Context: an optimization exercise on an open-source flow, tuned for small area. The choices shown serve that exercise and are no tape-out recipe. RTL that was checked went through simulation tests only; none was proved equivalent to the original. Some runs may be left out. An edit can pass the tests and still lose a function that they never use. The RTL of run 2 was laid out without a check of its function. The flow treats the clock pin as an ideal source, which a real chip does not have.

===== design/flow/config.mk =====
export PLATFORM = sky130hd
export DESIGN_NAME = pixel_generation
export DESIGN_NICKNAME = pixel_generation
export VERILOG_FILES = /design/flow/design.v
export SDC_FILE = /design/flow/constraint.sdc
export NUM_CORES = 4
export LEC_CHECK = 0
export CAP_MARGIN = 20
export CORE_MARGIN = 2
export CORE_UTILIZATION = 40
export SLEW_MARGIN = 20

===== design/flow/constraint.sdc =====
create_clock -name core_clock -period 10.0 [get_ports {clk}]
set_input_delay 2.0000 -clock core_clock [delete_from_list [all_inputs] [get_ports {clk}]]
set_output_delay 2.0000 -clock core_clock [all_outputs]
set_load 0.01 [all_outputs]

===== design/flow/design.v =====
`timescale 1ns / 1ps
module pixel_generation(
    input clk,                               
    input reset,                             
    input video_on,                          
    input [9:0] x, y,    
    input KEY_UP, KEY_DOWN, KEY_LEFT, KEY_RIGHT,
    output reg [11:0] rgb                    
    );
    reg [1:0] direction;
    reg [1:0] game_state;
    reg [1:0] lives_rem;
    reg game_result;
    reg [1:0] gs;                            
    reg gr;                                  
    parameter X_MAX = 639;                   
    parameter Y_MAX = 479;                   
    parameter SQ_RGB = 12'h00F;              
    parameter BG_RGB = 12'h000;              
    parameter SQUARE_SIZE = 32;              
    parameter SQUARE_VELOCITY_POS = 1;           
    parameter SQUARE_VELOCITY_NEG = 1;
    parameter RECT_RGB = 12'hFFF;
    parameter FLAG_RGB = 12'hF00;
    parameter FLAG_STICK_RGB = 12'hFF0;
    parameter GAME_OVER_RGB = 12'hF0F;
    parameter GAME_START_RGB = 12'h000;
    parameter START_RGB = 12'hFFF;
    parameter WON_RGB = 12'hFFF;
    parameter LOST_RGB = 12'hFFF;
    parameter LIVES_RGB = 12'hF0F;
    wire refresh_tick;
    assign refresh_tick = ((y == 481) && (x == 0)) ? 1 : 0;
    wire [9:0] sq_x_l, sq_x_r;               
    wire [9:0] sq_y_t, sq_y_b;               
    reg [9:0] sq_x_reg, sq_y_reg;            
    wire [9:0] sq_x_next, sq_y_next;         
    reg [9:0] x_delta_reg, y_delta_reg;      
    reg [9:0] x_delta_next, y_delta_next;    
    always @(posedge clk or posedge reset)
        if(reset) begin
            sq_x_reg <= 0;
            sq_y_reg <= 430;
            x_delta_reg <= SQUARE_VELOCITY_POS;
            y_delta_reg <= SQUARE_VELOCITY_POS;
            direction <= 2'b00;
            game_state <= 2'b00;
            lives_rem <= 2'b11;
            game_result <= 1'b0;
        end
        else begin
            gs = game_state;
            gr = game_result;
            if (gs == 2'b00 && KEY_UP) gs = 2'b01;
            if (gs == 2'b10 && KEY_UP) begin
                gs = 2'b00;
                lives_rem  <= 2'b11;
            end
            if (gs == 2'b01) begin
            if (gs == 2'b01) begin
                if (
                ((direction == 2'b10) &&!((sq_x_reg - x_delta_reg) >= 100 &&(sq_x_reg - x_delta_reg) <= 200 && (sq_y_reg >= 50-31) && (sq_y_reg <= 150)) &&
                            !((sq_x_reg - x_delta_reg) >= 120 && (sq_x_reg - x_delta_reg) <= 140 && (sq_y_reg >= 0) && (sq_y_reg <= 70)) &&
                            !((sq_x_reg - x_delta_reg) >= 240 && (sq_x_reg - x_delta_reg) <= 280 && (sq_y_reg >= 120-31) && (sq_y_reg <= 180)) &&
                            !((sq_x_reg - x_delta_reg) >= 320 && (sq_x_reg - x_delta_reg) <= 340 && (sq_y_reg >= 0) && (sq_y_reg <= 90)) && 
                            !((sq_x_reg - x_delta_reg) >= 470 && (sq_x_reg - x_delta_reg) <= 590 && (sq_y_reg >= 35-31) && (sq_y_reg <= 150)) &&
                            !((sq_x_reg - x_delta_reg) >= 550 && (sq_x_reg - x_delta_reg) <= 640 && (sq_y_reg >= 250-31) && (sq_y_reg <= 270)) &&
                            !((sq_x_reg - x_delta_reg) >= 500 && (sq_x_reg - x_delta_reg) <= 530 && (sq_y_reg >= 320-31) && (sq_y_reg <= 480)) &&
                            !((sq_x_reg - x_delta_reg) >= 140 && (sq_x_reg - x_delta_reg) <= 220 && (sq_y_reg >= 380-31) && (sq_y_reg <= 480)) &&
                            !((sq_x_reg - x_delta_reg) >= 180 && (sq_x_reg - x_delta_reg) <= 280 && (sq_y_reg >= 300-31) && (sq_y_reg <= 320)) &&
                            !((sq_x_reg - x_delta_reg) >= 260 && (sq_x_reg - x_delta_reg) <= 370 && (sq_y_reg >= 230-31) && (sq_y_reg <= 250)) &&
                            !((sq_x_reg - x_delta_reg) >= 60 &&  (sq_x_reg - x_delta_reg) <= 90 &&   (sq_y_reg >= 160-31) && (sq_y_reg <= 180)) &&
                            !((sq_x_reg - x_delta_reg) >= 320 && (sq_x_reg - x_delta_reg) <= 340 && (sq_y_reg >= 280-31) && (sq_y_reg <= 300)) &&
                            !((sq_x_reg - x_delta_reg) >= 420 && (sq_x_reg - x_delta_reg) <= 440 && (sq_y_reg >= 290-31) && (sq_y_reg <= 320)) &&
                            !((sq_x_reg - x_delta_reg) >= 60 && (sq_x_reg - x_delta_reg) <= 140 && (sq_y_reg >= 260-31) && (sq_y_reg <= 290)) &&
                            !((sq_x_reg - x_delta_reg) >= 490 && (sq_x_reg - x_delta_reg) <= 510 && (sq_y_reg >= 180-31) && (sq_y_reg <= 280)) &&
                            !((sq_x_reg - x_delta_reg) >= 490 && (sq_x_reg - x_delta_reg) <= 510 && (sq_y_reg >= 180-31) && (sq_y_reg <= 280)) &&    
                            !((sq_x_reg - x_delta_reg) >= 120 && (sq_x_reg - x_delta_reg) <= 140 && (sq_y_reg >= 270-31) && (sq_y_reg <= 320))) 
                            ||
                   ((direction == 2'b11) &&!((sq_x_reg + x_delta_reg +16 ) >= 100 && (sq_x_reg + x_delta_reg +16) <= 200 && (sq_y_reg >= 50-31) && (sq_y_reg <= 150)) &&
                            !((sq_x_reg + x_delta_reg +16 ) >= 120 && (sq_x_reg + x_delta_reg +16) <= 140 && (sq_y_reg >= 0) && (sq_y_reg <= 70)) &&
                            !((sq_x_reg + x_delta_reg +16 ) >= 240 && (sq_x_reg + x_delta_reg +16) <= 280 && (sq_y_reg >= 120-31) && (sq_y_reg <= 180)) &&
                            !((sq_x_reg + x_delta_reg +16 ) >= 320 && (sq_x_reg + x_delta_reg +16) <= 340 && (sq_y_reg >= 0 ) && (sq_y_reg <= 90)) && 
                            !((sq_x_reg + x_delta_reg +16 ) >= 470 && (sq_x_reg + x_delta_reg +16) <= 590 && (sq_y_reg >= 35-31 ) && (sq_y_reg <= 150)) &&
                            !((sq_x_reg + x_delta_reg +16 ) >= 550 && (sq_x_reg + x_delta_reg +16) <= 640 && (sq_y_reg >= 250-31) && (sq_y_reg <= 270)) &&
                            !((sq_x_reg + x_delta_reg +16 ) >= 500 && (sq_x_reg + x_delta_reg +16) <= 530 && (sq_y_reg >= 320-31) && (sq_y_reg <= 480)) &&
                            !((sq_x_reg + x_delta_reg +16 ) >= 140 && (sq_x_reg + x_delta_reg +16) <= 220 && (sq_y_reg >= 380-31) && (sq_y_reg <= 480)) &&
                            !((sq_x_reg + x_delta_reg +16 ) >= 180 && (sq_x_reg + x_delta_reg +16) <= 280 && (sq_y_reg >= 300-31) && (sq_y_reg <= 320)) &&
                            !((sq_x_reg + x_delta_reg +16 ) >= 260 && (sq_x_reg + x_delta_reg +16) <= 370 && (sq_y_reg >= 230-31) && (sq_y_reg <= 250)) &&
                            !((sq_x_reg + x_delta_reg +16 ) >= 60 &&  (sq_x_reg + x_delta_reg +16) <= 90 &&  (sq_y_reg >= 160-31) && (sq_y_reg <= 180)) &&
                            !((sq_x_reg + x_delta_reg +16 ) >= 320 && (sq_x_reg + x_delta_reg +16) <= 340 && (sq_y_reg >= 280-31) && (sq_y_reg <= 300)) &&
                            !((sq_x_reg + x_delta_reg +16 ) >= 420 && (sq_x_reg + x_delta_reg +16) <= 440 && (sq_y_reg >= 290-31) && (sq_y_reg <= 320)) &&
                            !((sq_x_reg + x_delta_reg +16 ) >= 60 && (sq_x_reg + x_delta_reg +16) <= 140 && (sq_y_reg >= 260-31) && (sq_y_reg <= 290)) &&
                            !((sq_x_reg + x_delta_reg + 16) >= 490 && (sq_x_reg + x_delta_reg+16) <= 510 && (sq_y_reg >= 180-31) && (sq_y_reg <= 280)) &&
                            !((sq_x_reg + x_delta_reg + 16) >= 490 && (sq_x_reg + x_delta_reg+16) <= 510 && (sq_y_reg >= 180-31) && (sq_y_reg <= 280)) &&  
                            !((sq_x_reg + x_delta_reg +16 ) >= 120 && (sq_x_reg + x_delta_reg +16) <= 140 && (sq_y_reg >= 270-31) && (sq_y_reg <= 320)))
                            ||
                  ((direction == 2'b00) &&!((sq_y_reg - y_delta_reg) >= 50 &&  (sq_y_reg - y_delta_reg) <= 150 && (sq_x_reg >= 100-15) && (sq_x_reg <= 200)) &&
                            !((sq_y_reg - y_delta_reg) >= 0 &&   (sq_y_reg - y_delta_reg) <= 70 && (sq_x_reg >= 120-15) && (sq_x_reg <= 140)) &&
                            !((sq_y_reg - y_delta_reg) >= 120 && (sq_y_reg - y_delta_reg) <= 180 && (sq_x_reg >= 220) && (sq_x_reg <= 280)) &&
                            !((sq_y_reg - y_delta_reg) >= 0 &&   (sq_y_reg - y_delta_reg) <= 90 && (sq_x_reg >= 320-15) && (sq_x_reg <= 340))  &&
                            !((sq_y_reg - y_delta_reg) >= 35 &&   (sq_y_reg - y_delta_reg) <= 150 && (sq_x_reg >= 470-15) && (sq_x_reg <= 590)) &&
                            !((sq_y_reg - y_delta_reg) >= 250 && (sq_y_reg - y_delta_reg) <= 270 && (sq_x_reg >= 550-15) && (sq_x_reg <= 640)) && 
                            !((sq_y_reg - y_delta_reg) >= 320 && (sq_y_reg - y_delta_reg) <= 480 && (sq_x_reg >= 500-15) && (sq_x_reg <= 530)) &&
                            !((sq_y_reg - y_delta_reg) >= 380 && (sq_y_reg - y_delta_reg) <= 480 && (sq_x_reg >= 140-15) && (sq_x_reg <= 220)) &&
                            !((sq_y_reg - y_delta_reg) >= 300 && (sq_y_reg - y_delta_reg) <= 320 && (sq_x_reg >= 180-15) && (sq_x_reg <= 280))  &&
                            !((sq_y_reg - y_delta_reg) >= 230 && (sq_y_reg - y_delta_reg) <= 250 && (sq_x_reg >= 260-15) && (sq_x_reg <= 370)) &&
                            !((sq_y_reg - y_delta_reg) >= 160 && (sq_y_reg - y_delta_reg) <= 180 && (sq_x_reg >= 60-15) && (sq_x_reg <= 90)) &&
                            !((sq_y_reg - y_delta_reg) >= 280 && (sq_y_reg - y_delta_reg) <= 300 && (sq_x_reg >= 320-15) && (sq_x_reg <= 340)) &&
                            !((sq_y_reg - y_delta_reg) >= 290 && (sq_y_reg - y_delta_reg) <= 320 && (sq_x_reg >= 420-15) && (sq_x_reg <= 440)) &&
                            !((sq_y_reg - y_delta_reg) >= 260 && (sq_y_reg - y_delta_reg) <= 290 && (sq_x_reg >= 60-15) && (sq_x_reg <= 140)) &&
                            !((sq_y_reg - y_delta_reg) >= 180 &&   (sq_y_reg - y_delta_reg) <= 280 && (sq_x_reg >= 490-15) && (sq_x_reg <= 510)) &&
                            !((sq_y_reg - y_delta_reg) >= 180 &&   (sq_y_reg - y_delta_reg) <= 280 && (sq_x_reg >= 490-15) && (sq_x_reg <= 510)) &&  
                            !((sq_y_reg - y_delta_reg) >= 270 && (sq_y_reg - y_delta_reg) <= 320 && (sq_x_reg >= 120-15) && (sq_x_reg <= 140)))
                            ||
                    ((direction == 2'b01) && !((sq_y_reg + y_delta_reg +32) >= 50 && (sq_y_reg + y_delta_reg +32) <= 150 && (sq_x_reg >= 100-15) && (sq_x_reg <= 200)) &&
                            !((sq_y_reg + y_delta_reg +32) >= 0 && (sq_y_reg + y_delta_reg +32) <= 70 && (sq_x_reg >= 120-15) && (sq_x_reg <= 140)) &&
                            !((sq_y_reg + y_delta_reg +32) >= 120 && (sq_y_reg + y_delta_reg +32) <= 180 && (sq_x_reg >= 220) && (sq_x_reg <= 280)) &&
                            !((sq_y_reg + y_delta_reg +32) >= 0 && (sq_y_reg + y_delta_reg +32) <= 90 && (sq_x_reg >= 320-15) && (sq_x_reg <= 340))  &&
                            !((sq_y_reg + y_delta_reg +32) >= 35 && (sq_y_reg + y_delta_reg +32) <= 150 && (sq_x_reg >= 470-15) && (sq_x_reg <= 590)) &&
                            !((sq_y_reg + y_delta_reg +32) >= 250 && (sq_y_reg + y_delta_reg +32) <= 270 && (sq_x_reg >= 550-15) && (sq_x_reg <= 640)) && 
                            !((sq_y_reg + y_delta_reg +32) >= 320 && (sq_y_reg + y_delta_reg +32) <= 480 && (sq_x_reg >= 500-15) && (sq_x_reg <= 530)) &&
                            !((sq_y_reg + y_delta_reg +32) >= 380 && (sq_y_reg + y_delta_reg +32) <= 480 && (sq_x_reg >= 140-15) && (sq_x_reg <= 220)) &&
                            !((sq_y_reg + y_delta_reg +32) >= 300 && (sq_y_reg + y_delta_reg +32) <= 320 && (sq_x_reg >= 180-15) && (sq_x_reg <= 280))  &&
                            !((sq_y_reg + y_delta_reg +32) >= 230 && (sq_y_reg + y_delta_reg +32) <= 250 && (sq_x_reg >= 260-15) && (sq_x_reg <= 370)) &&
                            !((sq_y_reg + y_delta_reg +32) >= 160 && (sq_y_reg + y_delta_reg +32) <= 180 && (sq_x_reg >= 60-15) && (sq_x_reg <= 90)) &&
                            !((sq_y_reg + y_delta_reg +32) >= 280 && (sq_y_reg + y_delta_reg +32) <= 300 && (sq_x_reg >= 320-15) && (sq_x_reg <= 340)) &&
                            !((sq_y_reg + y_delta_reg +32) >= 290 && (sq_y_reg + y_delta_reg +32) <= 320 && (sq_x_reg >= 420-15) && (sq_x_reg <= 440)) &&
                            !((sq_y_reg + y_delta_reg +32) >= 260 && (sq_y_reg + y_delta_reg +32) <= 290 && (sq_x_reg >= 60-15) && (sq_x_reg <= 140)) &&
                            !((sq_y_reg + y_delta_reg +32) >= 180 && (sq_y_reg + y_delta_reg +32) <= 280 && (sq_x_reg >= 490-15) && (sq_x_reg <= 510)) &&
                            !((sq_y_reg + y_delta_reg +32) >= 180 && (sq_y_reg + y_delta_reg +32) <= 280 && (sq_x_reg >= 490-15) && (sq_x_reg <= 510)) &&  
                            !((sq_y_reg + y_delta_reg +32) >= 270 && (sq_y_reg + y_delta_reg +32) <= 320 && (sq_x_reg >= 120-15) && (sq_x_reg <= 140)))
                ) begin
                    sq_x_reg <= sq_x_next;
                    sq_y_reg <= sq_y_next;
                    x_delta_reg <= x_delta_next;
                    y_delta_reg <= y_delta_next;
                end
                else begin
                    if (lives_rem == 2'b11) lives_rem <= 2'b10; 
                    else if (lives_rem == 2'b10) lives_rem <= 2'b01;
                    else if (lives_rem == 2'b01) lives_rem <= 2'b00;  
                end                                 
                if (KEY_UP) direction <= 2'b00;  
                else if (KEY_DOWN) direction <= 2'b01;  
                else if (KEY_LEFT) direction <= 2'b10;  
                else if (KEY_RIGHT) direction <= 2'b11;  
                if (sq_x_r >= 610 && sq_y_t <= 30) begin
                    gs = 2'b10;
                    gr = 1'b1;
                    sq_x_reg <= 0;
                    sq_y_reg <= 430;
                end
                else if (lives_rem == 2'b00) begin
                    gs = 2'b10;
                    gr = 1'b0;
                    sq_x_reg <= 0;
                    sq_y_reg <= 430;
                end
            end
        end
            game_state <= gs;
            game_result <= gr;
    end
    assign sq_x_l = sq_x_reg;                    
    assign sq_y_t = sq_y_reg;                    
    assign sq_x_r = (sq_x_l + SQUARE_SIZE) - 16;    
    assign sq_y_b = sq_y_t + SQUARE_SIZE - 1;    
    wire sq_on;
    assign sq_on = (sq_x_l <= x) && (x <= sq_x_r) && (sq_y_t <= y) && (y <= sq_y_b) && game_state == 2'b01;
    assign sq_x_next = (refresh_tick) ?
    (sq_x_r >= X_MAX) ? sq_x_reg - x_delta_reg :   
    (sq_x_l <= 0) ? sq_x_reg + x_delta_reg :
    ((direction == 2'b10) &&!((sq_x_reg - x_delta_reg) >= 100 &&(sq_x_reg - x_delta_reg) <= 200 && (sq_y_reg >= 50-31) && (sq_y_reg <= 150)) &&
                            !((sq_x_reg - x_delta_reg) >= 120 && (sq_x_reg - x_delta_reg) <= 140 && (sq_y_reg >= 0) && (sq_y_reg <= 70)) &&
                            !((sq_x_reg - x_delta_reg) >= 240 && (sq_x_reg - x_delta_reg) <= 280 && (sq_y_reg >= 120-31) && (sq_y_reg <= 180)) &&
                            !((sq_x_reg - x_delta_reg) >= 320 && (sq_x_reg - x_delta_reg) <= 340 && (sq_y_reg >= 0) && (sq_y_reg <= 90)) && 
                            !((sq_x_reg - x_delta_reg) >= 490 && (sq_x_reg - x_delta_reg) <= 510 && (sq_y_reg >= 180-31) && (sq_y_reg <= 280)) &&    
                            !((sq_x_reg - x_delta_reg) >= 470 && (sq_x_reg - x_delta_reg) <= 590 && (sq_y_reg >= 35-31) && (sq_y_reg <= 150)) &&
                            !((sq_x_reg - x_delta_reg) >= 550 && (sq_x_reg - x_delta_reg) <= 640 && (sq_y_reg >= 250-31) && (sq_y_reg <= 270)) &&
                            !((sq_x_reg - x_delta_reg) >= 500 && (sq_x_reg - x_delta_reg) <= 530 && (sq_y_reg >= 320-31) && (sq_y_reg <= 480)) &&
                            !((sq_x_reg - x_delta_reg) >= 140 && (sq_x_reg - x_delta_reg) <= 220 && (sq_y_reg >= 380-31) && (sq_y_reg <= 480)) &&
                            !((sq_x_reg - x_delta_reg) >= 180 && (sq_x_reg - x_delta_reg) <= 280 && (sq_y_reg >= 300-31) && (sq_y_reg <= 320)) &&
                            !((sq_x_reg - x_delta_reg) >= 260 && (sq_x_reg - x_delta_reg) <= 370 && (sq_y_reg >= 230-31) && (sq_y_reg <= 250)) &&
                            !((sq_x_reg - x_delta_reg) >= 60 &&  (sq_x_reg - x_delta_reg) <= 90 &&   (sq_y_reg >= 160-31) && (sq_y_reg <= 180)) &&
                            !((sq_x_reg - x_delta_reg) >= 320 && (sq_x_reg - x_delta_reg) <= 340 && (sq_y_reg >= 280-31) && (sq_y_reg <= 300)) &&
                            !((sq_x_reg - x_delta_reg) >= 420 && (sq_x_reg - x_delta_reg) <= 440 && (sq_y_reg >= 290-31) && (sq_y_reg <= 320)) &&
                            !((sq_x_reg - x_delta_reg) >= 60 && (sq_x_reg - x_delta_reg) <= 140 && (sq_y_reg >= 260-31) && (sq_y_reg <= 290)) &&
                            !((sq_x_reg - x_delta_reg) >= 120 && (sq_x_reg - x_delta_reg) <= 140 && (sq_y_reg >= 270-31) && (sq_y_reg <= 320)))
                            ? (sq_x_reg - x_delta_reg) :
    ((direction == 2'b11) &&!((sq_x_reg + x_delta_reg +16 ) >= 100 && (sq_x_reg + x_delta_reg +16) <= 200 && (sq_y_reg >= 50-31) && (sq_y_reg <= 150)) &&
                            !((sq_x_reg + x_delta_reg +16 ) >= 120 && (sq_x_reg + x_delta_reg +16) <= 140 && (sq_y_reg >= 0) && (sq_y_reg <= 70)) &&
                            !((sq_x_reg + x_delta_reg +16 ) >= 240 && (sq_x_reg + x_delta_reg +16) <= 280 && (sq_y_reg >= 120-31) && (sq_y_reg <= 180)) &&
                            !((sq_x_reg + x_delta_reg +16 ) >= 320 && (sq_x_reg + x_delta_reg +16) <= 340 && (sq_y_reg >= 0 ) && (sq_y_reg <= 90)) && 
                            !((sq_x_reg + x_delta_reg + 16) >= 490 && (sq_x_reg + x_delta_reg+16) <= 510 && (sq_y_reg >= 180-31) && (sq_y_reg <= 280)) && 
                            !((sq_x_reg + x_delta_reg +16 ) >= 470 && (sq_x_reg + x_delta_reg +16) <= 590 && (sq_y_reg >= 35-31 ) && (sq_y_reg <= 150)) &&
                            !((sq_x_reg + x_delta_reg +16 ) >= 550 && (sq_x_reg + x_delta_reg +16) <= 640 && (sq_y_reg >= 250-31) && (sq_y_reg <= 270)) &&
                            !((sq_x_reg + x_delta_reg +16 ) >= 500 && (sq_x_reg + x_delta_reg +16) <= 530 && (sq_y_reg >= 320-31) && (sq_y_reg <= 480)) &&
                            !((sq_x_reg + x_delta_reg +16 ) >= 140 && (sq_x_reg + x_delta_reg +16) <= 220 && (sq_y_reg >= 380-31) && (sq_y_reg <= 480)) &&
                            !((sq_x_reg + x_delta_reg +16 ) >= 180 && (sq_x_reg + x_delta_reg +16) <= 280 && (sq_y_reg >= 300-31) && (sq_y_reg <= 320)) &&
                            !((sq_x_reg + x_delta_reg +16 ) >= 260 && (sq_x_reg + x_delta_reg +16) <= 370 && (sq_y_reg >= 230-31) && (sq_y_reg <= 250)) &&
                            !((sq_x_reg + x_delta_reg +16 ) >= 60 &&  (sq_x_reg + x_delta_reg +16) <= 90 &&  (sq_y_reg >= 160-31) && (sq_y_reg <= 180)) &&
                            !((sq_x_reg + x_delta_reg +16 ) >= 320 && (sq_x_reg + x_delta_reg +16) <= 340 && (sq_y_reg >= 280-31) && (sq_y_reg <= 300)) &&
                            !((sq_x_reg + x_delta_reg +16 ) >= 420 && (sq_x_reg + x_delta_reg +16) <= 440 && (sq_y_reg >= 290-31) && (sq_y_reg <= 320)) &&
                            !((sq_x_reg + x_delta_reg +16 ) >= 60 && (sq_x_reg + x_delta_reg +16) <= 140 && (sq_y_reg >= 260-31) && (sq_y_reg <= 290)) &&
                            !((sq_x_reg + x_delta_reg +16 ) >= 120 && (sq_x_reg + x_delta_reg +16) <= 140 && (sq_y_reg >= 270-31) && (sq_y_reg <= 320)))
                            ? (sq_x_reg + x_delta_reg) : sq_x_reg :
    sq_x_reg;
assign sq_y_next = (refresh_tick) ?
    (sq_y_t <= 0) ? sq_y_reg + y_delta_reg :     
    (sq_y_b >= Y_MAX) ? sq_y_reg - y_delta_reg :
    ((direction == 2'b00) &&!((sq_y_reg - y_delta_reg) >= 50 &&  (sq_y_reg - y_delta_reg) <= 150 && (sq_x_reg >= 100-15) && (sq_x_reg <= 200)) &&
                            !((sq_y_reg - y_delta_reg) >= 0 &&   (sq_y_reg - y_delta_reg) <= 70 && (sq_x_reg >= 120-15) && (sq_x_reg <= 140)) &&
                            !((sq_y_reg - y_delta_reg) >= 120 && (sq_y_reg - y_delta_reg) <= 180 && (sq_x_reg >= 220) && (sq_x_reg <= 280)) &&
                            !((sq_y_reg - y_delta_reg) >= 0 &&   (sq_y_reg - y_delta_reg) <= 90 && (sq_x_reg >= 320-15) && (sq_x_reg <= 340))  &&
                            !((sq_y_reg - y_delta_reg) >= 180 &&   (sq_y_reg - y_delta_reg) <= 280 && (sq_x_reg >= 490-15) && (sq_x_reg <= 510)) &&
                            !((sq_y_reg - y_delta_reg) >= 35 &&   (sq_y_reg - y_delta_reg) <= 150 && (sq_x_reg >= 470-15) && (sq_x_reg <= 590)) &&
                            !((sq_y_reg - y_delta_reg) >= 250 && (sq_y_reg - y_delta_reg) <= 270 && (sq_x_reg >= 550-15) && (sq_x_reg <= 640)) && 
                            !((sq_y_reg - y_delta_reg) >= 320 && (sq_y_reg - y_delta_reg) <= 480 && (sq_x_reg >= 500-15) && (sq_x_reg <= 530)) &&
                            !((sq_y_reg - y_delta_reg) >= 380 && (sq_y_reg - y_delta_reg) <= 480 && (sq_x_reg >= 140-15) && (sq_x_reg <= 220)) &&
                            !((sq_y_reg - y_delta_reg) >= 300 && (sq_y_reg - y_delta_reg) <= 320 && (sq_x_reg >= 180-15) && (sq_x_reg <= 280))  &&
                            !((sq_y_reg - y_delta_reg) >= 230 && (sq_y_reg - y_delta_reg) <= 250 && (sq_x_reg >= 260-15) && (sq_x_reg <= 370)) &&
                            !((sq_y_reg - y_delta_reg) >= 160 && (sq_y_reg - y_delta_reg) <= 180 && (sq_x_reg >= 60-15) && (sq_x_reg <= 90)) &&
                            !((sq_y_reg - y_delta_reg) >= 280 && (sq_y_reg - y_delta_reg) <= 300 && (sq_x_reg >= 320-15) && (sq_x_reg <= 340)) &&
                            !((sq_y_reg - y_delta_reg) >= 290 && (sq_y_reg - y_delta_reg) <= 320 && (sq_x_reg >= 420-15) && (sq_x_reg <= 440)) &&
                            !((sq_y_reg - y_delta_reg) >= 260 && (sq_y_reg - y_delta_reg) <= 290 && (sq_x_reg >= 60-15) && (sq_x_reg <= 140)) &&
                            !((sq_y_reg - y_delta_reg) >= 270 && (sq_y_reg - y_delta_reg) <= 320 && (sq_x_reg >= 120-15) && (sq_x_reg <= 140)))
                            ? (sq_y_reg - y_delta_reg) :
    ((direction == 2'b01) && !((sq_y_reg + y_delta_reg +32) >= 50 && (sq_y_reg + y_delta_reg +32) <= 150 && (sq_x_reg >= 100-15) && (sq_x_reg <= 200)) &&
                            !((sq_y_reg + y_delta_reg +32) >= 0 && (sq_y_reg + y_delta_reg +32) <= 70 && (sq_x_reg >= 120-15) && (sq_x_reg <= 140)) &&
                            !((sq_y_reg + y_delta_reg +32) >= 120 && (sq_y_reg + y_delta_reg +32) <= 180 && (sq_x_reg >= 220) && (sq_x_reg <= 280)) &&
                            !((sq_y_reg + y_delta_reg +32) >= 0 && (sq_y_reg + y_delta_reg +32) <= 90 && (sq_x_reg >= 320-15) && (sq_x_reg <= 340))  &&
                            !((sq_y_reg + y_delta_reg +32) >= 35 && (sq_y_reg + y_delta_reg +32) <= 150 && (sq_x_reg >= 470-15) && (sq_x_reg <= 590)) &&
                            !((sq_y_reg + y_delta_reg +32) >= 180 && (sq_y_reg + y_delta_reg +32) <= 280 && (sq_x_reg >= 490-15) && (sq_x_reg <= 510)) &&
                            !((sq_y_reg + y_delta_reg +32) >= 250 && (sq_y_reg + y_delta_reg +32) <= 270 && (sq_x_reg >= 550-15) && (sq_x_reg <= 640)) && 
                            !((sq_y_reg + y_delta_reg +32) >= 320 && (sq_y_reg + y_delta_reg +32) <= 480 && (sq_x_reg >= 500-15) && (sq_x_reg <= 530)) &&
                            !((sq_y_reg + y_delta_reg +32) >= 380 && (sq_y_reg + y_delta_reg +32) <= 480 && (sq_x_reg >= 140-15) && (sq_x_reg <= 220)) &&
                            !((sq_y_reg + y_delta_reg +32) >= 300 && (sq_y_reg + y_delta_reg +32) <= 320 && (sq_x_reg >= 180-15) && (sq_x_reg <= 280))  &&
                            !((sq_y_reg + y_delta_reg +32) >= 230 && (sq_y_reg + y_delta_reg +32) <= 250 && (sq_x_reg >= 260-15) && (sq_x_reg <= 370)) &&
                            !((sq_y_reg + y_delta_reg +32) >= 160 && (sq_y_reg + y_delta_reg +32) <= 180 && (sq_x_reg >= 60-15) && (sq_x_reg <= 90)) &&
                            !((sq_y_reg + y_delta_reg +32) >= 280 && (sq_y_reg + y_delta_reg +32) <= 300 && (sq_x_reg >= 320-15) && (sq_x_reg <= 340)) &&
                            !((sq_y_reg + y_delta_reg +32) >= 290 && (sq_y_reg + y_delta_reg +32) <= 320 && (sq_x_reg >= 420-15) && (sq_x_reg <= 440)) &&
                            !((sq_y_reg + y_delta_reg +32) >= 260 && (sq_y_reg + y_delta_reg +32) <= 290 && (sq_x_reg >= 60-15) && (sq_x_reg <= 140)) &&
                            !((sq_y_reg + y_delta_reg +32) >= 270 && (sq_y_reg + y_delta_reg +32) <= 320 && (sq_x_reg >= 120-15) && (sq_x_reg <= 140)))
                            ? (sq_y_reg + y_delta_reg) : sq_y_reg:
    sq_y_reg;
    always @* begin
        x_delta_next = x_delta_reg;
        y_delta_next = y_delta_reg;
       if(sq_y_t < 1)                               
           y_delta_next = 1;                        
       else if(sq_x_r >= X_MAX)                    
           x_delta_next = 1;                        
       else if (sq_x_r >= 300) 
           x_delta_next = 2;
    end
    wire rect_on;
    assign rect_on = ((x >= 100 && x <= 200) && (y >= 50 && y <= 150) ||
               (x >= 120 && x <= 140) && (y >= 0 && y <= 70) ||
               (x >= 240 && x <= 280) && (y >= 120 && y <= 180) ||
               (x >= 320 && x <= 340) && (y >= 0 && y <= 90) ||
               (x >= 490 && x <=510) &&  (y>= 180 && y <=280) ||      
               (x >= 470 && x <= 590) && (y >= 35 && y <= 150) ||
               (x >= 550 && x <= 640) && (y >= 250 && y <= 270) ||
               (x >= 500 && x <= 530) && (y >= 320 && y <= 480) ||
               (x >= 140 && x <= 220) && (y >= 380 && y <= 480) ||
               (x >= 180 && x <= 280) && (y >= 300 && y <= 320) ||
               (x >= 260 && x <= 370) && (y >= 230 && y <= 250) ||
               (x >= 60 && x <= 90) && (y >= 160 && y <= 180) ||
               (x >= 320 && x <= 340) && (y >= 280 && y <= 300) ||
               (x >= 420 && x <= 440) && (y >= 290 && y <= 320) ||
               (x >= 60 && x <= 140) && (y >= 260 && y <= 290) ||
               (x >= 120 && x <= 140) && (y >= 270 && y <= 320)) && (game_state == 2'b01);
    wire flag_on;
    assign flag_on = ((x >= 610 && x <= 630) && (y >= 0 && y <= 30) && (game_state == 2'b01));
    wire flag_stick_on;
    assign flag_stick_on = ((x >= 630 && x <= 635) && (y >= 0 && y <= 50) && (game_state == 2'b01));
    wire s_on;
    assign s_on = ((x >= 100 && x <= 140) && (y >= 200 && y <= 220) ||   
                   (x >= 100 && x <= 120) && (y >= 220 && y <= 240) ||   
                   (x >= 100 && x <= 140) && (y >= 240 && y <= 260) ||   
                   (x >= 120 && x <= 140) && (y >= 260 && y <= 280) ||   
                   (x >= 100 && x <= 140) && (y >= 280 && y <= 300)) && game_state == 2'b00;    
    wire t_on;
    assign t_on = ((x >= 160 && x <= 200) && (y >= 200 && y <= 220) ||   
                   (x >= 175 && x <= 185) && (y >= 200 && y <= 300)) && game_state == 2'b00;
    wire a_on;
    assign a_on = ((x >= 220 && x <= 240) && (y >= 200 && y <= 300) ||   
                   (x >= 240 && x <= 260) && (y >= 200 && y <= 220) ||   
                   (x >= 240 && x <= 260) && (y >= 240 && y <= 260) ||   
                   (x >= 260 && x <= 280) && (y >= 200 && y <= 300)) && game_state == 2'b00;    
    wire r_on;
    assign r_on =((x >= 300 && x <= 315) && (y >= 200 && y <= 250) ||   
                   (x >= 315 && x <= 325) && (y >= 200 && y <= 215) ||   
                   (x >= 325 && x <= 340) && (y >= 200 && y <= 250) ||
                   (x >= 315 && x <= 325) && (y >= 225 && y <= 250) ||
                   (x >= 300 && x <= 320) && (y >= 250 && y <= 300) ||
                   (x >= 335 && x <= 345) && (y >= 250 && y <= 290)) && game_state == 2'b00;  
    wire t2_on;
    assign t2_on = ((x >= 360 && x <= 400) && (y >= 200 && y <= 220) ||   
                    (x >= 375 && x <= 385) && (y >= 220 && y <= 300)) && game_state == 2'b00;    
    wire won_on;
     assign won_on = (
    ((x >= 290) && (x <= 300) && (y >= 210) && (y <= 260)) ||
    ((x >= 310) && (x <= 320) && (y >= 220) && (y <= 260)) ||
    ((x >= 330) && (x <= 340) && (y >= 210) && (y <= 260)) ||
    ((x >= 300) && (x <= 310) && (y >= 250) && (y <= 260)) ||
    ((x >= 320) && (x <= 330) && (y >= 250) && (y <= 260)) ||
    ((x >= 360) && (x <= 370) && (y >= 210) && (y <= 260)) ||
    ((x >= 380) && (x <= 390) && (y >= 210) && (y <= 260)) ||
    ((x >= 370) && (x <= 380) && (y >= 210) && (y <= 220)) ||
    ((x >= 370) && (x <= 380) && (y >= 250) && (y <= 260)) ||
    ((x >= 410) && (x <= 420) && (y >= 210) && (y <= 260)) ||
    ((x >= 430) && (x <= 440) && (y >= 210) && (y <= 260)) ||
    ((x >= 420) && (x <= 430) && (y >= 210) && (y <= 220))
) && (game_state == 2'b10) && (game_result == 1'b1);
    wire loss_on;
    assign loss_on =  (
    ((x >= 280) && (x <= 290) && (y >= 200) && (y <= 240)) ||
    ((x >= 290) && (x <= 320) && (y >= 230) && (y <= 240)) ||
    ((x >= 330) && (x <= 340) && (y >= 200) && (y <= 240)) ||
    ((x >= 360) && (x <= 370) && (y >= 200) && (y <= 240)) ||
    ((x >= 340) && (x <= 360) && (y >= 200) && (y <= 210)) ||
    ((x >= 340) && (x <= 360) && (y >= 230) && (y <= 240)) ||
    ((x >= 390) && (x <= 420) && (y >= 200) && (y <= 210)) ||
    ((x >= 390) && (x <= 400) && (y >= 210) && (y <= 220)) ||
    ((x >= 390) && (x <= 420) && (y >= 220) && (y <= 230)) ||
    ((x >= 410) && (x <= 420) && (y >= 230) && (y <= 240)) ||
    ((x >= 390) && (x <= 420) && (y >= 240) && (y <= 250)) ||
    ((x >= 440) && (x <= 470) && (y >= 200) && (y <= 210)) ||
    ((x >= 450) && (x <= 460) && (y >= 210) && (y <= 240)))
 && (game_state == 2'b10) && (game_result == 1'b0);
    wire three_on;
    assign three_on = (
    ((x >= 535) && (x <= 600) && (y >= 400) && (y <= 420)) ||
    ((x >= 535) && (x <= 600) && (y >= 440) && (y <= 460)) ||
    ((x >= 535) && (x <= 600) && (y >= 480) && (y <= 500)) ||
    ((x >= 535) && (x <= 600) && (y >= 520) && (y <= 540)) && game_state == 2'b01 && lives_rem == 2'b11);
    wire two_on;
    assign two_on = (
    ((x >= 5) && (x <= 15) && (y >= 5) && (y <= 10)) ||
    ((x >= 12) && (x <= 15) && (y >= 10) && (y <= 17)) ||
    ((x >= 5) && (x <= 12) && (y >= 15) && (y <= 17)) ||
    ((x >= 5) && (x <= 8) && (y >= 17) && (y <= 24)) ||
    ((x >= 5) && (x <= 15) && (y >= 24) && (y <= 34)) && game_state == 2'b01 && lives_rem == 2'b10
) ;
    wire one_on;
    assign one_on = (((x >= 5) && (x <= 10) && (y >= 5) && (y <= 25))
    && game_state == 2'b01 && lives_rem == 2'b01
    ); 
    always @*
        if (~video_on)
            rgb = 12'h000;           
        else if (sq_on)
            rgb = SQ_RGB;            
        else if (rect_on)
            rgb = RECT_RGB;          
        else if (flag_on)
            rgb = FLAG_RGB;
        else if (flag_stick_on)
            rgb = FLAG_STICK_RGB;
        else if (s_on && game_state == 2'b00)
            rgb = 12'hF00;           
        else if (t_on && game_state == 2'b00)
            rgb = 12'h0F0;           
        else if (a_on && game_state == 2'b00)
            rgb = 12'h00F;           
        else if (r_on && game_state == 2'b00)
            rgb = 12'h0F0;        
        else if (t2_on && game_state == 2'b00)
            rgb = 12'hF00;           
        else if (won_on && game_state == 2'b10 && game_result == 1'b1)
            rgb = 12'h000;
        else if (loss_on && game_state == 2'b10 && game_result == 1'b0)
            rgb = 12'h000;
        else if (!loss_on && !won_on && game_state == 2'b10)  
            rgb = GAME_OVER_RGB;     
        else
            rgb = BG_RGB;          
endmodule

===== design/flow/run.sh =====
#!/bin/bash
# synth_recipe.tcl (not shown) runs the flow's synth.tcl, then flattens the netlist and writes it again
# the make line also repeats each setting of config.mk as NAME=value (left out here)
make -C /OpenROAD-flow-scripts/flow DESIGN_CONFIG=/design/flow/config.mk WORK_HOME=/design/flow/orfs CLKGATE_MAP_FILE= SYNTH_SCRIPT=/design/flow/synth_recipe.tcl finish

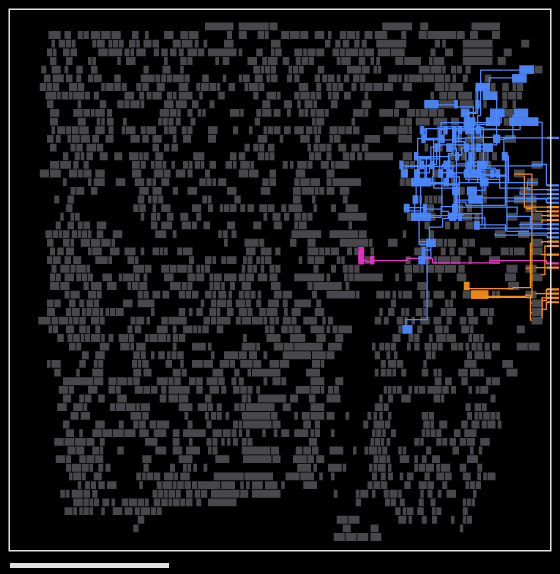
*Port wiring, run 1*
The bar under the picture is 50 um long.
legend:
  orange:
    port: rgb
    bits: 12
    direction: output
    edge: right
    end_cells: 3
    buffers: 12
    wire: 193 um
  magenta:
    port: KEY_DOWN
    bits: 1
    direction: input
    edge: right
    end_cells: 3
    buffers: 1
    wire: 69.1 um
  blue:
    port: y
    bits: 10
    direction: input
    edge: right
    end_cells: 77
    buffers: 10
    wire: 1390 um

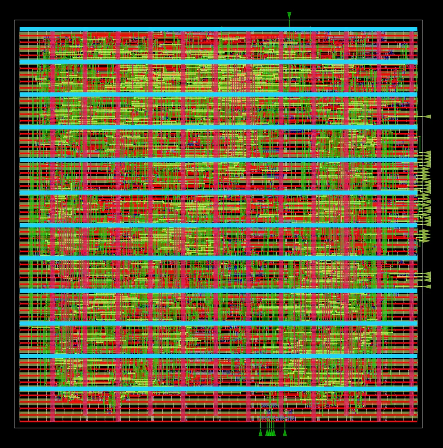
*Top view of the die, run 1*
Layout Cells excl Fill: 2007
floorplan die width: 169.7 um
Die Y: 169.7 um
Die ar.: 0.02880 mm^2
post-detailed-routing wire length: 53500 um

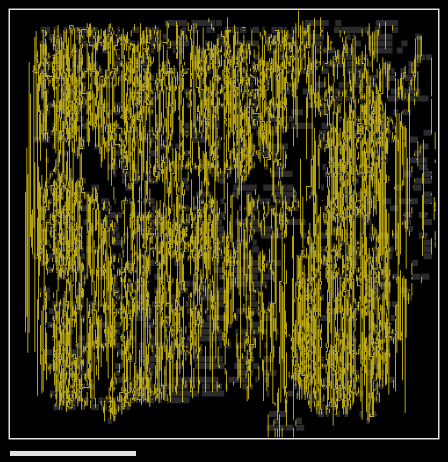
*The metal 2 layer, run 1*
The bar under the picture is 50 um long.
wire length on this layer: 23.6 mm
share of all routed wire: 44%
longest straight run: 107 um

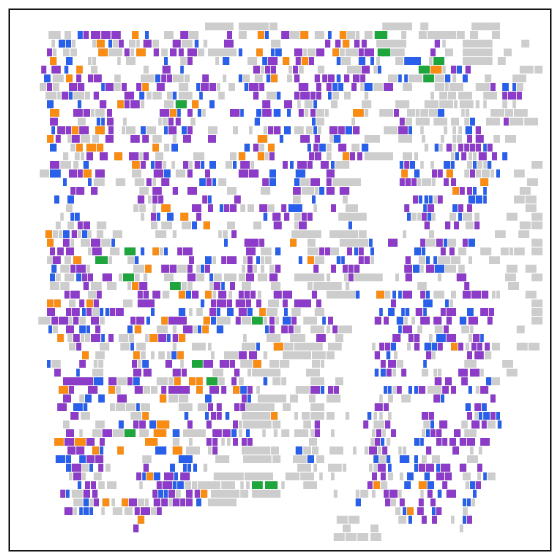
*Logic cells by family, run 1*
legend:
  blue:
    family: nor cells
    cells: 308
    most_used: nor2_1
    where: spread over the die
  green:
    family: mux cells
    cells: 16
    most_used: mux2i_1
  purple:
    family: aoi and oai cells
    cells: 546
    most_used: a21oi_1
    where: spread over the die
  orange:
    family: and/or cells
    cells: 99
    most_used: or3_1

==> impl_summary.log, run 1 <==
[metrics] total global-route track usage: 0.3597
[metrics] capturing element of the worst setup path: rgb[2]
[metrics] final routed DRC violation total: 0
[metrics] post-CTS setup buffers: 0
[metrics] smallest hold slack: around 0.5 ns
[metrics] number of nets still failing antenna checks after routing: 0
[metrics] endpoint type of the worst setup path: primary output
[metrics] detailed-routing iteration count for the pre-antenna-repair pass: 9
[metrics] wire per inst: roughly 27 um
[metrics] critical-path maximum fanout: 13
[metrics] number of synthesized register bits: 29
[metrics] synthesized net count: between 1500 and 2000
[metrics] number of synthesis warnings: 1
[metrics] end-of-flow core utilization: 0.4277
[metrics] share of flip-flops with an asynchronous set or reset: 1.000
[metrics] count of mapped cells out of synthesis: ~1700
[metrics] Final Net Count: between 1500 and 2000
[metrics] period utilisation layout: 0.8373
[metrics] final critical delay including setup and external delays: around 8.4 ns
[metrics] CTS tree: yes
[metrics] clock-pin slew on the worst setup and hold paths: roughly 0.060 ns
[metrics] share of cell area taken by flip-flops and latches: 0.06394
[metrics] final-layout fill cell count: 2864
[metrics] fraction of the mapped netlist area in compound gates: 0.3980
[metrics] number of sinks on the clock net: 29
[metrics] Register-to-Register Path Depth: 15
[metrics] transition at the pin with the smallest max-transition slack: about 1.2 ns
[metrics] multi-input combinational area share: 0.8100
[metrics] Avg Inst Size Synth: 6.360 um^2
[metrics] CTS Buf Count: 5
[metrics] Clk Tree Root Cell: sky130_fd_sc_hd__clkbuf_16
[metrics] Startpoint Class: primary input
[metrics] combinational family with the most area after synthesis: compound AO/OA/AOI/OAI gates
[metrics] unrepaired setup endpoints after global routing: no
[metrics] origin of the critical flop-to-flop path: sq_y_reg[0]$_DFFE_PP0P_
[metrics] worst hold start: x_delta_reg[0]$_DFFE_PP1P_
[metrics] reg-to-reg slack, setup: 4.14 ns
[metrics] Worst Hold End: x_delta_reg[0]$_DFFE_PP1P_
[metrics] multi-input combinational cell area: about 0.0093 mm^2
[metrics] Iter 0 DRT Violations: ~2700
[metrics] # rows: 60
[metrics] placed instance area: ~0.011 mm^2
[metrics] wire length of the first global-routing pass: 81120 um
[metrics] parity-gate share of the synthesized area counting xor and xnor cells: 0.03748
[metrics] worst hold path cell count: 2
[metrics] classification of the worst setup path: primary input to primary output
[metrics] leading post-synthesis cells by instance count: 177 x sky130_fd_sc_hd__nor2_1, 159 x sky130_fd_sc_hd__nand2_1, 150 x sky130_fd_sc_hd__a21oi_1
[metrics] most frequent cells in the layout: 177 x sky130_fd_sc_hd__nor2_1, 159 x sky130_fd_sc_hd__nand2_1, 150 x sky130_fd_sc_hd__a21oi_1, 145 x sky130_fd_sc_hd__o21ai_0, 69 x sky130_fd_sc_hd__nand3_1
[metrics] Longest Clk Path Bufs: 2
[metrics] beginning of the critical path: y[7]
[metrics] Fin Setup TNS: 0 ns
[metrics] FF+latch area: between 700 and 800 um^2
[metrics] run status: timing/DRC/antenna clean
[metrics] number of global-route vias before repair: between 10000 and 15000
[metrics] initial antenna violation count: 0
run 1: metal layers:
metal	routed length, um	GRT usage	share of wire	vias to the layer above
li1	-	-	-	6470
met1	21130	0.4836	0.40	6723
met2	23560	0.5762	0.44	1200
met3	6099	0.04827	0.11	225
met4	2707	0.1546	0.051	0
met5	0	0	0	-
run 1: critical path, cell delays in order:
cell and delay [ns]:
sky130_fd_sc_hd__clkdlybuf4s50_1 0.67, sky130_fd_sc_hd__or2_2 0.48, sky130_fd_sc_hd__or3_1 0.40, sky130_fd_sc_hd__nor3_1 0.14, sky130_fd_sc_hd__a21oi_1 0.06, sky130_fd_sc_hd__nor2_1 0.10, sky130_fd_sc_hd__a21oi_1 0.15, sky130_fd_sc_hd__a211o_1 0.36
sky130_fd_sc_hd__a2111oi_0 0.53, sky130_fd_sc_hd__a2111o_1 0.19, sky130_fd_sc_hd__nand2_1 0.07, sky130_fd_sc_hd__a21boi_0 0.15, sky130_fd_sc_hd__a31oi_1 0.43, sky130_fd_sc_hd__clkdlybuf4s50_1 0.63
--- run 2 (changed files replaced; the others as in run 1) ---
removed: design/flow/run.sh
==> design/flow/design.v <==
`timescale 1ns / 1ps
module pixel_generation(
    input clk,
    input reset,
    input video_on,
    input [9:0] x, y,
    input KEY_UP, KEY_DOWN, KEY_LEFT, KEY_RIGHT,
    output reg [11:0] rgb
    );
    reg [2:0] st;
    reg [9:0] sx;           
    reg [8:0] sy;           
    reg       dx2;          
    reg [1:0] dir;          
    function ge(input [9:0] a, input [9:0] c);
        integer i;
        begin
            ge = 1'b1;
            for (i = 0; i < 10; i = i + 1)
                ge = c[i] ? (a[i] & ge) : (a[i] | ge);
        end
    endfunction
    function le(input [9:0] a, input [9:0] c);
        integer i;
        begin
            le = 1'b1;
            for (i = 0; i < 10; i = i + 1)
                le = c[i] ? (~a[i] | le) : (~a[i] & le);
        end
    endfunction
    function [10:0] add10(input [9:0] a, input [9:0] b, input ci);
        integer i;
        reg c;
        begin
            c = ci;
            for (i = 0; i < 10; i = i + 1) begin
                add10[i] = a[i] ^ b[i] ^ c;
                c = (a[i] & b[i]) | (a[i] & c) | (b[i] & c);
            end
            add10[10] = c;
        end
    endfunction
    function gev(input [9:0] a, input [9:0] b);
        integer i;
        begin
            gev = 1'b1;
            for (i = 0; i < 10; i = i + 1)
                gev = (a[i] & ~b[i]) | ((a[i] | ~b[i]) & gev);
        end
    endfunction
    wire play  = st[2];
    wire start = ~st[2] & ~st[1];
    wire over  = ~st[2] & st[1];
    function hbox(input [9:0] p, input [8:0] q);
        hbox = (ge(p, 100) && le(p, 200) && ge(q, 19)  && le(q, 150)) ||
               (ge(p, 120) && le(p, 140) &&              le(q, 70))  ||
               (ge(p, 240) && le(p, 280) && ge(q, 89)  && le(q, 180)) ||
               (ge(p, 320) && le(p, 340) &&              le(q, 90))  ||
               (ge(p, 470) && le(p, 590) && ge(q, 4)   && le(q, 150)) ||
               (ge(p, 550) && le(p, 640) && ge(q, 219) && le(q, 270)) ||
               (ge(p, 500) && le(p, 530) && ge(q, 289))             ||
               (ge(p, 140) && le(p, 220) && ge(q, 349))             ||
               (ge(p, 180) && le(p, 280) && ge(q, 269) && le(q, 320)) ||
               (ge(p, 260) && le(p, 370) && ge(q, 199) && le(q, 250)) ||
               (ge(p, 60)  && le(p, 90)  && ge(q, 129) && le(q, 180)) ||
               (ge(p, 320) && le(p, 340) && ge(q, 249) && le(q, 300)) ||
               (ge(p, 420) && le(p, 440) && ge(q, 259) && le(q, 320)) ||
               (ge(p, 60)  && le(p, 140) && ge(q, 229) && le(q, 290)) ||
               (ge(p, 490) && le(p, 510) && ge(q, 149) && le(q, 280)) ||
               (ge(p, 120) && le(p, 140) && ge(q, 239) && le(q, 320));
    endfunction
    function vbox(input [9:0] c, input [9:0] r);
        vbox = (ge(r, 50)  && le(r, 150) && ge(c, 85)  && le(c, 200)) ||
               (            le(r, 70)  && ge(c, 105) && le(c, 140)) ||
               (ge(r, 120) && le(r, 180) && ge(c, 220) && le(c, 280)) ||
               (            le(r, 90)  && ge(c, 305) && le(c, 340)) ||
               (ge(r, 35)  && le(r, 150) && ge(c, 455) && le(c, 590)) ||
               (ge(r, 250) && le(r, 270) && ge(c, 535) && le(c, 640)) ||
               (ge(r, 320) && le(r, 480) && ge(c, 485) && le(c, 530)) ||
               (ge(r, 380) && le(r, 480) && ge(c, 125) && le(c, 220)) ||
               (ge(r, 300) && le(r, 320) && ge(c, 165) && le(c, 280)) ||
               (ge(r, 230) && le(r, 250) && ge(c, 245) && le(c, 370)) ||
               (ge(r, 160) && le(r, 180) && ge(c, 45)  && le(c, 90))  ||
               (ge(r, 280) && le(r, 300) && ge(c, 305) && le(c, 340)) ||
               (ge(r, 290) && le(r, 320) && ge(c, 405) && le(c, 440)) ||
               (ge(r, 260) && le(r, 290) && ge(c, 45)  && le(c, 140)) ||
               (ge(r, 180) && le(r, 280) && ge(c, 475) && le(c, 510)) ||
               (ge(r, 270) && le(r, 320) && ge(c, 105) && le(c, 140));
    endfunction
    wire tick   = (y == 10'd481) && (x == 10'd0);
    wire x_edge = ge(sx, 623) && le(sx, 1007);    
    wire x_zero = (sx == 10'd0);
    wire y_zero = (sy == 9'd0);
    wire y_edge = (sy[8:6] == 3'b111);            
    wire d_up = (dir == 2'b00), d_dn = (dir == 2'b01);
    wire d_lf = (dir == 2'b10), d_rt = (dir == 2'b11);
    wire        x_minus = x_edge | d_lf;
    wire [10:0] s_c  = add10(sx, x_minus ? {{9{1'b1}}, ~dx2} : {8'd0, dx2, ~dx2}, 1'b0);
    wire [9:0]  s    = s_c[9:0];
    wire [10:0] ph_c = add10(s, {5'd0, d_rt, 4'd0}, 1'b0);
    wire [9:0]  ph   = ph_c[9:0];
    wire r_edge_kill = d_rt & x_edge & ~((sx == 10'd623) & ~dx2);
    wire [10:0] t_c  = add10({1'b0, sy}, d_up ? 10'h3ff : 10'd1, 1'b0);
    wire [9:0]  t    = t_c[9:0];
    wire [10:0] pv_c = add10(t, {4'd0, d_dn, 5'd0}, 1'b0);
    wire [9:0]  pv   = pv_c[9:0];
    wire [9:0] bu = dir[1] ? ph : sx;
    wire [9:0] bv = dir[1] ? {1'b0, sy} : pv;
    wire blocked = dir[1] ? (hbox(bu, bv[8:0]) & ~r_edge_kill) : vbox(bu, bv);
    wire ok = ~blocked;
    reg [9:0] sx_n;
    reg [8:0] sy_n;
    always @* begin
        sx_n = sx;
        sy_n = sy;
        if (tick) begin
            if (x_zero)                      sx_n = {8'd0, dx2, ~dx2};
            else if (x_edge | dir[1])        sx_n = s;
            if (y_zero)                      sy_n = 9'd1;
            else if (y_edge)                 sy_n = 9'd447;
            else if (~dir[1])                sy_n = t[8:0];
        end
    end
    reg dx2_n;
    always @* begin
        dx2_n = dx2;
        if (y_zero)                dx2_n = dx2;
        else if (x_edge)           dx2_n = 1'b0;
        else if (ge(sx, 284) && le(sx, 1007)) dx2_n = 1'b1;
    end
    wire win = ge(sx, 594) && le(sx, 1007) && le({1'b0, sy}, 30);
    wire lives0 = (st[1:0] == 2'b00);
    always @(posedge clk or posedge reset) begin
        if (reset) begin
            st  <= 3'b000;
            sx  <= 10'd0;
            sy  <= 9'd430;
            dx2 <= 1'b0;
            dir <= 2'b00;
        end else begin
            if (over) begin
                if (KEY_UP) st <= 3'b000;
            end else if (play || KEY_UP) begin
                if (ok) begin
                    sx  <= sx_n;
                    sy  <= sy_n;
                    dx2 <= dx2_n;
                end
                if (KEY_UP)         dir <= 2'b00;
                else if (KEY_DOWN)  dir <= 2'b01;
                else if (KEY_LEFT)  dir <= 2'b10;
                else if (KEY_RIGHT) dir <= 2'b11;
                if (win) begin
                    st <= 3'b011;
                    sx <= 10'd0;
                    sy <= 9'd430;
                end else if (play && lives0) begin
                    st <= 3'b010;
                    sx <= 10'd0;
                    sy <= 9'd430;
                end else if (play) begin
                    if (!ok) st[1:0] <= {st[1] & st[0], ~st[0]};
                end else begin
                    st <= ok ? 3'b111 : 3'b110;
                end
            end
        end
    end
    wire [10:0] sxr_c = add10(sx, 10'd16, 1'b0);                
    wire [10:0] syb_c = add10({1'b0, sy}, 10'd31, 1'b0);        
    wire sq_on = gev(x, sx) && (sxr_c[10] || gev(sxr_c[9:0], x)) &&
                 gev(y, {1'b0, sy}) && gev(syb_c[9:0], y);
    wire rect_on =
        (ge(x, 100) && le(x, 200)) && (ge(y, 50) && le(y, 150)) ||
        (ge(x, 120) && le(x, 140)) && (le(y, 70)) ||
        (ge(x, 240) && le(x, 280)) && (ge(y, 120) && le(y, 180)) ||
        (ge(x, 320) && le(x, 340)) && (le(y, 90)) ||
        (ge(x, 490) && le(x, 510)) && (ge(y, 180) && le(y, 280)) ||
        (ge(x, 470) && le(x, 590)) && (ge(y, 35) && le(y, 150)) ||
        (ge(x, 550))             && (ge(y, 250) && le(y, 270)) ||
        (ge(x, 500) && le(x, 530)) && (ge(y, 320)) ||
        (ge(x, 140) && le(x, 220)) && (ge(y, 380)) ||
        (ge(x, 180) && le(x, 280)) && (ge(y, 300) && le(y, 320)) ||
        (ge(x, 260) && le(x, 370)) && (ge(y, 230) && le(y, 250)) ||
        (ge(x, 60) && le(x, 90))   && (ge(y, 160) && le(y, 180)) ||
        (ge(x, 320) && le(x, 340)) && (ge(y, 280) && le(y, 300)) ||
        (ge(x, 420) && le(x, 440)) && (ge(y, 290) && le(y, 320)) ||
        (ge(x, 60) && le(x, 140))  && (ge(y, 260) && le(y, 290)) ||
        (ge(x, 120) && le(x, 140)) && (ge(y, 270) && le(y, 320));
    wire flag_on  = (ge(x, 610) && le(x, 630)) && (le(y, 30));
    wire stick_on = (ge(x, 630) && le(x, 635)) && (le(y, 50));
    wire s_on = (ge(x, 100) && le(x, 140)) && (ge(y, 200) && le(y, 220)) ||
                (ge(x, 100) && le(x, 120)) && (ge(y, 220) && le(y, 240)) ||
                (ge(x, 100) && le(x, 140)) && (ge(y, 240) && le(y, 260)) ||
                (ge(x, 120) && le(x, 140)) && (ge(y, 260) && le(y, 280)) ||
                (ge(x, 100) && le(x, 140)) && (ge(y, 280) && le(y, 300));
    wire t_on = (ge(x, 160) && le(x, 200)) && (ge(y, 200) && le(y, 220)) ||
                (ge(x, 175) && le(x, 185)) && (ge(y, 200) && le(y, 300));
    wire a_on = (ge(x, 220) && le(x, 240)) && (ge(y, 200) && le(y, 300)) ||
                (ge(x, 240) && le(x, 260)) && (ge(y, 200) && le(y, 220)) ||
                (ge(x, 240) && le(x, 260)) && (ge(y, 240) && le(y, 260)) ||
                (ge(x, 260) && le(x, 280)) && (ge(y, 200) && le(y, 300));
    wire r_on = (ge(x, 300) && le(x, 315)) && (ge(y, 200) && le(y, 250)) ||
                (ge(x, 315) && le(x, 325)) && (ge(y, 200) && le(y, 215)) ||
                (ge(x, 325) && le(x, 340)) && (ge(y, 200) && le(y, 250)) ||
                (ge(x, 315) && le(x, 325)) && (ge(y, 225) && le(y, 250)) ||
                (ge(x, 300) && le(x, 320)) && (ge(y, 250) && le(y, 300)) ||
                (ge(x, 335) && le(x, 345)) && (ge(y, 250) && le(y, 290));
    wire t2_on = (ge(x, 360) && le(x, 400)) && (ge(y, 200) && le(y, 220)) ||
                 (ge(x, 375) && le(x, 385)) && (ge(y, 220) && le(y, 300));
    wire won_on =
        (ge(x, 290) && le(x, 300) && ge(y, 210) && le(y, 260)) ||
        (ge(x, 310) && le(x, 320) && ge(y, 220) && le(y, 260)) ||
        (ge(x, 330) && le(x, 340) && ge(y, 210) && le(y, 260)) ||
        (ge(x, 300) && le(x, 310) && ge(y, 250) && le(y, 260)) ||
        (ge(x, 320) && le(x, 330) && ge(y, 250) && le(y, 260)) ||
        (ge(x, 360) && le(x, 370) && ge(y, 210) && le(y, 260)) ||
        (ge(x, 380) && le(x, 390) && ge(y, 210) && le(y, 260)) ||
        (ge(x, 370) && le(x, 380) && ge(y, 210) && le(y, 220)) ||
        (ge(x, 370) && le(x, 380) && ge(y, 250) && le(y, 260)) ||
        (ge(x, 410) && le(x, 420) && ge(y, 210) && le(y, 260)) ||
        (ge(x, 430) && le(x, 440) && ge(y, 210) && le(y, 260)) ||
        (ge(x, 420) && le(x, 430) && ge(y, 210) && le(y, 220));
    wire loss_on =
        (ge(x, 280) && le(x, 290) && ge(y, 200) && le(y, 240)) ||
        (ge(x, 290) && le(x, 320) && ge(y, 230) && le(y, 240)) ||
        (ge(x, 330) && le(x, 340) && ge(y, 200) && le(y, 240)) ||
        (ge(x, 360) && le(x, 370) && ge(y, 200) && le(y, 240)) ||
        (ge(x, 340) && le(x, 360) && ge(y, 200) && le(y, 210)) ||
        (ge(x, 340) && le(x, 360) && ge(y, 230) && le(y, 240)) ||
        (ge(x, 390) && le(x, 420) && ge(y, 200) && le(y, 210)) ||
        (ge(x, 390) && le(x, 400) && ge(y, 210) && le(y, 220)) ||
        (ge(x, 390) && le(x, 420) && ge(y, 220) && le(y, 230)) ||
        (ge(x, 410) && le(x, 420) && ge(y, 230) && le(y, 240)) ||
        (ge(x, 390) && le(x, 420) && ge(y, 240) && le(y, 250)) ||
        (ge(x, 440) && le(x, 470) && ge(y, 200) && le(y, 210)) ||
        (ge(x, 450) && le(x, 460) && ge(y, 210) && le(y, 240));
    wire sq = play & sq_on;
    wire msg = st[0] ? won_on : loss_on;
    wire r_b = (play & ~sq & (rect_on | flag_on | stick_on)) |
               (start & (s_on | t2_on)) |
               (over & ~msg);
    wire g_b = (play & ~sq & (rect_on | (~flag_on & stick_on))) |
               (start & (t_on | r_on));
    wire b_b = (play & (sq_on | rect_on)) |
               (start & a_on) |
               (over & ~msg);
    always @* begin
        rgb[11:8] = {4{video_on & r_b}};
        rgb[7:4]  = {4{video_on & g_b}};
        rgb[3:0]  = {4{video_on & b_b}};
    end
endmodule
==> design/flow/flow/run.sh <==
#!/bin/bash
# Layout flow: the standard flow, except that synthesis maps the logic
# with an area-oriented ABC script (flow/area.abc) instead of ORFS's
# delay-oriented one. Registers, floorplan, power grid, placement, CTS and
# routing are exactly the standard flow's.
set -euo pipefail
WORK=$(pwd)
sed "s|SYNTH_SCRIPT=[^ ]*|SYNTH_SCRIPT=$WORK/flow/my_synth.tcl|" standard.sh > my_standard.sh
grep -q "SYNTH_SCRIPT=$WORK/flow/my_synth.tcl" my_standard.sh
bash my_standard.sh > flow_make.log 2>&1
==> design/flow/flow/area.abc <==
strash; dch; map -a; topo
==> design/flow/flow/my_synth.tcl <==
proc synth {args} { yosys synth -nofsm -noshare {*}$args }
# area-oriented mapping: same synthesis, own ABC script
set ::my_abc_script [file join [file dirname [file normalize [info script]]] area.abc]
proc abc {args} {
  set i [lsearch -exact $args -script]
  if {$i >= 0} { set args [lreplace $args $i [expr {$i + 1}] -script $::my_abc_script] }
  yosys abc {*}$args
}
source $::env(SCRIPTS_DIR)/synth.tcl
# left out here: clear keep_hierarchy, flatten, clean up, hide names made inside functions, write 1_2_yosys.v
==> design/flow/standard.sh <==
#!/bin/bash
# synth_recipe.tcl (not shown) runs the flow's synth.tcl, then flattens the netlist and writes it again
# the make line also repeats each setting of config.mk as NAME=value (left out here)
make -C /OpenROAD-flow-scripts/flow DESIGN_CONFIG=/design/flow/config.mk WORK_HOME=/design/flow/orfs CLKGATE_MAP_FILE= SYNTH_SCRIPT=/design/flow/synth_recipe.tcl "${@:-finish}"
==> design/flow/config.mk <==
export PLATFORM = sky130hd
export DESIGN_NAME = pixel_generation
export DESIGN_NICKNAME = pixel_generation
export VERILOG_FILES = /design/flow/design.v
export SDC_FILE = /design/flow/constraint.sdc
export NUM_CORES = 4
export LEC_CHECK = 0
export ABC_AREA = 1
export CAP_MARGIN = 20
export CORE_MARGIN = 2
export CORE_UTILIZATION = 40
export SLEW_MARGIN = 20
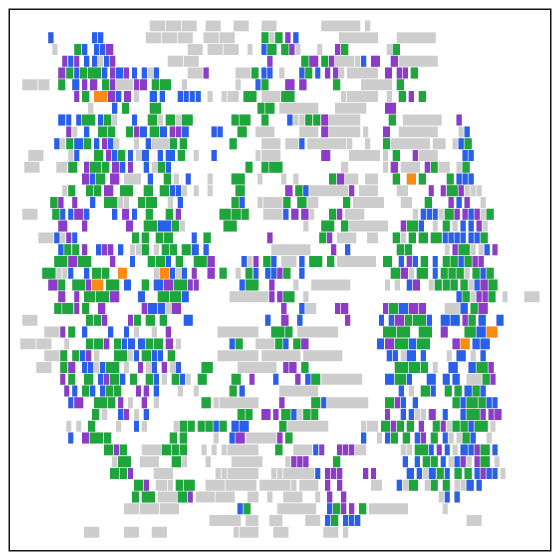
*Logic cells by family, run 2*
legend:
  blue:
    family: nor cells
    cells: 255
    most_used: nor2_1
    where: spread over the die
  orange:
    family: and/or cells
    cells: 7
    most_used: or2_2
  green:
    family: aoi and oai cells
    cells: 305
    most_used: o21ai_0
    where: spread over the die
  purple:
    family: nand cells
    cells: 199
    most_used: nand2_1
    where: spread over the die

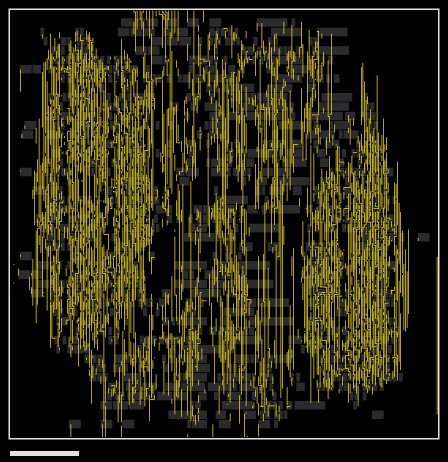
*The metal 2 layer, run 2*
The bar under the picture is 20 um long.
main direction: vertical
nets with wire on the layer: 944
longest straight run: 63.2 um

==> impl_summary.log, run 2 <==
[metrics] count of mapped cells out of synthesis: just over 1000
[metrics] synthesized net count: 1090
[metrics] number of synthesized register bits: 25
[metrics] Final Net Count: about 1100
[metrics] final routed DRC violation total: 0
[metrics] period utilisation layout: 0.9157
[metrics] Startpoint Class: flop
[metrics] multi-input combinational area share: 0.6890
[metrics] total number of cells along the worst setup path: 43
[metrics] number of synthesis warnings: 1
[metrics] post-detailed-routing wire length: about 24000 um
[metrics] Clk Tree Root Cell: sky130_fd_sc_hd__clkbuf_16
[metrics] clock-pin slew on the worst setup and hold paths: ~0.070 ns
[metrics] run status: timing/DRC/antenna clean
[metrics] number of nets still failing antenna checks after routing: 0
[metrics] multi-input combinational cell area: between 0.004 and 0.005 mm^2
[metrics] floorplan die width: 124.7 um
[metrics] CTS Buf Count: 3
[metrics] cell with the biggest individual delay on the critical path: sky130_fd_sc_hd__dfrtp_1
[metrics] initial antenna violation count: 0
[metrics] number of global-route vias before repair: ~7300
[metrics] Most common cell on crit path: sky130_fd_sc_hd__clkinv_1
[metrics] capturing element of the worst setup path: sx[5]$_DFFE_PP0P_
[metrics] Register-to-Register Path Depth: 43
[metrics] leading post-synthesis cells by instance count: 208 x sky130_fd_sc_hd__nor2_1, 164 x sky130_fd_sc_hd__clkinv_1, 138 x sky130_fd_sc_hd__nand2_1
[metrics] post-CTS setup buffers: 0
[metrics] final-layout fill cell count: approximately 1600
[metrics] most frequent cells in the layout: 208 x sky130_fd_sc_hd__nor2_1, 163 x sky130_fd_sc_hd__clkinv_1, 138 x sky130_fd_sc_hd__nand2_1, 99 x sky130_fd_sc_hd__o21ai_0, 95 x sky130_fd_sc_hd__a21oi_1
[metrics] crit path buf inv count: 10
[metrics] endpoint type of the worst setup path: flop
[metrics] number of sinks on the clock net: 25
[metrics] total global-route track usage: 0.2926
[metrics] Avg Inst Size Synth: between 5 and 6 um^2
[metrics] wire length of the first global-routing pass: about 37000 um
[metrics] unrepaired setup endpoints after global routing: no
[metrics] worst hold start: sy[2]$_DFFE_PP1P_
[metrics] share of flip-flops with an asynchronous set or reset: 1.000
[metrics] Die Y: 124.7 um
[metrics] combinational family with the most area after synthesis: simple AND/OR/NAND/NOR gates
[metrics] family with the most delay on the worst path: adder cells
[metrics] critical-path maximum fanout: 20
[metrics] Longest Clk Path Bufs: 2
[metrics] Iter 0 DRT Violations: 1175
[metrics] parity-gate share of the synthesized area counting xor and xnor cells: 0.007514
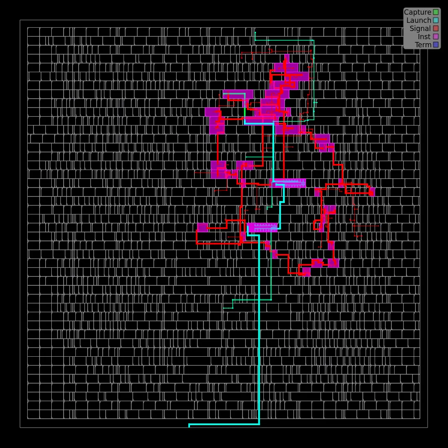
*Path with the least slack, run 2*
worst path setup slack after routing: 0.8431 ns
Layout Cells excl Fill: 1250
final critical delay including setup and external delays: 9.157 ns
end-of-flow core utilization: 0.4558
Fin Setup TNS: 0 ns

==> run 2: cell count changes in the layout (fill, tap and decap cells not counted), moves of 28 or more <==
cell,previous run,this run
sky130_fd_sc_hd__nor2_1,177,208
sky130_fd_sc_hd__xnor2_1,37,3
sky130_fd_sc_hd__nand2b_1,30,0
sky130_fd_sc_hd__inv_1,57,0
sky130_fd_sc_hd__ha_1,55,27
sky130_fd_sc_hd__o21a_1,31,1
sky130_fd_sc_hd__clkinv_1,5,163
sky130_fd_sc_hd__o21ai_0,145,99
sky130_fd_sc_hd__nand3_1,69,40
sky130_fd_sc_hd__a21oi_1,150,95
==> run 2: cell families after synthesis <==
logic type / Yosys count
simple gates: 461
compound gates: 313
buf+inv: 173
fa+ha+maj: 43
flops: 25
xor+xnor: 5
==> run 2: metal layers <==
metal	vias to the layer above	part of all wire	wire [um]	global-route usage
met5	-	0	0	0
met4	0	0.066	1566	0.1633
met3	153	0.091	2146	0.02448
met2	603	0.45	10670	0.4899
met1	3486	0.39	9274	0.3709
li1	3691	-	-	-
==> inputs of run 3 (changes only) <==
--- a/design/flow/design.v
+++ b/design/flow/design.v
@@ -102,2 +102,3 @@
     wire r_edge_kill = d_rt & x_edge & ~((sx == 10'd623) & ~dx2);
+    wire blk_h = hbox(ph, sy) & ~r_edge_kill;
     wire [10:0] t_c  = add10({1'b0, sy}, d_up ? 10'h3ff : 10'd1, 1'b0);
@@ -106,5 +107,4 @@
     wire [9:0]  pv   = pv_c[9:0];
-    wire [9:0] bu = dir[1] ? ph : sx;
-    wire [9:0] bv = dir[1] ? {1'b0, sy} : pv;
-    wire blocked = dir[1] ? (hbox(bu, bv[8:0]) & ~r_edge_kill) : vbox(bu, bv);
+    wire blk_v = vbox(sx, pv);
+    wire blocked = dir[1] ? blk_h : blk_v;
     wire ok = ~blocked;
==> design/flow/run.sh (new file) <==
#!/bin/bash
# synth_recipe.tcl (not shown) runs the flow's synth.tcl, then flattens the netlist and writes it again
# the make line also repeats each setting of config.mk as NAME=value (left out here)
make -C /OpenROAD-flow-scripts/flow DESIGN_CONFIG=/design/flow/config.mk WORK_HOME=/design/flow/orfs CLKGATE_MAP_FILE= SYNTH_SCRIPT=/design/flow/synth_recipe.tcl finish
removed: design/flow/flow/run.sh
removed: design/flow/flow/area.abc
removed: design/flow/flow/my_synth.tcl
removed: design/flow/standard.sh
==> impl_summary.log, run 3 <==
[metrics] number of sinks on the clock net: 25
[metrics] final-layout fill cell count: slightly below 2000
[metrics] transition at the pin with the smallest max-transition slack: 0.7773 ns
[metrics] share of cell area taken by flip-flops and latches: 0.08620
[metrics] detailed-routing iteration count for the pre-antenna-repair pass: 8
[metrics] met2 track demand over resource in global routing: 0.4259
[metrics] Clk Tree Root Cell: sky130_fd_sc_hd__clkbuf_16
[metrics] Die Y: approximately 140 um
[metrics] CTS tree: yes
[metrics] leading post-synthesis cells by instance count: 412 x sky130_fd_sc_hd__nand2_1, 156 x sky130_fd_sc_hd__inv_1, 132 x sky130_fd_sc_hd__nor2_1
[metrics] end-of-flow core utilization: 0.4291
[metrics] origin of the critical flop-to-flop path: sx[6]$_DFFE_PP0P_
[metrics] number of global-route vias before repair: about 7500
[metrics] worst path setup slack after routing: between 2 and 2.5 ns
[metrics] Fin Setup TNS: 0 ns
[metrics] run status: timing/DRC/antenna clean
[metrics] Startpoint Class: primary input
[metrics] worst hold path cell count: 2
[metrics] number of synthesized register bits: 25
[metrics] Avg Inst Size Synth: approximately 5.4 um^2
[metrics] period utilisation layout: 0.7846
[metrics] met3 wire length: about 2800 um
[metrics] reg-to-reg slack, setup: 2.57 ns
[metrics] number of synthesis warnings: 1
[metrics] post-detailed-routing wire length: 27360 um
[metrics] Met2 Routed Length: about 11000 um
[metrics] Register-to-Register Path Depth: 36
[metrics] beginning of the critical path: x[5]
[metrics] Top Layer Used: met4
[run 3: cell count changes in the layout (fill, tap and decap cells not counted), sizes merged, moves of 8 or more]
cell,delta
nand2,+285
inv,+165
clkinv,-160
nand3,+86
nor2,-59
a21oi,-39
a31oi,-27
nor4,-11
buf,-10
o21ai,+10
a2111oi,-8
[run 3: cell families (layout without fill, tap and decap cells)]
kind of cell | Yosys count | count (layout) | share of synthesized area
and+or+nand+nor | 761 | 761 | 0.4708
AOI/OAI and AO/OA | 222 | 222 | 0.1882
buffers and inverters | 222 | 214 | 0.1448
adders and majority gates | 48 | 48 | 0.1037
DFF | 25 | 25 | 0.09114
xor gates and xnor gates | 1 | 1 | 0.001261
[run 3: critical path: cells and delay by family]
kind                   cells  cell delay [ns]
AO/OA/AOI/OAI              2             0.57
buffers and inverters      3             1.94
AND/OR/NAND/NOR           10             1.33
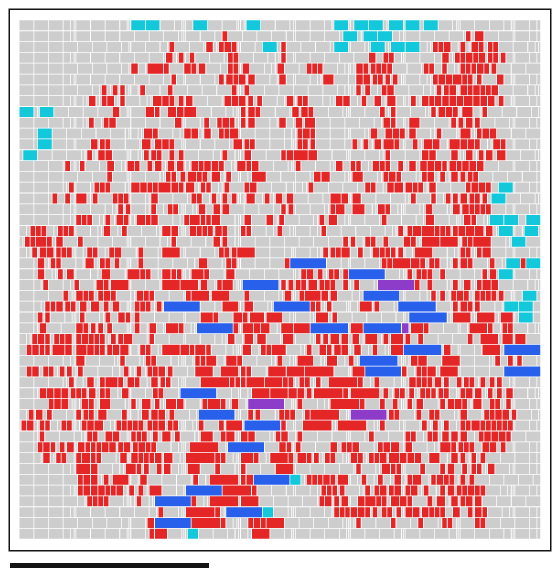
*Placement by cell class, run 3*
The bar under the picture is 50 um long. Fill, decap, tap and diode cells in grey.
legend:
  red:
    class: combinational and other logic
    cells: 1201
    share_of_their_area: 84%
  cyan:
    class: remaining buffers and delay cells
    cells: 41
    share_of_their_area: 5.7%
  purple:
    class: clock drivers and dummy loads
    cells: 4
    share_of_their_area: 1.1%
  blue:
    class: sequential cells
    cells: 25
    share_of_their_area: 9.0%

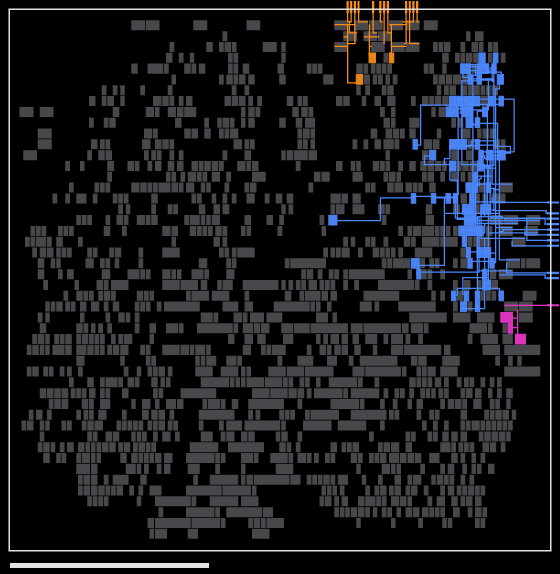
*Port wiring, run 3*
The bar under the picture is 50 um long.
legend:
  orange:
    port: rgb
    bits: 12
    direction: output
    edge: top
    end_cells: 3
    buffers: 12
    wire: 133 um
  magenta:
    port: KEY_DOWN
    bits: 1
    direction: input
    edge: right
    end_cells: 3
    buffers: 1
    wire: 21.8 um
  blue:
    port: y
    bits: 10
    direction: input
    edge: right
    end_cells: 67
    buffers: 10
    wire: 1060 um

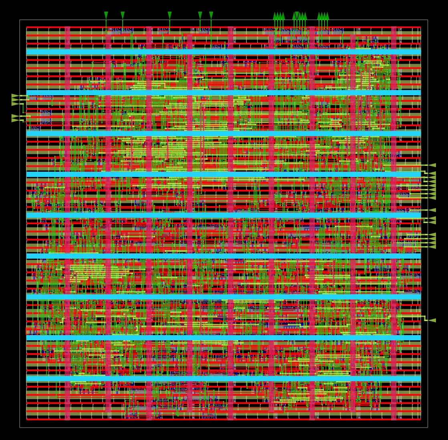
*Top view of the die, run 3*
final instance area: 0.007345 mm^2
# rows: 48
Layout Cells excl Fill: 1496
Top Ports: 39

## Run 4: files that changed since run 3, shown whole
removed: design/flow/run.sh
==> design/flow/design.v <==
`timescale 1ns / 1ps
module pixel_generation(
    input clk,
    input reset,
    input video_on,
    input [9:0] x, y,
    input KEY_UP, KEY_DOWN, KEY_LEFT, KEY_RIGHT,
    output [11:0] rgb
    );
    reg [2:0] st;
    reg [9:0] sx;           
    reg [8:0] sy;           
    reg       dx2;          
    reg [1:0] dir;          
    wire [2:0] st_d;
    wire [9:0] sx_d;
    wire [8:0] sy_d;
    wire       dx2_e, dx2_v;
    wire [1:0] dir_d;
  wire new_n89, new_n90, new_n91, new_n92, new_n93, new_n94, new_n95,
    new_n96, new_n97, new_n98, new_n99, new_n100, new_n101, new_n102,
    new_n103, new_n104, new_n105, new_n106, new_n107, new_n108, new_n109,
    new_n110, new_n111, new_n112, new_n113, new_n114, new_n115, new_n116,
    new_n117, new_n118, new_n119, new_n120, new_n121, new_n122, new_n123,
    new_n124, new_n125, new_n126, new_n127, new_n128, new_n129, new_n130,
    new_n131, new_n132, new_n133, new_n134, new_n135, new_n136, new_n137,
    new_n138, new_n139, new_n140, new_n141, new_n142, new_n143, new_n144,
    new_n145, new_n146, new_n147, new_n148, new_n149, new_n150, new_n151,
    new_n152, new_n153, new_n154, new_n155, new_n156, new_n157, new_n158,
    new_n159, new_n160, new_n161, new_n162, new_n163, new_n164, new_n165,
    new_n166, new_n167, new_n168, new_n169, new_n170, new_n171, new_n172,
    new_n173, new_n174, new_n175, new_n176, new_n177, new_n178, new_n179,
    new_n180, new_n181, new_n182, new_n183, new_n184, new_n185, new_n186,
    new_n187, new_n188, new_n189, new_n190, new_n191, new_n192, new_n193,
    new_n194, new_n195, new_n196, new_n197, new_n198, new_n199, new_n200,
    new_n201, new_n202, new_n203, new_n204, new_n205, new_n206, new_n207,
    new_n208, new_n209, new_n210, new_n211, new_n212, new_n213, new_n214,
    new_n215, new_n216, new_n217, new_n218, new_n219, new_n220, new_n221,
    new_n222, new_n223, new_n224, new_n225, new_n226, new_n227, new_n228,
    new_n229, new_n230, new_n231, new_n232, new_n233, new_n234, new_n235,
    new_n236, new_n237, new_n238, new_n239, new_n240, new_n241, new_n242,
    new_n243, new_n244, new_n245, new_n246, new_n247, new_n248, new_n249,
    new_n250, new_n251, new_n252, new_n253, new_n254, new_n255, new_n256,
    new_n257, new_n258, new_n259, new_n260, new_n261, new_n262, new_n263,
    new_n264, new_n265, new_n266, new_n267, new_n268, new_n269, new_n270,
    new_n271, new_n272, new_n273, new_n274, new_n275, new_n276, new_n277,
    new_n278, new_n279, new_n280, new_n281, new_n282, new_n283, new_n284,
    new_n285, new_n286, new_n287, new_n288, new_n289, new_n290, new_n291,
    new_n292, new_n293, new_n294, new_n295, new_n296, new_n297, new_n298,
    new_n299, new_n300, new_n301, new_n302, new_n303, new_n304, new_n305,
    new_n306, new_n307, new_n308, new_n309, new_n310, new_n311, new_n312,
    new_n313, new_n314, new_n315, new_n316, new_n317, new_n318, new_n319,
    new_n320, new_n321, new_n322, new_n323, new_n324, new_n325, new_n326,
    new_n327, new_n328, new_n329, new_n330, new_n331, new_n332, new_n333,
    new_n334, new_n335, new_n336, new_n337, new_n338, new_n339, new_n340,
    new_n341, new_n342, new_n343, new_n344, new_n345, new_n346, new_n347,
    new_n348, new_n349, new_n350, new_n351, new_n352, new_n353, new_n354,
    new_n355, new_n356, new_n357, new_n358, new_n359, new_n360, new_n361,
    new_n362, new_n363, new_n364, new_n365, new_n366, new_n367, new_n368,
    new_n369, new_n370, new_n371, new_n372, new_n373, new_n374, new_n375,
    new_n376, new_n377, new_n378, new_n379, new_n380, new_n381, new_n382,
    new_n383, new_n384, new_n385, new_n386, new_n387, new_n388, new_n389,
    new_n390, new_n391, new_n392, new_n393, new_n394, new_n395, new_n396,
    new_n397, new_n398, new_n399, new_n400, new_n401, new_n402, new_n403,
    new_n404, new_n405, new_n406, new_n407, new_n408, new_n409, new_n410,
    new_n411, new_n412, new_n413, new_n414, new_n415, new_n416, new_n417,
    new_n418, new_n419, new_n420, new_n421, new_n422, new_n423, new_n424,
    new_n425, new_n426, new_n427, new_n428, new_n429, new_n430, new_n431,
    new_n432, new_n433, new_n434, new_n435, new_n436, new_n437, new_n438,
    new_n439, new_n440, new_n441, new_n442, new_n443, new_n444, new_n445,
    new_n446, new_n447, new_n448, new_n449, new_n450, new_n451, new_n452,
    new_n453, new_n454, new_n455, new_n456, new_n457, new_n458, new_n459,
    new_n460, new_n461, new_n462, new_n463, new_n464, new_n465, new_n466,
    new_n467, new_n468, new_n469, new_n470, new_n471, new_n472, new_n473,
    new_n474, new_n475, new_n476, new_n477, new_n478, new_n479, new_n480,
    new_n481, new_n482, new_n483, new_n484, new_n485, new_n486, new_n487,
    new_n488, new_n489, new_n490, new_n491, new_n492, new_n493, new_n494,
    new_n495, new_n496, new_n497, new_n498, new_n499, new_n500, new_n501,
    new_n502, new_n503, new_n504, new_n505, new_n506, new_n507, new_n508,
    new_n509, new_n510, new_n511, new_n512, new_n513, new_n514, new_n515,
    new_n516, new_n517, new_n518, new_n519, new_n520, new_n521, new_n522,
    new_n523, new_n524, new_n525, new_n526, new_n527, new_n528, new_n529,
    new_n530, new_n531, new_n532, new_n533, new_n534, new_n535, new_n536,
    new_n537, new_n538, new_n539, new_n540, new_n541, new_n542, new_n543,
    new_n544, new_n545, new_n546, new_n547, new_n548, new_n549, new_n550,
    new_n551, new_n552, new_n553, new_n554, new_n555, new_n556, new_n557,
    new_n558, new_n559, new_n560, new_n561, new_n562, new_n563, new_n564,
    new_n565, new_n566, new_n567, new_n568, new_n569, new_n570, new_n571,
    new_n572, new_n573, new_n574, new_n575, new_n576, new_n577, new_n578,
    new_n579, new_n580, new_n582, new_n583, new_n584, new_n585, new_n586,
    new_n587, new_n588, new_n589, new_n590, new_n591, new_n592, new_n593,
    new_n594, new_n595, new_n596, new_n597, new_n598, new_n599, new_n600,
    new_n601, new_n602, new_n603, new_n604, new_n605, new_n606, new_n607,
    new_n608, new_n609, new_n610, new_n611, new_n612, new_n613, new_n614,
    new_n615, new_n616, new_n617, new_n618, new_n619, new_n620, new_n621,
    new_n622, new_n623, new_n624, new_n625, new_n626, new_n627, new_n628,
    new_n629, new_n630, new_n631, new_n632, new_n633, new_n634, new_n635,
    new_n636, new_n638, new_n639, new_n640, new_n641, new_n642, new_n643,
    new_n644, new_n645, new_n646, new_n647, new_n648, new_n649, new_n650,
    new_n651, new_n652, new_n653, new_n654, new_n655, new_n656, new_n657,
    new_n658, new_n659, new_n661, new_n662, new_n663, new_n664, new_n665,
    new_n666, new_n667, new_n668, new_n669, new_n670, new_n672, new_n673,
    new_n674, new_n675, new_n676, new_n677, new_n678, new_n679, new_n680,
    new_n681, new_n682, new_n683, new_n684, new_n685, new_n686, new_n687,
    new_n688, new_n689, new_n690, new_n691, new_n692, new_n693, new_n694,
    new_n695, new_n696, new_n697, new_n698, new_n699, new_n700, new_n701,
    new_n702, new_n703, new_n704, new_n705, new_n706, new_n707, new_n708,
    new_n709, new_n710, new_n711, new_n712, new_n713, new_n714, new_n715,
    new_n716, new_n717, new_n718, new_n719, new_n720, new_n721, new_n722,
    new_n723, new_n724, new_n725, new_n726, new_n727, new_n728, new_n729,
    new_n730, new_n731, new_n732, new_n733, new_n734, new_n735, new_n736,
    new_n737, new_n738, new_n739, new_n740, new_n741, new_n742, new_n743,
    new_n744, new_n745, new_n746, new_n747, new_n748, new_n749, new_n750,
    new_n751, new_n752, new_n753, new_n754, new_n755, new_n756, new_n757,
    new_n758, new_n759, new_n760, new_n761, new_n762, new_n763, new_n764,
    new_n765, new_n766, new_n767, new_n768, new_n769, new_n770, new_n771,
    new_n772, new_n773, new_n774, new_n775, new_n776, new_n777, new_n778,
    new_n779, new_n780, new_n781, new_n782, new_n783, new_n784, new_n785,
    new_n786, new_n787, new_n788, new_n789, new_n790, new_n791, new_n792,
    new_n793, new_n794, new_n795, new_n796, new_n797, new_n798, new_n799,
    new_n800, new_n801, new_n802, new_n803, new_n804, new_n805, new_n806,
    new_n807, new_n808, new_n809, new_n810, new_n811, new_n812, new_n813,
    new_n814, new_n815, new_n816, new_n817, new_n818, new_n819, new_n820,
    new_n821, new_n822, new_n823, new_n824, new_n825, new_n826, new_n827,
    new_n828, new_n829, new_n830, new_n831, new_n832, new_n833, new_n834,
    new_n835, new_n836, new_n837, new_n838, new_n839, new_n840, new_n841,
    new_n842, new_n843, new_n844, new_n845, new_n846, new_n847, new_n848,
    new_n849, new_n850, new_n851, new_n852, new_n853, new_n854, new_n855,
    new_n856, new_n857, new_n858, new_n859, new_n860, new_n861, new_n862,
    new_n863, new_n864, new_n865, new_n866, new_n867, new_n868, new_n869,
    new_n870, new_n871, new_n872, new_n873, new_n874, new_n875, new_n876,
    new_n877, new_n878, new_n879, new_n880, new_n881, new_n882, new_n883,
    new_n884, new_n885, new_n886, new_n887, new_n888, new_n889, new_n890,
    new_n891, new_n892, new_n893, new_n894, new_n895, new_n896, new_n897,
    new_n898, new_n899, new_n900, new_n901, new_n902, new_n903, new_n904,
    new_n905, new_n906, new_n907, new_n908, new_n909, new_n910, new_n911,
    new_n912, new_n913, new_n914, new_n915, new_n916, new_n917, new_n918,
    new_n919, new_n920, new_n921, new_n922, new_n923, new_n924, new_n925,
    new_n926, new_n927, new_n928, new_n929, new_n930, new_n931, new_n932,
    new_n933, new_n934, new_n935, new_n936, new_n937, new_n938, new_n939,
    new_n940, new_n941, new_n942, new_n943, new_n944, new_n945, new_n946,
    new_n947, new_n948, new_n949, new_n950, new_n951, new_n952, new_n953,
    new_n954, new_n955, new_n956, new_n957, new_n958, new_n959, new_n960,
    new_n961, new_n962, new_n963, new_n964, new_n965, new_n966, new_n967,
    new_n968, new_n969, new_n970, new_n971, new_n972, new_n973, new_n974,
    new_n975, new_n976, new_n977, new_n978, new_n979, new_n980, new_n981,
    new_n982, new_n983, new_n984, new_n985, new_n986, new_n987, new_n988,
    new_n989, new_n990, new_n991, new_n992, new_n993, new_n994, new_n995,
    new_n996, new_n997, new_n998, new_n999, new_n1000, new_n1001,
    new_n1002, new_n1003, new_n1004, new_n1005, new_n1006, new_n1007,
    new_n1008, new_n1009, new_n1010, new_n1011, new_n1012, new_n1013,
    new_n1014, new_n1015, new_n1016, new_n1017, new_n1018, new_n1019,
    new_n1020, new_n1021, new_n1022, new_n1023, new_n1024, new_n1025,
    new_n1026, new_n1027, new_n1028, new_n1029, new_n1030, new_n1031,
    new_n1032, new_n1033, new_n1034, new_n1035, new_n1036, new_n1037,
    new_n1038, new_n1039, new_n1040, new_n1041, new_n1042, new_n1043,
    new_n1044, new_n1045, new_n1046, new_n1047, new_n1048, new_n1049,
    new_n1050, new_n1051, new_n1052, new_n1053, new_n1054, new_n1055,
    new_n1056, new_n1057, new_n1058, new_n1059, new_n1060, new_n1061,
    new_n1062, new_n1063, new_n1064, new_n1065, new_n1066, new_n1067,
    new_n1068, new_n1069, new_n1070, new_n1071, new_n1072, new_n1073,
    new_n1074, new_n1075, new_n1076, new_n1077, new_n1078, new_n1079,
    new_n1080, new_n1081, new_n1082, new_n1083, new_n1084, new_n1085,
    new_n1086, new_n1087, new_n1088, new_n1089, new_n1090, new_n1091,
    new_n1092, new_n1093, new_n1094, new_n1095, new_n1096, new_n1097,
    new_n1098, new_n1099, new_n1100, new_n1101, new_n1102, new_n1103,
    new_n1104, new_n1105, new_n1106, new_n1107, new_n1108, new_n1109,
    new_n1110, new_n1111, new_n1112, new_n1113, new_n1114, new_n1115,
    new_n1116, new_n1117, new_n1118, new_n1119, new_n1120, new_n1121,
    new_n1122, new_n1123, new_n1124, new_n1125, new_n1126, new_n1127,
    new_n1128, new_n1129, new_n1130, new_n1131, new_n1132, new_n1133,
    new_n1134, new_n1135, new_n1136, new_n1137, new_n1138, new_n1139,
    new_n1140, new_n1141, new_n1142, new_n1143, new_n1144, new_n1145,
    new_n1146, new_n1147, new_n1148, new_n1149, new_n1150, new_n1151,
    new_n1152, new_n1153, new_n1154, new_n1155, new_n1156, new_n1157,
    new_n1158, new_n1159, new_n1160, new_n1161, new_n1162, new_n1163,
    new_n1164, new_n1165, new_n1166, new_n1167, new_n1168, new_n1169,
    new_n1170, new_n1171, new_n1172, new_n1173, new_n1174, new_n1175,
    new_n1176, new_n1177, new_n1178, new_n1179, new_n1180, new_n1181,
    new_n1182, new_n1183, new_n1184, new_n1185, new_n1186, new_n1187,
    new_n1188, new_n1189, new_n1190, new_n1191, new_n1192, new_n1193,
    new_n1194, new_n1195, new_n1196, new_n1197, new_n1199, new_n1200,
    new_n1201, new_n1202, new_n1203, new_n1204, new_n1207, new_n1208,
    new_n1209, new_n1210, new_n1211, new_n1212, new_n1213, new_n1214,
    new_n1215, new_n1216, new_n1217, new_n1218, new_n1219, new_n1220,
    new_n1221, new_n1222, new_n1223, new_n1224, new_n1225, new_n1226,
    new_n1227, new_n1229, new_n1230, new_n1231, new_n1232, new_n1233,
    new_n1234, new_n1236, new_n1237, new_n1238, new_n1240, new_n1241,
    new_n1243, new_n1244, new_n1246, new_n1247, new_n1249, new_n1250,
    new_n1252, new_n1253, new_n1255, new_n1256, new_n1258, new_n1259,
    new_n1261, new_n1262, new_n1263, new_n1264, new_n1265, new_n1266,
    new_n1267, new_n1268, new_n1269, new_n1271, new_n1272, new_n1273,
    new_n1274, new_n1275, new_n1277, new_n1278, new_n1280, new_n1281,
    new_n1283, new_n1284, new_n1285, new_n1286, new_n1288, new_n1289,
    new_n1291, new_n1292, new_n1293, new_n1294, new_n1296, new_n1297,
    new_n1299, new_n1300, new_n1301, new_n1302, new_n1303, new_n1305,
    new_n1306, new_n1307, new_n1308, new_n1309, new_n1311, new_n1312,
    new_n1313, new_n1314, new_n1315, new_n1316, new_n1317, new_n1319,
    new_n1320;
  assign new_n89 = ~x[2] & sx[2];
  assign new_n90 = ~x[1] & sx[1];
  assign new_n91 = ~new_n89 & ~new_n90;
  assign new_n92 = x[1] & ~sx[1];
  assign new_n93 = x[0] & ~sx[0];
  assign new_n94 = ~new_n92 & ~new_n93;
  assign new_n95 = new_n91 & ~new_n94;
  assign new_n96 = x[2] & ~sx[2];
  assign new_n97 = ~new_n95 & ~new_n96;
  assign new_n98 = ~x[3] & sx[3];
  assign new_n99 = ~new_n97 & ~new_n98;
  assign new_n100 = x[3] & ~sx[3];
  assign new_n101 = ~new_n99 & ~new_n100;
  assign new_n102 = x[4] & ~sx[4];
  assign new_n103 = ~x[0] & sx[0];
  assign new_n104 = ~new_n98 & ~new_n103;
  assign new_n105 = new_n91 & new_n104;
  assign new_n106 = ~new_n102 & ~new_n105;
  assign new_n107 = new_n101 & new_n106;
  assign new_n108 = ~x[4] & sx[4];
  assign new_n109 = ~x[5] & sx[5];
  assign new_n110 = ~new_n108 & ~new_n109;
  assign new_n111 = ~new_n107 & new_n110;
  assign new_n112 = x[5] & ~sx[5];
  assign new_n113 = x[6] & ~sx[6];
  assign new_n114 = ~x[6] & sx[6];
  assign new_n115 = ~new_n113 & ~new_n114;
  assign new_n116 = ~new_n112 & new_n115;
  assign new_n117 = ~new_n111 & new_n116;
  assign new_n118 = ~x[7] & sx[7];
  assign new_n119 = x[7] & ~sx[7];
  assign new_n120 = new_n114 & ~new_n119;
  assign new_n121 = ~new_n118 & ~new_n120;
  assign new_n122 = ~new_n117 & new_n121;
  assign new_n123 = x[9] & ~sx[9];
  assign new_n124 = x[8] & ~sx[8];
  assign new_n125 = ~new_n123 & ~new_n124;
  assign new_n126 = ~new_n122 & new_n125;
  assign new_n127 = y[4] & ~sy[4];
  assign new_n128 = ~y[4] & sy[4];
  assign new_n129 = y[3] & ~sy[3];
  assign new_n130 = ~y[3] & sy[3];
  assign new_n131 = y[2] & ~sy[2];
  assign new_n132 = ~y[2] & sy[2];
  assign new_n133 = ~y[1] & sy[1];
  assign new_n134 = ~y[0] & sy[0];
  assign new_n135 = ~new_n133 & ~new_n134;
  assign new_n136 = y[1] & ~sy[1];
  assign new_n137 = ~new_n135 & ~new_n136;
  assign new_n138 = ~new_n132 & ~new_n137;
  assign new_n139 = ~new_n131 & ~new_n138;
  assign new_n140 = ~new_n130 & ~new_n139;
  assign new_n141 = ~new_n129 & ~new_n140;
  assign new_n142 = ~new_n128 & ~new_n141;
  assign new_n143 = ~new_n127 & ~new_n142;
  assign new_n144 = ~y[8] & sy[8];
  assign new_n145 = y[8] & ~sy[8];
  assign new_n146 = ~new_n144 & ~new_n145;
  assign new_n147 = y[7] & ~sy[7];
  assign new_n148 = y[6] & ~sy[6];
  assign new_n149 = y[5] & ~sy[5];
  assign new_n150 = ~new_n148 & ~new_n149;
  assign new_n151 = ~new_n147 & new_n150;
  assign new_n152 = new_n146 & new_n151;
  assign new_n153 = new_n143 & new_n152;
  assign new_n154 = ~y[5] & sy[5];
  assign new_n155 = ~new_n149 & ~new_n154;
  assign new_n156 = ~new_n143 & ~new_n155;
  assign new_n157 = ~new_n102 & ~new_n108;
  assign new_n158 = ~new_n101 & ~new_n157;
  assign new_n159 = ~x[4] & ~x[5];
  assign new_n160 = ~x[6] & new_n159;
  assign new_n161 = x[5] & ~new_n108;
  assign new_n162 = ~new_n113 & ~new_n161;
  assign new_n163 = ~sx[5] & ~new_n162;
  assign new_n164 = sx[5] & sx[6];
  assign new_n165 = sx[4] & new_n164;
  assign new_n166 = x[5] & x[6];
  assign new_n167 = ~new_n108 & new_n109;
  assign new_n168 = ~new_n166 & ~new_n167;
  assign new_n169 = ~sx[6] & ~new_n168;
  assign new_n170 = ~new_n165 & ~new_n169;
  assign new_n171 = ~new_n163 & new_n170;
  assign new_n172 = ~new_n160 & ~new_n171;
  assign new_n173 = ~new_n158 & ~new_n172;
  assign new_n174 = ~x[8] & sx[8];
  assign new_n175 = ~new_n124 & ~new_n174;
  assign new_n176 = ~new_n119 & new_n165;
  assign new_n177 = new_n175 & new_n176;
  assign new_n178 = ~new_n173 & ~new_n177;
  assign new_n179 = new_n119 & ~new_n165;
  assign new_n180 = ~y[6] & sy[6];
  assign new_n181 = ~new_n148 & ~new_n180;
  assign new_n182 = ~new_n154 & ~new_n181;
  assign new_n183 = ~new_n179 & ~new_n182;
  assign new_n184 = ~y[8] & ~y[9];
  assign new_n185 = ~y[7] & sy[7];
  assign new_n186 = ~new_n184 & new_n185;
  assign new_n187 = ~new_n146 & ~new_n186;
  assign new_n188 = ~new_n147 & ~new_n185;
  assign new_n189 = ~new_n180 & ~new_n188;
  assign new_n190 = ~new_n187 & ~new_n189;
  assign new_n191 = new_n183 & new_n190;
  assign new_n192 = new_n118 & new_n165;
  assign new_n193 = ~new_n175 & ~new_n192;
  assign new_n194 = new_n123 & ~new_n174;
  assign new_n195 = y[9] & ~new_n144;
  assign new_n196 = ~x[9] & sx[9];
  assign new_n197 = ~new_n195 & ~new_n196;
  assign new_n198 = ~new_n194 & new_n197;
  assign new_n199 = ~new_n193 & new_n198;
  assign new_n200 = new_n191 & new_n199;
  assign new_n201 = ~new_n178 & new_n200;
  assign new_n202 = ~new_n156 & new_n201;
  assign new_n203 = ~new_n153 & new_n202;
  assign new_n204 = ~new_n126 & new_n203;
  assign new_n205 = st[2] & ~new_n204;
  assign new_n206 = ~x[8] & ~x[9];
  assign new_n207 = ~x[7] & new_n206;
  assign new_n208 = ~x[0] & ~x[1];
  assign new_n209 = x[2] & ~new_n208;
  assign new_n210 = x[3] & new_n209;
  assign new_n211 = new_n160 & new_n206;
  assign new_n212 = ~new_n210 & new_n211;
  assign new_n213 = ~new_n207 & ~new_n212;
  assign new_n214 = ~x[2] & ~x[3];
  assign new_n215 = ~x[4] & new_n214;
  assign new_n216 = new_n166 & ~new_n215;
  assign new_n217 = ~x[7] & ~new_n216;
  assign new_n218 = ~new_n213 & ~new_n217;
  assign new_n219 = x[3] & x[4];
  assign new_n220 = ~x[7] & ~new_n219;
  assign new_n221 = new_n218 & ~new_n220;
  assign new_n222 = ~x[3] & ~new_n209;
  assign new_n223 = x[4] & ~new_n222;
  assign new_n224 = x[8] & ~x[9];
  assign new_n225 = ~x[7] & new_n224;
  assign new_n226 = x[6] & new_n225;
  assign new_n227 = ~x[5] & new_n226;
  assign new_n228 = ~new_n223 & new_n227;
  assign new_n229 = y[3] & y[4];
  assign new_n230 = y[0] & y[1];
  assign new_n231 = ~y[2] & ~new_n230;
  assign new_n232 = new_n229 & ~new_n231;
  assign new_n233 = ~y[5] & ~new_n232;
  assign new_n234 = y[6] & ~new_n233;
  assign new_n235 = new_n228 & ~new_n234;
  assign new_n236 = ~new_n221 & ~new_n235;
  assign new_n237 = ~y[8] & ~new_n236;
  assign new_n238 = x[7] & new_n224;
  assign new_n239 = ~x[1] & ~x[2];
  assign new_n240 = new_n219 & ~new_n239;
  assign new_n241 = ~x[5] & ~new_n240;
  assign new_n242 = new_n238 & ~new_n241;
  assign new_n243 = ~x[2] & new_n208;
  assign new_n244 = x[3] & ~new_n243;
  assign new_n245 = x[4] & new_n244;
  assign new_n246 = ~x[6] & ~new_n245;
  assign new_n247 = ~new_n215 & new_n246;
  assign new_n248 = new_n242 & new_n247;
  assign new_n249 = ~new_n221 & ~new_n248;
  assign new_n250 = ~y[2] & ~y[3];
  assign new_n251 = ~y[1] & new_n250;
  assign new_n252 = ~y[4] & new_n251;
  assign new_n253 = y[5] & ~new_n252;
  assign new_n254 = ~y[6] & ~new_n253;
  assign new_n255 = ~new_n249 & ~new_n254;
  assign new_n256 = ~x[6] & ~x[7];
  assign new_n257 = ~x[5] & new_n256;
  assign new_n258 = ~new_n245 & new_n257;
  assign new_n259 = x[8] & ~new_n258;
  assign new_n260 = ~x[9] & ~new_n259;
  assign new_n261 = y[4] & y[5];
  assign new_n262 = ~y[6] & ~y[7];
  assign new_n263 = ~new_n261 & new_n262;
  assign new_n264 = y[2] & y[3];
  assign new_n265 = y[5] & new_n264;
  assign new_n266 = new_n263 & ~new_n265;
  assign new_n267 = x[4] & x[5];
  assign new_n268 = ~new_n214 & new_n267;
  assign new_n269 = ~x[6] & new_n206;
  assign new_n270 = ~new_n268 & new_n269;
  assign new_n271 = ~new_n207 & ~new_n270;
  assign new_n272 = ~new_n266 & new_n271;
  assign new_n273 = new_n260 & new_n272;
  assign new_n274 = ~new_n255 & ~new_n273;
  assign new_n275 = ~y[0] & new_n252;
  assign new_n276 = ~y[5] & new_n275;
  assign new_n277 = y[6] & ~new_n276;
  assign new_n278 = y[8] & ~new_n277;
  assign new_n279 = ~new_n274 & new_n278;
  assign new_n280 = ~new_n237 & ~new_n279;
  assign new_n281 = ~y[7] & ~new_n280;
  assign new_n282 = y[6] & y[7];
  assign new_n283 = y[5] & new_n282;
  assign new_n284 = ~y[1] & ~y[2];
  assign new_n285 = new_n229 & ~new_n284;
  assign new_n286 = new_n283 & new_n285;
  assign new_n287 = ~y[8] & new_n286;
  assign new_n288 = y[1] & y[2];
  assign new_n289 = y[0] & new_n288;
  assign new_n290 = y[3] & new_n289;
  assign new_n291 = ~y[5] & new_n262;
  assign new_n292 = ~y[4] & new_n291;
  assign new_n293 = y[8] & new_n292;
  assign new_n294 = ~new_n290 & new_n293;
  assign new_n295 = ~new_n287 & ~new_n294;
  assign new_n296 = ~x[8] & new_n256;
  assign new_n297 = x[1] & x[2];
  assign new_n298 = ~x[3] & ~new_n297;
  assign new_n299 = ~x[4] & new_n298;
  assign new_n300 = x[5] & ~new_n299;
  assign new_n301 = new_n296 & ~new_n300;
  assign new_n302 = x[9] & ~new_n301;
  assign new_n303 = ~new_n295 & new_n302;
  assign new_n304 = ~new_n250 & new_n261;
  assign new_n305 = ~y[6] & ~new_n304;
  assign new_n306 = ~y[8] & ~new_n305;
  assign new_n307 = ~y[0] & ~y[1];
  assign new_n308 = ~y[2] & new_n307;
  assign new_n309 = new_n229 & ~new_n308;
  assign new_n310 = y[8] & new_n291;
  assign new_n311 = ~new_n309 & new_n310;
  assign new_n312 = ~new_n306 & ~new_n311;
  assign new_n313 = x[0] & x[1];
  assign new_n314 = x[2] & new_n313;
  assign new_n315 = new_n219 & new_n314;
  assign new_n316 = ~x[3] & ~x[4];
  assign new_n317 = x[6] & ~new_n316;
  assign new_n318 = x[5] & new_n224;
  assign new_n319 = new_n317 & new_n318;
  assign new_n320 = ~x[4] & new_n239;
  assign new_n321 = x[7] & ~new_n320;
  assign new_n322 = new_n319 & new_n321;
  assign new_n323 = ~new_n315 & new_n322;
  assign new_n324 = ~new_n312 & new_n323;
  assign new_n325 = ~new_n303 & ~new_n324;
  assign new_n326 = ~new_n281 & new_n325;
  assign new_n327 = ~y[9] & ~new_n326;
  assign new_n328 = y[5] & y[6];
  assign new_n329 = new_n229 & new_n328;
  assign new_n330 = ~y[7] & ~new_n329;
  assign new_n331 = ~y[2] & ~y[7];
  assign new_n332 = y[8] & ~new_n331;
  assign new_n333 = ~new_n330 & new_n332;
  assign new_n334 = ~y[9] & ~new_n333;
  assign new_n335 = x[4] & x[6];
  assign new_n336 = new_n210 & new_n335;
  assign new_n337 = ~x[4] & ~x[6];
  assign new_n338 = x[2] & x[3];
  assign new_n339 = new_n337 & ~new_n338;
  assign new_n340 = ~x[5] & new_n339;
  assign new_n341 = ~new_n166 & ~new_n340;
  assign new_n342 = ~new_n336 & new_n341;
  assign new_n343 = ~new_n334 & new_n342;
  assign new_n344 = ~y[5] & ~y[6];
  assign new_n345 = ~y[3] & ~new_n289;
  assign new_n346 = y[4] & ~new_n345;
  assign new_n347 = new_n344 & ~new_n346;
  assign new_n348 = y[7] & ~new_n347;
  assign new_n349 = new_n184 & ~new_n348;
  assign new_n350 = x[6] & x[7];
  assign new_n351 = new_n159 & ~new_n244;
  assign new_n352 = new_n350 & ~new_n351;
  assign new_n353 = ~new_n251 & new_n261;
  assign new_n354 = new_n262 & ~new_n353;
  assign new_n355 = ~new_n352 & ~new_n354;
  assign new_n356 = new_n349 & new_n355;
  assign new_n357 = ~new_n343 & ~new_n356;
  assign new_n358 = ~new_n217 & ~new_n357;
  assign new_n359 = new_n206 & ~new_n358;
  assign new_n360 = new_n184 & ~new_n261;
  assign new_n361 = ~y[3] & new_n307;
  assign new_n362 = ~new_n250 & ~new_n361;
  assign new_n363 = ~y[9] & new_n292;
  assign new_n364 = ~new_n362 & new_n363;
  assign new_n365 = ~new_n184 & ~new_n364;
  assign new_n366 = new_n184 & ~new_n282;
  assign new_n367 = ~new_n360 & ~new_n366;
  assign new_n368 = ~new_n365 & new_n367;
  assign new_n369 = y[7] & ~new_n232;
  assign new_n370 = new_n368 & new_n369;
  assign new_n371 = ~new_n360 & ~new_n370;
  assign new_n372 = ~x[2] & ~new_n313;
  assign new_n373 = ~x[3] & new_n372;
  assign new_n374 = x[4] & ~new_n373;
  assign new_n375 = new_n166 & new_n374;
  assign new_n376 = new_n160 & new_n214;
  assign new_n377 = ~x[7] & ~new_n376;
  assign new_n378 = ~y[3] & ~y[4];
  assign new_n379 = ~new_n288 & new_n378;
  assign new_n380 = new_n283 & ~new_n379;
  assign new_n381 = ~x[9] & new_n380;
  assign new_n382 = new_n377 & new_n381;
  assign new_n383 = ~new_n375 & new_n382;
  assign new_n384 = ~new_n371 & new_n383;
  assign new_n385 = ~new_n230 & new_n250;
  assign new_n386 = y[5] & ~new_n385;
  assign new_n387 = new_n263 & ~new_n386;
  assign new_n388 = ~x[9] & new_n350;
  assign new_n389 = x[4] & ~new_n298;
  assign new_n390 = ~x[5] & ~new_n389;
  assign new_n391 = new_n388 & ~new_n390;
  assign new_n392 = ~x[7] & new_n159;
  assign new_n393 = new_n313 & new_n338;
  assign new_n394 = new_n392 & ~new_n393;
  assign new_n395 = ~new_n256 & ~new_n394;
  assign new_n396 = ~x[8] & ~new_n395;
  assign new_n397 = ~new_n391 & ~new_n396;
  assign new_n398 = ~new_n387 & ~new_n397;
  assign new_n399 = new_n349 & new_n398;
  assign new_n400 = y[8] & ~new_n262;
  assign new_n401 = ~y[9] & ~new_n400;
  assign new_n402 = new_n268 & new_n388;
  assign new_n403 = ~x[5] & new_n296;
  assign new_n404 = ~new_n374 & new_n403;
  assign new_n405 = ~new_n402 & ~new_n404;
  assign new_n406 = ~new_n401 & ~new_n405;
  assign new_n407 = ~new_n206 & ~new_n406;
  assign new_n408 = ~new_n399 & new_n407;
  assign new_n409 = ~new_n384 & new_n408;
  assign new_n410 = ~new_n359 & ~new_n409;
  assign new_n411 = new_n267 & new_n338;
  assign new_n412 = new_n256 & ~new_n411;
  assign new_n413 = y[8] & new_n387;
  assign new_n414 = new_n250 & new_n292;
  assign new_n415 = ~y[9] & ~new_n414;
  assign new_n416 = new_n413 & new_n415;
  assign new_n417 = ~new_n213 & new_n416;
  assign new_n418 = y[7] & ~new_n361;
  assign new_n419 = new_n304 & new_n418;
  assign new_n420 = new_n366 & ~new_n419;
  assign new_n421 = x[6] & new_n219;
  assign new_n422 = ~new_n372 & new_n421;
  assign new_n423 = y[5] & y[7];
  assign new_n424 = ~new_n166 & new_n423;
  assign new_n425 = new_n207 & new_n424;
  assign new_n426 = ~new_n422 & new_n425;
  assign new_n427 = new_n420 & new_n426;
  assign new_n428 = ~new_n417 & ~new_n427;
  assign new_n429 = ~new_n412 & ~new_n428;
  assign new_n430 = new_n265 & ~new_n307;
  assign new_n431 = ~y[9] & new_n263;
  assign new_n432 = ~new_n430 & new_n431;
  assign new_n433 = ~new_n229 & new_n291;
  assign new_n434 = y[8] & ~new_n433;
  assign new_n435 = new_n432 & new_n434;
  assign new_n436 = new_n228 & new_n435;
  assign new_n437 = ~x[8] & new_n388;
  assign new_n438 = new_n267 & new_n437;
  assign new_n439 = ~new_n225 & ~new_n438;
  assign new_n440 = ~new_n330 & ~new_n439;
  assign new_n441 = new_n420 & new_n440;
  assign new_n442 = new_n260 & new_n441;
  assign new_n443 = ~new_n436 & ~new_n442;
  assign new_n444 = ~new_n429 & new_n443;
  assign new_n445 = ~new_n410 & new_n444;
  assign new_n446 = ~new_n327 & new_n445;
  assign new_n447 = new_n205 & new_n446;
  assign new_n448 = new_n282 & ~new_n378;
  assign new_n449 = ~y[5] & new_n184;
  assign new_n450 = new_n448 & new_n449;
  assign new_n451 = y[2] & new_n229;
  assign new_n452 = ~new_n307 & new_n451;
  assign new_n453 = new_n450 & ~new_n452;
  assign new_n454 = ~x[5] & ~x[6];
  assign new_n455 = new_n208 & new_n214;
  assign new_n456 = x[4] & ~new_n455;
  assign new_n457 = new_n454 & ~new_n456;
  assign new_n458 = x[7] & ~new_n457;
  assign new_n459 = new_n453 & ~new_n458;
  assign new_n460 = ~new_n209 & new_n316;
  assign new_n461 = ~new_n454 & ~new_n460;
  assign new_n462 = ~new_n166 & ~new_n461;
  assign new_n463 = y[4] & ~new_n385;
  assign new_n464 = new_n450 & ~new_n463;
  assign new_n465 = new_n449 & ~new_n451;
  assign new_n466 = ~new_n366 & ~new_n465;
  assign new_n467 = new_n184 & new_n345;
  assign new_n468 = ~new_n449 & ~new_n467;
  assign new_n469 = new_n466 & ~new_n468;
  assign new_n470 = ~new_n464 & ~new_n469;
  assign new_n471 = ~new_n370 & new_n470;
  assign new_n472 = new_n462 & ~new_n471;
  assign new_n473 = ~new_n459 & ~new_n472;
  assign new_n474 = ~x[5] & new_n299;
  assign new_n475 = new_n238 & ~new_n474;
  assign new_n476 = ~new_n473 & new_n475;
  assign new_n477 = new_n308 & new_n467;
  assign new_n478 = ~new_n360 & ~new_n477;
  assign new_n479 = new_n159 & new_n239;
  assign new_n480 = new_n317 & ~new_n479;
  assign new_n481 = ~new_n223 & new_n480;
  assign new_n482 = ~new_n375 & new_n481;
  assign new_n483 = x[5] & new_n337;
  assign new_n484 = new_n373 & new_n483;
  assign new_n485 = new_n219 & new_n454;
  assign new_n486 = ~new_n484 & ~new_n485;
  assign new_n487 = ~new_n482 & new_n486;
  assign new_n488 = new_n184 & ~new_n448;
  assign new_n489 = ~new_n283 & new_n488;
  assign new_n490 = new_n225 & ~new_n489;
  assign new_n491 = ~new_n487 & new_n490;
  assign new_n492 = new_n242 & new_n462;
  assign new_n493 = ~new_n159 & ~new_n267;
  assign new_n494 = new_n226 & new_n493;
  assign new_n495 = new_n224 & ~new_n454;
  assign new_n496 = new_n392 & new_n455;
  assign new_n497 = ~new_n256 & ~new_n496;
  assign new_n498 = new_n495 & ~new_n497;
  assign new_n499 = ~new_n494 & ~new_n498;
  assign new_n500 = ~new_n492 & new_n499;
  assign new_n501 = new_n380 & ~new_n500;
  assign new_n502 = y[4] & ~new_n251;
  assign new_n503 = new_n449 & ~new_n502;
  assign new_n504 = ~new_n366 & ~new_n503;
  assign new_n505 = ~x[3] & ~new_n314;
  assign new_n506 = new_n335 & ~new_n505;
  assign new_n507 = ~new_n166 & ~new_n337;
  assign new_n508 = ~x[3] & ~x[6];
  assign new_n509 = new_n238 & ~new_n508;
  assign new_n510 = new_n507 & new_n509;
  assign new_n511 = ~new_n506 & new_n510;
  assign new_n512 = new_n239 & new_n316;
  assign new_n513 = ~x[4] & ~new_n512;
  assign new_n514 = ~new_n210 & new_n513;
  assign new_n515 = new_n511 & new_n514;
  assign new_n516 = new_n504 & new_n515;
  assign new_n517 = ~new_n501 & ~new_n516;
  assign new_n518 = ~new_n491 & new_n517;
  assign new_n519 = ~new_n478 & ~new_n518;
  assign new_n520 = ~new_n494 & ~new_n511;
  assign new_n521 = new_n464 & ~new_n520;
  assign new_n522 = ~st[0] & ~new_n521;
  assign new_n523 = ~new_n519 & new_n522;
  assign new_n524 = ~new_n476 & new_n523;
  assign new_n525 = new_n160 & new_n505;
  assign new_n526 = x[1] & new_n338;
  assign new_n527 = ~x[4] & ~new_n526;
  assign new_n528 = x[5] & ~new_n527;
  assign new_n529 = new_n246 & new_n528;
  assign new_n530 = ~new_n525 & ~new_n529;
  assign new_n531 = new_n238 & ~new_n530;
  assign new_n532 = ~new_n411 & ~new_n482;
  assign new_n533 = new_n226 & ~new_n532;
  assign new_n534 = new_n498 & new_n514;
  assign new_n535 = ~new_n492 & ~new_n534;
  assign new_n536 = ~new_n533 & new_n535;
  assign new_n537 = ~new_n531 & new_n536;
  assign new_n538 = new_n504 & ~new_n537;
  assign new_n539 = new_n224 & ~new_n497;
  assign new_n540 = new_n267 & ~new_n298;
  assign new_n541 = ~x[6] & ~new_n540;
  assign new_n542 = new_n466 & ~new_n541;
  assign new_n543 = new_n539 & new_n542;
  assign new_n544 = ~new_n339 & new_n495;
  assign new_n545 = new_n184 & ~new_n286;
  assign new_n546 = new_n544 & ~new_n545;
  assign new_n547 = ~x[7] & ~new_n494;
  assign new_n548 = new_n546 & new_n547;
  assign new_n549 = ~new_n543 & ~new_n548;
  assign new_n550 = ~new_n538 & new_n549;
  assign new_n551 = ~new_n365 & ~new_n550;
  assign new_n552 = ~x[7] & new_n335;
  assign new_n553 = x[7] & new_n337;
  assign new_n554 = ~new_n552 & ~new_n553;
  assign new_n555 = new_n318 & new_n502;
  assign new_n556 = ~new_n554 & new_n555;
  assign new_n557 = new_n453 & new_n556;
  assign new_n558 = st[0] & ~new_n557;
  assign new_n559 = ~new_n551 & new_n558;
  assign new_n560 = ~new_n524 & ~new_n559;
  assign new_n561 = st[1] & ~new_n560;
  assign new_n562 = ~new_n368 & ~new_n453;
  assign new_n563 = ~new_n377 & ~new_n439;
  assign new_n564 = ~new_n562 & new_n563;
  assign new_n565 = new_n225 & new_n241;
  assign new_n566 = new_n247 & new_n565;
  assign new_n567 = new_n267 & ~new_n455;
  assign new_n568 = ~x[5] & ~new_n338;
  assign new_n569 = ~new_n159 & ~new_n568;
  assign new_n570 = new_n437 & new_n569;
  assign new_n571 = ~new_n567 & new_n570;
  assign new_n572 = ~new_n566 & ~new_n571;
  assign new_n573 = ~new_n184 & ~new_n432;
  assign new_n574 = ~new_n489 & ~new_n573;
  assign new_n575 = ~new_n572 & new_n574;
  assign new_n576 = ~new_n564 & ~new_n575;
  assign new_n577 = ~st[1] & ~new_n576;
  assign new_n578 = ~st[2] & ~new_n577;
  assign new_n579 = ~new_n561 & new_n578;
  assign new_n580 = video_on & ~new_n579;
  assign rgb[0] = ~new_n447 & new_n580;
  assign new_n582 = y[4] & new_n290;
  assign new_n583 = x[6] & ~x[8];
  assign new_n584 = x[9] & ~y[7];
  assign new_n585 = new_n583 & new_n584;
  assign new_n586 = new_n184 & new_n585;
  assign new_n587 = x[5] & ~x[7];
  assign new_n588 = new_n344 & new_n587;
  assign new_n589 = ~new_n512 & new_n588;
  assign new_n590 = new_n586 & new_n589;
  assign new_n591 = ~new_n506 & new_n590;
  assign new_n592 = ~new_n582 & new_n591;
  assign new_n593 = y[4] & new_n386;
  assign new_n594 = ~x[7] & ~y[6];
  assign new_n595 = ~new_n338 & new_n594;
  assign new_n596 = new_n540 & new_n595;
  assign new_n597 = new_n586 & new_n596;
  assign new_n598 = ~new_n593 & new_n597;
  assign new_n599 = ~new_n592 & ~new_n598;
  assign new_n600 = new_n446 & new_n599;
  assign new_n601 = video_on & new_n205;
  assign new_n602 = ~new_n600 & new_n601;
  assign new_n603 = ~new_n592 & new_n602;
  assign new_n604 = new_n228 & ~new_n460;
  assign new_n605 = new_n412 & new_n544;
  assign new_n606 = ~new_n604 & ~new_n605;
  assign new_n607 = ~new_n489 & ~new_n606;
  assign new_n608 = ~new_n275 & new_n283;
  assign new_n609 = new_n495 & new_n507;
  assign new_n610 = new_n547 & new_n609;
  assign new_n611 = new_n608 & new_n610;
  assign new_n612 = ~new_n607 & ~new_n611;
  assign new_n613 = ~new_n371 & ~new_n612;
  assign new_n614 = ~new_n497 & new_n546;
  assign new_n615 = ~x[4] & ~new_n393;
  assign new_n616 = ~new_n240 & ~new_n615;
  assign new_n617 = ~new_n453 & ~new_n616;
  assign new_n618 = x[7] & ~new_n454;
  assign new_n619 = new_n206 & new_n618;
  assign new_n620 = ~new_n489 & new_n619;
  assign new_n621 = ~new_n352 & new_n620;
  assign new_n622 = ~new_n617 & new_n621;
  assign new_n623 = ~new_n614 & ~new_n622;
  assign new_n624 = ~new_n573 & ~new_n623;
  assign new_n625 = ~new_n229 & new_n450;
  assign new_n626 = new_n610 & new_n625;
  assign new_n627 = ~new_n287 & ~new_n413;
  assign new_n628 = ~y[9] & new_n565;
  assign new_n629 = new_n395 & new_n628;
  assign new_n630 = ~new_n627 & new_n629;
  assign new_n631 = ~new_n626 & ~new_n630;
  assign new_n632 = ~new_n624 & new_n631;
  assign new_n633 = ~new_n613 & new_n632;
  assign new_n634 = video_on & ~st[2];
  assign new_n635 = ~st[1] & new_n634;
  assign new_n636 = ~new_n633 & new_n635;
  assign rgb[4] = new_n603 | new_n636;
  assign new_n638 = ~new_n435 & new_n562;
  assign new_n639 = new_n218 & ~new_n638;
  assign new_n640 = new_n506 & new_n587;
  assign new_n641 = x[7] & new_n508;
  assign new_n642 = new_n479 & new_n641;
  assign new_n643 = ~new_n640 & ~new_n642;
  assign new_n644 = new_n224 & ~new_n573;
  assign new_n645 = ~new_n643 & new_n644;
  assign new_n646 = new_n207 & new_n216;
  assign new_n647 = ~new_n245 & new_n646;
  assign new_n648 = ~new_n478 & new_n647;
  assign new_n649 = ~new_n645 & ~new_n648;
  assign new_n650 = new_n466 & ~new_n649;
  assign new_n651 = ~new_n238 & ~new_n319;
  assign new_n652 = new_n459 & ~new_n651;
  assign new_n653 = new_n221 & new_n416;
  assign new_n654 = ~new_n652 & ~new_n653;
  assign new_n655 = ~new_n650 & new_n654;
  assign new_n656 = ~new_n639 & new_n655;
  assign new_n657 = ~st[1] & ~new_n656;
  assign new_n658 = ~new_n561 & ~new_n657;
  assign new_n659 = new_n634 & ~new_n658;
  assign rgb[8] = new_n602 | new_n659;
  assign new_n661 = sx[7] & sx[8];
  assign new_n662 = new_n165 & new_n661;
  assign new_n663 = sx[9] & ~new_n662;
  assign new_n664 = ~sx[7] & ~sx[8];
  assign new_n665 = sx[2] & sx[3];
  assign new_n666 = sx[0] & sx[1];
  assign new_n667 = new_n665 & new_n666;
  assign new_n668 = ~sx[4] & ~new_n667;
  assign new_n669 = new_n164 & ~new_n668;
  assign new_n670 = new_n664 & ~new_n669;
  assign dx2_v = ~new_n663 | new_n670;
  assign new_n672 = dir[0] & dx2_v;
  assign new_n673 = ~sx[0] & ~dx2;
  assign new_n674 = dir[0] & new_n673;
  assign new_n675 = dir[1] & ~new_n674;
  assign new_n676 = sx[1] & new_n675;
  assign new_n677 = new_n672 & new_n676;
  assign new_n678 = sx[4] & new_n665;
  assign new_n679 = new_n677 & new_n678;
  assign new_n680 = dx2_v & ~new_n675;
  assign new_n681 = sx[0] & ~dx2;
  assign new_n682 = ~new_n672 & new_n681;
  assign new_n683 = ~new_n680 & ~new_n682;
  assign new_n684 = ~sx[1] & new_n683;
  assign new_n685 = ~new_n672 & new_n684;
  assign new_n686 = ~sx[2] & new_n685;
  assign new_n687 = ~sx[3] & new_n686;
  assign new_n688 = ~sx[4] & new_n687;
  assign new_n689 = ~new_n679 & ~new_n688;
  assign new_n690 = sx[5] & ~new_n689;
  assign new_n691 = ~sx[5] & ~new_n688;
  assign new_n692 = ~new_n679 & new_n691;
  assign new_n693 = ~new_n690 & ~new_n692;
  assign new_n694 = new_n665 & new_n677;
  assign new_n695 = ~new_n687 & ~new_n694;
  assign new_n696 = sx[4] & ~new_n695;
  assign new_n697 = ~sx[4] & new_n695;
  assign new_n698 = ~new_n696 & ~new_n697;
  assign new_n699 = dir[0] & dir[1];
  assign new_n700 = new_n698 & new_n699;
  assign new_n701 = new_n693 & new_n700;
  assign new_n702 = sx[5] & ~new_n679;
  assign new_n703 = ~new_n691 & ~new_n702;
  assign new_n704 = sx[6] & ~new_n703;
  assign new_n705 = ~sx[6] & new_n703;
  assign new_n706 = ~new_n704 & ~new_n705;
  assign new_n707 = new_n701 & ~new_n706;
  assign new_n708 = ~sx[5] & ~sx[6];
  assign new_n709 = ~new_n164 & ~new_n708;
  assign new_n710 = new_n703 & ~new_n709;
  assign new_n711 = ~sx[7] & ~new_n710;
  assign new_n712 = sx[7] & new_n710;
  assign new_n713 = ~new_n711 & ~new_n712;
  assign new_n714 = new_n707 & new_n713;
  assign new_n715 = ~sx[4] & ~sx[7];
  assign new_n716 = sx[4] & sx[7];
  assign new_n717 = ~new_n715 & ~new_n716;
  assign new_n718 = new_n710 & ~new_n717;
  assign new_n719 = ~sx[8] & ~new_n718;
  assign new_n720 = sx[8] & new_n718;
  assign new_n721 = ~new_n719 & ~new_n720;
  assign new_n722 = new_n714 & ~new_n721;
  assign new_n723 = ~new_n714 & new_n721;
  assign new_n724 = ~new_n722 & ~new_n723;
  assign new_n725 = sx[2] & new_n677;
  assign new_n726 = ~new_n686 & ~new_n725;
  assign new_n727 = sx[3] & ~new_n726;
  assign new_n728 = ~sx[3] & new_n726;
  assign new_n729 = ~new_n727 & ~new_n728;
  assign new_n730 = ~dx2 & dir[1];
  assign new_n731 = sx[0] & ~new_n730;
  assign new_n732 = ~sx[0] & new_n730;
  assign new_n733 = ~new_n731 & ~new_n732;
  assign new_n734 = sx[1] & ~new_n683;
  assign new_n735 = ~new_n684 & ~new_n734;
  assign new_n736 = new_n733 & new_n735;
  assign new_n737 = ~new_n729 & new_n736;
  assign new_n738 = ~new_n677 & ~new_n685;
  assign new_n739 = sx[2] & ~new_n738;
  assign new_n740 = ~sx[2] & new_n738;
  assign new_n741 = ~new_n739 & ~new_n740;
  assign new_n742 = ~new_n729 & ~new_n741;
  assign new_n743 = ~new_n737 & ~new_n742;
  assign new_n744 = new_n724 & new_n743;
  assign new_n745 = ~new_n698 & ~new_n699;
  assign new_n746 = ~new_n700 & ~new_n745;
  assign new_n747 = new_n693 & new_n746;
  assign new_n748 = ~new_n706 & new_n747;
  assign new_n749 = ~sx[1] & ~new_n675;
  assign new_n750 = ~new_n676 & ~new_n733;
  assign new_n751 = ~new_n749 & new_n750;
  assign new_n752 = new_n742 & ~new_n751;
  assign new_n753 = new_n748 & ~new_n752;
  assign new_n754 = ~new_n707 & ~new_n713;
  assign new_n755 = ~new_n714 & ~new_n754;
  assign new_n756 = ~new_n753 & ~new_n755;
  assign new_n757 = ~new_n724 & new_n756;
  assign new_n758 = ~new_n744 & ~new_n757;
  assign new_n759 = new_n718 & new_n758;
  assign new_n760 = sx[9] & ~new_n759;
  assign new_n761 = ~sx[9] & new_n759;
  assign new_n762 = ~new_n760 & ~new_n761;
  assign new_n763 = sx[8] & new_n714;
  assign new_n764 = ~new_n762 & new_n763;
  assign new_n765 = new_n762 & ~new_n763;
  assign new_n766 = ~new_n764 & ~new_n765;
  assign new_n767 = new_n724 & ~new_n766;
  assign new_n768 = new_n729 & new_n741;
  assign new_n769 = ~new_n736 & new_n768;
  assign new_n770 = ~new_n701 & new_n706;
  assign new_n771 = ~new_n707 & ~new_n770;
  assign new_n772 = ~new_n693 & ~new_n700;
  assign new_n773 = ~new_n701 & ~new_n772;
  assign new_n774 = ~new_n746 & ~new_n773;
  assign new_n775 = ~new_n771 & new_n774;
  assign new_n776 = ~new_n769 & new_n775;
  assign new_n777 = new_n755 & ~new_n776;
  assign new_n778 = new_n767 & ~new_n777;
  assign new_n779 = dir[0] & ~dir[1];
  assign new_n780 = ~sy[0] & dir[0];
  assign new_n781 = ~dir[1] & ~new_n780;
  assign new_n782 = sy[1] & dir[0];
  assign new_n783 = sy[0] & ~dir[1];
  assign new_n784 = sy[0] & ~dir[0];
  assign new_n785 = new_n781 & ~new_n784;
  assign new_n786 = sy[1] & ~new_n785;
  assign new_n787 = ~sy[1] & new_n785;
  assign new_n788 = ~new_n786 & ~new_n787;
  assign new_n789 = ~new_n783 & ~new_n788;
  assign new_n790 = ~new_n782 & ~new_n789;
  assign new_n791 = new_n781 & ~new_n790;
  assign new_n792 = sy[1] & sy[2];
  assign new_n793 = ~sy[2] & ~new_n791;
  assign new_n794 = sy[2] & new_n791;
  assign new_n795 = ~new_n793 & ~new_n794;
  assign new_n796 = ~new_n788 & new_n795;
  assign new_n797 = ~new_n792 & ~new_n796;
  assign new_n798 = new_n791 & ~new_n797;
  assign new_n799 = sy[3] & new_n792;
  assign new_n800 = ~sy[1] & ~dir[0];
  assign new_n801 = ~new_n799 & ~new_n800;
  assign new_n802 = ~sy[2] & ~sy[3];
  assign new_n803 = ~dir[0] & ~new_n802;
  assign new_n804 = ~new_n801 & ~new_n803;
  assign new_n805 = new_n791 & new_n804;
  assign new_n806 = sy[4] & ~new_n805;
  assign new_n807 = ~sy[4] & new_n805;
  assign new_n808 = ~new_n806 & ~new_n807;
  assign new_n809 = sy[3] & ~new_n798;
  assign new_n810 = ~sy[3] & new_n798;
  assign new_n811 = ~new_n809 & ~new_n810;
  assign new_n812 = ~new_n808 & ~new_n811;
  assign new_n813 = ~sy[0] & dir[1];
  assign new_n814 = ~new_n783 & ~new_n813;
  assign new_n815 = ~new_n790 & new_n814;
  assign new_n816 = ~new_n795 & ~new_n815;
  assign new_n817 = new_n812 & ~new_n816;
  assign new_n818 = new_n808 & new_n811;
  assign new_n819 = ~new_n796 & new_n818;
  assign new_n820 = ~new_n817 & ~new_n819;
  assign new_n821 = new_n798 & ~new_n820;
  assign new_n822 = ~sy[5] & ~new_n821;
  assign new_n823 = sy[5] & new_n821;
  assign new_n824 = ~new_n822 & ~new_n823;
  assign new_n825 = new_n779 & new_n824;
  assign new_n826 = ~new_n779 & ~new_n824;
  assign new_n827 = ~new_n825 & ~new_n826;
  assign new_n828 = new_n821 & new_n827;
  assign new_n829 = ~new_n825 & ~new_n828;
  assign new_n830 = sy[6] & ~new_n829;
  assign new_n831 = ~sy[6] & new_n829;
  assign new_n832 = ~new_n830 & ~new_n831;
  assign new_n833 = ~new_n817 & ~new_n827;
  assign new_n834 = new_n832 & ~new_n833;
  assign new_n835 = ~sy[7] & ~sy[8];
  assign new_n836 = sy[6] & new_n825;
  assign new_n837 = ~sy[6] & ~dir[0];
  assign new_n838 = sy[6] & dir[0];
  assign new_n839 = ~new_n837 & ~new_n838;
  assign new_n840 = new_n828 & ~new_n839;
  assign new_n841 = ~new_n836 & ~new_n840;
  assign new_n842 = new_n835 & new_n841;
  assign new_n843 = ~new_n834 & new_n842;
  assign new_n844 = sy[7] & new_n840;
  assign new_n845 = ~sy[7] & ~new_n840;
  assign new_n846 = ~new_n844 & ~new_n845;
  assign new_n847 = new_n836 & ~new_n846;
  assign new_n848 = ~new_n836 & new_n846;
  assign new_n849 = ~new_n847 & ~new_n848;
  assign new_n850 = ~new_n832 & new_n849;
  assign new_n851 = ~new_n827 & new_n850;
  assign new_n852 = new_n808 & new_n850;
  assign new_n853 = new_n788 & ~new_n814;
  assign new_n854 = new_n795 & ~new_n811;
  assign new_n855 = ~new_n853 & new_n854;
  assign new_n856 = new_n852 & ~new_n855;
  assign new_n857 = ~new_n851 & ~new_n856;
  assign new_n858 = ~sy[6] & ~sy[7];
  assign new_n859 = sy[6] & sy[7];
  assign new_n860 = ~new_n858 & ~new_n859;
  assign new_n861 = ~new_n841 & ~new_n860;
  assign new_n862 = sy[8] & ~new_n861;
  assign new_n863 = ~sy[8] & new_n861;
  assign new_n864 = ~new_n862 & ~new_n863;
  assign new_n865 = ~new_n812 & ~new_n827;
  assign new_n866 = ~new_n864 & ~new_n865;
  assign new_n867 = ~new_n857 & new_n866;
  assign new_n868 = ~new_n843 & ~new_n867;
  assign new_n869 = sy[0] & new_n804;
  assign new_n870 = ~sy[0] & ~new_n782;
  assign new_n871 = ~new_n800 & new_n802;
  assign new_n872 = new_n870 & new_n871;
  assign new_n873 = ~new_n869 & ~new_n872;
  assign new_n874 = new_n827 & new_n873;
  assign new_n875 = ~new_n857 & ~new_n874;
  assign new_n876 = new_n816 & new_n853;
  assign new_n877 = new_n818 & new_n876;
  assign new_n878 = ~new_n827 & new_n877;
  assign new_n879 = new_n832 & ~new_n878;
  assign new_n880 = new_n849 & ~new_n879;
  assign new_n881 = ~new_n864 & new_n880;
  assign new_n882 = ~new_n875 & new_n881;
  assign new_n883 = new_n868 & ~new_n882;
  assign new_n884 = new_n736 & ~new_n741;
  assign new_n885 = new_n729 & ~new_n884;
  assign new_n886 = ~new_n746 & ~new_n885;
  assign new_n887 = ~new_n706 & new_n773;
  assign new_n888 = ~new_n886 & new_n887;
  assign new_n889 = ~new_n755 & ~new_n888;
  assign new_n890 = ~new_n883 & ~new_n889;
  assign new_n891 = new_n811 & new_n816;
  assign new_n892 = new_n852 & new_n891;
  assign new_n893 = ~new_n851 & ~new_n892;
  assign new_n894 = ~new_n864 & ~new_n893;
  assign new_n895 = ~new_n755 & ~new_n771;
  assign new_n896 = ~new_n746 & ~new_n769;
  assign new_n897 = new_n773 & ~new_n896;
  assign new_n898 = new_n895 & ~new_n897;
  assign new_n899 = ~new_n795 & new_n811;
  assign new_n900 = new_n808 & new_n851;
  assign new_n901 = new_n899 & new_n900;
  assign new_n902 = ~new_n898 & ~new_n901;
  assign new_n903 = new_n894 & new_n902;
  assign new_n904 = ~new_n890 & ~new_n903;
  assign new_n905 = new_n778 & ~new_n904;
  assign new_n906 = ~new_n743 & ~new_n773;
  assign new_n907 = ~new_n774 & ~new_n906;
  assign new_n908 = ~new_n724 & new_n762;
  assign new_n909 = new_n755 & new_n908;
  assign new_n910 = new_n746 & new_n885;
  assign new_n911 = new_n693 & new_n910;
  assign new_n912 = ~new_n771 & ~new_n911;
  assign new_n913 = new_n909 & new_n912;
  assign new_n914 = new_n907 & new_n913;
  assign new_n915 = new_n882 & new_n914;
  assign new_n916 = new_n849 & new_n864;
  assign new_n917 = ~new_n832 & new_n864;
  assign new_n918 = new_n796 & new_n814;
  assign new_n919 = ~new_n808 & new_n918;
  assign new_n920 = new_n865 & ~new_n919;
  assign new_n921 = new_n917 & new_n920;
  assign new_n922 = ~new_n916 & ~new_n921;
  assign new_n923 = new_n741 & new_n751;
  assign new_n924 = ~new_n729 & ~new_n923;
  assign new_n925 = new_n774 & new_n924;
  assign new_n926 = new_n713 & new_n771;
  assign new_n927 = new_n908 & new_n926;
  assign new_n928 = ~new_n925 & new_n927;
  assign new_n929 = new_n729 & new_n923;
  assign new_n930 = new_n774 & ~new_n929;
  assign new_n931 = new_n771 & ~new_n930;
  assign new_n932 = new_n724 & ~new_n755;
  assign new_n933 = ~new_n931 & new_n932;
  assign new_n934 = new_n766 & new_n933;
  assign new_n935 = ~new_n928 & ~new_n934;
  assign new_n936 = new_n893 & ~new_n935;
  assign new_n937 = ~new_n808 & new_n874;
  assign new_n938 = new_n850 & ~new_n937;
  assign new_n939 = ~new_n755 & ~new_n907;
  assign new_n940 = ~new_n774 & new_n895;
  assign new_n941 = new_n774 & ~new_n885;
  assign new_n942 = new_n926 & ~new_n941;
  assign new_n943 = ~new_n940 & ~new_n942;
  assign new_n944 = new_n767 & new_n943;
  assign new_n945 = ~new_n939 & new_n944;
  assign new_n946 = ~new_n938 & new_n945;
  assign new_n947 = ~new_n936 & ~new_n946;
  assign new_n948 = ~new_n922 & ~new_n947;
  assign new_n949 = ~new_n811 & new_n918;
  assign new_n950 = new_n900 & ~new_n949;
  assign new_n951 = ~new_n864 & ~new_n950;
  assign new_n952 = ~new_n729 & new_n884;
  assign new_n953 = new_n775 & new_n952;
  assign new_n954 = new_n755 & ~new_n953;
  assign new_n955 = new_n724 & new_n766;
  assign new_n956 = ~new_n954 & new_n955;
  assign new_n957 = ~new_n951 & new_n956;
  assign new_n958 = new_n832 & new_n846;
  assign new_n959 = new_n812 & new_n827;
  assign new_n960 = new_n788 & new_n816;
  assign new_n961 = new_n959 & ~new_n960;
  assign new_n962 = new_n958 & new_n961;
  assign new_n963 = new_n864 & ~new_n962;
  assign new_n964 = ~new_n773 & new_n895;
  assign new_n965 = new_n924 & new_n964;
  assign new_n966 = ~new_n775 & ~new_n965;
  assign new_n967 = ~new_n963 & new_n966;
  assign new_n968 = new_n957 & new_n967;
  assign new_n969 = ~new_n948 & ~new_n968;
  assign new_n970 = ~new_n915 & new_n969;
  assign new_n971 = ~new_n808 & ~new_n899;
  assign new_n972 = new_n827 & new_n971;
  assign new_n973 = new_n917 & ~new_n972;
  assign new_n974 = ~new_n916 & ~new_n973;
  assign new_n975 = new_n811 & new_n853;
  assign new_n976 = new_n917 & new_n975;
  assign new_n977 = new_n974 & ~new_n976;
  assign new_n978 = ~new_n751 & ~new_n768;
  assign new_n979 = new_n910 & ~new_n978;
  assign new_n980 = ~new_n773 & ~new_n979;
  assign new_n981 = new_n771 & ~new_n980;
  assign new_n982 = ~new_n755 & ~new_n981;
  assign new_n983 = ~new_n849 & new_n982;
  assign new_n984 = new_n767 & new_n983;
  assign new_n985 = ~new_n977 & new_n984;
  assign new_n986 = new_n827 & ~new_n898;
  assign new_n987 = new_n985 & new_n986;
  assign new_n988 = ~new_n910 & new_n964;
  assign new_n989 = ~new_n724 & ~new_n988;
  assign new_n990 = ~new_n766 & ~new_n989;
  assign new_n991 = ~new_n977 & new_n990;
  assign new_n992 = new_n849 & ~new_n959;
  assign new_n993 = ~new_n774 & new_n926;
  assign new_n994 = ~new_n768 & ~new_n773;
  assign new_n995 = new_n993 & ~new_n994;
  assign new_n996 = new_n724 & ~new_n995;
  assign new_n997 = ~new_n850 & ~new_n996;
  assign new_n998 = ~new_n992 & new_n997;
  assign new_n999 = new_n991 & new_n998;
  assign new_n1000 = new_n812 & ~new_n876;
  assign new_n1001 = new_n851 & ~new_n1000;
  assign new_n1002 = ~new_n864 & ~new_n1001;
  assign new_n1003 = new_n729 & new_n748;
  assign new_n1004 = new_n923 & new_n1003;
  assign new_n1005 = new_n909 & ~new_n1004;
  assign new_n1006 = ~new_n1002 & new_n1005;
  assign new_n1007 = new_n974 & new_n981;
  assign new_n1008 = new_n1006 & new_n1007;
  assign new_n1009 = ~new_n999 & ~new_n1008;
  assign new_n1010 = ~new_n987 & new_n1009;
  assign new_n1011 = new_n771 & new_n939;
  assign new_n1012 = new_n908 & new_n1011;
  assign new_n1013 = new_n747 & ~new_n952;
  assign new_n1014 = new_n895 & new_n1013;
  assign new_n1015 = new_n908 & new_n1014;
  assign new_n1016 = ~new_n1012 & ~new_n1015;
  assign new_n1017 = ~new_n868 & ~new_n1016;
  assign new_n1018 = ~new_n932 & new_n990;
  assign new_n1019 = new_n881 & new_n1018;
  assign new_n1020 = new_n852 & ~new_n854;
  assign new_n1021 = ~new_n743 & ~new_n746;
  assign new_n1022 = new_n773 & ~new_n1021;
  assign new_n1023 = new_n724 & ~new_n771;
  assign new_n1024 = ~new_n1022 & new_n1023;
  assign new_n1025 = ~new_n851 & ~new_n1024;
  assign new_n1026 = ~new_n1020 & new_n1025;
  assign new_n1027 = new_n1019 & new_n1026;
  assign new_n1028 = ~new_n769 & ~new_n773;
  assign new_n1029 = new_n993 & ~new_n1028;
  assign new_n1030 = new_n767 & ~new_n1029;
  assign new_n1031 = new_n748 & new_n769;
  assign new_n1032 = ~new_n755 & ~new_n1031;
  assign new_n1033 = new_n795 & new_n959;
  assign new_n1034 = new_n849 & ~new_n1033;
  assign new_n1035 = ~new_n1032 & ~new_n1034;
  assign new_n1036 = new_n1030 & new_n1035;
  assign new_n1037 = new_n746 & ~new_n752;
  assign new_n1038 = new_n964 & ~new_n1037;
  assign new_n1039 = new_n955 & new_n1038;
  assign new_n1040 = new_n927 & new_n1022;
  assign new_n1041 = ~new_n1039 & ~new_n1040;
  assign new_n1042 = ~new_n1036 & new_n1041;
  assign new_n1043 = new_n827 & new_n958;
  assign new_n1044 = ~new_n877 & new_n1043;
  assign new_n1045 = ~new_n850 & ~new_n864;
  assign new_n1046 = ~new_n1044 & new_n1045;
  assign new_n1047 = ~new_n1042 & new_n1046;
  assign new_n1048 = new_n864 & new_n1043;
  assign new_n1049 = new_n748 & new_n755;
  assign new_n1050 = new_n724 & ~new_n1049;
  assign new_n1051 = new_n820 & ~new_n1050;
  assign new_n1052 = ~new_n758 & new_n1051;
  assign new_n1053 = ~new_n766 & new_n1052;
  assign new_n1054 = new_n1048 & new_n1053;
  assign new_n1055 = ~new_n1047 & ~new_n1054;
  assign new_n1056 = ~new_n1027 & new_n1055;
  assign new_n1057 = ~new_n1017 & new_n1056;
  assign new_n1058 = new_n1010 & new_n1057;
  assign new_n1059 = new_n970 & new_n1058;
  assign new_n1060 = ~new_n905 & new_n1059;
  assign new_n1061 = sx[0] & sx[7];
  assign new_n1062 = sx[9] & new_n1061;
  assign new_n1063 = ~dir[1] & ~new_n1062;
  assign new_n1064 = ~new_n1060 & new_n1063;
  assign new_n1065 = ~new_n755 & ~new_n1003;
  assign new_n1066 = new_n755 & new_n1003;
  assign new_n1067 = ~new_n1065 & ~new_n1066;
  assign new_n1068 = new_n905 & new_n1067;
  assign new_n1069 = ~sy[0] & ~sy[1];
  assign new_n1070 = sy[2] & ~new_n1069;
  assign new_n1071 = new_n818 & ~new_n1070;
  assign new_n1072 = new_n1048 & ~new_n1071;
  assign new_n1073 = ~new_n894 & ~new_n1072;
  assign new_n1074 = new_n778 & ~new_n1073;
  assign new_n1075 = ~new_n878 & new_n985;
  assign new_n1076 = ~new_n1074 & ~new_n1075;
  assign new_n1077 = new_n747 & new_n768;
  assign new_n1078 = new_n895 & ~new_n1077;
  assign new_n1079 = ~new_n1076 & ~new_n1078;
  assign new_n1080 = ~new_n834 & ~new_n846;
  assign new_n1081 = new_n834 & new_n846;
  assign new_n1082 = ~new_n1080 & ~new_n1081;
  assign new_n1083 = new_n864 & ~new_n1082;
  assign new_n1084 = new_n857 & ~new_n1083;
  assign new_n1085 = new_n1012 & ~new_n1084;
  assign new_n1086 = new_n827 & ~new_n877;
  assign new_n1087 = new_n850 & ~new_n1086;
  assign new_n1088 = ~new_n742 & new_n747;
  assign new_n1089 = new_n927 & new_n1088;
  assign new_n1090 = ~new_n1039 & ~new_n1089;
  assign new_n1091 = ~new_n864 & ~new_n1090;
  assign new_n1092 = ~new_n816 & new_n959;
  assign new_n1093 = new_n818 & ~new_n918;
  assign new_n1094 = ~new_n827 & new_n1093;
  assign new_n1095 = new_n742 & ~new_n746;
  assign new_n1096 = new_n964 & new_n1095;
  assign new_n1097 = ~sx[9] & ~sy[8];
  assign new_n1098 = new_n757 & new_n1097;
  assign new_n1099 = ~new_n1096 & new_n1098;
  assign new_n1100 = ~new_n1094 & new_n1099;
  assign new_n1101 = ~new_n1092 & new_n1100;
  assign new_n1102 = new_n958 & new_n1101;
  assign new_n1103 = ~new_n1091 & ~new_n1102;
  assign new_n1104 = ~new_n1087 & ~new_n1103;
  assign new_n1105 = ~new_n1085 & ~new_n1104;
  assign new_n1106 = new_n735 & ~new_n741;
  assign new_n1107 = new_n729 & ~new_n1106;
  assign new_n1108 = ~new_n746 & ~new_n1107;
  assign new_n1109 = ~new_n835 & ~new_n1108;
  assign new_n1110 = new_n887 & new_n1109;
  assign new_n1111 = new_n1006 & new_n1110;
  assign new_n1112 = ~sy[0] & new_n960;
  assign new_n1113 = ~new_n827 & new_n1112;
  assign new_n1114 = ~new_n865 & ~new_n1113;
  assign new_n1115 = new_n832 & new_n1114;
  assign new_n1116 = new_n849 & ~new_n1115;
  assign new_n1117 = ~new_n1050 & ~new_n1116;
  assign new_n1118 = new_n991 & new_n1117;
  assign new_n1119 = ~new_n1111 & ~new_n1118;
  assign new_n1120 = new_n1105 & new_n1119;
  assign new_n1121 = new_n864 & ~new_n1081;
  assign new_n1122 = ~new_n729 & new_n735;
  assign new_n1123 = ~new_n742 & ~new_n1122;
  assign new_n1124 = ~new_n746 & ~new_n1123;
  assign new_n1125 = new_n773 & ~new_n1124;
  assign new_n1126 = new_n895 & ~new_n1125;
  assign new_n1127 = ~new_n1121 & ~new_n1126;
  assign new_n1128 = new_n957 & new_n1127;
  assign new_n1129 = ~new_n773 & ~new_n1123;
  assign new_n1130 = ~new_n774 & ~new_n1129;
  assign new_n1131 = new_n927 & new_n1130;
  assign new_n1132 = ~new_n934 & ~new_n1131;
  assign new_n1133 = ~new_n901 & ~new_n1132;
  assign new_n1134 = ~new_n808 & ~new_n891;
  assign new_n1135 = new_n851 & ~new_n1134;
  assign new_n1136 = new_n773 & ~new_n1095;
  assign new_n1137 = ~new_n755 & ~new_n1136;
  assign new_n1138 = new_n944 & ~new_n1137;
  assign new_n1139 = ~new_n1135 & new_n1138;
  assign new_n1140 = ~new_n1133 & ~new_n1139;
  assign new_n1141 = ~new_n922 & ~new_n1140;
  assign new_n1142 = ~new_n827 & new_n892;
  assign new_n1143 = new_n913 & new_n1136;
  assign new_n1144 = new_n881 & new_n1143;
  assign new_n1145 = ~new_n1142 & new_n1144;
  assign new_n1146 = ~new_n827 & new_n856;
  assign new_n1147 = new_n1023 & ~new_n1088;
  assign new_n1148 = new_n1019 & ~new_n1147;
  assign new_n1149 = ~new_n1146 & new_n1148;
  assign new_n1150 = ~new_n827 & ~new_n855;
  assign new_n1151 = new_n834 & ~new_n1150;
  assign new_n1152 = new_n849 & ~new_n1151;
  assign new_n1153 = ~new_n768 & new_n775;
  assign new_n1154 = new_n755 & ~new_n1153;
  assign new_n1155 = ~new_n864 & new_n1154;
  assign new_n1156 = ~new_n1152 & new_n1155;
  assign new_n1157 = new_n1030 & new_n1156;
  assign new_n1158 = ~new_n1149 & ~new_n1157;
  assign new_n1159 = ~new_n1145 & new_n1158;
  assign new_n1160 = ~new_n1141 & new_n1159;
  assign new_n1161 = ~new_n1128 & new_n1160;
  assign new_n1162 = new_n1120 & new_n1161;
  assign new_n1163 = ~new_n1079 & new_n1162;
  assign new_n1164 = ~new_n1068 & new_n1163;
  assign new_n1165 = sx[1] & ~dx2;
  assign new_n1166 = dir[0] & ~new_n1165;
  assign new_n1167 = ~dx2_v & new_n1166;
  assign new_n1168 = dir[1] & ~new_n1167;
  assign new_n1169 = ~new_n1164 & new_n1168;
  assign new_n1170 = ~new_n1064 & ~new_n1169;
  assign new_n1171 = KEY_UP & ~st[2];
  assign new_n1172 = st[1] & new_n1171;
  assign new_n1173 = KEY_UP & ~new_n1172;
  assign new_n1174 = ~st[2] & ~new_n1173;
  assign new_n1175 = new_n1170 & ~new_n1174;
  assign new_n1176 = ~sx[1] & ~sx[2];
  assign new_n1177 = ~sx[3] & new_n1176;
  assign new_n1178 = sx[4] & sx[6];
  assign new_n1179 = ~new_n1177 & new_n1178;
  assign new_n1180 = ~new_n164 & new_n664;
  assign new_n1181 = ~new_n1179 & new_n1180;
  assign new_n1182 = ~sy[5] & ~sy[6];
  assign new_n1183 = new_n835 & new_n1182;
  assign new_n1184 = sy[0] & sy[4];
  assign new_n1185 = new_n799 & new_n1184;
  assign new_n1186 = new_n1183 & ~new_n1185;
  assign new_n1187 = ~new_n1181 & new_n1186;
  assign new_n1188 = new_n663 & new_n1187;
  assign new_n1189 = st[2] & ~new_n1188;
  assign new_n1190 = ~st[0] & new_n1189;
  assign new_n1191 = new_n1175 & ~new_n1190;
  assign new_n1192 = ~KEY_UP & st[0];
  assign new_n1193 = ~new_n1189 & new_n1192;
  assign new_n1194 = ~st[0] & st[2];
  assign new_n1195 = st[1] & new_n1194;
  assign new_n1196 = ~new_n1170 & new_n1195;
  assign new_n1197 = ~new_n1193 & ~new_n1196;
  assign st_d[0] = new_n1191 | ~new_n1197;
  assign new_n1199 = ~st[1] & new_n1194;
  assign new_n1200 = ~new_n1188 & ~new_n1199;
  assign new_n1201 = ~new_n1174 & ~new_n1200;
  assign new_n1202 = ~st[1] & ~new_n1171;
  assign new_n1203 = ~new_n1201 & new_n1202;
  assign new_n1204 = ~new_n1172 & ~new_n1203;
  assign st_d[1] = ~new_n1196 & new_n1204;
  assign st_d[2] = ~new_n1174 & new_n1200;
  assign new_n1207 = ~x[7] & y[8];
  assign new_n1208 = ~y[9] & new_n1207;
  assign new_n1209 = new_n455 & new_n1208;
  assign new_n1210 = new_n211 & new_n1209;
  assign new_n1211 = new_n252 & new_n1210;
  assign new_n1212 = new_n608 & new_n1211;
  assign new_n1213 = new_n1175 & new_n1212;
  assign new_n1214 = new_n1200 & new_n1213;
  assign new_n1215 = ~sx[7] & new_n708;
  assign new_n1216 = ~sx[0] & ~sx[4];
  assign new_n1217 = ~sx[8] & ~sx[9];
  assign new_n1218 = new_n1216 & new_n1217;
  assign new_n1219 = new_n1177 & new_n1218;
  assign new_n1220 = new_n1215 & new_n1219;
  assign new_n1221 = ~dir[1] & ~new_n1220;
  assign new_n1222 = dx2_v & new_n1221;
  assign new_n1223 = ~dx2 & ~new_n1222;
  assign new_n1224 = new_n1214 & new_n1223;
  assign new_n1225 = sx[0] & ~new_n1201;
  assign new_n1226 = ~new_n1224 & ~new_n1225;
  assign new_n1227 = sx[0] & new_n1224;
  assign sx_d[0] = ~new_n1226 & ~new_n1227;
  assign new_n1229 = ~new_n1201 & ~new_n1213;
  assign new_n1230 = sx[1] & new_n1229;
  assign new_n1231 = ~dx2 & new_n1220;
  assign new_n1232 = new_n735 & ~new_n1220;
  assign new_n1233 = ~new_n1231 & ~new_n1232;
  assign new_n1234 = new_n1214 & new_n1233;
  assign sx_d[1] = new_n1230 | new_n1234;
  assign new_n1236 = new_n1214 & ~new_n1220;
  assign new_n1237 = new_n741 & new_n1236;
  assign new_n1238 = sx[2] & new_n1229;
  assign sx_d[2] = new_n1237 | new_n1238;
  assign new_n1240 = new_n729 & new_n1236;
  assign new_n1241 = sx[3] & new_n1229;
  assign sx_d[3] = new_n1240 | new_n1241;
  assign new_n1243 = new_n698 & new_n1236;
  assign new_n1244 = sx[4] & new_n1229;
  assign sx_d[4] = new_n1243 | new_n1244;
  assign new_n1246 = new_n693 & new_n1236;
  assign new_n1247 = sx[5] & new_n1229;
  assign sx_d[5] = new_n1246 | new_n1247;
  assign new_n1249 = ~new_n706 & new_n1236;
  assign new_n1250 = sx[6] & new_n1229;
  assign sx_d[6] = new_n1249 | new_n1250;
  assign new_n1252 = new_n713 & new_n1236;
  assign new_n1253 = sx[7] & new_n1229;
  assign sx_d[7] = new_n1252 | new_n1253;
  assign new_n1255 = new_n721 & new_n1236;
  assign new_n1256 = sx[8] & new_n1229;
  assign sx_d[8] = new_n1255 | new_n1256;
  assign new_n1258 = ~new_n762 & new_n1236;
  assign new_n1259 = sx[9] & new_n1229;
  assign sx_d[9] = new_n1258 | new_n1259;
  assign new_n1261 = ~sy[0] & ~new_n1213;
  assign new_n1262 = sy[8] & new_n859;
  assign new_n1263 = ~sy[4] & new_n802;
  assign new_n1264 = new_n1069 & new_n1263;
  assign new_n1265 = new_n1183 & new_n1264;
  assign new_n1266 = ~new_n1262 & ~new_n1265;
  assign new_n1267 = ~new_n814 & new_n1266;
  assign new_n1268 = new_n1213 & new_n1267;
  assign new_n1269 = ~new_n1201 & ~new_n1268;
  assign sy_d[0] = ~new_n1261 & new_n1269;
  assign new_n1271 = new_n1214 & new_n1266;
  assign new_n1272 = new_n788 & new_n1271;
  assign new_n1273 = new_n1213 & ~new_n1265;
  assign new_n1274 = ~new_n1201 & ~new_n1273;
  assign new_n1275 = ~sy[1] & new_n1274;
  assign sy_d[1] = ~new_n1272 & ~new_n1275;
  assign new_n1277 = ~new_n795 & new_n1271;
  assign new_n1278 = ~sy[2] & new_n1274;
  assign sy_d[2] = ~new_n1277 & ~new_n1278;
  assign new_n1280 = new_n811 & new_n1271;
  assign new_n1281 = ~sy[3] & new_n1274;
  assign sy_d[3] = ~new_n1280 & ~new_n1281;
  assign new_n1283 = sy[4] & new_n1229;
  assign new_n1284 = new_n808 & ~new_n1262;
  assign new_n1285 = new_n1200 & ~new_n1284;
  assign new_n1286 = new_n1273 & new_n1285;
  assign sy_d[4] = new_n1283 | new_n1286;
  assign new_n1288 = ~new_n824 & new_n1271;
  assign new_n1289 = ~sy[5] & new_n1274;
  assign sy_d[5] = ~new_n1288 & ~new_n1289;
  assign new_n1291 = ~new_n825 & new_n832;
  assign new_n1292 = ~new_n836 & ~new_n1291;
  assign new_n1293 = new_n1271 & ~new_n1292;
  assign new_n1294 = sy[6] & new_n1229;
  assign sy_d[6] = new_n1293 | new_n1294;
  assign new_n1296 = ~new_n846 & new_n1271;
  assign new_n1297 = ~sy[7] & new_n1274;
  assign sy_d[7] = ~new_n1296 & ~new_n1297;
  assign new_n1299 = new_n1048 & new_n1273;
  assign new_n1300 = sy[8] & ~new_n1299;
  assign new_n1301 = ~new_n834 & new_n844;
  assign new_n1302 = new_n1273 & new_n1301;
  assign new_n1303 = ~new_n1201 & ~new_n1302;
  assign sy_d[8] = new_n1300 | ~new_n1303;
  assign new_n1305 = ~new_n678 & new_n1215;
  assign new_n1306 = sx[8] & ~sx[9];
  assign new_n1307 = ~new_n1305 & new_n1306;
  assign new_n1308 = ~new_n663 & ~new_n1307;
  assign new_n1309 = ~new_n1265 & ~new_n1308;
  assign dx2_e = new_n1175 & new_n1309;
  assign new_n1311 = KEY_RIGHT & st[2];
  assign new_n1312 = ~dir[0] & ~new_n1311;
  assign new_n1313 = KEY_LEFT & st[2];
  assign new_n1314 = ~new_n1312 & ~new_n1313;
  assign new_n1315 = ~KEY_DOWN & ~new_n1173;
  assign new_n1316 = ~new_n1174 & ~new_n1315;
  assign new_n1317 = ~new_n1314 & ~new_n1316;
  assign dir_d[0] = ~new_n1173 & ~new_n1317;
  assign new_n1319 = ~dir[1] & ~new_n1311;
  assign new_n1320 = ~new_n1313 & new_n1319;
  assign dir_d[1] = ~new_n1316 & ~new_n1320;
  assign rgb[1] = rgb[0];
  assign rgb[2] = rgb[0];
  assign rgb[3] = rgb[0];
  assign rgb[5] = rgb[4];
  assign rgb[6] = rgb[4];
  assign rgb[7] = rgb[4];
  assign rgb[9] = rgb[8];
  assign rgb[10] = rgb[8];
  assign rgb[11] = rgb[8];
    always @(posedge clk or posedge reset) begin
        if (reset) begin
            st  <= 3'b000;
            sx  <= 10'd0;
            sy  <= 9'd430;
            dx2 <= 1'b0;
            dir <= 2'b00;
        end else begin
            st  <= st_d;
            sx  <= sx_d;
            sy  <= sy_d;
            if (dx2_e) dx2 <= dx2_v;
            dir <= dir_d;
        end
    end
endmodule
==> design/flow/flow/run.sh <==
#!/bin/bash
# Layout flow: the standard flow (standard.sh), except that
#  - synthesis maps the logic with an area-oriented ABC script (flow/area.abc)
#    instead of ORFS's delay-oriented one, and without extracting adder
#    cells first (flow/my_synth.tcl), and
#  - the port buffers are sky130_fd_sc_hd__buf_1 cells.
# Registers, floorplan, power grid, placement, CTS and routing are the
# standard flow's.
set -euo pipefail
WORK=$(pwd)
sed "s|SYNTH_SCRIPT=[^ ]*|SYNTH_SCRIPT=$WORK/flow/my_synth.tcl 'BUFFER_PORTS_ARGS=-buffer_cell sky130_fd_sc_hd__buf_1'|" standard.sh > my_standard.sh
grep -q "SYNTH_SCRIPT=$WORK/flow/my_synth.tcl" my_standard.sh
bash my_standard.sh > flow_make.log 2>&1
==> design/flow/flow/area.abc <==
strash; &get -n; &dch; &nf -R 1000 -p; &put; topo
==> design/flow/flow/my_synth.tcl <==
proc synth {args} { yosys synth -nofsm -noshare {*}$args }
# area-oriented mapping: same synthesis, own ABC script
set ::my_abc_script [file join [file dirname [file normalize [info script]]] area.abc]
proc abc {args} {
  set i [lsearch -exact $args -script]
  if {$i >= 0} { set args [lreplace $args $i [expr {$i + 1}] -script $::my_abc_script] }
  yosys abc {*}$args
}
# no adder extraction: ABC maps the adders' gates with the rest of the logic
proc extract_fa {args} { }
source $::env(SCRIPTS_DIR)/synth.tcl
# left out here: clear keep_hierarchy, flatten, clean up, hide names made inside functions, write 1_2_yosys.v
==> design/flow/standard.sh <==
#!/bin/bash
# synth_recipe.tcl (not shown) runs the flow's synth.tcl, then flattens the netlist and writes it again
# the make line also repeats each setting of config.mk as NAME=value (left out here)
make -C /OpenROAD-flow-scripts/flow DESIGN_CONFIG=/design/flow/config.mk WORK_HOME=/design/flow/orfs CLKGATE_MAP_FILE= SYNTH_SCRIPT=/design/flow/synth_recipe.tcl "${@:-finish}"
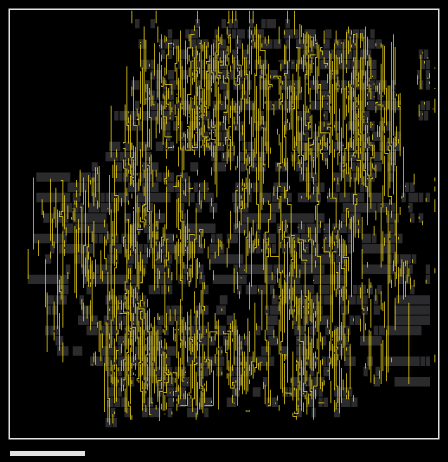
*The metal 2 layer, run 4*
The bar under the picture is 20 um long.
longest straight run: 42.8 um
nets with wire on the layer: 693
main direction: vertical

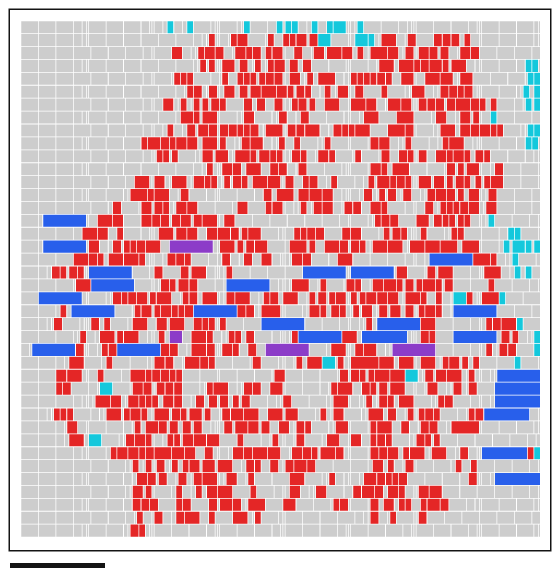
*Placement by cell class, run 4*
The bar under the picture is 20 um long. Fill, decap, tap and diode cells in grey.
legend:
  cyan:
    class: remaining buffers and delay cells
    cells: 47
    share_of_their_area: 4.2%
  purple:
    class: clock drivers and dummy loads
    cells: 4
    share_of_their_area: 1.6%
  red:
    class: combinational and other logic
    cells: 749
    share_of_their_area: 82%
  blue:
    class: sequential cells
    cells: 25
    share_of_their_area: 13%

==> impl_summary.log, run 4 <==
[metrics] busiest layer in global routing: met1
[metrics] share of synthesized cell area in full adder, half adder and majority cells: 0.01038
[metrics] final-layout fill cell count: 1288
[metrics] multi-input combinational cell area: a little over 0.004 mm^2
[metrics] multi-input combinational area share: 0.7699
[metrics] crit path buf inv count: 1
[metrics] Layout Cells excl Fill: a little under 1000
[metrics] smallest hold slack: between 0.5 and 0.6 ns
[metrics] run status: timing/DRC/antenna clean
[metrics] met3 layer usage reported by global route: 0.06908
[metrics] number of nets still failing antenna checks after routing: 0
[metrics] classification of the worst setup path: flop to flop
[metrics] Longest Clk Path Bufs: 2
[metrics] number of synthesized register bits: 25
[metrics] Top Layer Used: met4
[metrics] worst path setup slack after routing: 1.155 ns
[metrics] origin of the critical flop-to-flop path: sy[0]$_DFF_PP0_
[metrics] final instance area: ~0.0052 mm^2
[metrics] Avg Inst Size Synth: 6.157 um^2
[metrics] wire per inst: slightly below 20 um
[metrics] Top Ports: 39
[metrics] number of global-route vias before repair: around 5400
[metrics] routed metal-1 wire length: approximately 8600 um
[metrics] met2 track demand over resource in global routing: 0.3840
[metrics] Worst path max stage delay: approximately 0.52 ns
[metrics] synthesized net count: 810
[metrics] wire length of the first global-routing pass: 29620 um
[metrics] count of mapped cells out of synthesis: about 780
[metrics] most frequent cells in the layout: 118 x sky130_fd_sc_hd__nand2_1, 109 x sky130_fd_sc_hd__nor2_1, 81 x sky130_fd_sc_hd__o21ai_0, 75 x sky130_fd_sc_hd__a21oi_1, 38 x sky130_fd_sc_hd__buf_1
[metrics] placed instance area: ~0.0051 mm^2
[metrics] simple-gate share of the synthesized area: 0.3901
[metrics] clock-pin slew on the worst setup and hold paths: approximately 0.07 ns
[metrics] initial antenna violation count: 0
[metrics] period utilisation layout: 0.8845
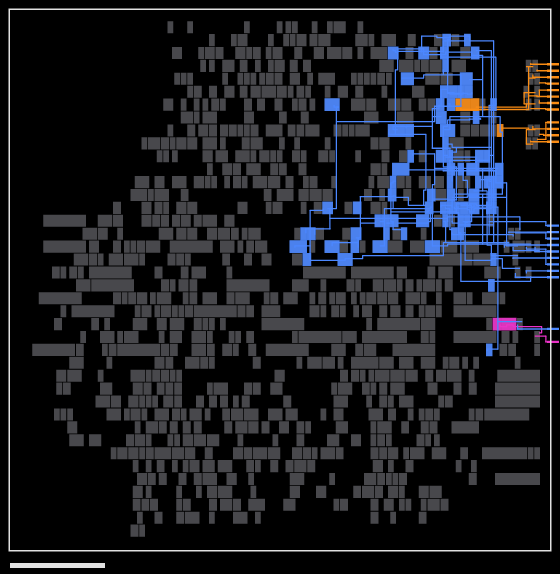
*Port wiring, run 4*
The bar under the picture is 20 um long.
legend:
  magenta:
    port: KEY_DOWN
    bits: 1
    direction: input
    edge: right
    end_cells: 2
    buffers: 1
    wire: 15.8 um
  blue:
    port: y
    bits: 10
    direction: input
    edge: right
    end_cells: 76
    buffers: 11
    wire: 1130 um
  orange:
    port: rgb
    bits: 12
    direction: output
    edge: right
    end_cells: 3
    buffers: 12
    wire: 101 um

==> run 4: cell count changes after synthesis, sizes merged, moves of 16 or more <==
| cell | before | now |
|---|---|---|
| fa | 16 | 0 |
| clkinv | 3 | 26 |
| ha | 32 | 0 |
| o21ai | 109 | 81 |
| a21oi | 56 | 75 |
| nor2 | 149 | 110 |
| nand2 | 423 | 118 |
| nand3 | 126 | 34 |
| xnor2 | 0 | 29 |
| buf | 46 | 9 |
| a31oi | 6 | 25 |
| inv | 166 | 0 |
| nor2b | 0 | 17 |
==> run 4: worst paths after layout <==
check	to	cells past startpoint	slack, ns
min	sy[5]$_DFF_PP1_	2	0.58
min in group asynchronous	dir[1]$_DFF_PP0_	2	1.79
max reg2reg	sx[0]$_DFF_PP0_	36	1.15
max in group asynchronous	sx[0]$_DFF_PP0_	2	7.76
min reg2reg	sy[5]$_DFF_PP1_	2	0.58
max	sx[0]$_DFF_PP0_	36	1.15
==> run 4: cells by family (layout without fill, tap and decap cells) <==
group	Yosys count	in the layout
flops	25	25
fa+ha+maj	5	5
xor+xnor	44	44
compound gates	272	272
simple gates	400	400
buf+inv	35	77
mux	2	2
==> inputs of run 5 (changes only) <==
--- a/design/flow/config.mk
+++ b/design/flow/config.mk
@@ -8,5 +8,5 @@
 export ABC_AREA = 1
-export CAP_MARGIN = 20
+export CAP_MARGIN = 0
 export CORE_MARGIN = 2
 export CORE_UTILIZATION = 40
-export SLEW_MARGIN = 20
+export SLEW_MARGIN = 0
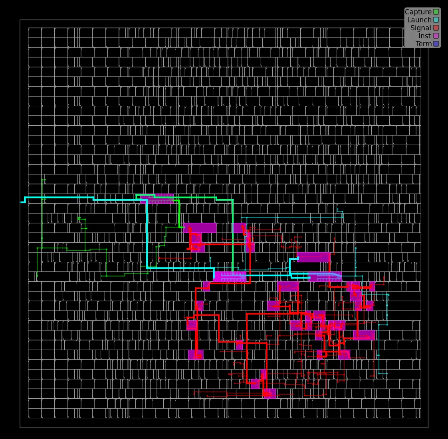
*Path with the least slack, run 5*
final critical delay including setup and external delays: 8.845 ns
worst path setup slack after routing: 1.155 ns
end-of-flow core utilization: 0.4405

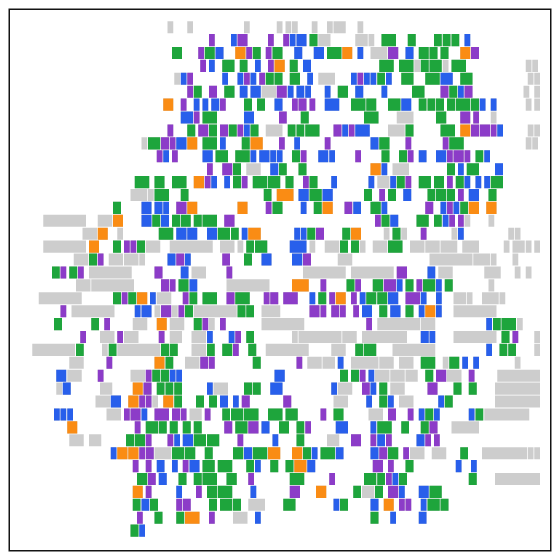
*Logic cells by family, run 5*
legend:
  blue:
    family: nor cells
    cells: 183
    most_used: nor2_1
  green:
    family: aoi and oai cells
    cells: 253
    most_used: o21ai_0
  purple:
    family: nand cells
    cells: 177
    most_used: nand2_1
  orange:
    family: and/or cells
    cells: 40
    most_used: and2_0

==> impl_summary.log, run 5 <==
[metrics] run status: timing/DRC/antenna clean
[metrics] simple-gate share of the synthesized area: 0.3901
[metrics] share of flip-flops with an asynchronous set or reset: 1.000
[metrics] most frequent cells in the layout: 118 x sky130_fd_sc_hd__nand2_1, 109 x sky130_fd_sc_hd__nor2_1, 81 x sky130_fd_sc_hd__o21ai_0, 75 x sky130_fd_sc_hd__a21oi_1, 38 x sky130_fd_sc_hd__buf_1
[metrics] Longest Clk Path Bufs: 2
[metrics] transition at the pin with the smallest max-transition slack: 1.026 ns
[metrics] met3 layer usage reported by global route: 0.06908
[metrics] met2 track demand over resource in global routing: 0.3840
[metrics] number of synthesis warnings: 1
[metrics] count of mapped cells out of synthesis: roughly 800
[metrics] unrepaired setup endpoints after global routing: no
[metrics] number of nets still failing antenna checks after routing: 0
[metrics] number of synthesized register bits: 25
[metrics] beginning of the critical path: sy[0]$_DFF_PP0_
[metrics] CTS Buf Count: 3
[metrics] worst hold path cell count: 2
[metrics] critical-path maximum fanout: 9
[metrics] fraction of the mapped netlist area in compound gates: 0.3496
[metrics] cell with the biggest individual delay on the critical path: sky130_fd_sc_hd__dfrtp_1
[metrics] share of cell area taken by flip-flops and latches: 0.1206
[metrics] Top Ports: 39
[metrics] Met2 Routed Length: roughly 7400 um
[metrics] wire per inst: a little under 20 um
[metrics] CTS tree: yes
[metrics] # rows: 40
[metrics] Final Net Count: ~850
[metrics] final-layout fill cell count: 1288
[metrics] multi-input combinational cell area: a little over 0.004 mm^2
[metrics] parity-gate share of the synthesized area counting xor and xnor cells: 0.07994
[metrics] Register-to-Register Path Depth: 36
[metrics] classification of the worst setup path: flop to flop
[metrics] Avg Inst Size Synth: between 6 and 7 um^2
[metrics] Worst path max stage delay: approximately 0.52 ns
[metrics] reg-to-reg slack, setup: roughly 1.2 ns
[metrics] met3 wire length: about 2500 um
[metrics] multiplexer share of the synthesized area: 0.004412
[metrics] clock-pin slew on the worst setup and hold paths: about 0.07 ns
[metrics] met1 global-route usage: 0.4508
[metrics] FF+latch area: between 600 and 700 um^2
[metrics] detailed-routing iteration count for the pre-antenna-repair pass: 6
[metrics] number of sinks on the clock net: 25
[metrics] initial antenna violation count: 0
[metrics] endpoint type of the worst setup path: flop
[metrics] multi-input combinational area share: 0.7699
[metrics] final routed DRC violation total: 0
[metrics] leading post-synthesis cells by instance count: 118 x sky130_fd_sc_hd__nand2_1, 110 x sky130_fd_sc_hd__nor2_1, 81 x sky130_fd_sc_hd__o21ai_0
[metrics] wire length of the first global-routing pass: about 30000 um
[metrics] Die ar.: ~0.013 mm^2
[metrics] Startpoint Class: flop
[metrics] post-CTS setup buffers: 0
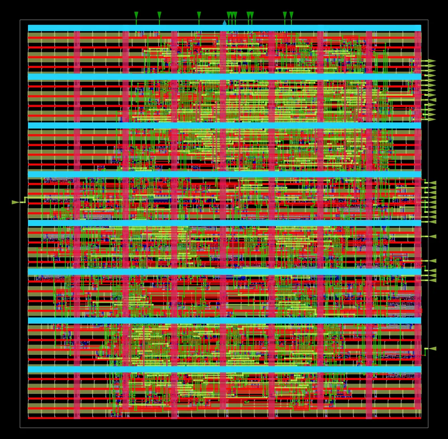
*Top view of the die, run 5*
floorplan die width: 113.8 um
Die Y: 113.8 um
final instance area: 0.005248 mm^2

[run 5: worst max-delay path: cells and delay by family, from the launching register on]
family                    cells  cell delay [ns]
AOI/OAI and AO/OA            14             2.73
xor gates and xnor gates      7             2.79
buffers and inverters         1             0.17
DFF                           1             0.52
and+or+nand+nor              14             2.52
[run 5: what timing repair did]
action / in CTS / in global routing
hold buffers: 0 / 0
endpoints found under the setup margin: 0 / 18
gates resized for setup: 0 / 3
[run 5: per-stage QoR]
step / instances / hold slack (ns) / cell area [um^2] / setup slack, ns
after global placement: 968 / 0.5445 / 5147 / 1.271
after detailed placement: 968 / 0.5635 / 5147 / 0.9069
after global routing: 972 / 0.5996 / 5248 / 0.02436
final: 972 / 0.5784 / 5248 / 1.155
after floorplan: 783 / 0.5088 / 4821 / 2.835
after CTS: 972 / 0.5769 / 5230 / 0.8509
==> inputs of run 6 (changes only) <==
--- a/design/flow/flow/run.sh
+++ b/design/flow/flow/run.sh
@@ -10,3 +10,3 @@
 WORK=$(pwd)
-sed "s|SYNTH_SCRIPT=[^ ]*|SYNTH_SCRIPT=$WORK/flow/my_synth.tcl 'BUFFER_PORTS_ARGS=-buffer_cell sky130_fd_sc_hd__buf_1'|" standard.sh > my_standard.sh
+sed "s|SYNTH_SCRIPT=[^ ]*|SYNTH_SCRIPT=$WORK/flow/my_synth.tcl 'BUFFER_PORTS_ARGS=-buffer_cell sky130_fd_sc_hd__buf_1' 'MIN_BUF_CELL_AND_PORTS=sky130_fd_sc_hd__buf_1 A X'|" standard.sh > my_standard.sh
 grep -q "SYNTH_SCRIPT=$WORK/flow/my_synth.tcl" my_standard.sh
--- a/design/flow/config.mk
+++ b/design/flow/config.mk
@@ -8,5 +8,5 @@
 export ABC_AREA = 1
-export CAP_MARGIN = 0
+export CAP_MARGIN = 20
 export CORE_MARGIN = 2
 export CORE_UTILIZATION = 40
-export SLEW_MARGIN = 0
+export SLEW_MARGIN = 20
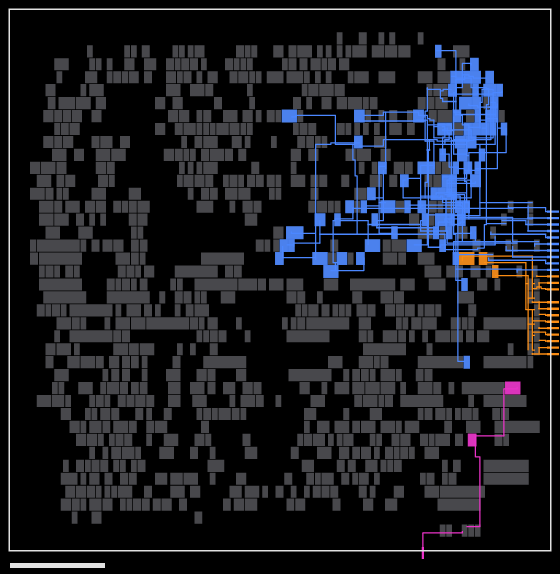
*Port wiring, run 6*
The bar under the picture is 20 um long.
legend:
  magenta:
    port: KEY_DOWN
    bits: 1
    direction: input
    edge: bottom
    end_cells: 2
    buffers: 1
    wire: 53.5 um
  orange:
    port: rgb
    bits: 12
    direction: output
    edge: right
    end_cells: 3
    buffers: 12
    wire: 114 um
  blue:
    port: y
    bits: 10
    direction: input
    edge: right
    end_cells: 76
    buffers: 10
    wire: 1180 um

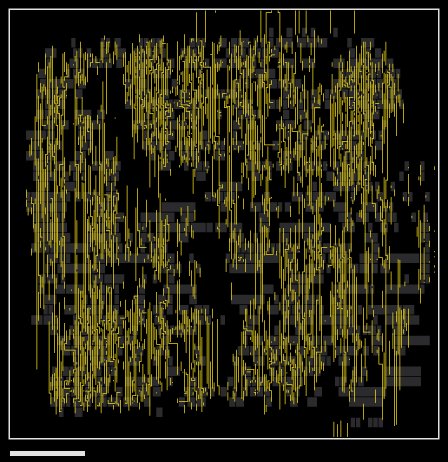
*The metal 2 layer, run 6*
The bar under the picture is 20 um long.
nets with wire on the layer: 739
longest straight run: 55.8 um
wire length on this layer: 8250 um
main direction: vertical
share of all routed wire: 40%

==> impl_summary.log, run 6 <==
[metrics] beginning of the critical path: sy[0]$_DFF_PP0_
[metrics] count of mapped cells out of synthesis: 783
[metrics] end-of-flow core utilization: 0.4518
[metrics] number of synthesis warnings: 1
[metrics] most frequent cells in the layout: 118 x sky130_fd_sc_hd__nand2_1, 109 x sky130_fd_sc_hd__nor2_1, 81 x sky130_fd_sc_hd__o21ai_0, 75 x sky130_fd_sc_hd__a21oi_1
[metrics] unrepaired setup endpoints after global routing: no
[metrics] placed instance area: around 0.0051 mm^2
[metrics] run status: timing/DRC/antenna clean
[metrics] crit path buf inv count: 2
[metrics] family with the most delay on the worst path: simple AND/OR/NAND/NOR gates
[metrics] FF+latch area: 633.1 um^2
[metrics] initial antenna violation count: 1
[metrics] Most common cell on crit path: sky130_fd_sc_hd__nor2_1
[metrics] Top Ports: 39
[metrics] smallest hold slack: between 0.5 and 0.6 ns
[metrics] number of nets still failing antenna checks after routing: 0
[metrics] Inst Count DP: around 960
[metrics] wire length of the first global-routing pass: between 30000 and 40000 um
[metrics] leading post-synthesis cells by instance count: 118 x sky130_fd_sc_hd__nand2_1, 110 x sky130_fd_sc_hd__nor2_1, 81 x sky130_fd_sc_hd__o21ai_0
[metrics] Longest Clk Path Bufs: 2
[metrics] worst path setup slack after routing: 1.070 ns
[metrics] CTS tree: yes
[metrics] endpoint type of the worst setup path: flop
[metrics] Startpoint Class: flop
[metrics] multiplexer share of the synthesized area: 0.004443
[metrics] reg-to-reg endpoint: sy[6]$_DFF_PP0_
[metrics] final critical delay including setup and external delays: between 8 and 9 ns
[metrics] transition at the pin with the smallest max-transition slack: between 0.9 and 1 ns
[metrics] parity-gate share of the synthesized area counting xor and xnor cells: 0.08050
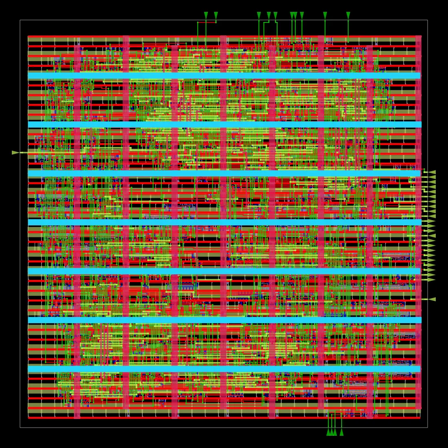
*Top view of the die, run 6*
floorplan die width: 113.4 um
Die ar.: 0.01286 mm^2
# rows: 39

==> run 6: changes by cell type after synthesis <==
cell / delta
sky130_fd_sc_hd__buf_1: +9
sky130_fd_sc_hd__buf_4: -9
==> run 6: timing repair <==
action / in CTS / in global routing
setup buffers: 0 / 0
setup endpoints to repair: 0 / 11
hold buffers: 0 / 0
gates resized for setup: 0 / 1
==> run 6: worst min path at each step <==
stage                    startpoint              end  slack [ns]  cells past startpoint
floorplan           st[0]$_DFF_PP0_  st[0]$_DFF_PP0_        0.51                      2
global placement    sx[2]$_DFF_PP0_  sx[2]$_DFF_PP0_        0.56                      2
detailed placement  sy[3]$_DFF_PP1_  sy[3]$_DFF_PP1_        0.56                      2
CTS                 sy[3]$_DFF_PP1_  sy[3]$_DFF_PP1_        0.57                      2
global route        sy[1]$_DFF_PP1_  sy[1]$_DFF_PP1_        0.61                      2
finish              sy[3]$_DFF_PP1_  sy[3]$_DFF_PP1_        0.57                      2
==> run 6: per-layer routing <==
layer	part of all wire	global-route usage	vias to the layer above
met5	0	0	-
met4	0.019	0.05691	0
met3	0.13	0.08820	50
met2	0.40	0.4399	470
met1	0.45	0.4880	3089
li1	-	-	3028
==> inputs of run 7 (changes only) <==
--- a/design/flow/config.mk
+++ b/design/flow/config.mk
@@ -11,2 +11,3 @@
 export CORE_UTILIZATION = 40
+export CTS_BUF_LIST = sky130_fd_sc_hd__clkbuf_8
 export SLEW_MARGIN = 20
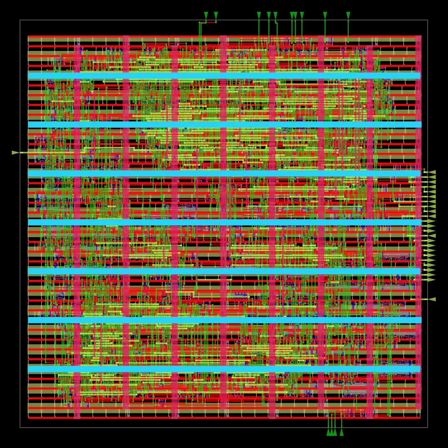
*Top view of the die, run 7*
final instance area: 0.005194 mm^2
Die Y: 113.4 um

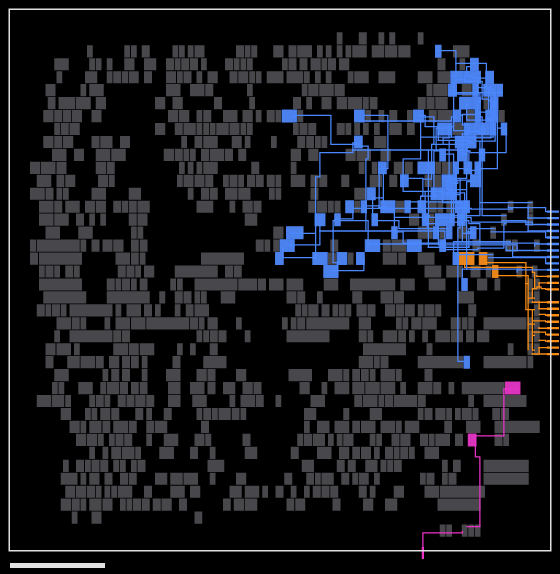
*Port wiring, run 7*
The bar under the picture is 20 um long.
legend:
  magenta:
    port: KEY_DOWN
    bits: 1
    direction: input
    edge: bottom
    end_cells: 2
    buffers: 1
    wire: 53.5 um
  blue:
    port: y
    bits: 10
    direction: input
    edge: right
    end_cells: 76
    buffers: 10
    wire: 1180 um
  orange:
    port: rgb
    bits: 12
    direction: output
    edge: right
    end_cells: 3
    buffers: 12
    wire: 111 um

==> impl_summary.log, run 7 <==
[metrics] run status: timing/DRC/antenna clean
[metrics] Met2 Routed Length: 8298 um
[metrics] origin of the critical flop-to-flop path: sy[0]$_DFF_PP0_
[metrics] met3 layer usage reported by global route: 0.08874
[metrics] Worst Hold End: sy[3]$_DFF_PP1_
[metrics] multi-input combinational area share: 0.7750
[metrics] Final Net Count: around 850
[metrics] Fin Setup TNS: 0 ns
[metrics] floorplan die width: 113.4 um
[metrics] capturing element of the worst setup path: sy[6]$_DFF_PP0_
[metrics] wire length of the first global-routing pass: around 33000 um
[metrics] smallest hold slack: 0.5759 ns
[metrics] most frequent cells in the layout: 118 x sky130_fd_sc_hd__nand2_1, 109 x sky130_fd_sc_hd__nor2_1, 81 x sky130_fd_sc_hd__o21ai_0, 75 x sky130_fd_sc_hd__a21oi_1
[metrics] final routed DRC violation total: 0
[metrics] parity-gate share of the synthesized area counting xor and xnor cells: 0.08050
[metrics] routed metal-1 wire length: between 9000 and 10000 um
[metrics] share of flip-flops with an asynchronous set or reset: 1.000
[metrics] Register-to-Register Path Depth: 36
[metrics] Top Ports: 39
[metrics] initial antenna violation count: 1
[metrics] FF+latch area: ~630 um^2
[metrics] beginning of the critical path: sy[0]$_DFF_PP0_
[metrics] wire per inst: 21.33 um
[metrics] Worst path max stage delay: 0.54 ns
[metrics] classification of the worst setup path: flop to flop
[metrics] endpoint type of the worst setup path: flop
[metrics] fraction of the mapped netlist area in compound gates: 0.3521
[metrics] synthesized net count: around 800
[metrics] Clk Tree Root Cell: sky130_fd_sc_hd__clkbuf_8
[metrics] critical-path maximum fanout: 11
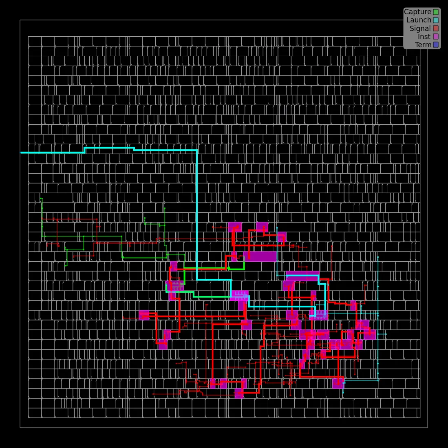
*Path with the least slack, run 7*
worst path setup slack after routing: 1.078 ns
Layout Cells excl Fill: 969
end-of-flow core utilization: 0.4491
final critical delay including setup and external delays: 8.922 ns

-- run 7: changes by cell type in the layout (fill, tap and decap cells not counted) --
cell,change
sky130_fd_sc_hd__clkbuf_16,-3
sky130_fd_sc_hd__clkbuf_8,+3
sky130_fd_sc_hd__clkbuf_1,-1
sky130_fd_sc_hd__diode_2,+1
sky130_fd_sc_hd__inv_1,+1
-- run 7: worst max-delay path: cells and delay by family, from the launching register on --
family | cells | cell delay [ns]
buf+inv | 2 | 0.37
simple gates | 15 | 2.96
xor+xnor | 7 | 2.77
compound gates | 12 | 2.23
flops | 1 | 0.54
-- run 7: kinds of logic after synthesis --
family,count (synthesis)
AO/OA/AOI/OAI,272
XOR/XNOR,44
adder cells (fa/ha/maj),5
buffers and inverters,35
flip-flops,25
multiplexers,2
AND/OR/NAND/NOR,400
-- run 7: timing repair --
| item | CTS | global route |
|---|---|---|
| resized for setup | 0 | 1 |
| hold buffers | 0 | 0 |
| endpoints found under the setup margin | 0 | 11 |
==> inputs of run 8 (changes only) <==
--- a/design/flow/flow/run.sh
+++ b/design/flow/flow/run.sh
@@ -10,3 +10,3 @@
 WORK=$(pwd)
-sed "s|SYNTH_SCRIPT=[^ ]*|SYNTH_SCRIPT=$WORK/flow/my_synth.tcl 'BUFFER_PORTS_ARGS=-buffer_cell sky130_fd_sc_hd__buf_1' 'MIN_BUF_CELL_AND_PORTS=sky130_fd_sc_hd__buf_1 A X'|" standard.sh > my_standard.sh
+sed "s|SYNTH_SCRIPT=[^ ]*|SYNTH_SCRIPT=$WORK/flow/my_synth.tcl 'BUFFER_PORTS_ARGS=-buffer_cell sky130_fd_sc_hd__buf_1' SYNTH_INSBUF=0|" standard.sh > my_standard.sh
 grep -q "SYNTH_SCRIPT=$WORK/flow/my_synth.tcl" my_standard.sh
--- a/design/flow/config.mk
+++ b/design/flow/config.mk
@@ -11,3 +11,2 @@
 export CORE_UTILIZATION = 40
-export CTS_BUF_LIST = sky130_fd_sc_hd__clkbuf_8
 export SLEW_MARGIN = 20
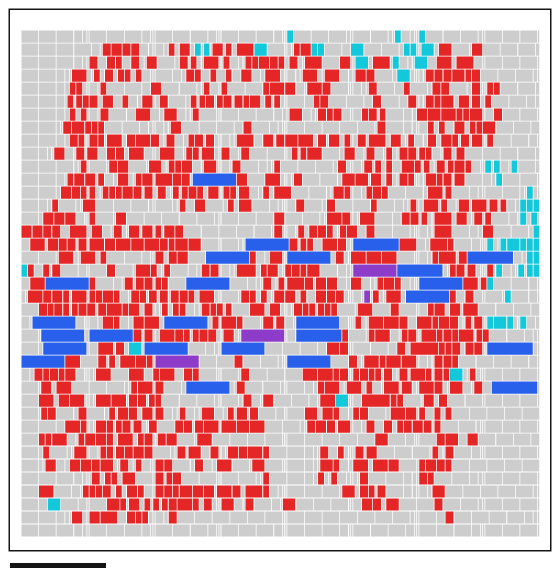
*Placement by cell class, run 8*
The bar under the picture is 20 um long. Fill, decap, tap and diode cells in grey.
legend:
  purple:
    class: clock drivers and dummy loads
    cells: 4
    share_of_their_area: 1.6%
  blue:
    class: sequential cells
    cells: 25
    share_of_their_area: 12%
  red:
    class: combinational and other logic
    cells: 749
    share_of_their_area: 81%
  cyan:
    class: remaining buffers and delay cells
    cells: 50
    share_of_their_area: 4.6%

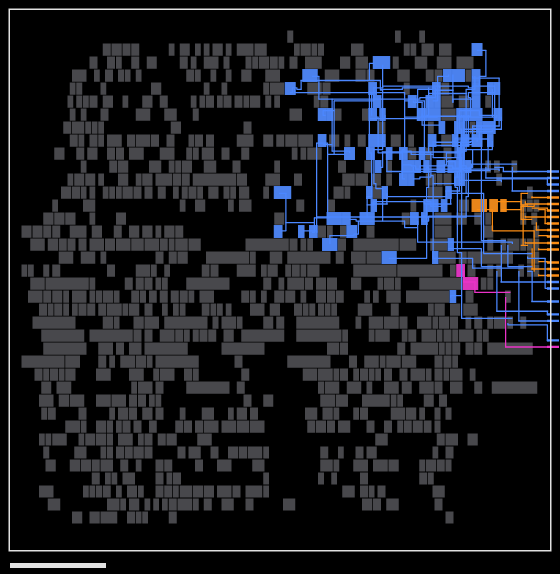
*Port wiring, run 8*
The bar under the picture is 20 um long.
legend:
  blue:
    port: y
    bits: 10
    direction: input
    edge: right
    end_cells: 76
    buffers: 11
    wire: 1310 um
  orange:
    port: rgb
    bits: 12
    direction: output
    edge: right
    end_cells: 3
    buffers: 12
    wire: 108 um
  magenta:
    port: KEY_DOWN
    bits: 1
    direction: input
    edge: right
    end_cells: 2
    buffers: 1
    wire: 33.4 um

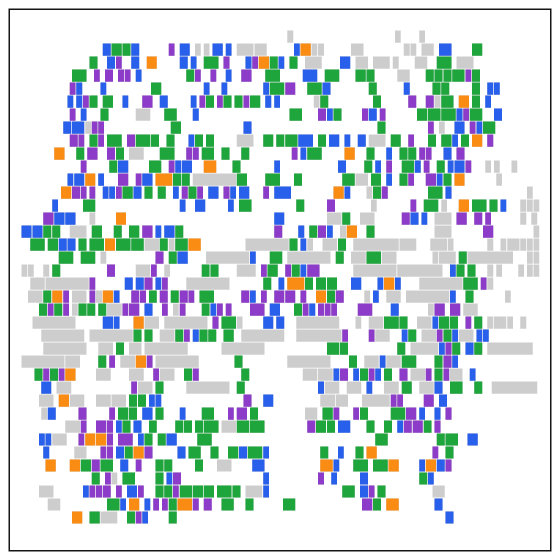
*Logic cells by family, run 8*
legend:
  green:
    family: aoi and oai cells
    cells: 253
    most_used: o21ai_0
    where: spread over the die
  orange:
    family: and/or cells
    cells: 40
    most_used: and2_0
    where: spread over the die
  blue:
    family: nor cells
    cells: 183
    most_used: nor2_1
    where: spread over the die
  purple:
    family: nand cells
    cells: 177
    most_used: nand2_1
    where: spread over the die

==> impl_summary.log, run 8 <==
[metrics] run status: timing/DRC/antenna clean
[metrics] worst path setup slack after routing: between 1 and 1.5 ns
[metrics] capturing element of the worst setup path: sy[7]$_DFF_PP1_
[metrics] Register-to-Register Path Depth: 35
[metrics] clock-pin slew on the worst setup and hold paths: ~0.070 ns
[metrics] simple-gate share of the synthesized area: 0.3956
[metrics] unrepaired setup endpoints after global routing: no
[metrics] Die ar.: around 0.013 mm^2
[metrics] number of synthesis warnings: 1
[metrics] Top Ports: 39
[metrics] CTS tree: yes
[metrics] placed instance area: slightly above 0.005 mm^2
[metrics] beginning of the critical path: sy[0]$_DFF_PP0_
[metrics] worst hold path cell count: 2
[metrics] cell with the biggest individual delay on the critical path: sky130_fd_sc_hd__xor2_1
[metrics] number of synthesized register bits: 25
[metrics] reg-to-reg endpoint: sy[7]$_DFF_PP1_
[metrics] routed metal-1 wire length: 10000 um
[metrics] Met2 Routed Length: slightly above 8000 um
[metrics] Longest Clk Path Bufs: 2
[metrics] initial antenna violation count: 0
[metrics] origin of the critical flop-to-flop path: sy[0]$_DFF_PP0_
[metrics] family with the most delay on the worst path: simple AND/OR/NAND/NOR gates
[metrics] count of mapped cells out of synthesis: ~770
[metrics] met3 layer usage reported by global route: 0.1157
[metrics] leading post-synthesis cells by instance count: 118 x sky130_fd_sc_hd__nand2_1, 110 x sky130_fd_sc_hd__nor2_1, 81 x sky130_fd_sc_hd__o21ai_0
[metrics] share of flip-flops with an asynchronous set or reset: 1.000
[metrics] most frequent cells in the layout: 118 x sky130_fd_sc_hd__nand2_1, 109 x sky130_fd_sc_hd__nor2_1, 81 x sky130_fd_sc_hd__o21ai_0, 75 x sky130_fd_sc_hd__a21oi_1, 38 x sky130_fd_sc_hd__buf_1
[metrics] synthesized net count: between 800 and 900
[metrics] combinational family with the most area after synthesis: simple AND/OR/NAND/NOR gates
[metrics] wire length of the first global-routing pass: about 33000 um
[metrics] Avg Inst Size Synth: a little over 6 um^2
[metrics] wire per inst: ~22 um
[metrics] Top Layer Used: met4
[metrics] final critical delay including setup and external delays: about 8.9 ns
[metrics] Fin Setup TNS: 0 ns
[metrics] met1 global-route usage: 0.5276
[metrics] reg-to-reg slack, setup: ~1.1 ns
[metrics] share of synthesized cell area in full adder, half adder and majority cells: 0.01053
[metrics] total number of cells along the worst setup path: 35
[metrics] number of global-route vias before repair: approximately 5900
[metrics] met3 wire length: about 3200 um
[metrics] Most common cell on crit path: sky130_fd_sc_hd__nor2_1
[metrics] worst hold start: sy[5]$_DFF_PP1_
[metrics] CTS Buf Count: 3
[metrics] number of sinks on the clock net: 25
[metrics] met2 track demand over resource in global routing: 0.4263
[metrics] Layout Cells excl Fill: 971
run 8: cell count changes after synthesis:
cell,delta
sky130_fd_sc_hd__buf_1,-9
run 8: layout make-up:
class / instances / area (um^2) / area share
multi-input combinational: 723 / 4040 / 0.7679
tap: 143 / 178.9 / 0.03401
inverter: 26 / 97.59 / 0.01855
sequential: 25 / 633.1 / 0.1203
clock buffer: 4 / 78.83 / 0.01498
timing repair buffer: 50 / 232.7 / 0.04423
run 8: worst reg2reg max path, delay by kind of cell (launching register included):
| kind | cells | cell delay, ns |
|---|---|---|
| buffers and inverters | 1 | 0.18 |
| DFF | 1 | 0.51 |
| AOI/OAI and AO/OA | 12 | 2.46 |
| and+or+nand+nor | 15 | 2.81 |
| xor gates and xnor gates | 7 | 2.79 |
run 8: repair_timing:
item | CTS | global route
setup endpoints to repair | 0 | 17
buffers inserted | 0 | 0
gates resized for setup | 0 | 3
### Top view of the die, run 8

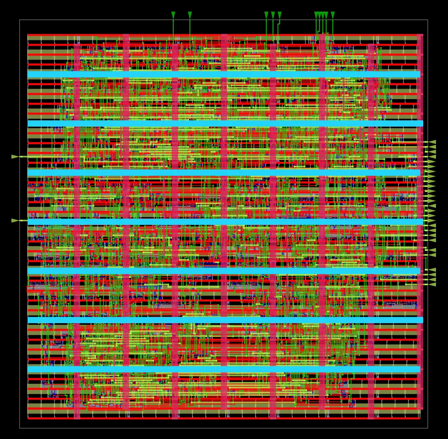

==> inputs of run 9 (changes only) <==
==> design/flow/flow/run.sh (replaced) <==
#!/bin/bash
# Layout flow: the standard flow (standard.sh), except that
#  - synthesis maps the logic with an area-oriented ABC script (flow/area.abc)
#    instead of ORFS's delay-oriented one (flow/my_synth.tcl), and
#  - the port buffers are sky130_fd_sc_hd__buf_1 cells.
# Registers, floorplan, power grid, placement, CTS and routing are the
# standard flow's.
set -euo pipefail
WORK=$(pwd)
sed "s|SYNTH_SCRIPT=[^ ]*|SYNTH_SCRIPT=$WORK/flow/my_synth.tcl 'BUFFER_PORTS_ARGS=-buffer_cell sky130_fd_sc_hd__buf_1'|" standard.sh > my_standard.sh
grep -q "SYNTH_SCRIPT=$WORK/flow/my_synth.tcl" my_standard.sh
bash my_standard.sh > flow_make.log 2>&1
--- a/design/flow/flow/my_synth.tcl
+++ b/design/flow/flow/my_synth.tcl
@@ -8,4 +8,2 @@
 }
-# no adder extraction: ABC maps the adders' gates with the rest of the logic
-proc extract_fa {args} { }
 source $::env(SCRIPTS_DIR)/synth.tcl
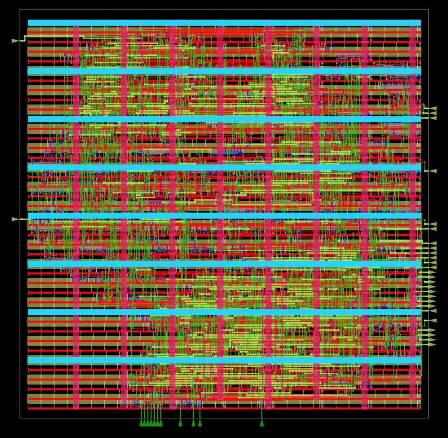
*Top view of the die, run 9*
floorplan die width: 115.3 um
Die Y: 115.3 um
end-of-flow core utilization: 0.4492
post-detailed-routing wire length: 19910 um
final instance area: 0.005418 mm^2

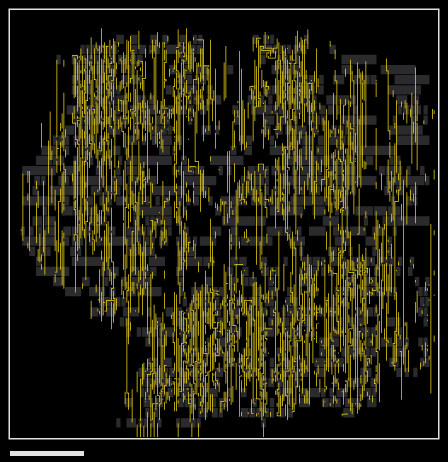
*The metal 2 layer, run 9*
The bar under the picture is 20 um long.
share of all routed wire: 39%
nets with wire on the layer: 748

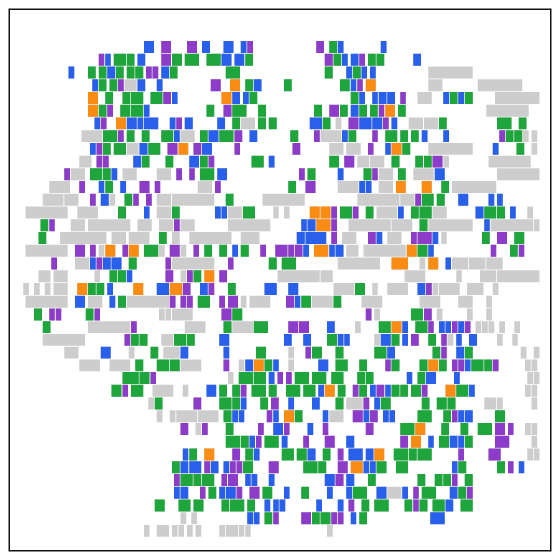
*Logic cells by family, run 9*
legend:
  orange:
    family: and/or cells
    cells: 35
    most_used: or3_1
  purple:
    family: nand cells
    cells: 166
    most_used: nand2_1
    where: spread over the die
  blue:
    family: nor cells
    cells: 195
    most_used: nor2_1
  green:
    family: aoi and oai cells
    cells: 252
    most_used: a21oi_1
    where: spread over the die

==> impl_summary.log, run 9 <==
[metrics] Fin Setup TNS: 0 ns
[metrics] Startpoint Class: flop
[metrics] final routed DRC violation total: 0
[metrics] proportion of final cell area spent on non-clock buffers: 0.04249
[metrics] share of flip-flops with an asynchronous set or reset: 1.000
[metrics] number of synthesized register bits: 25
[metrics] met3 layer usage reported by global route: 0.07169
[metrics] reg-to-reg slack, setup: 0.88 ns
[metrics] most frequent cells in the layout: 116 x sky130_fd_sc_hd__nor2_1, 112 x sky130_fd_sc_hd__nand2_1, 93 x sky130_fd_sc_hd__a21oi_1, 66 x sky130_fd_sc_hd__o21ai_0, 45 x sky130_fd_sc_hd__nor3_1
[metrics] Iter 0 DRT Violations: between 1000 and 1500
[metrics] synthesized net count: 850
[metrics] Clk Tree Root Cell: sky130_fd_sc_hd__clkbuf_16
[metrics] worst hold path cell count: 2
[metrics] Final Net Count: just under 900
[metrics] classification of the worst setup path: flop to flop
[metrics] dominant class by area: multi-input gates
[metrics] initial antenna violation count: 0
[metrics] multi-input combinational cell area: 0.004114 mm^2
[metrics] critical-path maximum fanout: 9
[metrics] met2 track demand over resource in global routing: 0.4207
[metrics] leading post-synthesis cells by instance count: 116 x sky130_fd_sc_hd__nor2_1, 112 x sky130_fd_sc_hd__nand2_1, 93 x sky130_fd_sc_hd__a21oi_1
[metrics] wire length of the first global-routing pass: between 30000 and 40000 um
[metrics] Top Layer Used: met4
[metrics] detailed-routing iteration count for the pre-antenna-repair pass: 6
[metrics] FF+latch area: roughly 630 um^2
[metrics] transition at the pin with the smallest max-transition slack: a little over 1 ns
[metrics] met3 wire length: ~2700 um
[metrics] final-layout fill cell count: 1314
[metrics] number of synthesis warnings: 1
[metrics] final critical delay including setup and external delays: 9.122 ns
[metrics] unrepaired setup endpoints after global routing: no
[metrics] CTS tree: yes
[metrics] crit path buf inv count: 1
[metrics] number of global-route vias before repair: approximately 5800
[metrics] count of mapped cells out of synthesis: approximately 800
[metrics] Worst path max stage delay: between 0.6 and 0.7 ns
[metrics] capturing element of the worst setup path: sx[4]$_DFF_PP0_
[metrics] number of sinks on the clock net: 25
[metrics] Top Ports: 39
[metrics] beginning of the critical path: sy[0]$_DFF_PP0_
[metrics] Avg Inst Size Synth: 6.229 um^2
[metrics] clock-pin slew on the worst setup and hold paths: approximately 0.07 ns
[metrics] worst hold start: sy[5]$_DFF_PP1_
[metrics] smallest hold slack: 0.5449 ns
[metrics] Buffers excl. clock: between 40 and 50
[metrics] run status: timing/DRC/antenna clean
[metrics] number of multi-input combinational cells in the layout: ~720
[metrics] count of clock-net buffers in the final layout: 3
[metrics] final-layout clock-cell area share: 0.01478
[metrics] endpoint type of the worst setup path: flop
[metrics] wire per inst: 19.80 um
[metrics] Non-clock inverters: 40
[metrics] reg-to-reg endpoint: sx[4]$_DFF_PP0_
[metrics] # rows: 40
[metrics] Die ar.: around 0.013 mm^2
[metrics] number of nets still failing antenna checks after routing: 0
[metrics] cell with the biggest individual delay on the critical path: sky130_fd_sc_hd__xnor2_1
run 9: what timing repair did:
action | 4_1_cts | 5_1_grt
buffers inserted | 0 | 0
resized for setup | 0 | 1
endpoints found under the hold margin | 0 | 0
setup endpoints to repair | 0 | 8
run 9: kinds of logic after synthesis:
kind of cell / Yosys count / share of synthesized area
and+or+nand+nor: 396 / 0.3737
AOI/OAI and AO/OA: 265 / 0.3248
muxes: 2 / 0.004290
DFF: 25 / 0.1277
adders and majority gates: 31 / 0.07620
xor gates and xnor gates: 28 / 0.04946
buffers and inverters: 49 / 0.04390
run 9: worst reg2reg max path, delay by kind of cell, from the launching register on:
family	cells	cell delay (ns)
simple gates	17	3.37
compound gates	11	2.56
xor+xnor	5	1.82
fa+ha+maj	2	0.65
flops	1	0.49
buf+inv	1	0.20
run 9: per-stage QoR:
step                      std cells  setup slack, ns
after CTS                      1005           0.8640
after floorplan                 796            2.724
after global placement         1001           0.7130
after detailed placement       1001           0.9358
after global routing           1006          0.03351
final                          1006           0.8783
## Run 10: large edit since run 9, in outline
design/flow/design.v: 1457 -> 1354 lines; modules unchanged: 0
  pixel_generation: edited, 1456 -> 1353 lines
==> design/flow/flow/run.sh (replaced) <==
#!/bin/bash
# Layout flow: the standard flow (standard.sh), except that
#  - synthesis maps the logic with an area-oriented ABC script (flow/area.abc)
#    instead of ORFS's delay-oriented one, and without extracting adder
#    cells first (flow/my_synth.tcl),
#  - the buffers synthesis puts on outputs that share a net, and the port
#    buffers, are sky130_fd_sc_hd__buf_1 cells.
# Registers, floorplan, power grid, placement, CTS and routing are the
# standard flow's. All tool output goes to flow_make.log and ORFS's logs.
set -euo pipefail
WORK=$(pwd)
sed "s|SYNTH_SCRIPT=[^ ]*|SYNTH_SCRIPT=$WORK/flow/my_synth.tcl 'BUFFER_PORTS_ARGS=-buffer_cell sky130_fd_sc_hd__buf_1' 'MIN_BUF_CELL_AND_PORTS=sky130_fd_sc_hd__buf_1 A X'|" standard.sh > my_standard.sh
grep -q "SYNTH_SCRIPT=$WORK/flow/my_synth.tcl" my_standard.sh
bash my_standard.sh > flow_make.log 2>&1
==> design/flow/flow/area.abc (replaced) <==
strash; &get -n; &dch; &nf -R 1000 -p -F 10 -A 6 -C 32; &put; topo
--- a/design/flow/flow/my_synth.tcl
+++ b/design/flow/flow/my_synth.tcl
@@ -7,4 +7,6 @@
   yosys abc {*}$args
 }
+# no adder extraction: ABC maps the adders' gates with the rest of the logic
+proc extract_fa {args} { }
 source $::env(SCRIPTS_DIR)/synth.tcl
 # left out here: clear keep_hierarchy, flatten, clean up, hide names made inside functions, write 1_2_yosys.v
--- a/design/flow/config.mk
+++ b/design/flow/config.mk
@@ -10,3 +10,4 @@
 export CORE_MARGIN = 2
 export CORE_UTILIZATION = 40
+export CTS_BUF_LIST = sky130_fd_sc_hd__clkbuf_8
 export SLEW_MARGIN = 20
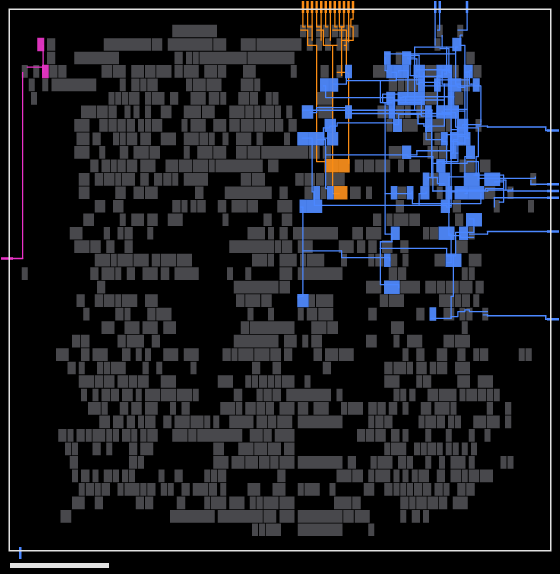
*Port wiring, run 10*
The bar under the picture is 20 um long.
legend:
  orange:
    port: rgb
    bits: 12
    direction: output
    edge: top
    end_cells: 3
    buffers: 12
    wire: 172 um
  blue:
    port: y
    bits: 10
    direction: input
    edge: 6 right, 3 top, 1 bottom
    end_cells: 65
    buffers: 9
    wire: 963 um
  magenta:
    port: KEY_DOWN
    bits: 1
    direction: input
    edge: left
    end_cells: 2
    buffers: 1
    wire: 48.3 um

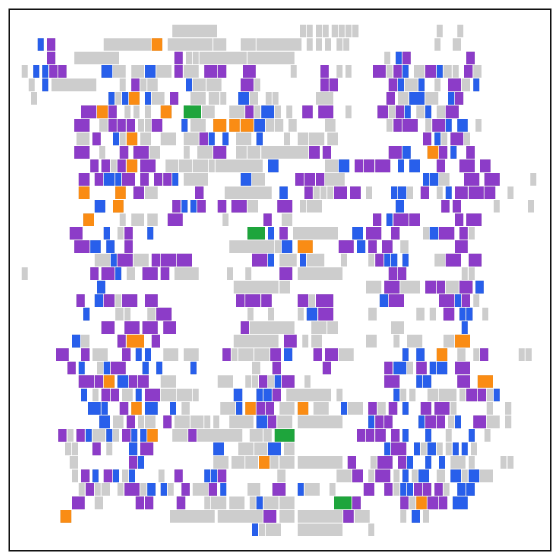
*Logic cells by family, run 10*
legend:
  orange:
    family: and/or cells
    cells: 27
    most_used: or2_0
    where: spread over the die
  blue:
    family: nor cells
    cells: 155
    most_used: nor2_1
    where: spread over the die
  purple:
    family: aoi and oai cells
    cells: 238
    most_used: o21ai_0
    where: spread over the die
  green:
    family: mux cells
    cells: 4
    most_used: mux2i_1

==> impl_summary.log, run 10 <==
[metrics] run status: timing/DRC/antenna clean
[metrics] multi-input combinational cell area: roughly 0.0036 mm^2
[metrics] CTS Buf Count: 3
[metrics] combinational family with the most area after synthesis: compound AO/OA/AOI/OAI gates
[metrics] Fin Setup TNS: 0 ns
[metrics] count of mapped cells out of synthesis: 696
[metrics] Worst path max stage delay: about 0.57 ns
[metrics] number of synthesized register bits: 25
[metrics] Avg Inst Size Synth: approximately 6.3 um^2
[metrics] worst hold path cell count: 2
[metrics] CTS tree: yes
[metrics] Inst Count DP: approximately 880
[metrics] Worst Setup Slack post-DPL: roughly 1.6 ns
[metrics] most frequent cells in the layout: 101 x sky130_fd_sc_hd__nor2_1, 79 x sky130_fd_sc_hd__nand2_1, 71 x sky130_fd_sc_hd__o21ai_0, 58 x sky130_fd_sc_hd__a21oi_1, 37 x sky130_fd_sc_hd__buf_1
[metrics] Register-to-Register Path Depth: 39
[metrics] Longest Clk Path Bufs: 2
[metrics] Iter 0 DRT Violations: approximately 660
[metrics] multiplexer share of the synthesized area: 0.009370
[metrics] Clk Tree Root Cell: sky130_fd_sc_hd__clkbuf_8
[metrics] parity-gate share of the synthesized area counting xor and xnor cells: 0.06956
[metrics] number of sinks on the clock net: 25
[metrics] quantity of hold-fixing buffers added after cts: 0
[metrics] Non-clock inverters: 36
[metrics] FF+latch area: between 600 and 700 um^2
[metrics] post-CTS setup buffers: 0
[metrics] placed instance area: around 0.0048 mm^2
[metrics] share of synthesized cell area in full adder, half adder and majority cells: 0.002271
[metrics] Final Net Count: 770
[metrics] share of flip-flops with an asynchronous set or reset: 1.000
[metrics] Most common cell on crit path: sky130_fd_sc_hd__nor2_1
[metrics] # rows: 38
[metrics] final-layout clock-cell area share: 0.009312
[metrics] Layout Cells excl Fill: slightly below 900
[metrics] end-of-flow core utilization: 0.4482
[metrics] number of multi-input combinational cells in the layout: about 630
[metrics] count of clock-net buffers in the final layout: 3
[metrics] family with the most delay on the worst path: simple AND/OR/NAND/NOR gates
[metrics] period utilisation layout: 0.8829
[metrics] wire per inst: between 20 and 25 um
[metrics] critical-path maximum fanout: 13
[metrics] worst path setup slack after routing: roughly 1.2 ns
[metrics] synthesized net count: between 700 and 800
[metrics] crit path buf inv count: 4
[metrics] sequential cells: 25
[metrics] dominant class by area: multi-input gates
[metrics] Buffers excl. clock: ~50
[metrics] number of nets still failing antenna checks after routing: 0
[metrics] classification of the worst setup path: flop to flop
[metrics] floorplan die width: approximately 110 um
[metrics] multi-input combinational area share: 0.7452
[metrics] fraction of the mapped netlist area in compound gates: 0.3938
[metrics] Die Y: 109.0 um
[metrics] total number of cells along the worst setup path: 39
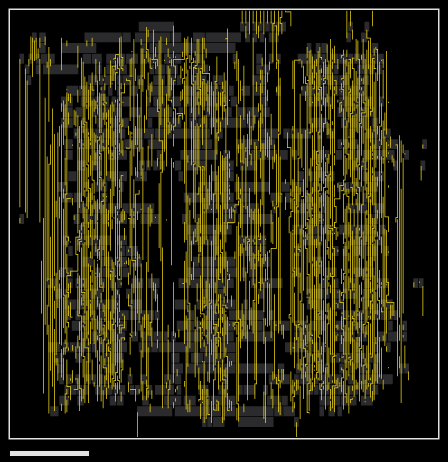
*The metal 2 layer, run 10*
The bar under the picture is 20 um long.
longest straight run: 70.7 um
share of all routed wire: 50%
nets with wire on the layer: 664
wire length on this layer: 9550 um
main direction: vertical

## run 10: worst paths after layout
kind / startpoint / to / slack [ns]
max in group asynchronous: reset / sx[5]$_DFF_PP0_ / 7.78
min in group asynchronous: reset / sy[0]$_DFF_PP0_ / 1.78
worst max-delay path: sy[2]$_DFF_PP1_ / sx[2]$_DFF_PP0_ / 1.17
worst min-delay path: sy[5]$_DFF_PP1_ / sy[5]$_DFF_PP1_ / 0.52
worst max register to register: sy[2]$_DFF_PP1_ / sx[2]$_DFF_PP0_ / 1.17
worst min register to register: sy[5]$_DFF_PP1_ / sy[5]$_DFF_PP1_ / 0.52
## run 10: layer usage
layer  share of wire  track usage
met5               0            0
met1            0.36       0.3632
met4           0.072       0.2262
met3           0.073      0.02152
met2            0.50       0.5710
==> inputs of run 11 (changes only) <==
--- a/design/flow/config.mk
+++ b/design/flow/config.mk
@@ -12,2 +12,3 @@
 export CTS_BUF_LIST = sky130_fd_sc_hd__clkbuf_8
+export GPL_TIMING_DRIVEN = 0
 export SLEW_MARGIN = 20
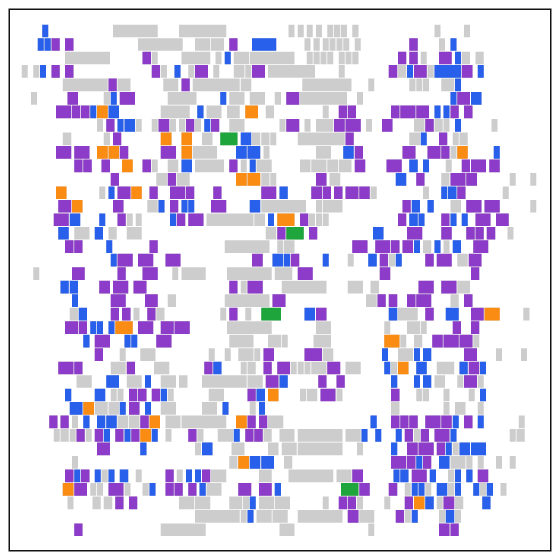
*Logic cells by family, run 11*
legend:
  purple:
    family: aoi and oai cells
    cells: 238
    most_used: o21ai_0
    where: spread over the die
  green:
    family: mux cells
    cells: 4
    most_used: mux2i_1
  orange:
    family: and/or cells
    cells: 27
    most_used: or2_0
  blue:
    family: nor cells
    cells: 155
    most_used: nor2_1
    where: spread over the die

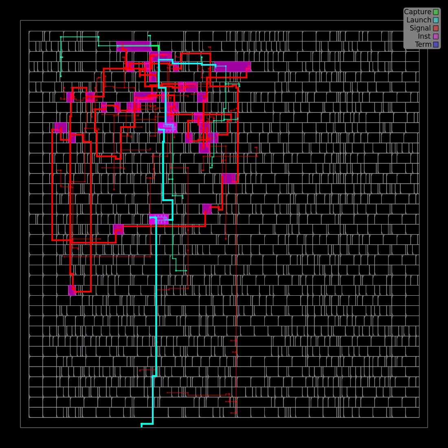
*Path with the least slack, run 11*
end-of-flow core utilization: 0.4488
Layout Cells excl Fill: 878
final critical delay including setup and external delays: 9.323 ns
worst path setup slack after routing: 0.6766 ns

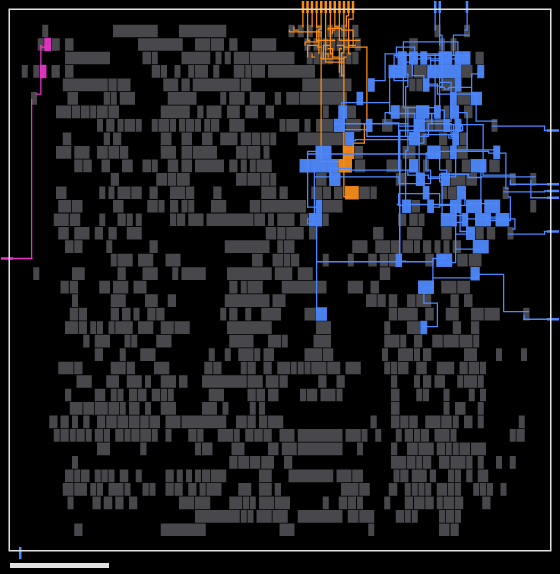
*Port wiring, run 11*
The bar under the picture is 20 um long.
legend:
  orange:
    port: rgb
    bits: 12
    direction: output
    edge: top
    end_cells: 3
    buffers: 21
    wire: 238 um
  magenta:
    port: KEY_DOWN
    bits: 1
    direction: input
    edge: left
    end_cells: 2
    buffers: 1
    wire: 49.3 um
  blue:
    port: y
    bits: 10
    direction: input
    edge: 6 right, 3 top, 1 bottom
    end_cells: 65
    buffers: 9
    wire: 962 um

==> impl_summary.log, run 11 <==
[metrics] Worst Hold End: sy[5]$_DFF_PP1_
[metrics] Met2 Routed Length: 9713 um
[metrics] total number of cells along the worst setup path: 30
[metrics] met3 wire length: around 1300 um
[metrics] Iter 0 DRT Violations: approximately 720
[metrics] met1 global-route usage: 0.3793
[metrics] Avg Inst Size Synth: approximately 6.3 um^2
[metrics] post-CTS setup buffers: 0
[metrics] Final Net Count: between 700 and 800
[metrics] count of mapped cells out of synthesis: just under 700
[metrics] worst hold start: sy[5]$_DFF_PP1_
[metrics] final routed DRC violation total: 0
[metrics] Most common cell on crit path: sky130_fd_sc_hd__nor2_1
[metrics] final instance area: roughly 0.0048 mm^2
[metrics] Worst Setup Slack post-DPL: 0.1608 ns
[metrics] smallest hold slack: approximately 0.53 ns
[metrics] CTS tree: yes
[metrics] endpoint type of the worst setup path: flop
[metrics] busiest layer in global routing: met2
[metrics] number of synthesized register bits: 25
[metrics] quantity of hold-fixing buffers added after cts: 0
[metrics] Startpoint Class: flop
[metrics] number of sinks on the clock net: 25
[metrics] routed metal-1 wire length: between 7000 and 8000 um
[metrics] Top Ports: 39
[metrics] family with the most delay on the worst path: simple AND/OR/NAND/NOR gates
[metrics] leading post-synthesis cells by instance count: 101 x sky130_fd_sc_hd__nor2_1, 79 x sky130_fd_sc_hd__nand2_1, 71 x sky130_fd_sc_hd__o21ai_0
[metrics] run status: timing/DRC/antenna clean
[metrics] clock-pin slew on the worst setup and hold paths: 0.10 ns
[metrics] placed instance area: 0.004725 mm^2
[metrics] Register-to-Register Path Depth: 30
[metrics] most frequent cells in the layout: 101 x sky130_fd_sc_hd__nor2_1, 79 x sky130_fd_sc_hd__nand2_1, 70 x sky130_fd_sc_hd__o21ai_0, 57 x sky130_fd_sc_hd__a21oi_1, 45 x sky130_fd_sc_hd__buf_1
[metrics] met3 layer usage reported by global route: 0.03766
[metrics] worst hold path cell count: 2
[metrics] number of global-route vias before repair: about 5400
[metrics] Die ar.: around 0.012 mm^2
[metrics] capturing element of the worst setup path: sy[4]$_DFF_PP0_
[metrics] Die Y: 109.0 um
[metrics] beginning of the critical path: sy[5]$_DFF_PP1_
[metrics] unrepaired setup endpoints after global routing: no
[metrics] number of nets still failing antenna checks after routing: 0
[metrics] Top Layer Used: met4
[metrics] Clk Tree Root Cell: sky130_fd_sc_hd__clkbuf_8
[metrics] classification of the worst setup path: flop to flop
[metrics] floorplan die width: roughly 110 um
[metrics] period utilisation layout: 0.9323
[metrics] Longest Clk Path Bufs: 2
[metrics] transition at the pin with the smallest max-transition slack: 1.052 ns
[metrics] origin of the critical flop-to-flop path: sy[5]$_DFF_PP1_
[metrics] synthesized net count: slightly above 700
## run 11: cell types whose count changed in the layout (fill, tap and decap cells not counted), sizes merged
cell,previous run,this run
buf,51,47
## run 11: kinds of logic after synthesis
| kind of cell | count (synthesis) | share of synthesized area |
|---|---|---|
| buffers and inverters | 45 | 0.03833 |
| flip-flops | 25 | 0.1437 |
| AO/OA/AOI/OAI | 267 | 0.3938 |
| XOR/XNOR | 35 | 0.06956 |
| adder cells (fa/ha/maj) | 1 | 0.002272 |
| multiplexers | 4 | 0.009370 |
| AND/OR/NAND/NOR | 319 | 0.3430 |
## run 11: area by class of cell
cell class / count / area (um^2) / area share
Multi-Input combinational cell: 626 / 3654 / 0.7543
Sequential cell: 25 / 633.1 / 0.1307
Tap cell: 140 / 175.2 / 0.03617
Timing Repair Buffer: 38 / 167.7 / 0.03462
Inverter: 36 / 135.1 / 0.02790
Clock buffer: 3 / 41.29 / 0.008525
Buffer: 9 / 33.78 / 0.006975
Clock inverter: 1 / 3.754 / 0.0007750
## run 11: what timing repair did
| action | 4_1_cts | 5_1_grt |
|---|---|---|
| setup endpoints to repair | 0 | 22 |
| gates resized for setup | 0 | 6 |
| hold endpoints to repair | 0 | 0 |
==> inputs of run 12 (changes only) <==
--- a/design/flow/config.mk
+++ b/design/flow/config.mk
@@ -10,5 +10,4 @@
 export CORE_MARGIN = 2
-export CORE_UTILIZATION = 40
+export CORE_UTILIZATION = 65
 export CTS_BUF_LIST = sky130_fd_sc_hd__clkbuf_8
-export GPL_TIMING_DRIVEN = 0
 export SLEW_MARGIN = 20
==> impl_summary.log, run 12 <==
[metrics] endpoint type of the worst setup path: flop
[metrics] Register-to-Register Path Depth: 32
[metrics] reg-to-reg endpoint: sx[9]$_DFF_PP0_
[metrics] CTS Buf Count: 3
[metrics] Buffers excl. clock: 44
[metrics] Inst Count DP: 811
[metrics] final-layout fill cell count: ~610
[metrics] clock-pin slew on the worst setup and hold paths: about 0.09 ns
[metrics] quantity of hold-fixing buffers added after cts: 0
[metrics] share of flip-flops with an asynchronous set or reset: 1.000
[metrics] Startpoint Class: flop
[metrics] run status: timing/DRC/antenna clean
[metrics] number of multi-input combinational cells in the layout: between 600 and 700
[metrics] initial antenna violation count: 0
[metrics] count of mapped cells out of synthesis: ~700
[metrics] transition at the pin with the smallest max-transition slack: ~1.0 ns
[metrics] Non-clock inverters: 36
[metrics] most frequent cells in the layout: 101 x sky130_fd_sc_hd__nor2_1, 79 x sky130_fd_sc_hd__nand2_1, 71 x sky130_fd_sc_hd__o21ai_0, 58 x sky130_fd_sc_hd__a21oi_1, 37 x sky130_fd_sc_hd__buf_1
[metrics] origin of the critical flop-to-flop path: sy[5]$_DFF_PP1_
[metrics] Most common cell on crit path: sky130_fd_sc_hd__nor2_1
[metrics] met2 track demand over resource in global routing: 0.7371
[metrics] Worst Hold End: sy[5]$_DFF_PP1_
[metrics] worst hold start: sy[5]$_DFF_PP1_
[metrics] number of global-route vias before repair: 5440
[metrics] met3 wire length: 1819 um
[metrics] critical-path maximum fanout: 13
[metrics] final instance area: ~0.0047 mm^2
[metrics] classification of the worst setup path: flop to flop
[metrics] Top Layer Used: met4
[metrics] final-layout clock-cell area share: 0.009812
[metrics] Top Ports: 39
[metrics] number of sinks on the clock net: 25
[metrics] number of well-tap cells placed: 80
[metrics] routed metal-1 wire length: between 5000 and 6000 um
[metrics] post-detailed-routing wire length: roughly 17000 um
[metrics] leading post-synthesis cells by instance count: 101 x sky130_fd_sc_hd__nor2_1, 79 x sky130_fd_sc_hd__nand2_1, 71 x sky130_fd_sc_hd__o21ai_0
[metrics] Final Net Count: roughly 760
[metrics] period utilisation layout: 0.9300
[metrics] wire per inst: just over 20 um
[metrics] met1 global-route usage: 0.5673
[metrics] capturing element of the worst setup path: sx[9]$_DFF_PP0_
[metrics] Worst path max stage delay: ~0.60 ns
[metrics] total number of cells along the worst setup path: 32
[metrics] number of synthesis warnings: 1
[metrics] reg-to-reg slack, setup: roughly 0.7 ns
[metrics] Die ar.: ~0.0075 mm^2
[metrics] placed instance area: between 0.004 and 0.005 mm^2
[metrics] Clk Tree Root Cell: sky130_fd_sc_hd__clkbuf_8
[metrics] Longest Clk Path Bufs: 2
[metrics] multi-input combinational cell area: 0.003612 mm^2
[metrics] dominant class by area: multi-input gates
[metrics] CTS-repair resized insts: 0
[metrics] smallest hold slack: between 0.5 and 0.6 ns
[metrics] beginning of the critical path: sy[5]$_DFF_PP1_
==> run 12: changes by cell type in the layout (fill, tap and decap cells not counted), moves of 3 or more <==
cell,before,now
sky130_fd_sc_hd__buf_1,45,37
sky130_fd_sc_hd__buf_4,0,7
sky130_fd_sc_hd__xnor2_1,18,21
sky130_fd_sc_hd__xnor2_2,3,0
==> run 12: kinds of logic after synthesis <==
logic type,after synthesis,synth area share
and+or+nand+nor,319,0.3430
AOI/OAI and AO/OA,267,0.3938
buffers and inverters,45,0.03833
xor gates and xnor gates,35,0.06956
DFF,25,0.1437
muxes,4,0.009370
adders and majority gates,1,0.002272
==> run 12: stage by stage <==
stage                     utilization  worst slack (ns)
after floorplan                     -             2.129
after global placement         0.6981             1.405
final                          0.7062            0.7004
after detailed placement       0.6981            0.8926
after global routing           0.7062           0.06717
after CTS                      0.7051            0.8614
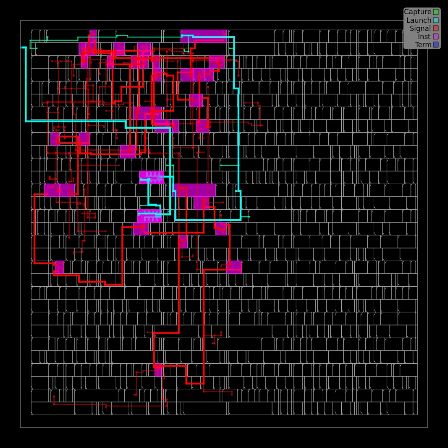
*Path with the least slack, run 12*
final critical delay including setup and external delays: 9.300 ns
end-of-flow core utilization: 0.7062
Layout Cells excl Fill: 815

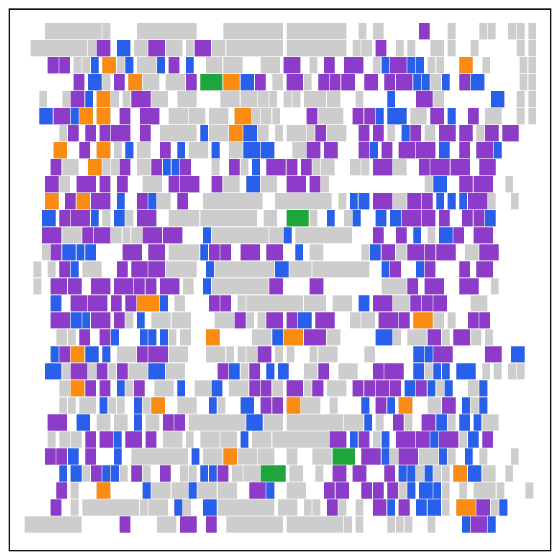
*Logic cells by family, run 12*
legend:
  purple:
    family: aoi and oai cells
    cells: 238
    most_used: o21ai_0
    where: spread over the die
  orange:
    family: and/or cells
    cells: 27
    most_used: or2_0
    where: spread over the die
  green:
    family: mux cells
    cells: 4
    most_used: mux2i_1
  blue:
    family: nor cells
    cells: 155
    most_used: nor2_1
    where: spread over the die

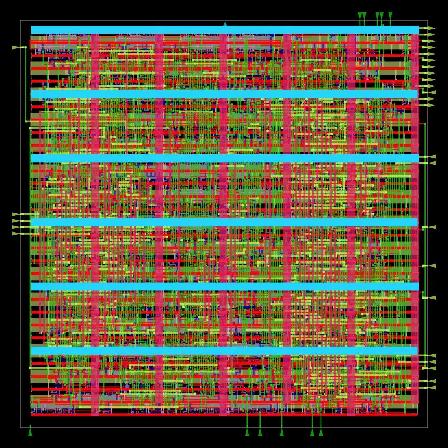
*Top view of the die, run 12*
# rows: 30
floorplan die width: 86.34 um

==> inputs of run 13 (changes only) <==
--- a/design/flow/flow/run.sh
+++ b/design/flow/flow/run.sh
@@ -4,7 +4,6 @@
 #    instead of ORFS's delay-oriented one, and without extracting adder
-#    cells first (flow/my_synth.tcl),
-#  - the buffers synthesis puts on outputs that share a net, and the port
-#    buffers, are sky130_fd_sc_hd__buf_1 cells.
+#    cells first (flow/my_synth.tcl), and
+#  - the port buffers are sky130_fd_sc_hd__buf_1 cells.
 # Registers, floorplan, power grid, placement, CTS and routing are the
-# standard flow's. All tool output goes to flow_make.log and ORFS's logs.
+# standard flow's.
 set -euo pipefail
==> design/flow/flow/area.abc (replaced) <==
strash; &get -n; &dch; &nf -R 1000 -p; &put; topo
--- a/design/flow/config.mk
+++ b/design/flow/config.mk
@@ -10,3 +10,3 @@
 export CORE_MARGIN = 2
-export CORE_UTILIZATION = 65
+export CORE_UTILIZATION = 40
 export CTS_BUF_LIST = sky130_fd_sc_hd__clkbuf_8
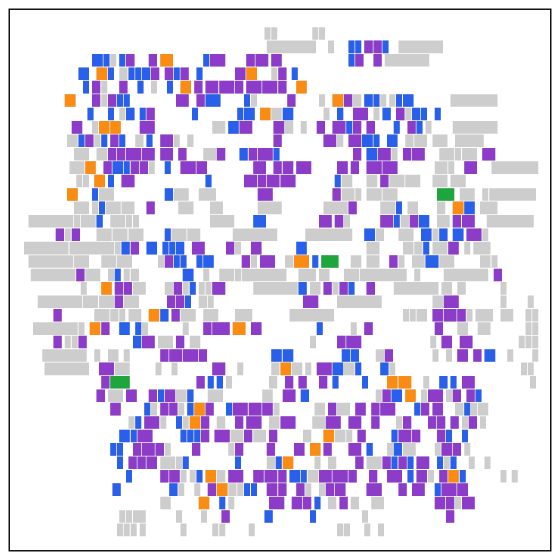
*Logic cells by family, run 13*
legend:
  orange:
    family: and/or cells
    cells: 32
    most_used: and2_0
  green:
    family: mux cells
    cells: 3
    most_used: mux2i_1
  blue:
    family: nor cells
    cells: 159
    most_used: nor2_1
  purple:
    family: aoi and oai cells
    cells: 248
    most_used: o21ai_0

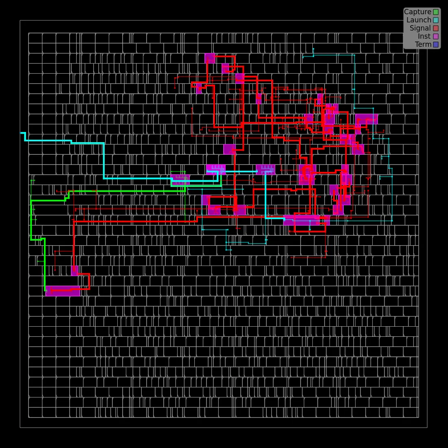
*Path with the least slack, run 13*
Layout Cells excl Fill: 890
worst path setup slack after routing: 0.7417 ns
final critical delay including setup and external delays: 9.258 ns
end-of-flow core utilization: 0.4476

==> impl_summary.log, run 13 <==
[metrics] run status: timing/DRC/antenna clean
[metrics] Die ar.: between 0.01 and 0.015 mm^2
[metrics] cell with the biggest individual delay on the critical path: sky130_fd_sc_hd__dfstp_2
[metrics] reg-to-reg endpoint: sx[4]$_DFF_PP0_
[metrics] critical-path maximum fanout: 13
[metrics] Inst Count DP: about 890
[metrics] synthesized net count: around 740
[metrics] final instance area: 0.004852 mm^2
[metrics] Worst path max stage delay: roughly 0.67 ns
[metrics] share of flip-flops with an asynchronous set or reset: 1.000
[metrics] beginning of the critical path: sy[7]$_DFF_PP1_
[metrics] period utilisation layout: 0.9258
[metrics] Top Ports: 39
[metrics] final routed DRC violation total: 0
[metrics] worst hold path cell count: 2
[metrics] Worst Setup Slack post-DPL: approximately 0.84 ns
[metrics] number of synthesis warnings: 1
[metrics] wire length of the first global-routing pass: around 28000 um
[metrics] endpoint type of the worst setup path: flop
[metrics] total global-route track usage: 0.2943
[metrics] Worst Hold End: sy[1]$_DFF_PP1_
[metrics] smallest hold slack: between 0.5 and 0.6 ns
[metrics] CTS-repair resized insts: 0
[metrics] transition at the pin with the smallest max-transition slack: approximately 0.86 ns
[metrics] # rows: 38
[metrics] Register-to-Register Path Depth: 31
[metrics] CTS tree: yes
[metrics] wire per inst: 19.81 um
[metrics] placed instance area: between 0.004 and 0.005 mm^2
[metrics] initial antenna violation count: 0
[metrics] classification of the worst setup path: flop to flop
[metrics] number of sinks on the clock net: 25
[metrics] reg-to-reg slack, setup: 0.74 ns
[metrics] Iter 0 DRT Violations: 941
[metrics] count of mapped cells out of synthesis: a little over 700
[metrics] quantity of hold-fixing buffers added after cts: 0
[metrics] Fin Setup TNS: 0 ns
[metrics] number of global-route vias before repair: approximately 5000
[metrics] Startpoint Class: flop
[metrics] detailed-routing iteration count for the pre-antenna-repair pass: 5
[metrics] most frequent cells in the layout: 107 x sky130_fd_sc_hd__nor2_1, 88 x sky130_fd_sc_hd__nand2_1, 81 x sky130_fd_sc_hd__o21ai_0, 59 x sky130_fd_sc_hd__a21oi_1, 37 x sky130_fd_sc_hd__buf_1
[metrics] number of nets still failing antenna checks after routing: 0
[metrics] CTS Buf Count: 3
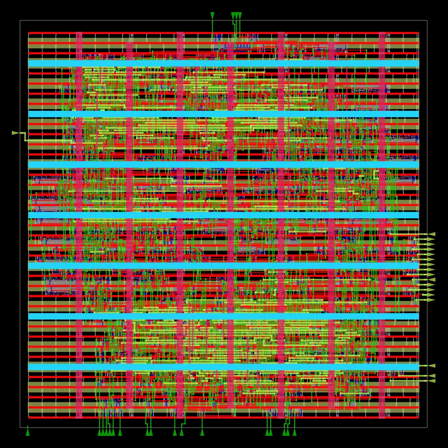
*Top view of the die, run 13*
floorplan die width: 109.5 um
post-detailed-routing wire length: 17630 um
Die Y: 109.5 um

-- run 13: kinds of logic after synthesis --
logic type / synth area share
simple gates: 0.3539
buf+inv: 0.02868
flops: 0.1423
xor+xnor: 0.07281
mux: 0.007028
compound gates: 0.3885
fa+ha+maj: 0.006748
-- run 13: final cells by class --
| class | instances | share of cell area |
|---|---|---|
| Clock inverter | 1 | 0.001547 |
| Tap cell | 140 | 0.03610 |
| Clock buffer | 3 | 0.008510 |
| Sequential cell | 25 | 0.1305 |
| Timing Repair Buffer | 43 | 0.04203 |
| Inverter | 25 | 0.01934 |
| Multi-Input combinational cell | 653 | 0.7620 |
-- run 13: metal layers --
metal	global-route usage	up-vias	part of all wire
li1	-	2778	-
met1	0.4637	2730	0.45
met2	0.4083	415	0.40
met3	0.07232	36	0.13
met4	0.03436	0	0.014
met5	0	-	0
-- run 13: worst max-delay path: cells and delay by family (launching register included) --
family | cells | cell delay [ns]
simple gates | 15 | 3.75
compound gates | 11 | 2.34
xor+xnor | 4 | 1.91
flops | 1 | 0.67
buf+inv | 1 | 0.44
--- run 14: outline of the changes from run 13 ---
design/flow/design.v: 1354 -> 1350 lines; modules unchanged: 0
  pixel_generation: edited, 1353 -> 1349 lines
--- a/design/flow/flow/run.sh
+++ b/design/flow/flow/run.sh
@@ -3,8 +3,9 @@
 #  - synthesis maps the logic with an area-oriented ABC script (flow/area.abc)
 #    instead of ORFS's delay-oriented one, and without extracting adder
-#    cells first (flow/my_synth.tcl), and
-#  - the port buffers are sky130_fd_sc_hd__buf_1 cells.
+#    cells first (flow/my_synth.tcl),
+#  - the buffers synthesis puts on outputs that share a net, and the port
+#    buffers, are sky130_fd_sc_hd__buf_1 cells.
 # Registers, floorplan, power grid, placement, CTS and routing are the
-# standard flow's.
+# standard flow's. All tool output goes to flow_make.log and ORFS's logs.
 set -euo pipefail
 WORK=$(pwd)
==> design/flow/flow/area.abc (replaced) <==
strash; &get -n; &dch; &nf -R 1000 -p -F 10 -A 6 -C 32; &put; topo
--- a/design/flow/config.mk
+++ b/design/flow/config.mk
@@ -9,5 +9,5 @@
 export CAP_MARGIN = 20
 export CORE_MARGIN = 2
-export CORE_UTILIZATION = 40
+export CORE_UTILIZATION = 72
 export CTS_BUF_LIST = sky130_fd_sc_hd__clkbuf_8
 export SLEW_MARGIN = 20
==> impl_summary.log, run 14 <==
[metrics] Non-clock inverters: 29
[metrics] critical-path maximum fanout: 13
[metrics] quantity of hold-fixing buffers added after cts: 0
[metrics] Inst Count DP: about 800
[metrics] met2 track demand over resource in global routing: 0.7626
[metrics] reg-to-reg slack, setup: between 1 and 1.5 ns
[metrics] number of nets still failing antenna checks after routing: 0
[metrics] combinational family with the most area after synthesis: compound AO/OA/AOI/OAI gates
[metrics] total global-route track usage: 0.4824
[metrics] CTS tree: yes
[metrics] detailed-routing iteration count for the pre-antenna-repair pass: 15
[metrics] Iter 0 DRT Violations: approximately 1300
[metrics] proportion of final cell area spent on non-clock buffers: 0.03730
[metrics] floorplan die width: around 82 um
[metrics] cell with the biggest individual delay on the critical path: sky130_fd_sc_hd__o21ai_0
[metrics] total number of cells along the worst setup path: 35
[metrics] Most common cell on crit path: sky130_fd_sc_hd__o21ai_0
[metrics] capturing element of the worst setup path: sx[5]$_DFF_PP0_
[metrics] busiest layer in global routing: met2
[metrics] post-detailed-routing wire length: 16250 um
[metrics] Die ar.: about 0.0067 mm^2
[metrics] FF+latch area: 633.1 um^2
[metrics] final instance area: 0.004663 mm^2
[metrics] met1 global-route usage: 0.6105
[metrics] worst hold path cell count: 2
[metrics] multi-input combinational cell area: approximately 0.0036 mm^2
[metrics] beginning of the critical path: sy[5]$_DFF_PP1_
[metrics] final-layout fill cell count: 485
[metrics] period utilisation layout: 0.8969
[metrics] run status: timing/DRC/antenna clean
[metrics] count of clock-net buffers in the final layout: 3
[metrics] post-CTS setup buffers: 0
[metrics] transition at the pin with the smallest max-transition slack: 1.196 ns
[metrics] number of global-route vias before repair: between 5000 and 6000
[metrics] multi-input combinational area share: 0.7730
[metrics] final critical delay including setup and external delays: 8.969 ns
## run 14: changes by cell type after synthesis, sizes merged, moves of 6 or more
cell and change:
nand2 +11, a22o -7, and2 -8, o21ai +6
nand3 +7, nand4 +7, nor2 -6
## run 14: through the flow
| stage | hold slack, ns |
|---|---|
| 2_1_floorplan | 0.4810 |
| 3_3_place_gp | 0.4989 |
| 3_5_place_dp | 0.5087 |
| 4_1_cts | 0.5226 |
| 5_1_grt | 0.5567 |
| 6_report | 0.5382 |
## run 14: metal layers
| layer | wire, um | vias up | part of all wire |
|---|---|---|---|
| met5 | 0 | - | 0 |
| met4 | 1157 | 0 | 0.071 |
| met3 | 2312 | 188 | 0.14 |
| met2 | 6842 | 667 | 0.42 |
| met1 | 5935 | 2706 | 0.37 |
| li1 | - | 2759 | - |
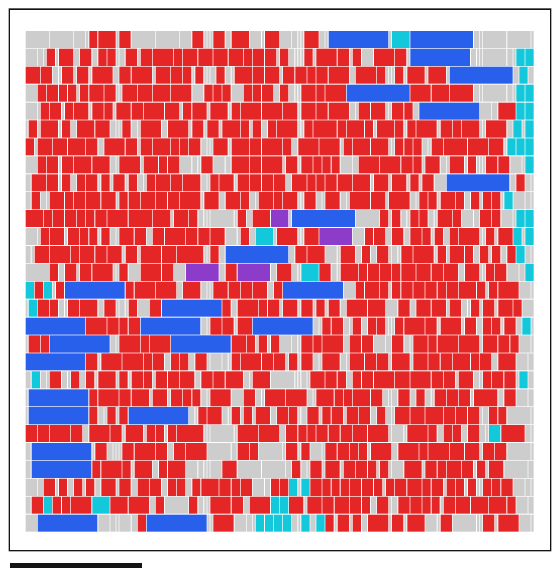
*Placement by cell class, run 14*
The bar under the picture is 20 um long. Fill, decap, tap and diode cells in grey.
legend:
  blue:
    class: sequential cells
    cells: 25
    share_of_their_area: 14%
  cyan:
    class: remaining buffers and delay cells
    cells: 42
    share_of_their_area: 3.8%
  purple:
    class: clock drivers and dummy loads
    cells: 4
    share_of_their_area: 1.1%
  red:
    class: combinational and other logic
    cells: 678
    share_of_their_area: 81%

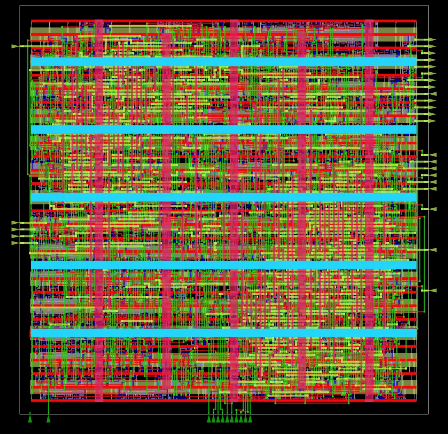
*Top view of the die, run 14*
end-of-flow core utilization: 0.7923
Die Y: 81.99 um
Layout Cells excl Fill: 824
# rows: 28

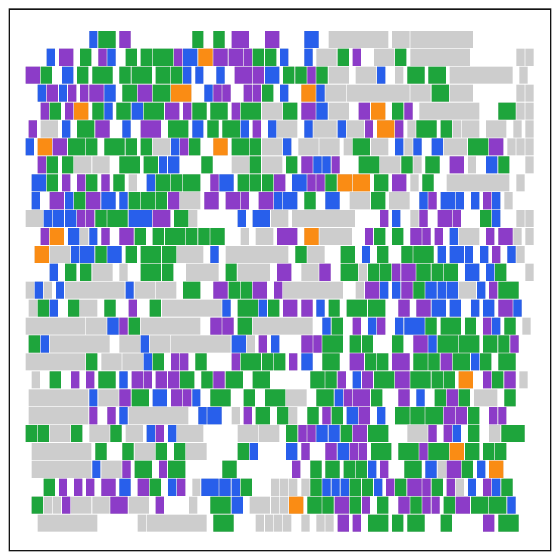
*Logic cells by family, run 14*
legend:
  purple:
    family: nand cells
    cells: 180
    most_used: nand2_1
    where: spread over the die
  green:
    family: aoi and oai cells
    cells: 243
    most_used: o21ai_0
    where: spread over the die
  blue:
    family: nor cells
    cells: 149
    most_used: nor2_1
    where: spread over the die
  orange:
    family: and/or cells
    cells: 17
    where: spread over the die

==> inputs of run 15 (changes only) <==
--- a/design/flow/config.mk
+++ b/design/flow/config.mk
@@ -10,4 +10,5 @@
 export CORE_MARGIN = 2
-export CORE_UTILIZATION = 72
+export CORE_UTILIZATION = 65
 export CTS_BUF_LIST = sky130_fd_sc_hd__clkbuf_8
+export PLACE_DENSITY = 0.75
 export SLEW_MARGIN = 20
==> impl_summary.log, run 15 <==
[metrics] run status: timing/DRC/antenna clean
[metrics] Top Layer Used: met4
[metrics] reg-to-reg endpoint: sx[8]$_DFF_PP0_
[metrics] Register-to-Register Path Depth: 36
[metrics] detailed-routing iteration count for the pre-antenna-repair pass: 8
[metrics] Iter 0 DRT Violations: a little under 1000
[metrics] smallest hold slack: 0.5406 ns
[metrics] number of sinks on the clock net: 25
[metrics] Worst Hold End: sy[5]$_DFF_PP1_
[metrics] Startpoint Class: flop
[metrics] Clk Tree Root Cell: sky130_fd_sc_hd__clkbuf_8
[metrics] endpoint type of the worst setup path: flop
[metrics] critical-path maximum fanout: 16
[metrics] Worst path max stage delay: 0.60 ns
[metrics] Longest Clk Path Bufs: 2
[metrics] number of synthesis warnings: 1
[metrics] leading post-synthesis cells by instance count: 101 x sky130_fd_sc_hd__nor2_1, 99 x sky130_fd_sc_hd__nand2_1, 87 x sky130_fd_sc_hd__o21ai_0
[metrics] number of synthesized register bits: 25
[metrics] worst hold path cell count: 2
[metrics] number of global-route vias before repair: roughly 5400
[metrics] most frequent cells in the layout: 101 x sky130_fd_sc_hd__nor2_1, 99 x sky130_fd_sc_hd__nand2_1, 87 x sky130_fd_sc_hd__o21ai_0, 59 x sky130_fd_sc_hd__a21oi_1, 37 x sky130_fd_sc_hd__buf_1
[metrics] cell with the biggest individual delay on the critical path: sky130_fd_sc_hd__o21ai_0
[metrics] transition at the pin with the smallest max-transition slack: ~0.95 ns
[metrics] number of nets still failing antenna checks after routing: 0
[metrics] met2 track demand over resource in global routing: 0.6913
[metrics] count of mapped cells out of synthesis: between 700 and 800
[metrics] final routed DRC violation total: 0
[run 15: through the flow]
stage | util | std cells
after floorplan | - | 712
after global placement | 0.7214 | 824
after detailed placement | 0.7214 | 824
after CTS | 0.7290 | 828
after global routing | 0.7290 | 828
final | 0.7290 | 828
[run 15: cell families (layout without fill, tap and decap cells)]
logic type                 after synthesis  count (layout)  share of synthesized area
DFF                                     25              25                     0.1446
buffers and inverters                   38              77                    0.03257
xor gates and xnor gates                36              36                    0.07200
adders and majority gates                2               2                   0.004572
AOI/OAI and AO/OA                      263             263                     0.3726
muxes                                    2               2                   0.004857
and+or+nand+nor                        346             346                     0.3689
[run 15: layout make-up]
class                           count  area, um^2
Sequential cell                    25       633.1
Clock buffer                        3       41.29
Clock inverter                      1       7.507
Tap cell                           77       96.34
Fill cell                         544        1740
Multi-Input combinational cell    649        3603
Timing Repair Buffer               44       191.4
Inverter                           29       108.9
[run 15: worst max-delay path, delay by kind of cell (launching register included)]
kind	cells	cell delay [ns]
compound gates	12	2.87
buf+inv	3	0.74
flops	1	0.43
simple gates	17	3.69
xor+xnor	4	1.51
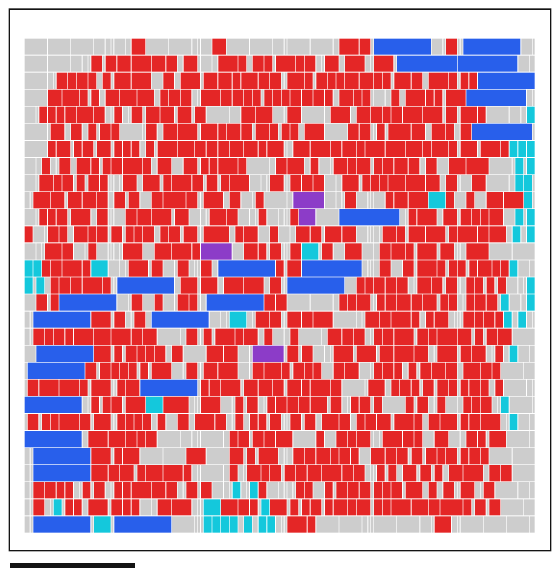
*Placement by cell class, run 15*
The bar under the picture is 20 um long. Fill, decap, tap and diode cells in grey.
legend:
  blue:
    class: sequential cells
    cells: 25
    share_of_their_area: 14%
  red:
    class: combinational and other logic
    cells: 678
    share_of_their_area: 81%
  cyan:
    class: remaining buffers and delay cells
    cells: 44
    share_of_their_area: 4.2%
  purple:
    class: clock drivers and dummy loads
    cells: 4
    share_of_their_area: 1.1%

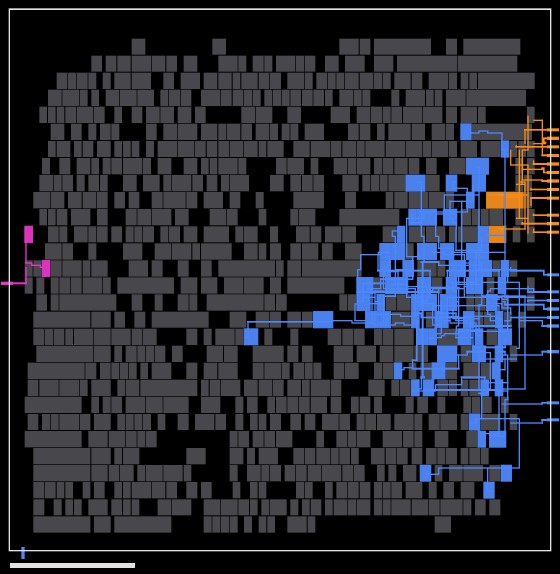
*Port wiring, run 15*
The bar under the picture is 20 um long.
legend:
  orange:
    port: rgb
    bits: 12
    direction: output
    edge: right
    end_cells: 3
    buffers: 12
    wire: 113 um
  blue:
    port: y
    bits: 10
    direction: input
    edge: 9 right, 1 bottom
    end_cells: 69
    buffers: 9
    wire: 881 um
  magenta:
    port: KEY_DOWN
    bits: 1
    direction: input
    edge: left
    end_cells: 2
    buffers: 1
    wire: 12.8 um

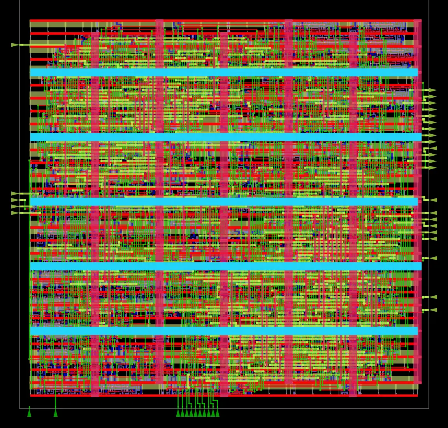
*Top view of the die, run 15*
# rows: 29
post-detailed-routing wire length: 16320 um
final instance area: 0.004682 mm^2
end-of-flow core utilization: 0.7290

==> inputs of run 16 (changes only) <==
--- a/design/flow/config.mk
+++ b/design/flow/config.mk
@@ -12,3 +12,2 @@
 export CTS_BUF_LIST = sky130_fd_sc_hd__clkbuf_8
-export PLACE_DENSITY = 0.75
 export SLEW_MARGIN = 20
==> impl_summary.log, run 16 <==
[metrics] end-of-flow core utilization: 0.7290
[metrics] total global-route track usage: 0.4405
[metrics] Avg Inst Size Synth: about 6.2 um^2
[metrics] Die ar.: approximately 0.0074 mm^2
[metrics] run status: timing/DRC/antenna clean
[metrics] smallest hold slack: about 0.54 ns
[metrics] post-detailed-routing wire length: roughly 16000 um
[metrics] quantity of hold-fixing buffers added after cts: 0
[metrics] worst hold start: sy[5]$_DFF_PP1_
[metrics] met1 global-route usage: 0.6013
[metrics] family with the most delay on the worst path: simple AND/OR/NAND/NOR gates
[metrics] Met2 Routed Length: ~7100 um
[metrics] critical-path maximum fanout: 16
[metrics] busiest layer in global routing: met2
[metrics] number of sinks on the clock net: 25
[metrics] post-CTS setup buffers: 0
[metrics] Final Net Count: ~780
[metrics] # rows: 29
[metrics] Worst Hold End: sy[5]$_DFF_PP1_
[metrics] CTS Buf Count: 3
[metrics] final instance area: 0.004682 mm^2
[metrics] wire per inst: between 15 and 20 um
[metrics] number of global-route vias before repair: 5399
[metrics] reg-to-reg slack, setup: 0.66 ns
[metrics] wire length of the first global-routing pass: approximately 27000 um
[metrics] detailed-routing iteration count for the pre-antenna-repair pass: 8
[metrics] transition at the pin with the smallest max-transition slack: 0.9531 ns
[metrics] worst hold path cell count: 2
run 16: worst max path at each step:
stage	slack [ns]	endpoint	cells past startpoint	from
floorplan	2.34	sx[0]$_DFF_PP0_	33	sy[5]$_DFF_PP1_
global placement	1.37	sx[7]$_DFF_PP0_	36	sy[5]$_DFF_PP1_
detailed placement	1.18	sx[8]$_DFF_PP0_	36	sy[5]$_DFF_PP1_
CTS	1.11	sx[8]$_DFF_PP0_	36	sy[5]$_DFF_PP1_
global route	0.004	sx[3]$_DFF_PP0_	36	sy[5]$_DFF_PP1_
finish	0.66	sx[8]$_DFF_PP0_	36	sy[5]$_DFF_PP1_
run 16: area by class of cell:
type	instances	area (um^2)	area share
Clock buffer	3	41.29	0.008819
Clock inverter	1	7.507	0.001603
Multi-Input combinational cell	649	3603	0.7696
Timing Repair Buffer	44	191.4	0.04089
Tap cell	77	96.34	0.02058
Inverter	29	108.9	0.02325
Sequential cell	25	633.1	0.1352
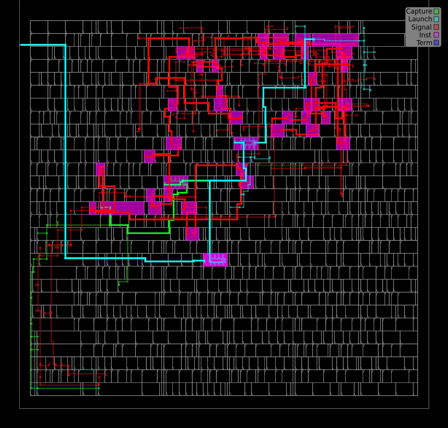
*Path with the least slack, run 16*
worst path setup slack after routing: 0.6569 ns
Layout Cells excl Fill: 828
final critical delay including setup and external delays: 9.343 ns

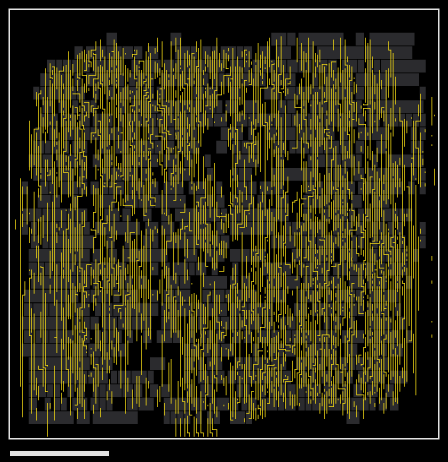
*The metal 2 layer, run 16*
The bar under the picture is 20 um long.
longest straight run: 42.2 um
nets with wire on the layer: 657

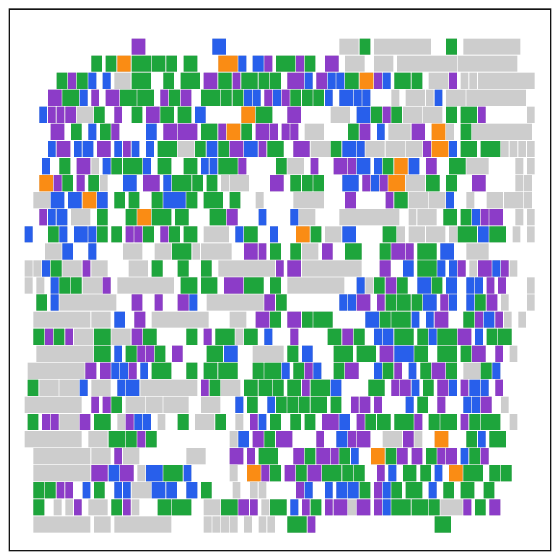
*Logic cells by family, run 16*
legend:
  blue:
    family: nor cells
    cells: 149
    most_used: nor2_1
    where: spread over the die
  orange:
    family: and/or cells
    cells: 17
    where: spread over the die
  purple:
    family: nand cells
    cells: 180
    most_used: nand2_1
    where: spread over the die
  green:
    family: aoi and oai cells
    cells: 243
    most_used: o21ai_0
    where: spread over the die

==> inputs of run 17 (changes only) <==
--- a/design/flow/config.mk
+++ b/design/flow/config.mk
@@ -12,2 +12,3 @@
 export CTS_BUF_LIST = sky130_fd_sc_hd__clkbuf_8
+export GPL_ROUTABILITY_DRIVEN = 0
 export SLEW_MARGIN = 20
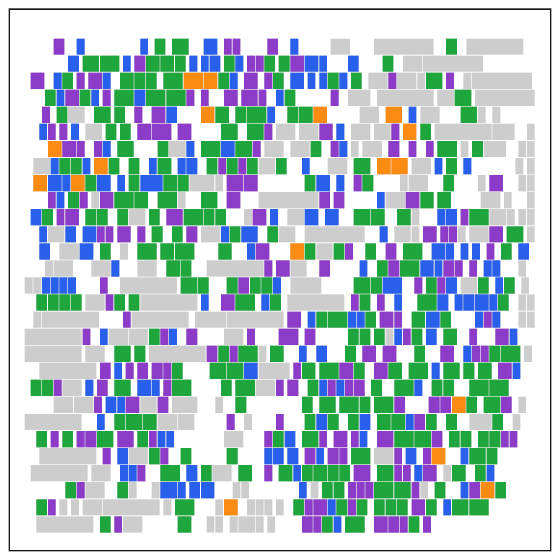
*Logic cells by family, run 17*
legend:
  purple:
    family: nand cells
    cells: 180
    most_used: nand2_1
    where: spread over the die
  green:
    family: aoi and oai cells
    cells: 243
    most_used: o21ai_0
    where: spread over the die
  orange:
    family: and/or cells
    cells: 17
    where: spread over the die
  blue:
    family: nor cells
    cells: 149
    most_used: nor2_1
    where: spread over the die

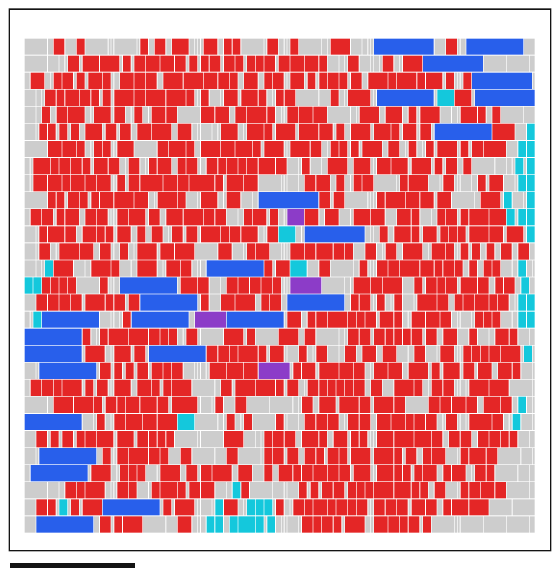
*Placement by cell class, run 17*
The bar under the picture is 20 um long. Fill, decap, tap and diode cells in grey.
legend:
  blue:
    class: sequential cells
    cells: 25
    share_of_their_area: 14%
  purple:
    class: clock drivers and dummy loads
    cells: 4
    share_of_their_area: 1.1%
  red:
    class: combinational and other logic
    cells: 678
    share_of_their_area: 81%
  cyan:
    class: remaining buffers and delay cells
    cells: 42
    share_of_their_area: 3.9%

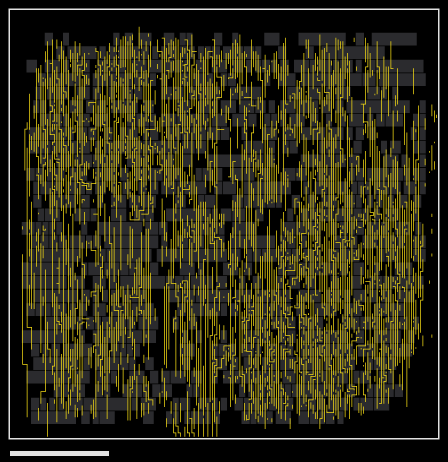
*The metal 2 layer, run 17*
The bar under the picture is 20 um long.
longest straight run: 40.8 um
share of all routed wire: 43%

==> impl_summary.log, run 17 <==
[metrics] Layout Cells excl Fill: approximately 830
[metrics] run status: timing/DRC/antenna clean
[metrics] count of mapped cells out of synthesis: ~710
[metrics] synthesized net count: approximately 740
[metrics] smallest hold slack: 0.5478 ns
[metrics] Longest Clk Path Bufs: 2
[metrics] worst hold start: sy[1]$_DFF_PP1_
[metrics] Worst Hold End: sy[1]$_DFF_PP1_
[metrics] wire length of the first global-routing pass: 26490 um
[metrics] Iter 0 DRT Violations: 1106
[metrics] family with the most delay on the worst path: simple AND/OR/NAND/NOR gates
[metrics] CTS tree: yes
[metrics] post-CTS setup buffers: 0
[metrics] Worst path max stage delay: approximately 0.62 ns
[metrics] share of flip-flops with an asynchronous set or reset: 1.000
[metrics] final-layout fill cell count: ~600
[metrics] met3 wire length: approximately 2300 um
[metrics] Avg Inst Size Synth: 6.151 um^2
[metrics] unrepaired setup endpoints after global routing: no
[metrics] met1 global-route usage: 0.5921
[metrics] Register-to-Register Path Depth: 35
[metrics] clock-pin slew on the worst setup and hold paths: 0.09 ns
[metrics] Worst Setup Slack post-DPL: about 1.2 ns
[metrics] cell with the biggest individual delay on the critical path: sky130_fd_sc_hd__o21ai_0
[metrics] leading post-synthesis cells by instance count: 101 x sky130_fd_sc_hd__nor2_1, 99 x sky130_fd_sc_hd__nand2_1, 87 x sky130_fd_sc_hd__o21ai_0
[metrics] Inst Count DP: between 800 and 900
[metrics] initial antenna violation count: 0
[metrics] CTS-repair resized insts: 0
[metrics] worst hold path cell count: 2
[metrics] worst path setup slack after routing: 0.8390 ns
[metrics] floorplan die width: 86.08 um
[metrics] busiest layer in global routing: met2
## run 17: cell counts after synthesis
Identical to the previous run, type by type.
## run 17: area by class of cell
type | instances | area [um^2] | share of cell area
inverters | 29 | 108.9 | 0.02332
multi-input cells | 649 | 3603 | 0.7721
flip-flops and latches | 25 | 633.1 | 0.1357
clock inverters | 1 | 7.507 | 0.001609
repair buffers | 42 | 176.4 | 0.03780
well taps | 77 | 96.34 | 0.02064
clock buffers | 3 | 41.29 | 0.008847
## run 17: logic make-up after synthesis
kind of cell / count (synthesis) / synth area share
xor gates and xnor gates: 36 / 0.07200
buffers and inverters: 38 / 0.03257
muxes: 2 / 0.004857
DFF: 25 / 0.1446
adders and majority gates: 2 / 0.004572
AOI/OAI and AO/OA: 263 / 0.3726
and+or+nand+nor: 346 / 0.3689
==> inputs of run 18 (changes only) <==
--- a/design/flow/flow/run.sh
+++ b/design/flow/flow/run.sh
@@ -11,3 +11,3 @@
 WORK=$(pwd)
-sed "s|SYNTH_SCRIPT=[^ ]*|SYNTH_SCRIPT=$WORK/flow/my_synth.tcl 'BUFFER_PORTS_ARGS=-buffer_cell sky130_fd_sc_hd__buf_1' 'MIN_BUF_CELL_AND_PORTS=sky130_fd_sc_hd__buf_1 A X'|" standard.sh > my_standard.sh
+sed "s|SYNTH_SCRIPT=[^ ]*|SYNTH_SCRIPT=$WORK/flow/my_synth.tcl 'BUFFER_PORTS_ARGS=-buffer_cell sky130_fd_sc_hd__buf_1' 'MIN_BUF_CELL_AND_PORTS=sky130_fd_sc_hd__buf_1 A X' 'CTS_ARGS=-sink_clustering_enable -repair_clock_nets -buf_list sky130_fd_sc_hd__clkbuf_8 -sink_clustering_size 30 -dont_use_dummy_load'|" standard.sh > my_standard.sh
 grep -q "SYNTH_SCRIPT=$WORK/flow/my_synth.tcl" my_standard.sh
--- a/design/flow/config.mk
+++ b/design/flow/config.mk
@@ -12,3 +12,2 @@
 export CTS_BUF_LIST = sky130_fd_sc_hd__clkbuf_8
-export GPL_ROUTABILITY_DRIVEN = 0
 export SLEW_MARGIN = 20
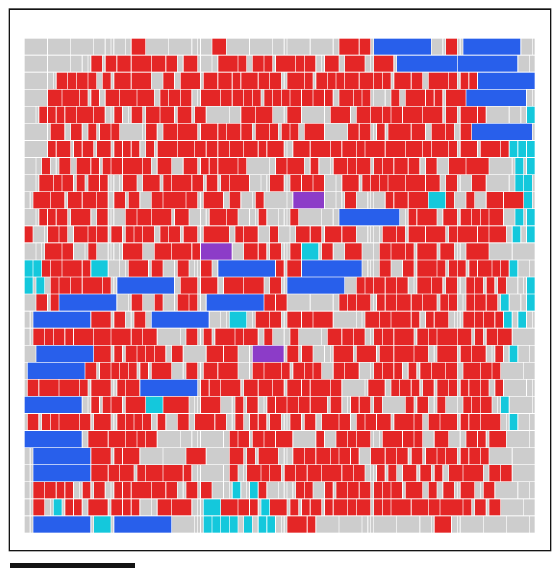
*Placement by cell class, run 18*
The bar under the picture is 20 um long. Fill, decap, tap and diode cells in grey.
legend:
  cyan:
    class: remaining buffers and delay cells
    cells: 44
    share_of_their_area: 4.2%
  purple:
    class: clock drivers
    cells: 3
    share_of_their_area: 0.90%
  blue:
    class: sequential cells
    cells: 25
    share_of_their_area: 14%
  red:
    class: combinational and other logic
    cells: 678
    share_of_their_area: 81%

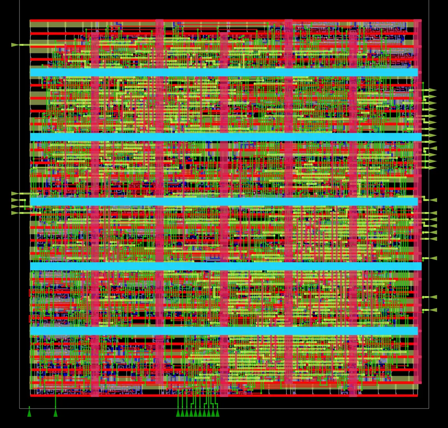
*Top view of the die, run 18*
Layout Cells excl Fill: 827
floorplan die width: 86.08 um
Die ar.: 0.007410 mm^2

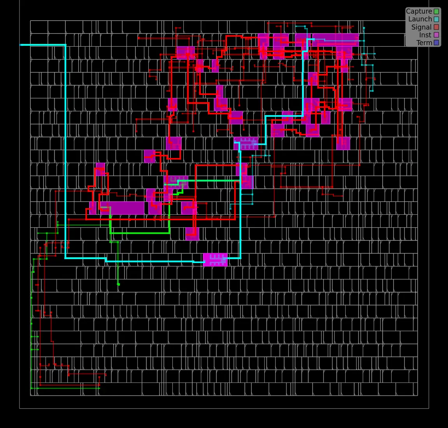
*Path with the least slack, run 18*
worst path setup slack after routing: 0.7041 ns
end-of-flow core utilization: 0.7278

==> impl_summary.log, run 18 <==
[metrics] initial antenna violation count: 0
[metrics] clock-pin slew on the worst setup and hold paths: about 0.090 ns
[metrics] cell with the biggest individual delay on the critical path: sky130_fd_sc_hd__or4_1
[metrics] Most common cell on crit path: sky130_fd_sc_hd__o21ai_0
[metrics] Fin Setup TNS: 0 ns
[metrics] transition at the pin with the smallest max-transition slack: roughly 0.94 ns
[metrics] critical path data required time: 10.19 ns
[metrics] Top Layer Used: met4
[metrics] worst hold path cell count: 2
[metrics] number of synthesized register bits: 25
[metrics] Worst Setup Slack post-DPL: 1.176 ns
[metrics] count of mapped cells out of synthesis: between 700 and 800
[metrics] number of nets still failing antenna checks after routing: 0
[metrics] busiest layer in global routing: met2
[metrics] met3 layer usage reported by global route: 0.08566
[metrics] capturing element of the worst setup path: sx[8]$_DFF_PP0_
[metrics] number of sinks on the clock net: 25
[metrics] met1 global-route usage: 0.5995
[metrics] Avg Inst Size Synth: approximately 6 um^2
[metrics] reg-to-reg slack, setup: between 0.7 and 0.8 ns
[metrics] placed instance area: between 0.004 and 0.005 mm^2
[metrics] Clk Tree Root Cell: sky130_fd_sc_hd__clkbuf_8
[metrics] endpoint type of the worst setup path: flop
[metrics] Top Ports: 39
[metrics] routed metal-1 wire length: a little over 6000 um
[metrics] worst hold start: sy[5]$_DFF_PP1_
[metrics] reg-to-reg endpoint: sx[8]$_DFF_PP0_
[metrics] number of global-route vias before repair: 5387
[metrics] wire length of the first global-routing pass: about 27000 um
[metrics] number of synthesis warnings: 1
[metrics] final instance area: roughly 0.0047 mm^2
[metrics] Startpoint Class: flop
[metrics] post-detailed-routing wire length: 16360 um
[metrics] critical-path maximum fanout: 16
[metrics] origin of the critical flop-to-flop path: sy[5]$_DFF_PP1_
[metrics] total global-route track usage: 0.4401
[metrics] classification of the worst setup path: flop to flop
[metrics] met3 wire length: 2438 um
[metrics] share of flip-flops with an asynchronous set or reset: 1.000
[metrics] final critical delay including setup and external delays: slightly above 9 ns
[metrics] post-CTS setup buffers: 0
[metrics] period utilisation layout: 0.9296
[metrics] leading post-synthesis cells by instance count: 101 x sky130_fd_sc_hd__nor2_1, 99 x sky130_fd_sc_hd__nand2_1, 87 x sky130_fd_sc_hd__o21ai_0
[metrics] # rows: 29
[metrics] run status: timing/DRC/antenna clean
[metrics] unrepaired setup endpoints after global routing: no
[metrics] smallest hold slack: roughly 0.54 ns
[metrics] CTS-repair resized insts: 0
[metrics] Longest Clk Path Bufs: 2
[metrics] quantity of hold-fixing buffers added after cts: 0
[metrics] grt total ovfl: 0
[metrics] beginning of the critical path: sy[5]$_DFF_PP1_
[metrics] Iter 0 DRT Violations: ~1000
[metrics] final routed DRC violation total: 0
[metrics] most frequent cells in the layout: 101 x sky130_fd_sc_hd__nor2_1, 99 x sky130_fd_sc_hd__nand2_1, 87 x sky130_fd_sc_hd__o21ai_0, 59 x sky130_fd_sc_hd__a21oi_1, 37 x sky130_fd_sc_hd__buf_1
[metrics] CTS Buf Count: 3
[metrics] met2 track demand over resource in global routing: 0.6906
-- run 18: cell counts after synthesis --
No cell type changed its count.
-- run 18: cells by family after synthesis --
family | count (synthesis) | share of synthesized area
AND/OR/NAND/NOR | 346 | 0.3689
flip-flops | 25 | 0.1446
AO/OA/AOI/OAI | 263 | 0.3726
multiplexers | 2 | 0.004857
buffers and inverters | 38 | 0.03257
adder cells (fa/ha/maj) | 2 | 0.004572
XOR/XNOR | 36 | 0.07200
-- run 18: worst max-delay path, delay by kind of cell (launching register included) --
kind / cells / cell delay (ns)
AO/OA/AOI/OAI: 12 / 2.89
XOR/XNOR: 4 / 1.49
buffers and inverters: 3 / 0.73
flip-flops: 1 / 0.42
AND/OR/NAND/NOR: 17 / 3.67
-- run 18: layout make-up --
cell class / count / area (um^2)
inverter: 29 / 108.9
multi-input combinational: 649 / 3603
timing repair buffer: 44 / 191.4
sequential: 25 / 633.1
clock buffer: 3 / 41.29
fill: 546 / 1748
tap: 77 / 96.34
==> inputs of run 19 (changes only) <==
--- a/design/flow/flow/run.sh
+++ b/design/flow/flow/run.sh
@@ -6,3 +6,5 @@
 #  - the buffers synthesis puts on outputs that share a net, and the port
-#    buffers, are sky130_fd_sc_hd__buf_1 cells.
+#    buffers, are sky130_fd_sc_hd__buf_1 cells, and
+#  - clock tree synthesis uses sky130_fd_sc_hd__clkbuf_8 and adds no dummy
+#    loads (CTS_ARGS; otherwise ORFS's own clock_tree_synthesis arguments).
 # Registers, floorplan, power grid, placement, CTS and routing are the
--- a/design/flow/config.mk
+++ b/design/flow/config.mk
@@ -10,3 +10,3 @@
 export CORE_MARGIN = 2
-export CORE_UTILIZATION = 65
+export CORE_UTILIZATION = 70
 export CTS_BUF_LIST = sky130_fd_sc_hd__clkbuf_8
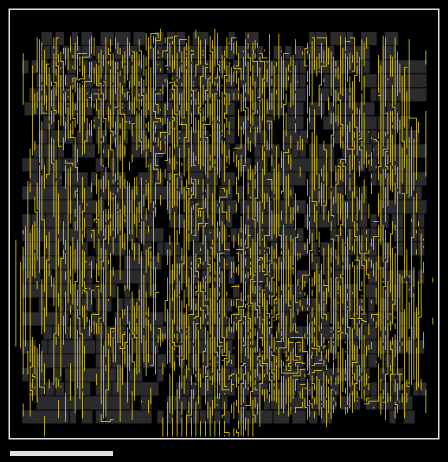
*The metal 2 layer, run 19*
The bar under the picture is 20 um long.
share of all routed wire: 41%
longest straight run: 35.4 um

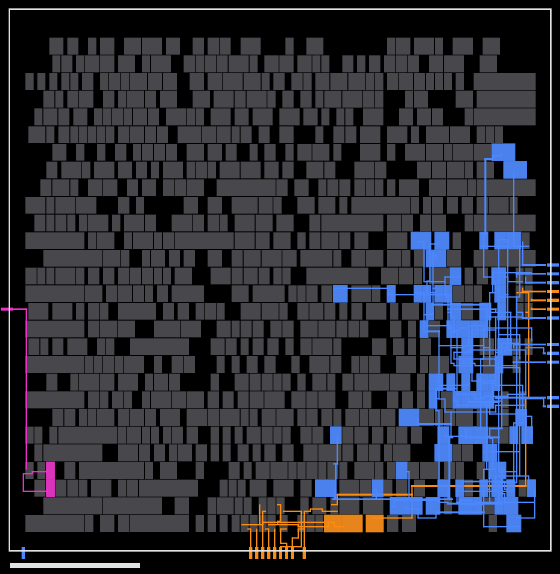
*Port wiring, run 19*
The bar under the picture is 20 um long.
legend:
  blue:
    port: y
    bits: 10
    direction: input
    edge: 9 right, 1 bottom
    end_cells: 69
    buffers: 9
    wire: 839 um
  magenta:
    port: KEY_DOWN
    bits: 1
    direction: input
    edge: left
    end_cells: 2
    buffers: 1
    wire: 37.8 um
  orange:
    port: rgb
    bits: 12
    direction: output
    edge: 9 bottom, 3 right
    end_cells: 3
    buffers: 12
    wire: 168 um

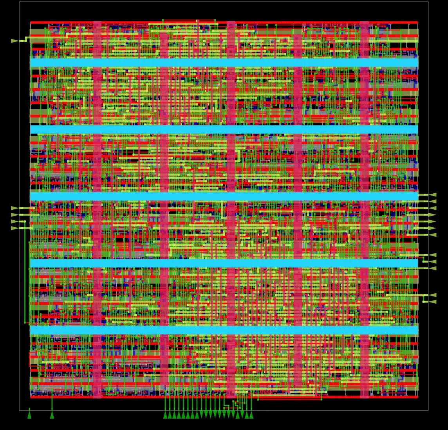
*Top view of the die, run 19*
post-detailed-routing wire length: 16440 um
floorplan die width: 83.10 um
Die ar.: 0.006905 mm^2
end-of-flow core utilization: 0.7820
final instance area: 0.004684 mm^2

==> impl_summary.log, run 19 <==
[metrics] number of sinks on the clock net: 25
[metrics] Fin Setup TNS: 0 ns
[metrics] most frequent cells in the layout: 101 x sky130_fd_sc_hd__nor2_1, 99 x sky130_fd_sc_hd__nand2_1, 87 x sky130_fd_sc_hd__o21ai_0, 59 x sky130_fd_sc_hd__a21oi_1, 37 x sky130_fd_sc_hd__buf_1
[metrics] transition at the pin with the smallest max-transition slack: about 0.99 ns
[metrics] critical path data required time: around 10 ns
[metrics] met2 track demand over resource in global routing: 0.6694
[metrics] smallest hold slack: ~0.55 ns
[metrics] FF+latch area: 633.1 um^2
[metrics] wire per inst: between 15 and 20 um
[metrics] leading post-synthesis cells by instance count: 101 x sky130_fd_sc_hd__nor2_1, 99 x sky130_fd_sc_hd__nand2_1, 87 x sky130_fd_sc_hd__o21ai_0
[metrics] Top Ports: 39
[metrics] run status: timing/DRC/antenna clean
[metrics] number of synthesis warnings: 1
[metrics] routed metal-1 wire length: between 6000 and 7000 um
[metrics] fraction of the mapped netlist area in compound gates: 0.3726
[metrics] multiplexer share of the synthesized area: 0.004857
[metrics] multi-input combinational cell area: about 0.0036 mm^2
[metrics] CTS Buf Count: 3
[metrics] placed instance area: between 0.004 and 0.005 mm^2
[metrics] final-layout fill cell count: 519
[metrics] met3 wire length: roughly 2700 um
[metrics] detailed-routing iteration count for the pre-antenna-repair pass: 16
==> run 19: cell counts after synthesis <==
Identical to the previous run, type by type.
==> run 19: worst reg2reg max path, delay by kind of cell, from the launching register on <==
kind / cells / cell delay [ns]
AOI/OAI and AO/OA: 12 / 3.06
xor gates and xnor gates: 4 / 1.51
buffers and inverters: 3 / 0.68
DFF: 1 / 0.42
and+or+nand+nor: 17 / 3.67
==> run 19: final timing paths <==
kind,from,end,cells after the start
min in group asynchronous,reset,sx[1]$_DFF_PP0_,2
hold reg to reg,sy[5]$_DFF_PP1_,sy[5]$_DFF_PP1_,2
hold / removal,sy[5]$_DFF_PP1_,sy[5]$_DFF_PP1_,2
setup reg to reg,sy[5]$_DFF_PP1_,sy[4]$_DFF_PP0_,36
setup / recovery,sy[5]$_DFF_PP1_,sy[4]$_DFF_PP0_,36
max in group asynchronous,reset,sy[3]$_DFF_PP1_,3
==> run 19: cell type report <==
type / count / share of cell area
clock buffer: 3 / 0.008814
inverter: 29 / 0.02324
timing repair buffer: 42 / 0.04193
tap: 75 / 0.02003
multi-input combinational: 649 / 0.7708
sequential: 25 / 0.1351

==> port drivers added, routing unchanged <==
Ports are ideal in the flow. The routed layouts listed here were re-timed in OpenROAD.
Step 1 assumes that a clkbuf_16 drives the clock port and a buf_2 every other input.
Step 2, shift: input delay + t, output delay - t, t = (earliest + latest rising clock arrival at the registers) / 2. This alone moves slack from input paths to output paths.
Three values: ideal ports, drivers, drivers and shift; two values: the first two.
run	t, ns	setup WS [ns]	hold slack, ns	clock arrival spread, ns
run 1	0.316	1.627 / 1.595 / 1.595	0.498 / 0.498 / 0.498	0.008 / 0.007
run 2	0.301	0.843 / 0.843 / 0.843	0.542 / 0.542 / 0.542	0.006 / 0.006
run 3	0.300	2.154 / 2.131 / 2.131	0.559 / 0.559 / 0.559	0.011 / 0.012
run 4	0.302	1.155 / 1.155 / 1.155	0.578 / 0.578 / 0.578	0.005 / 0.005
run 5	0.302	1.155 / 1.155 / 1.155	0.578 / 0.578 / 0.578	0.005 / 0.005
run 6	0.301	1.070 / 1.070 / 1.070	0.572 / 0.572 / 0.572	0.004 / 0.004
run 7	0.309	1.078 / 1.078 / 1.078	0.576 / 0.576 / 0.576	0.005 / 0.005
run 8	0.301	1.147 / 1.147 / 1.147	0.575 / 0.575 / 0.575	0.001 / 0.002
run 9	0.301	0.878 / 0.878 / 0.878	0.545 / 0.545 / 0.545	0.003 / 0.003
run 10	0.306	1.171 / 1.171 / 1.171	0.523 / 0.523 / 0.523	0.004 / 0.003
run 11	0.302	0.677 / 0.677 / 0.677	0.531 / 0.531 / 0.531	0.003 / 0.004
run 12	0.299	0.700 / 0.700 / 0.700	0.538 / 0.538 / 0.538	0.008 / 0.008
run 13	0.301	0.742 / 0.742 / 0.742	0.540 / 0.540 / 0.540	0.019 / 0.018
run 14	0.304	1.031 / 1.031 / 1.031	0.538 / 0.538 / 0.538	0.003 / 0.003
run 15	0.309	0.657 / 0.657 / 0.657	0.541 / 0.541 / 0.541	0.005 / 0.004
run 16	0.309	0.657 / 0.657 / 0.657	0.541 / 0.541 / 0.541	0.005 / 0.004
run 17	0.308	0.839 / 0.839 / 0.839	0.548 / 0.548 / 0.548	0.008 / 0.007
run 18	0.304	0.704 / 0.704 / 0.704	0.539 / 0.539 / 0.539	0.017 / 0.017
run 19	0.302	0.559 / 0.559 / 0.559	0.546 / 0.546 / 0.546	0.020 / 0.020
After both steps setup and hold are still met in every run listed. The setup slack of run 1, which loses most, moves by -0.032 ns with the drivers and by -0.032 ns with both steps.
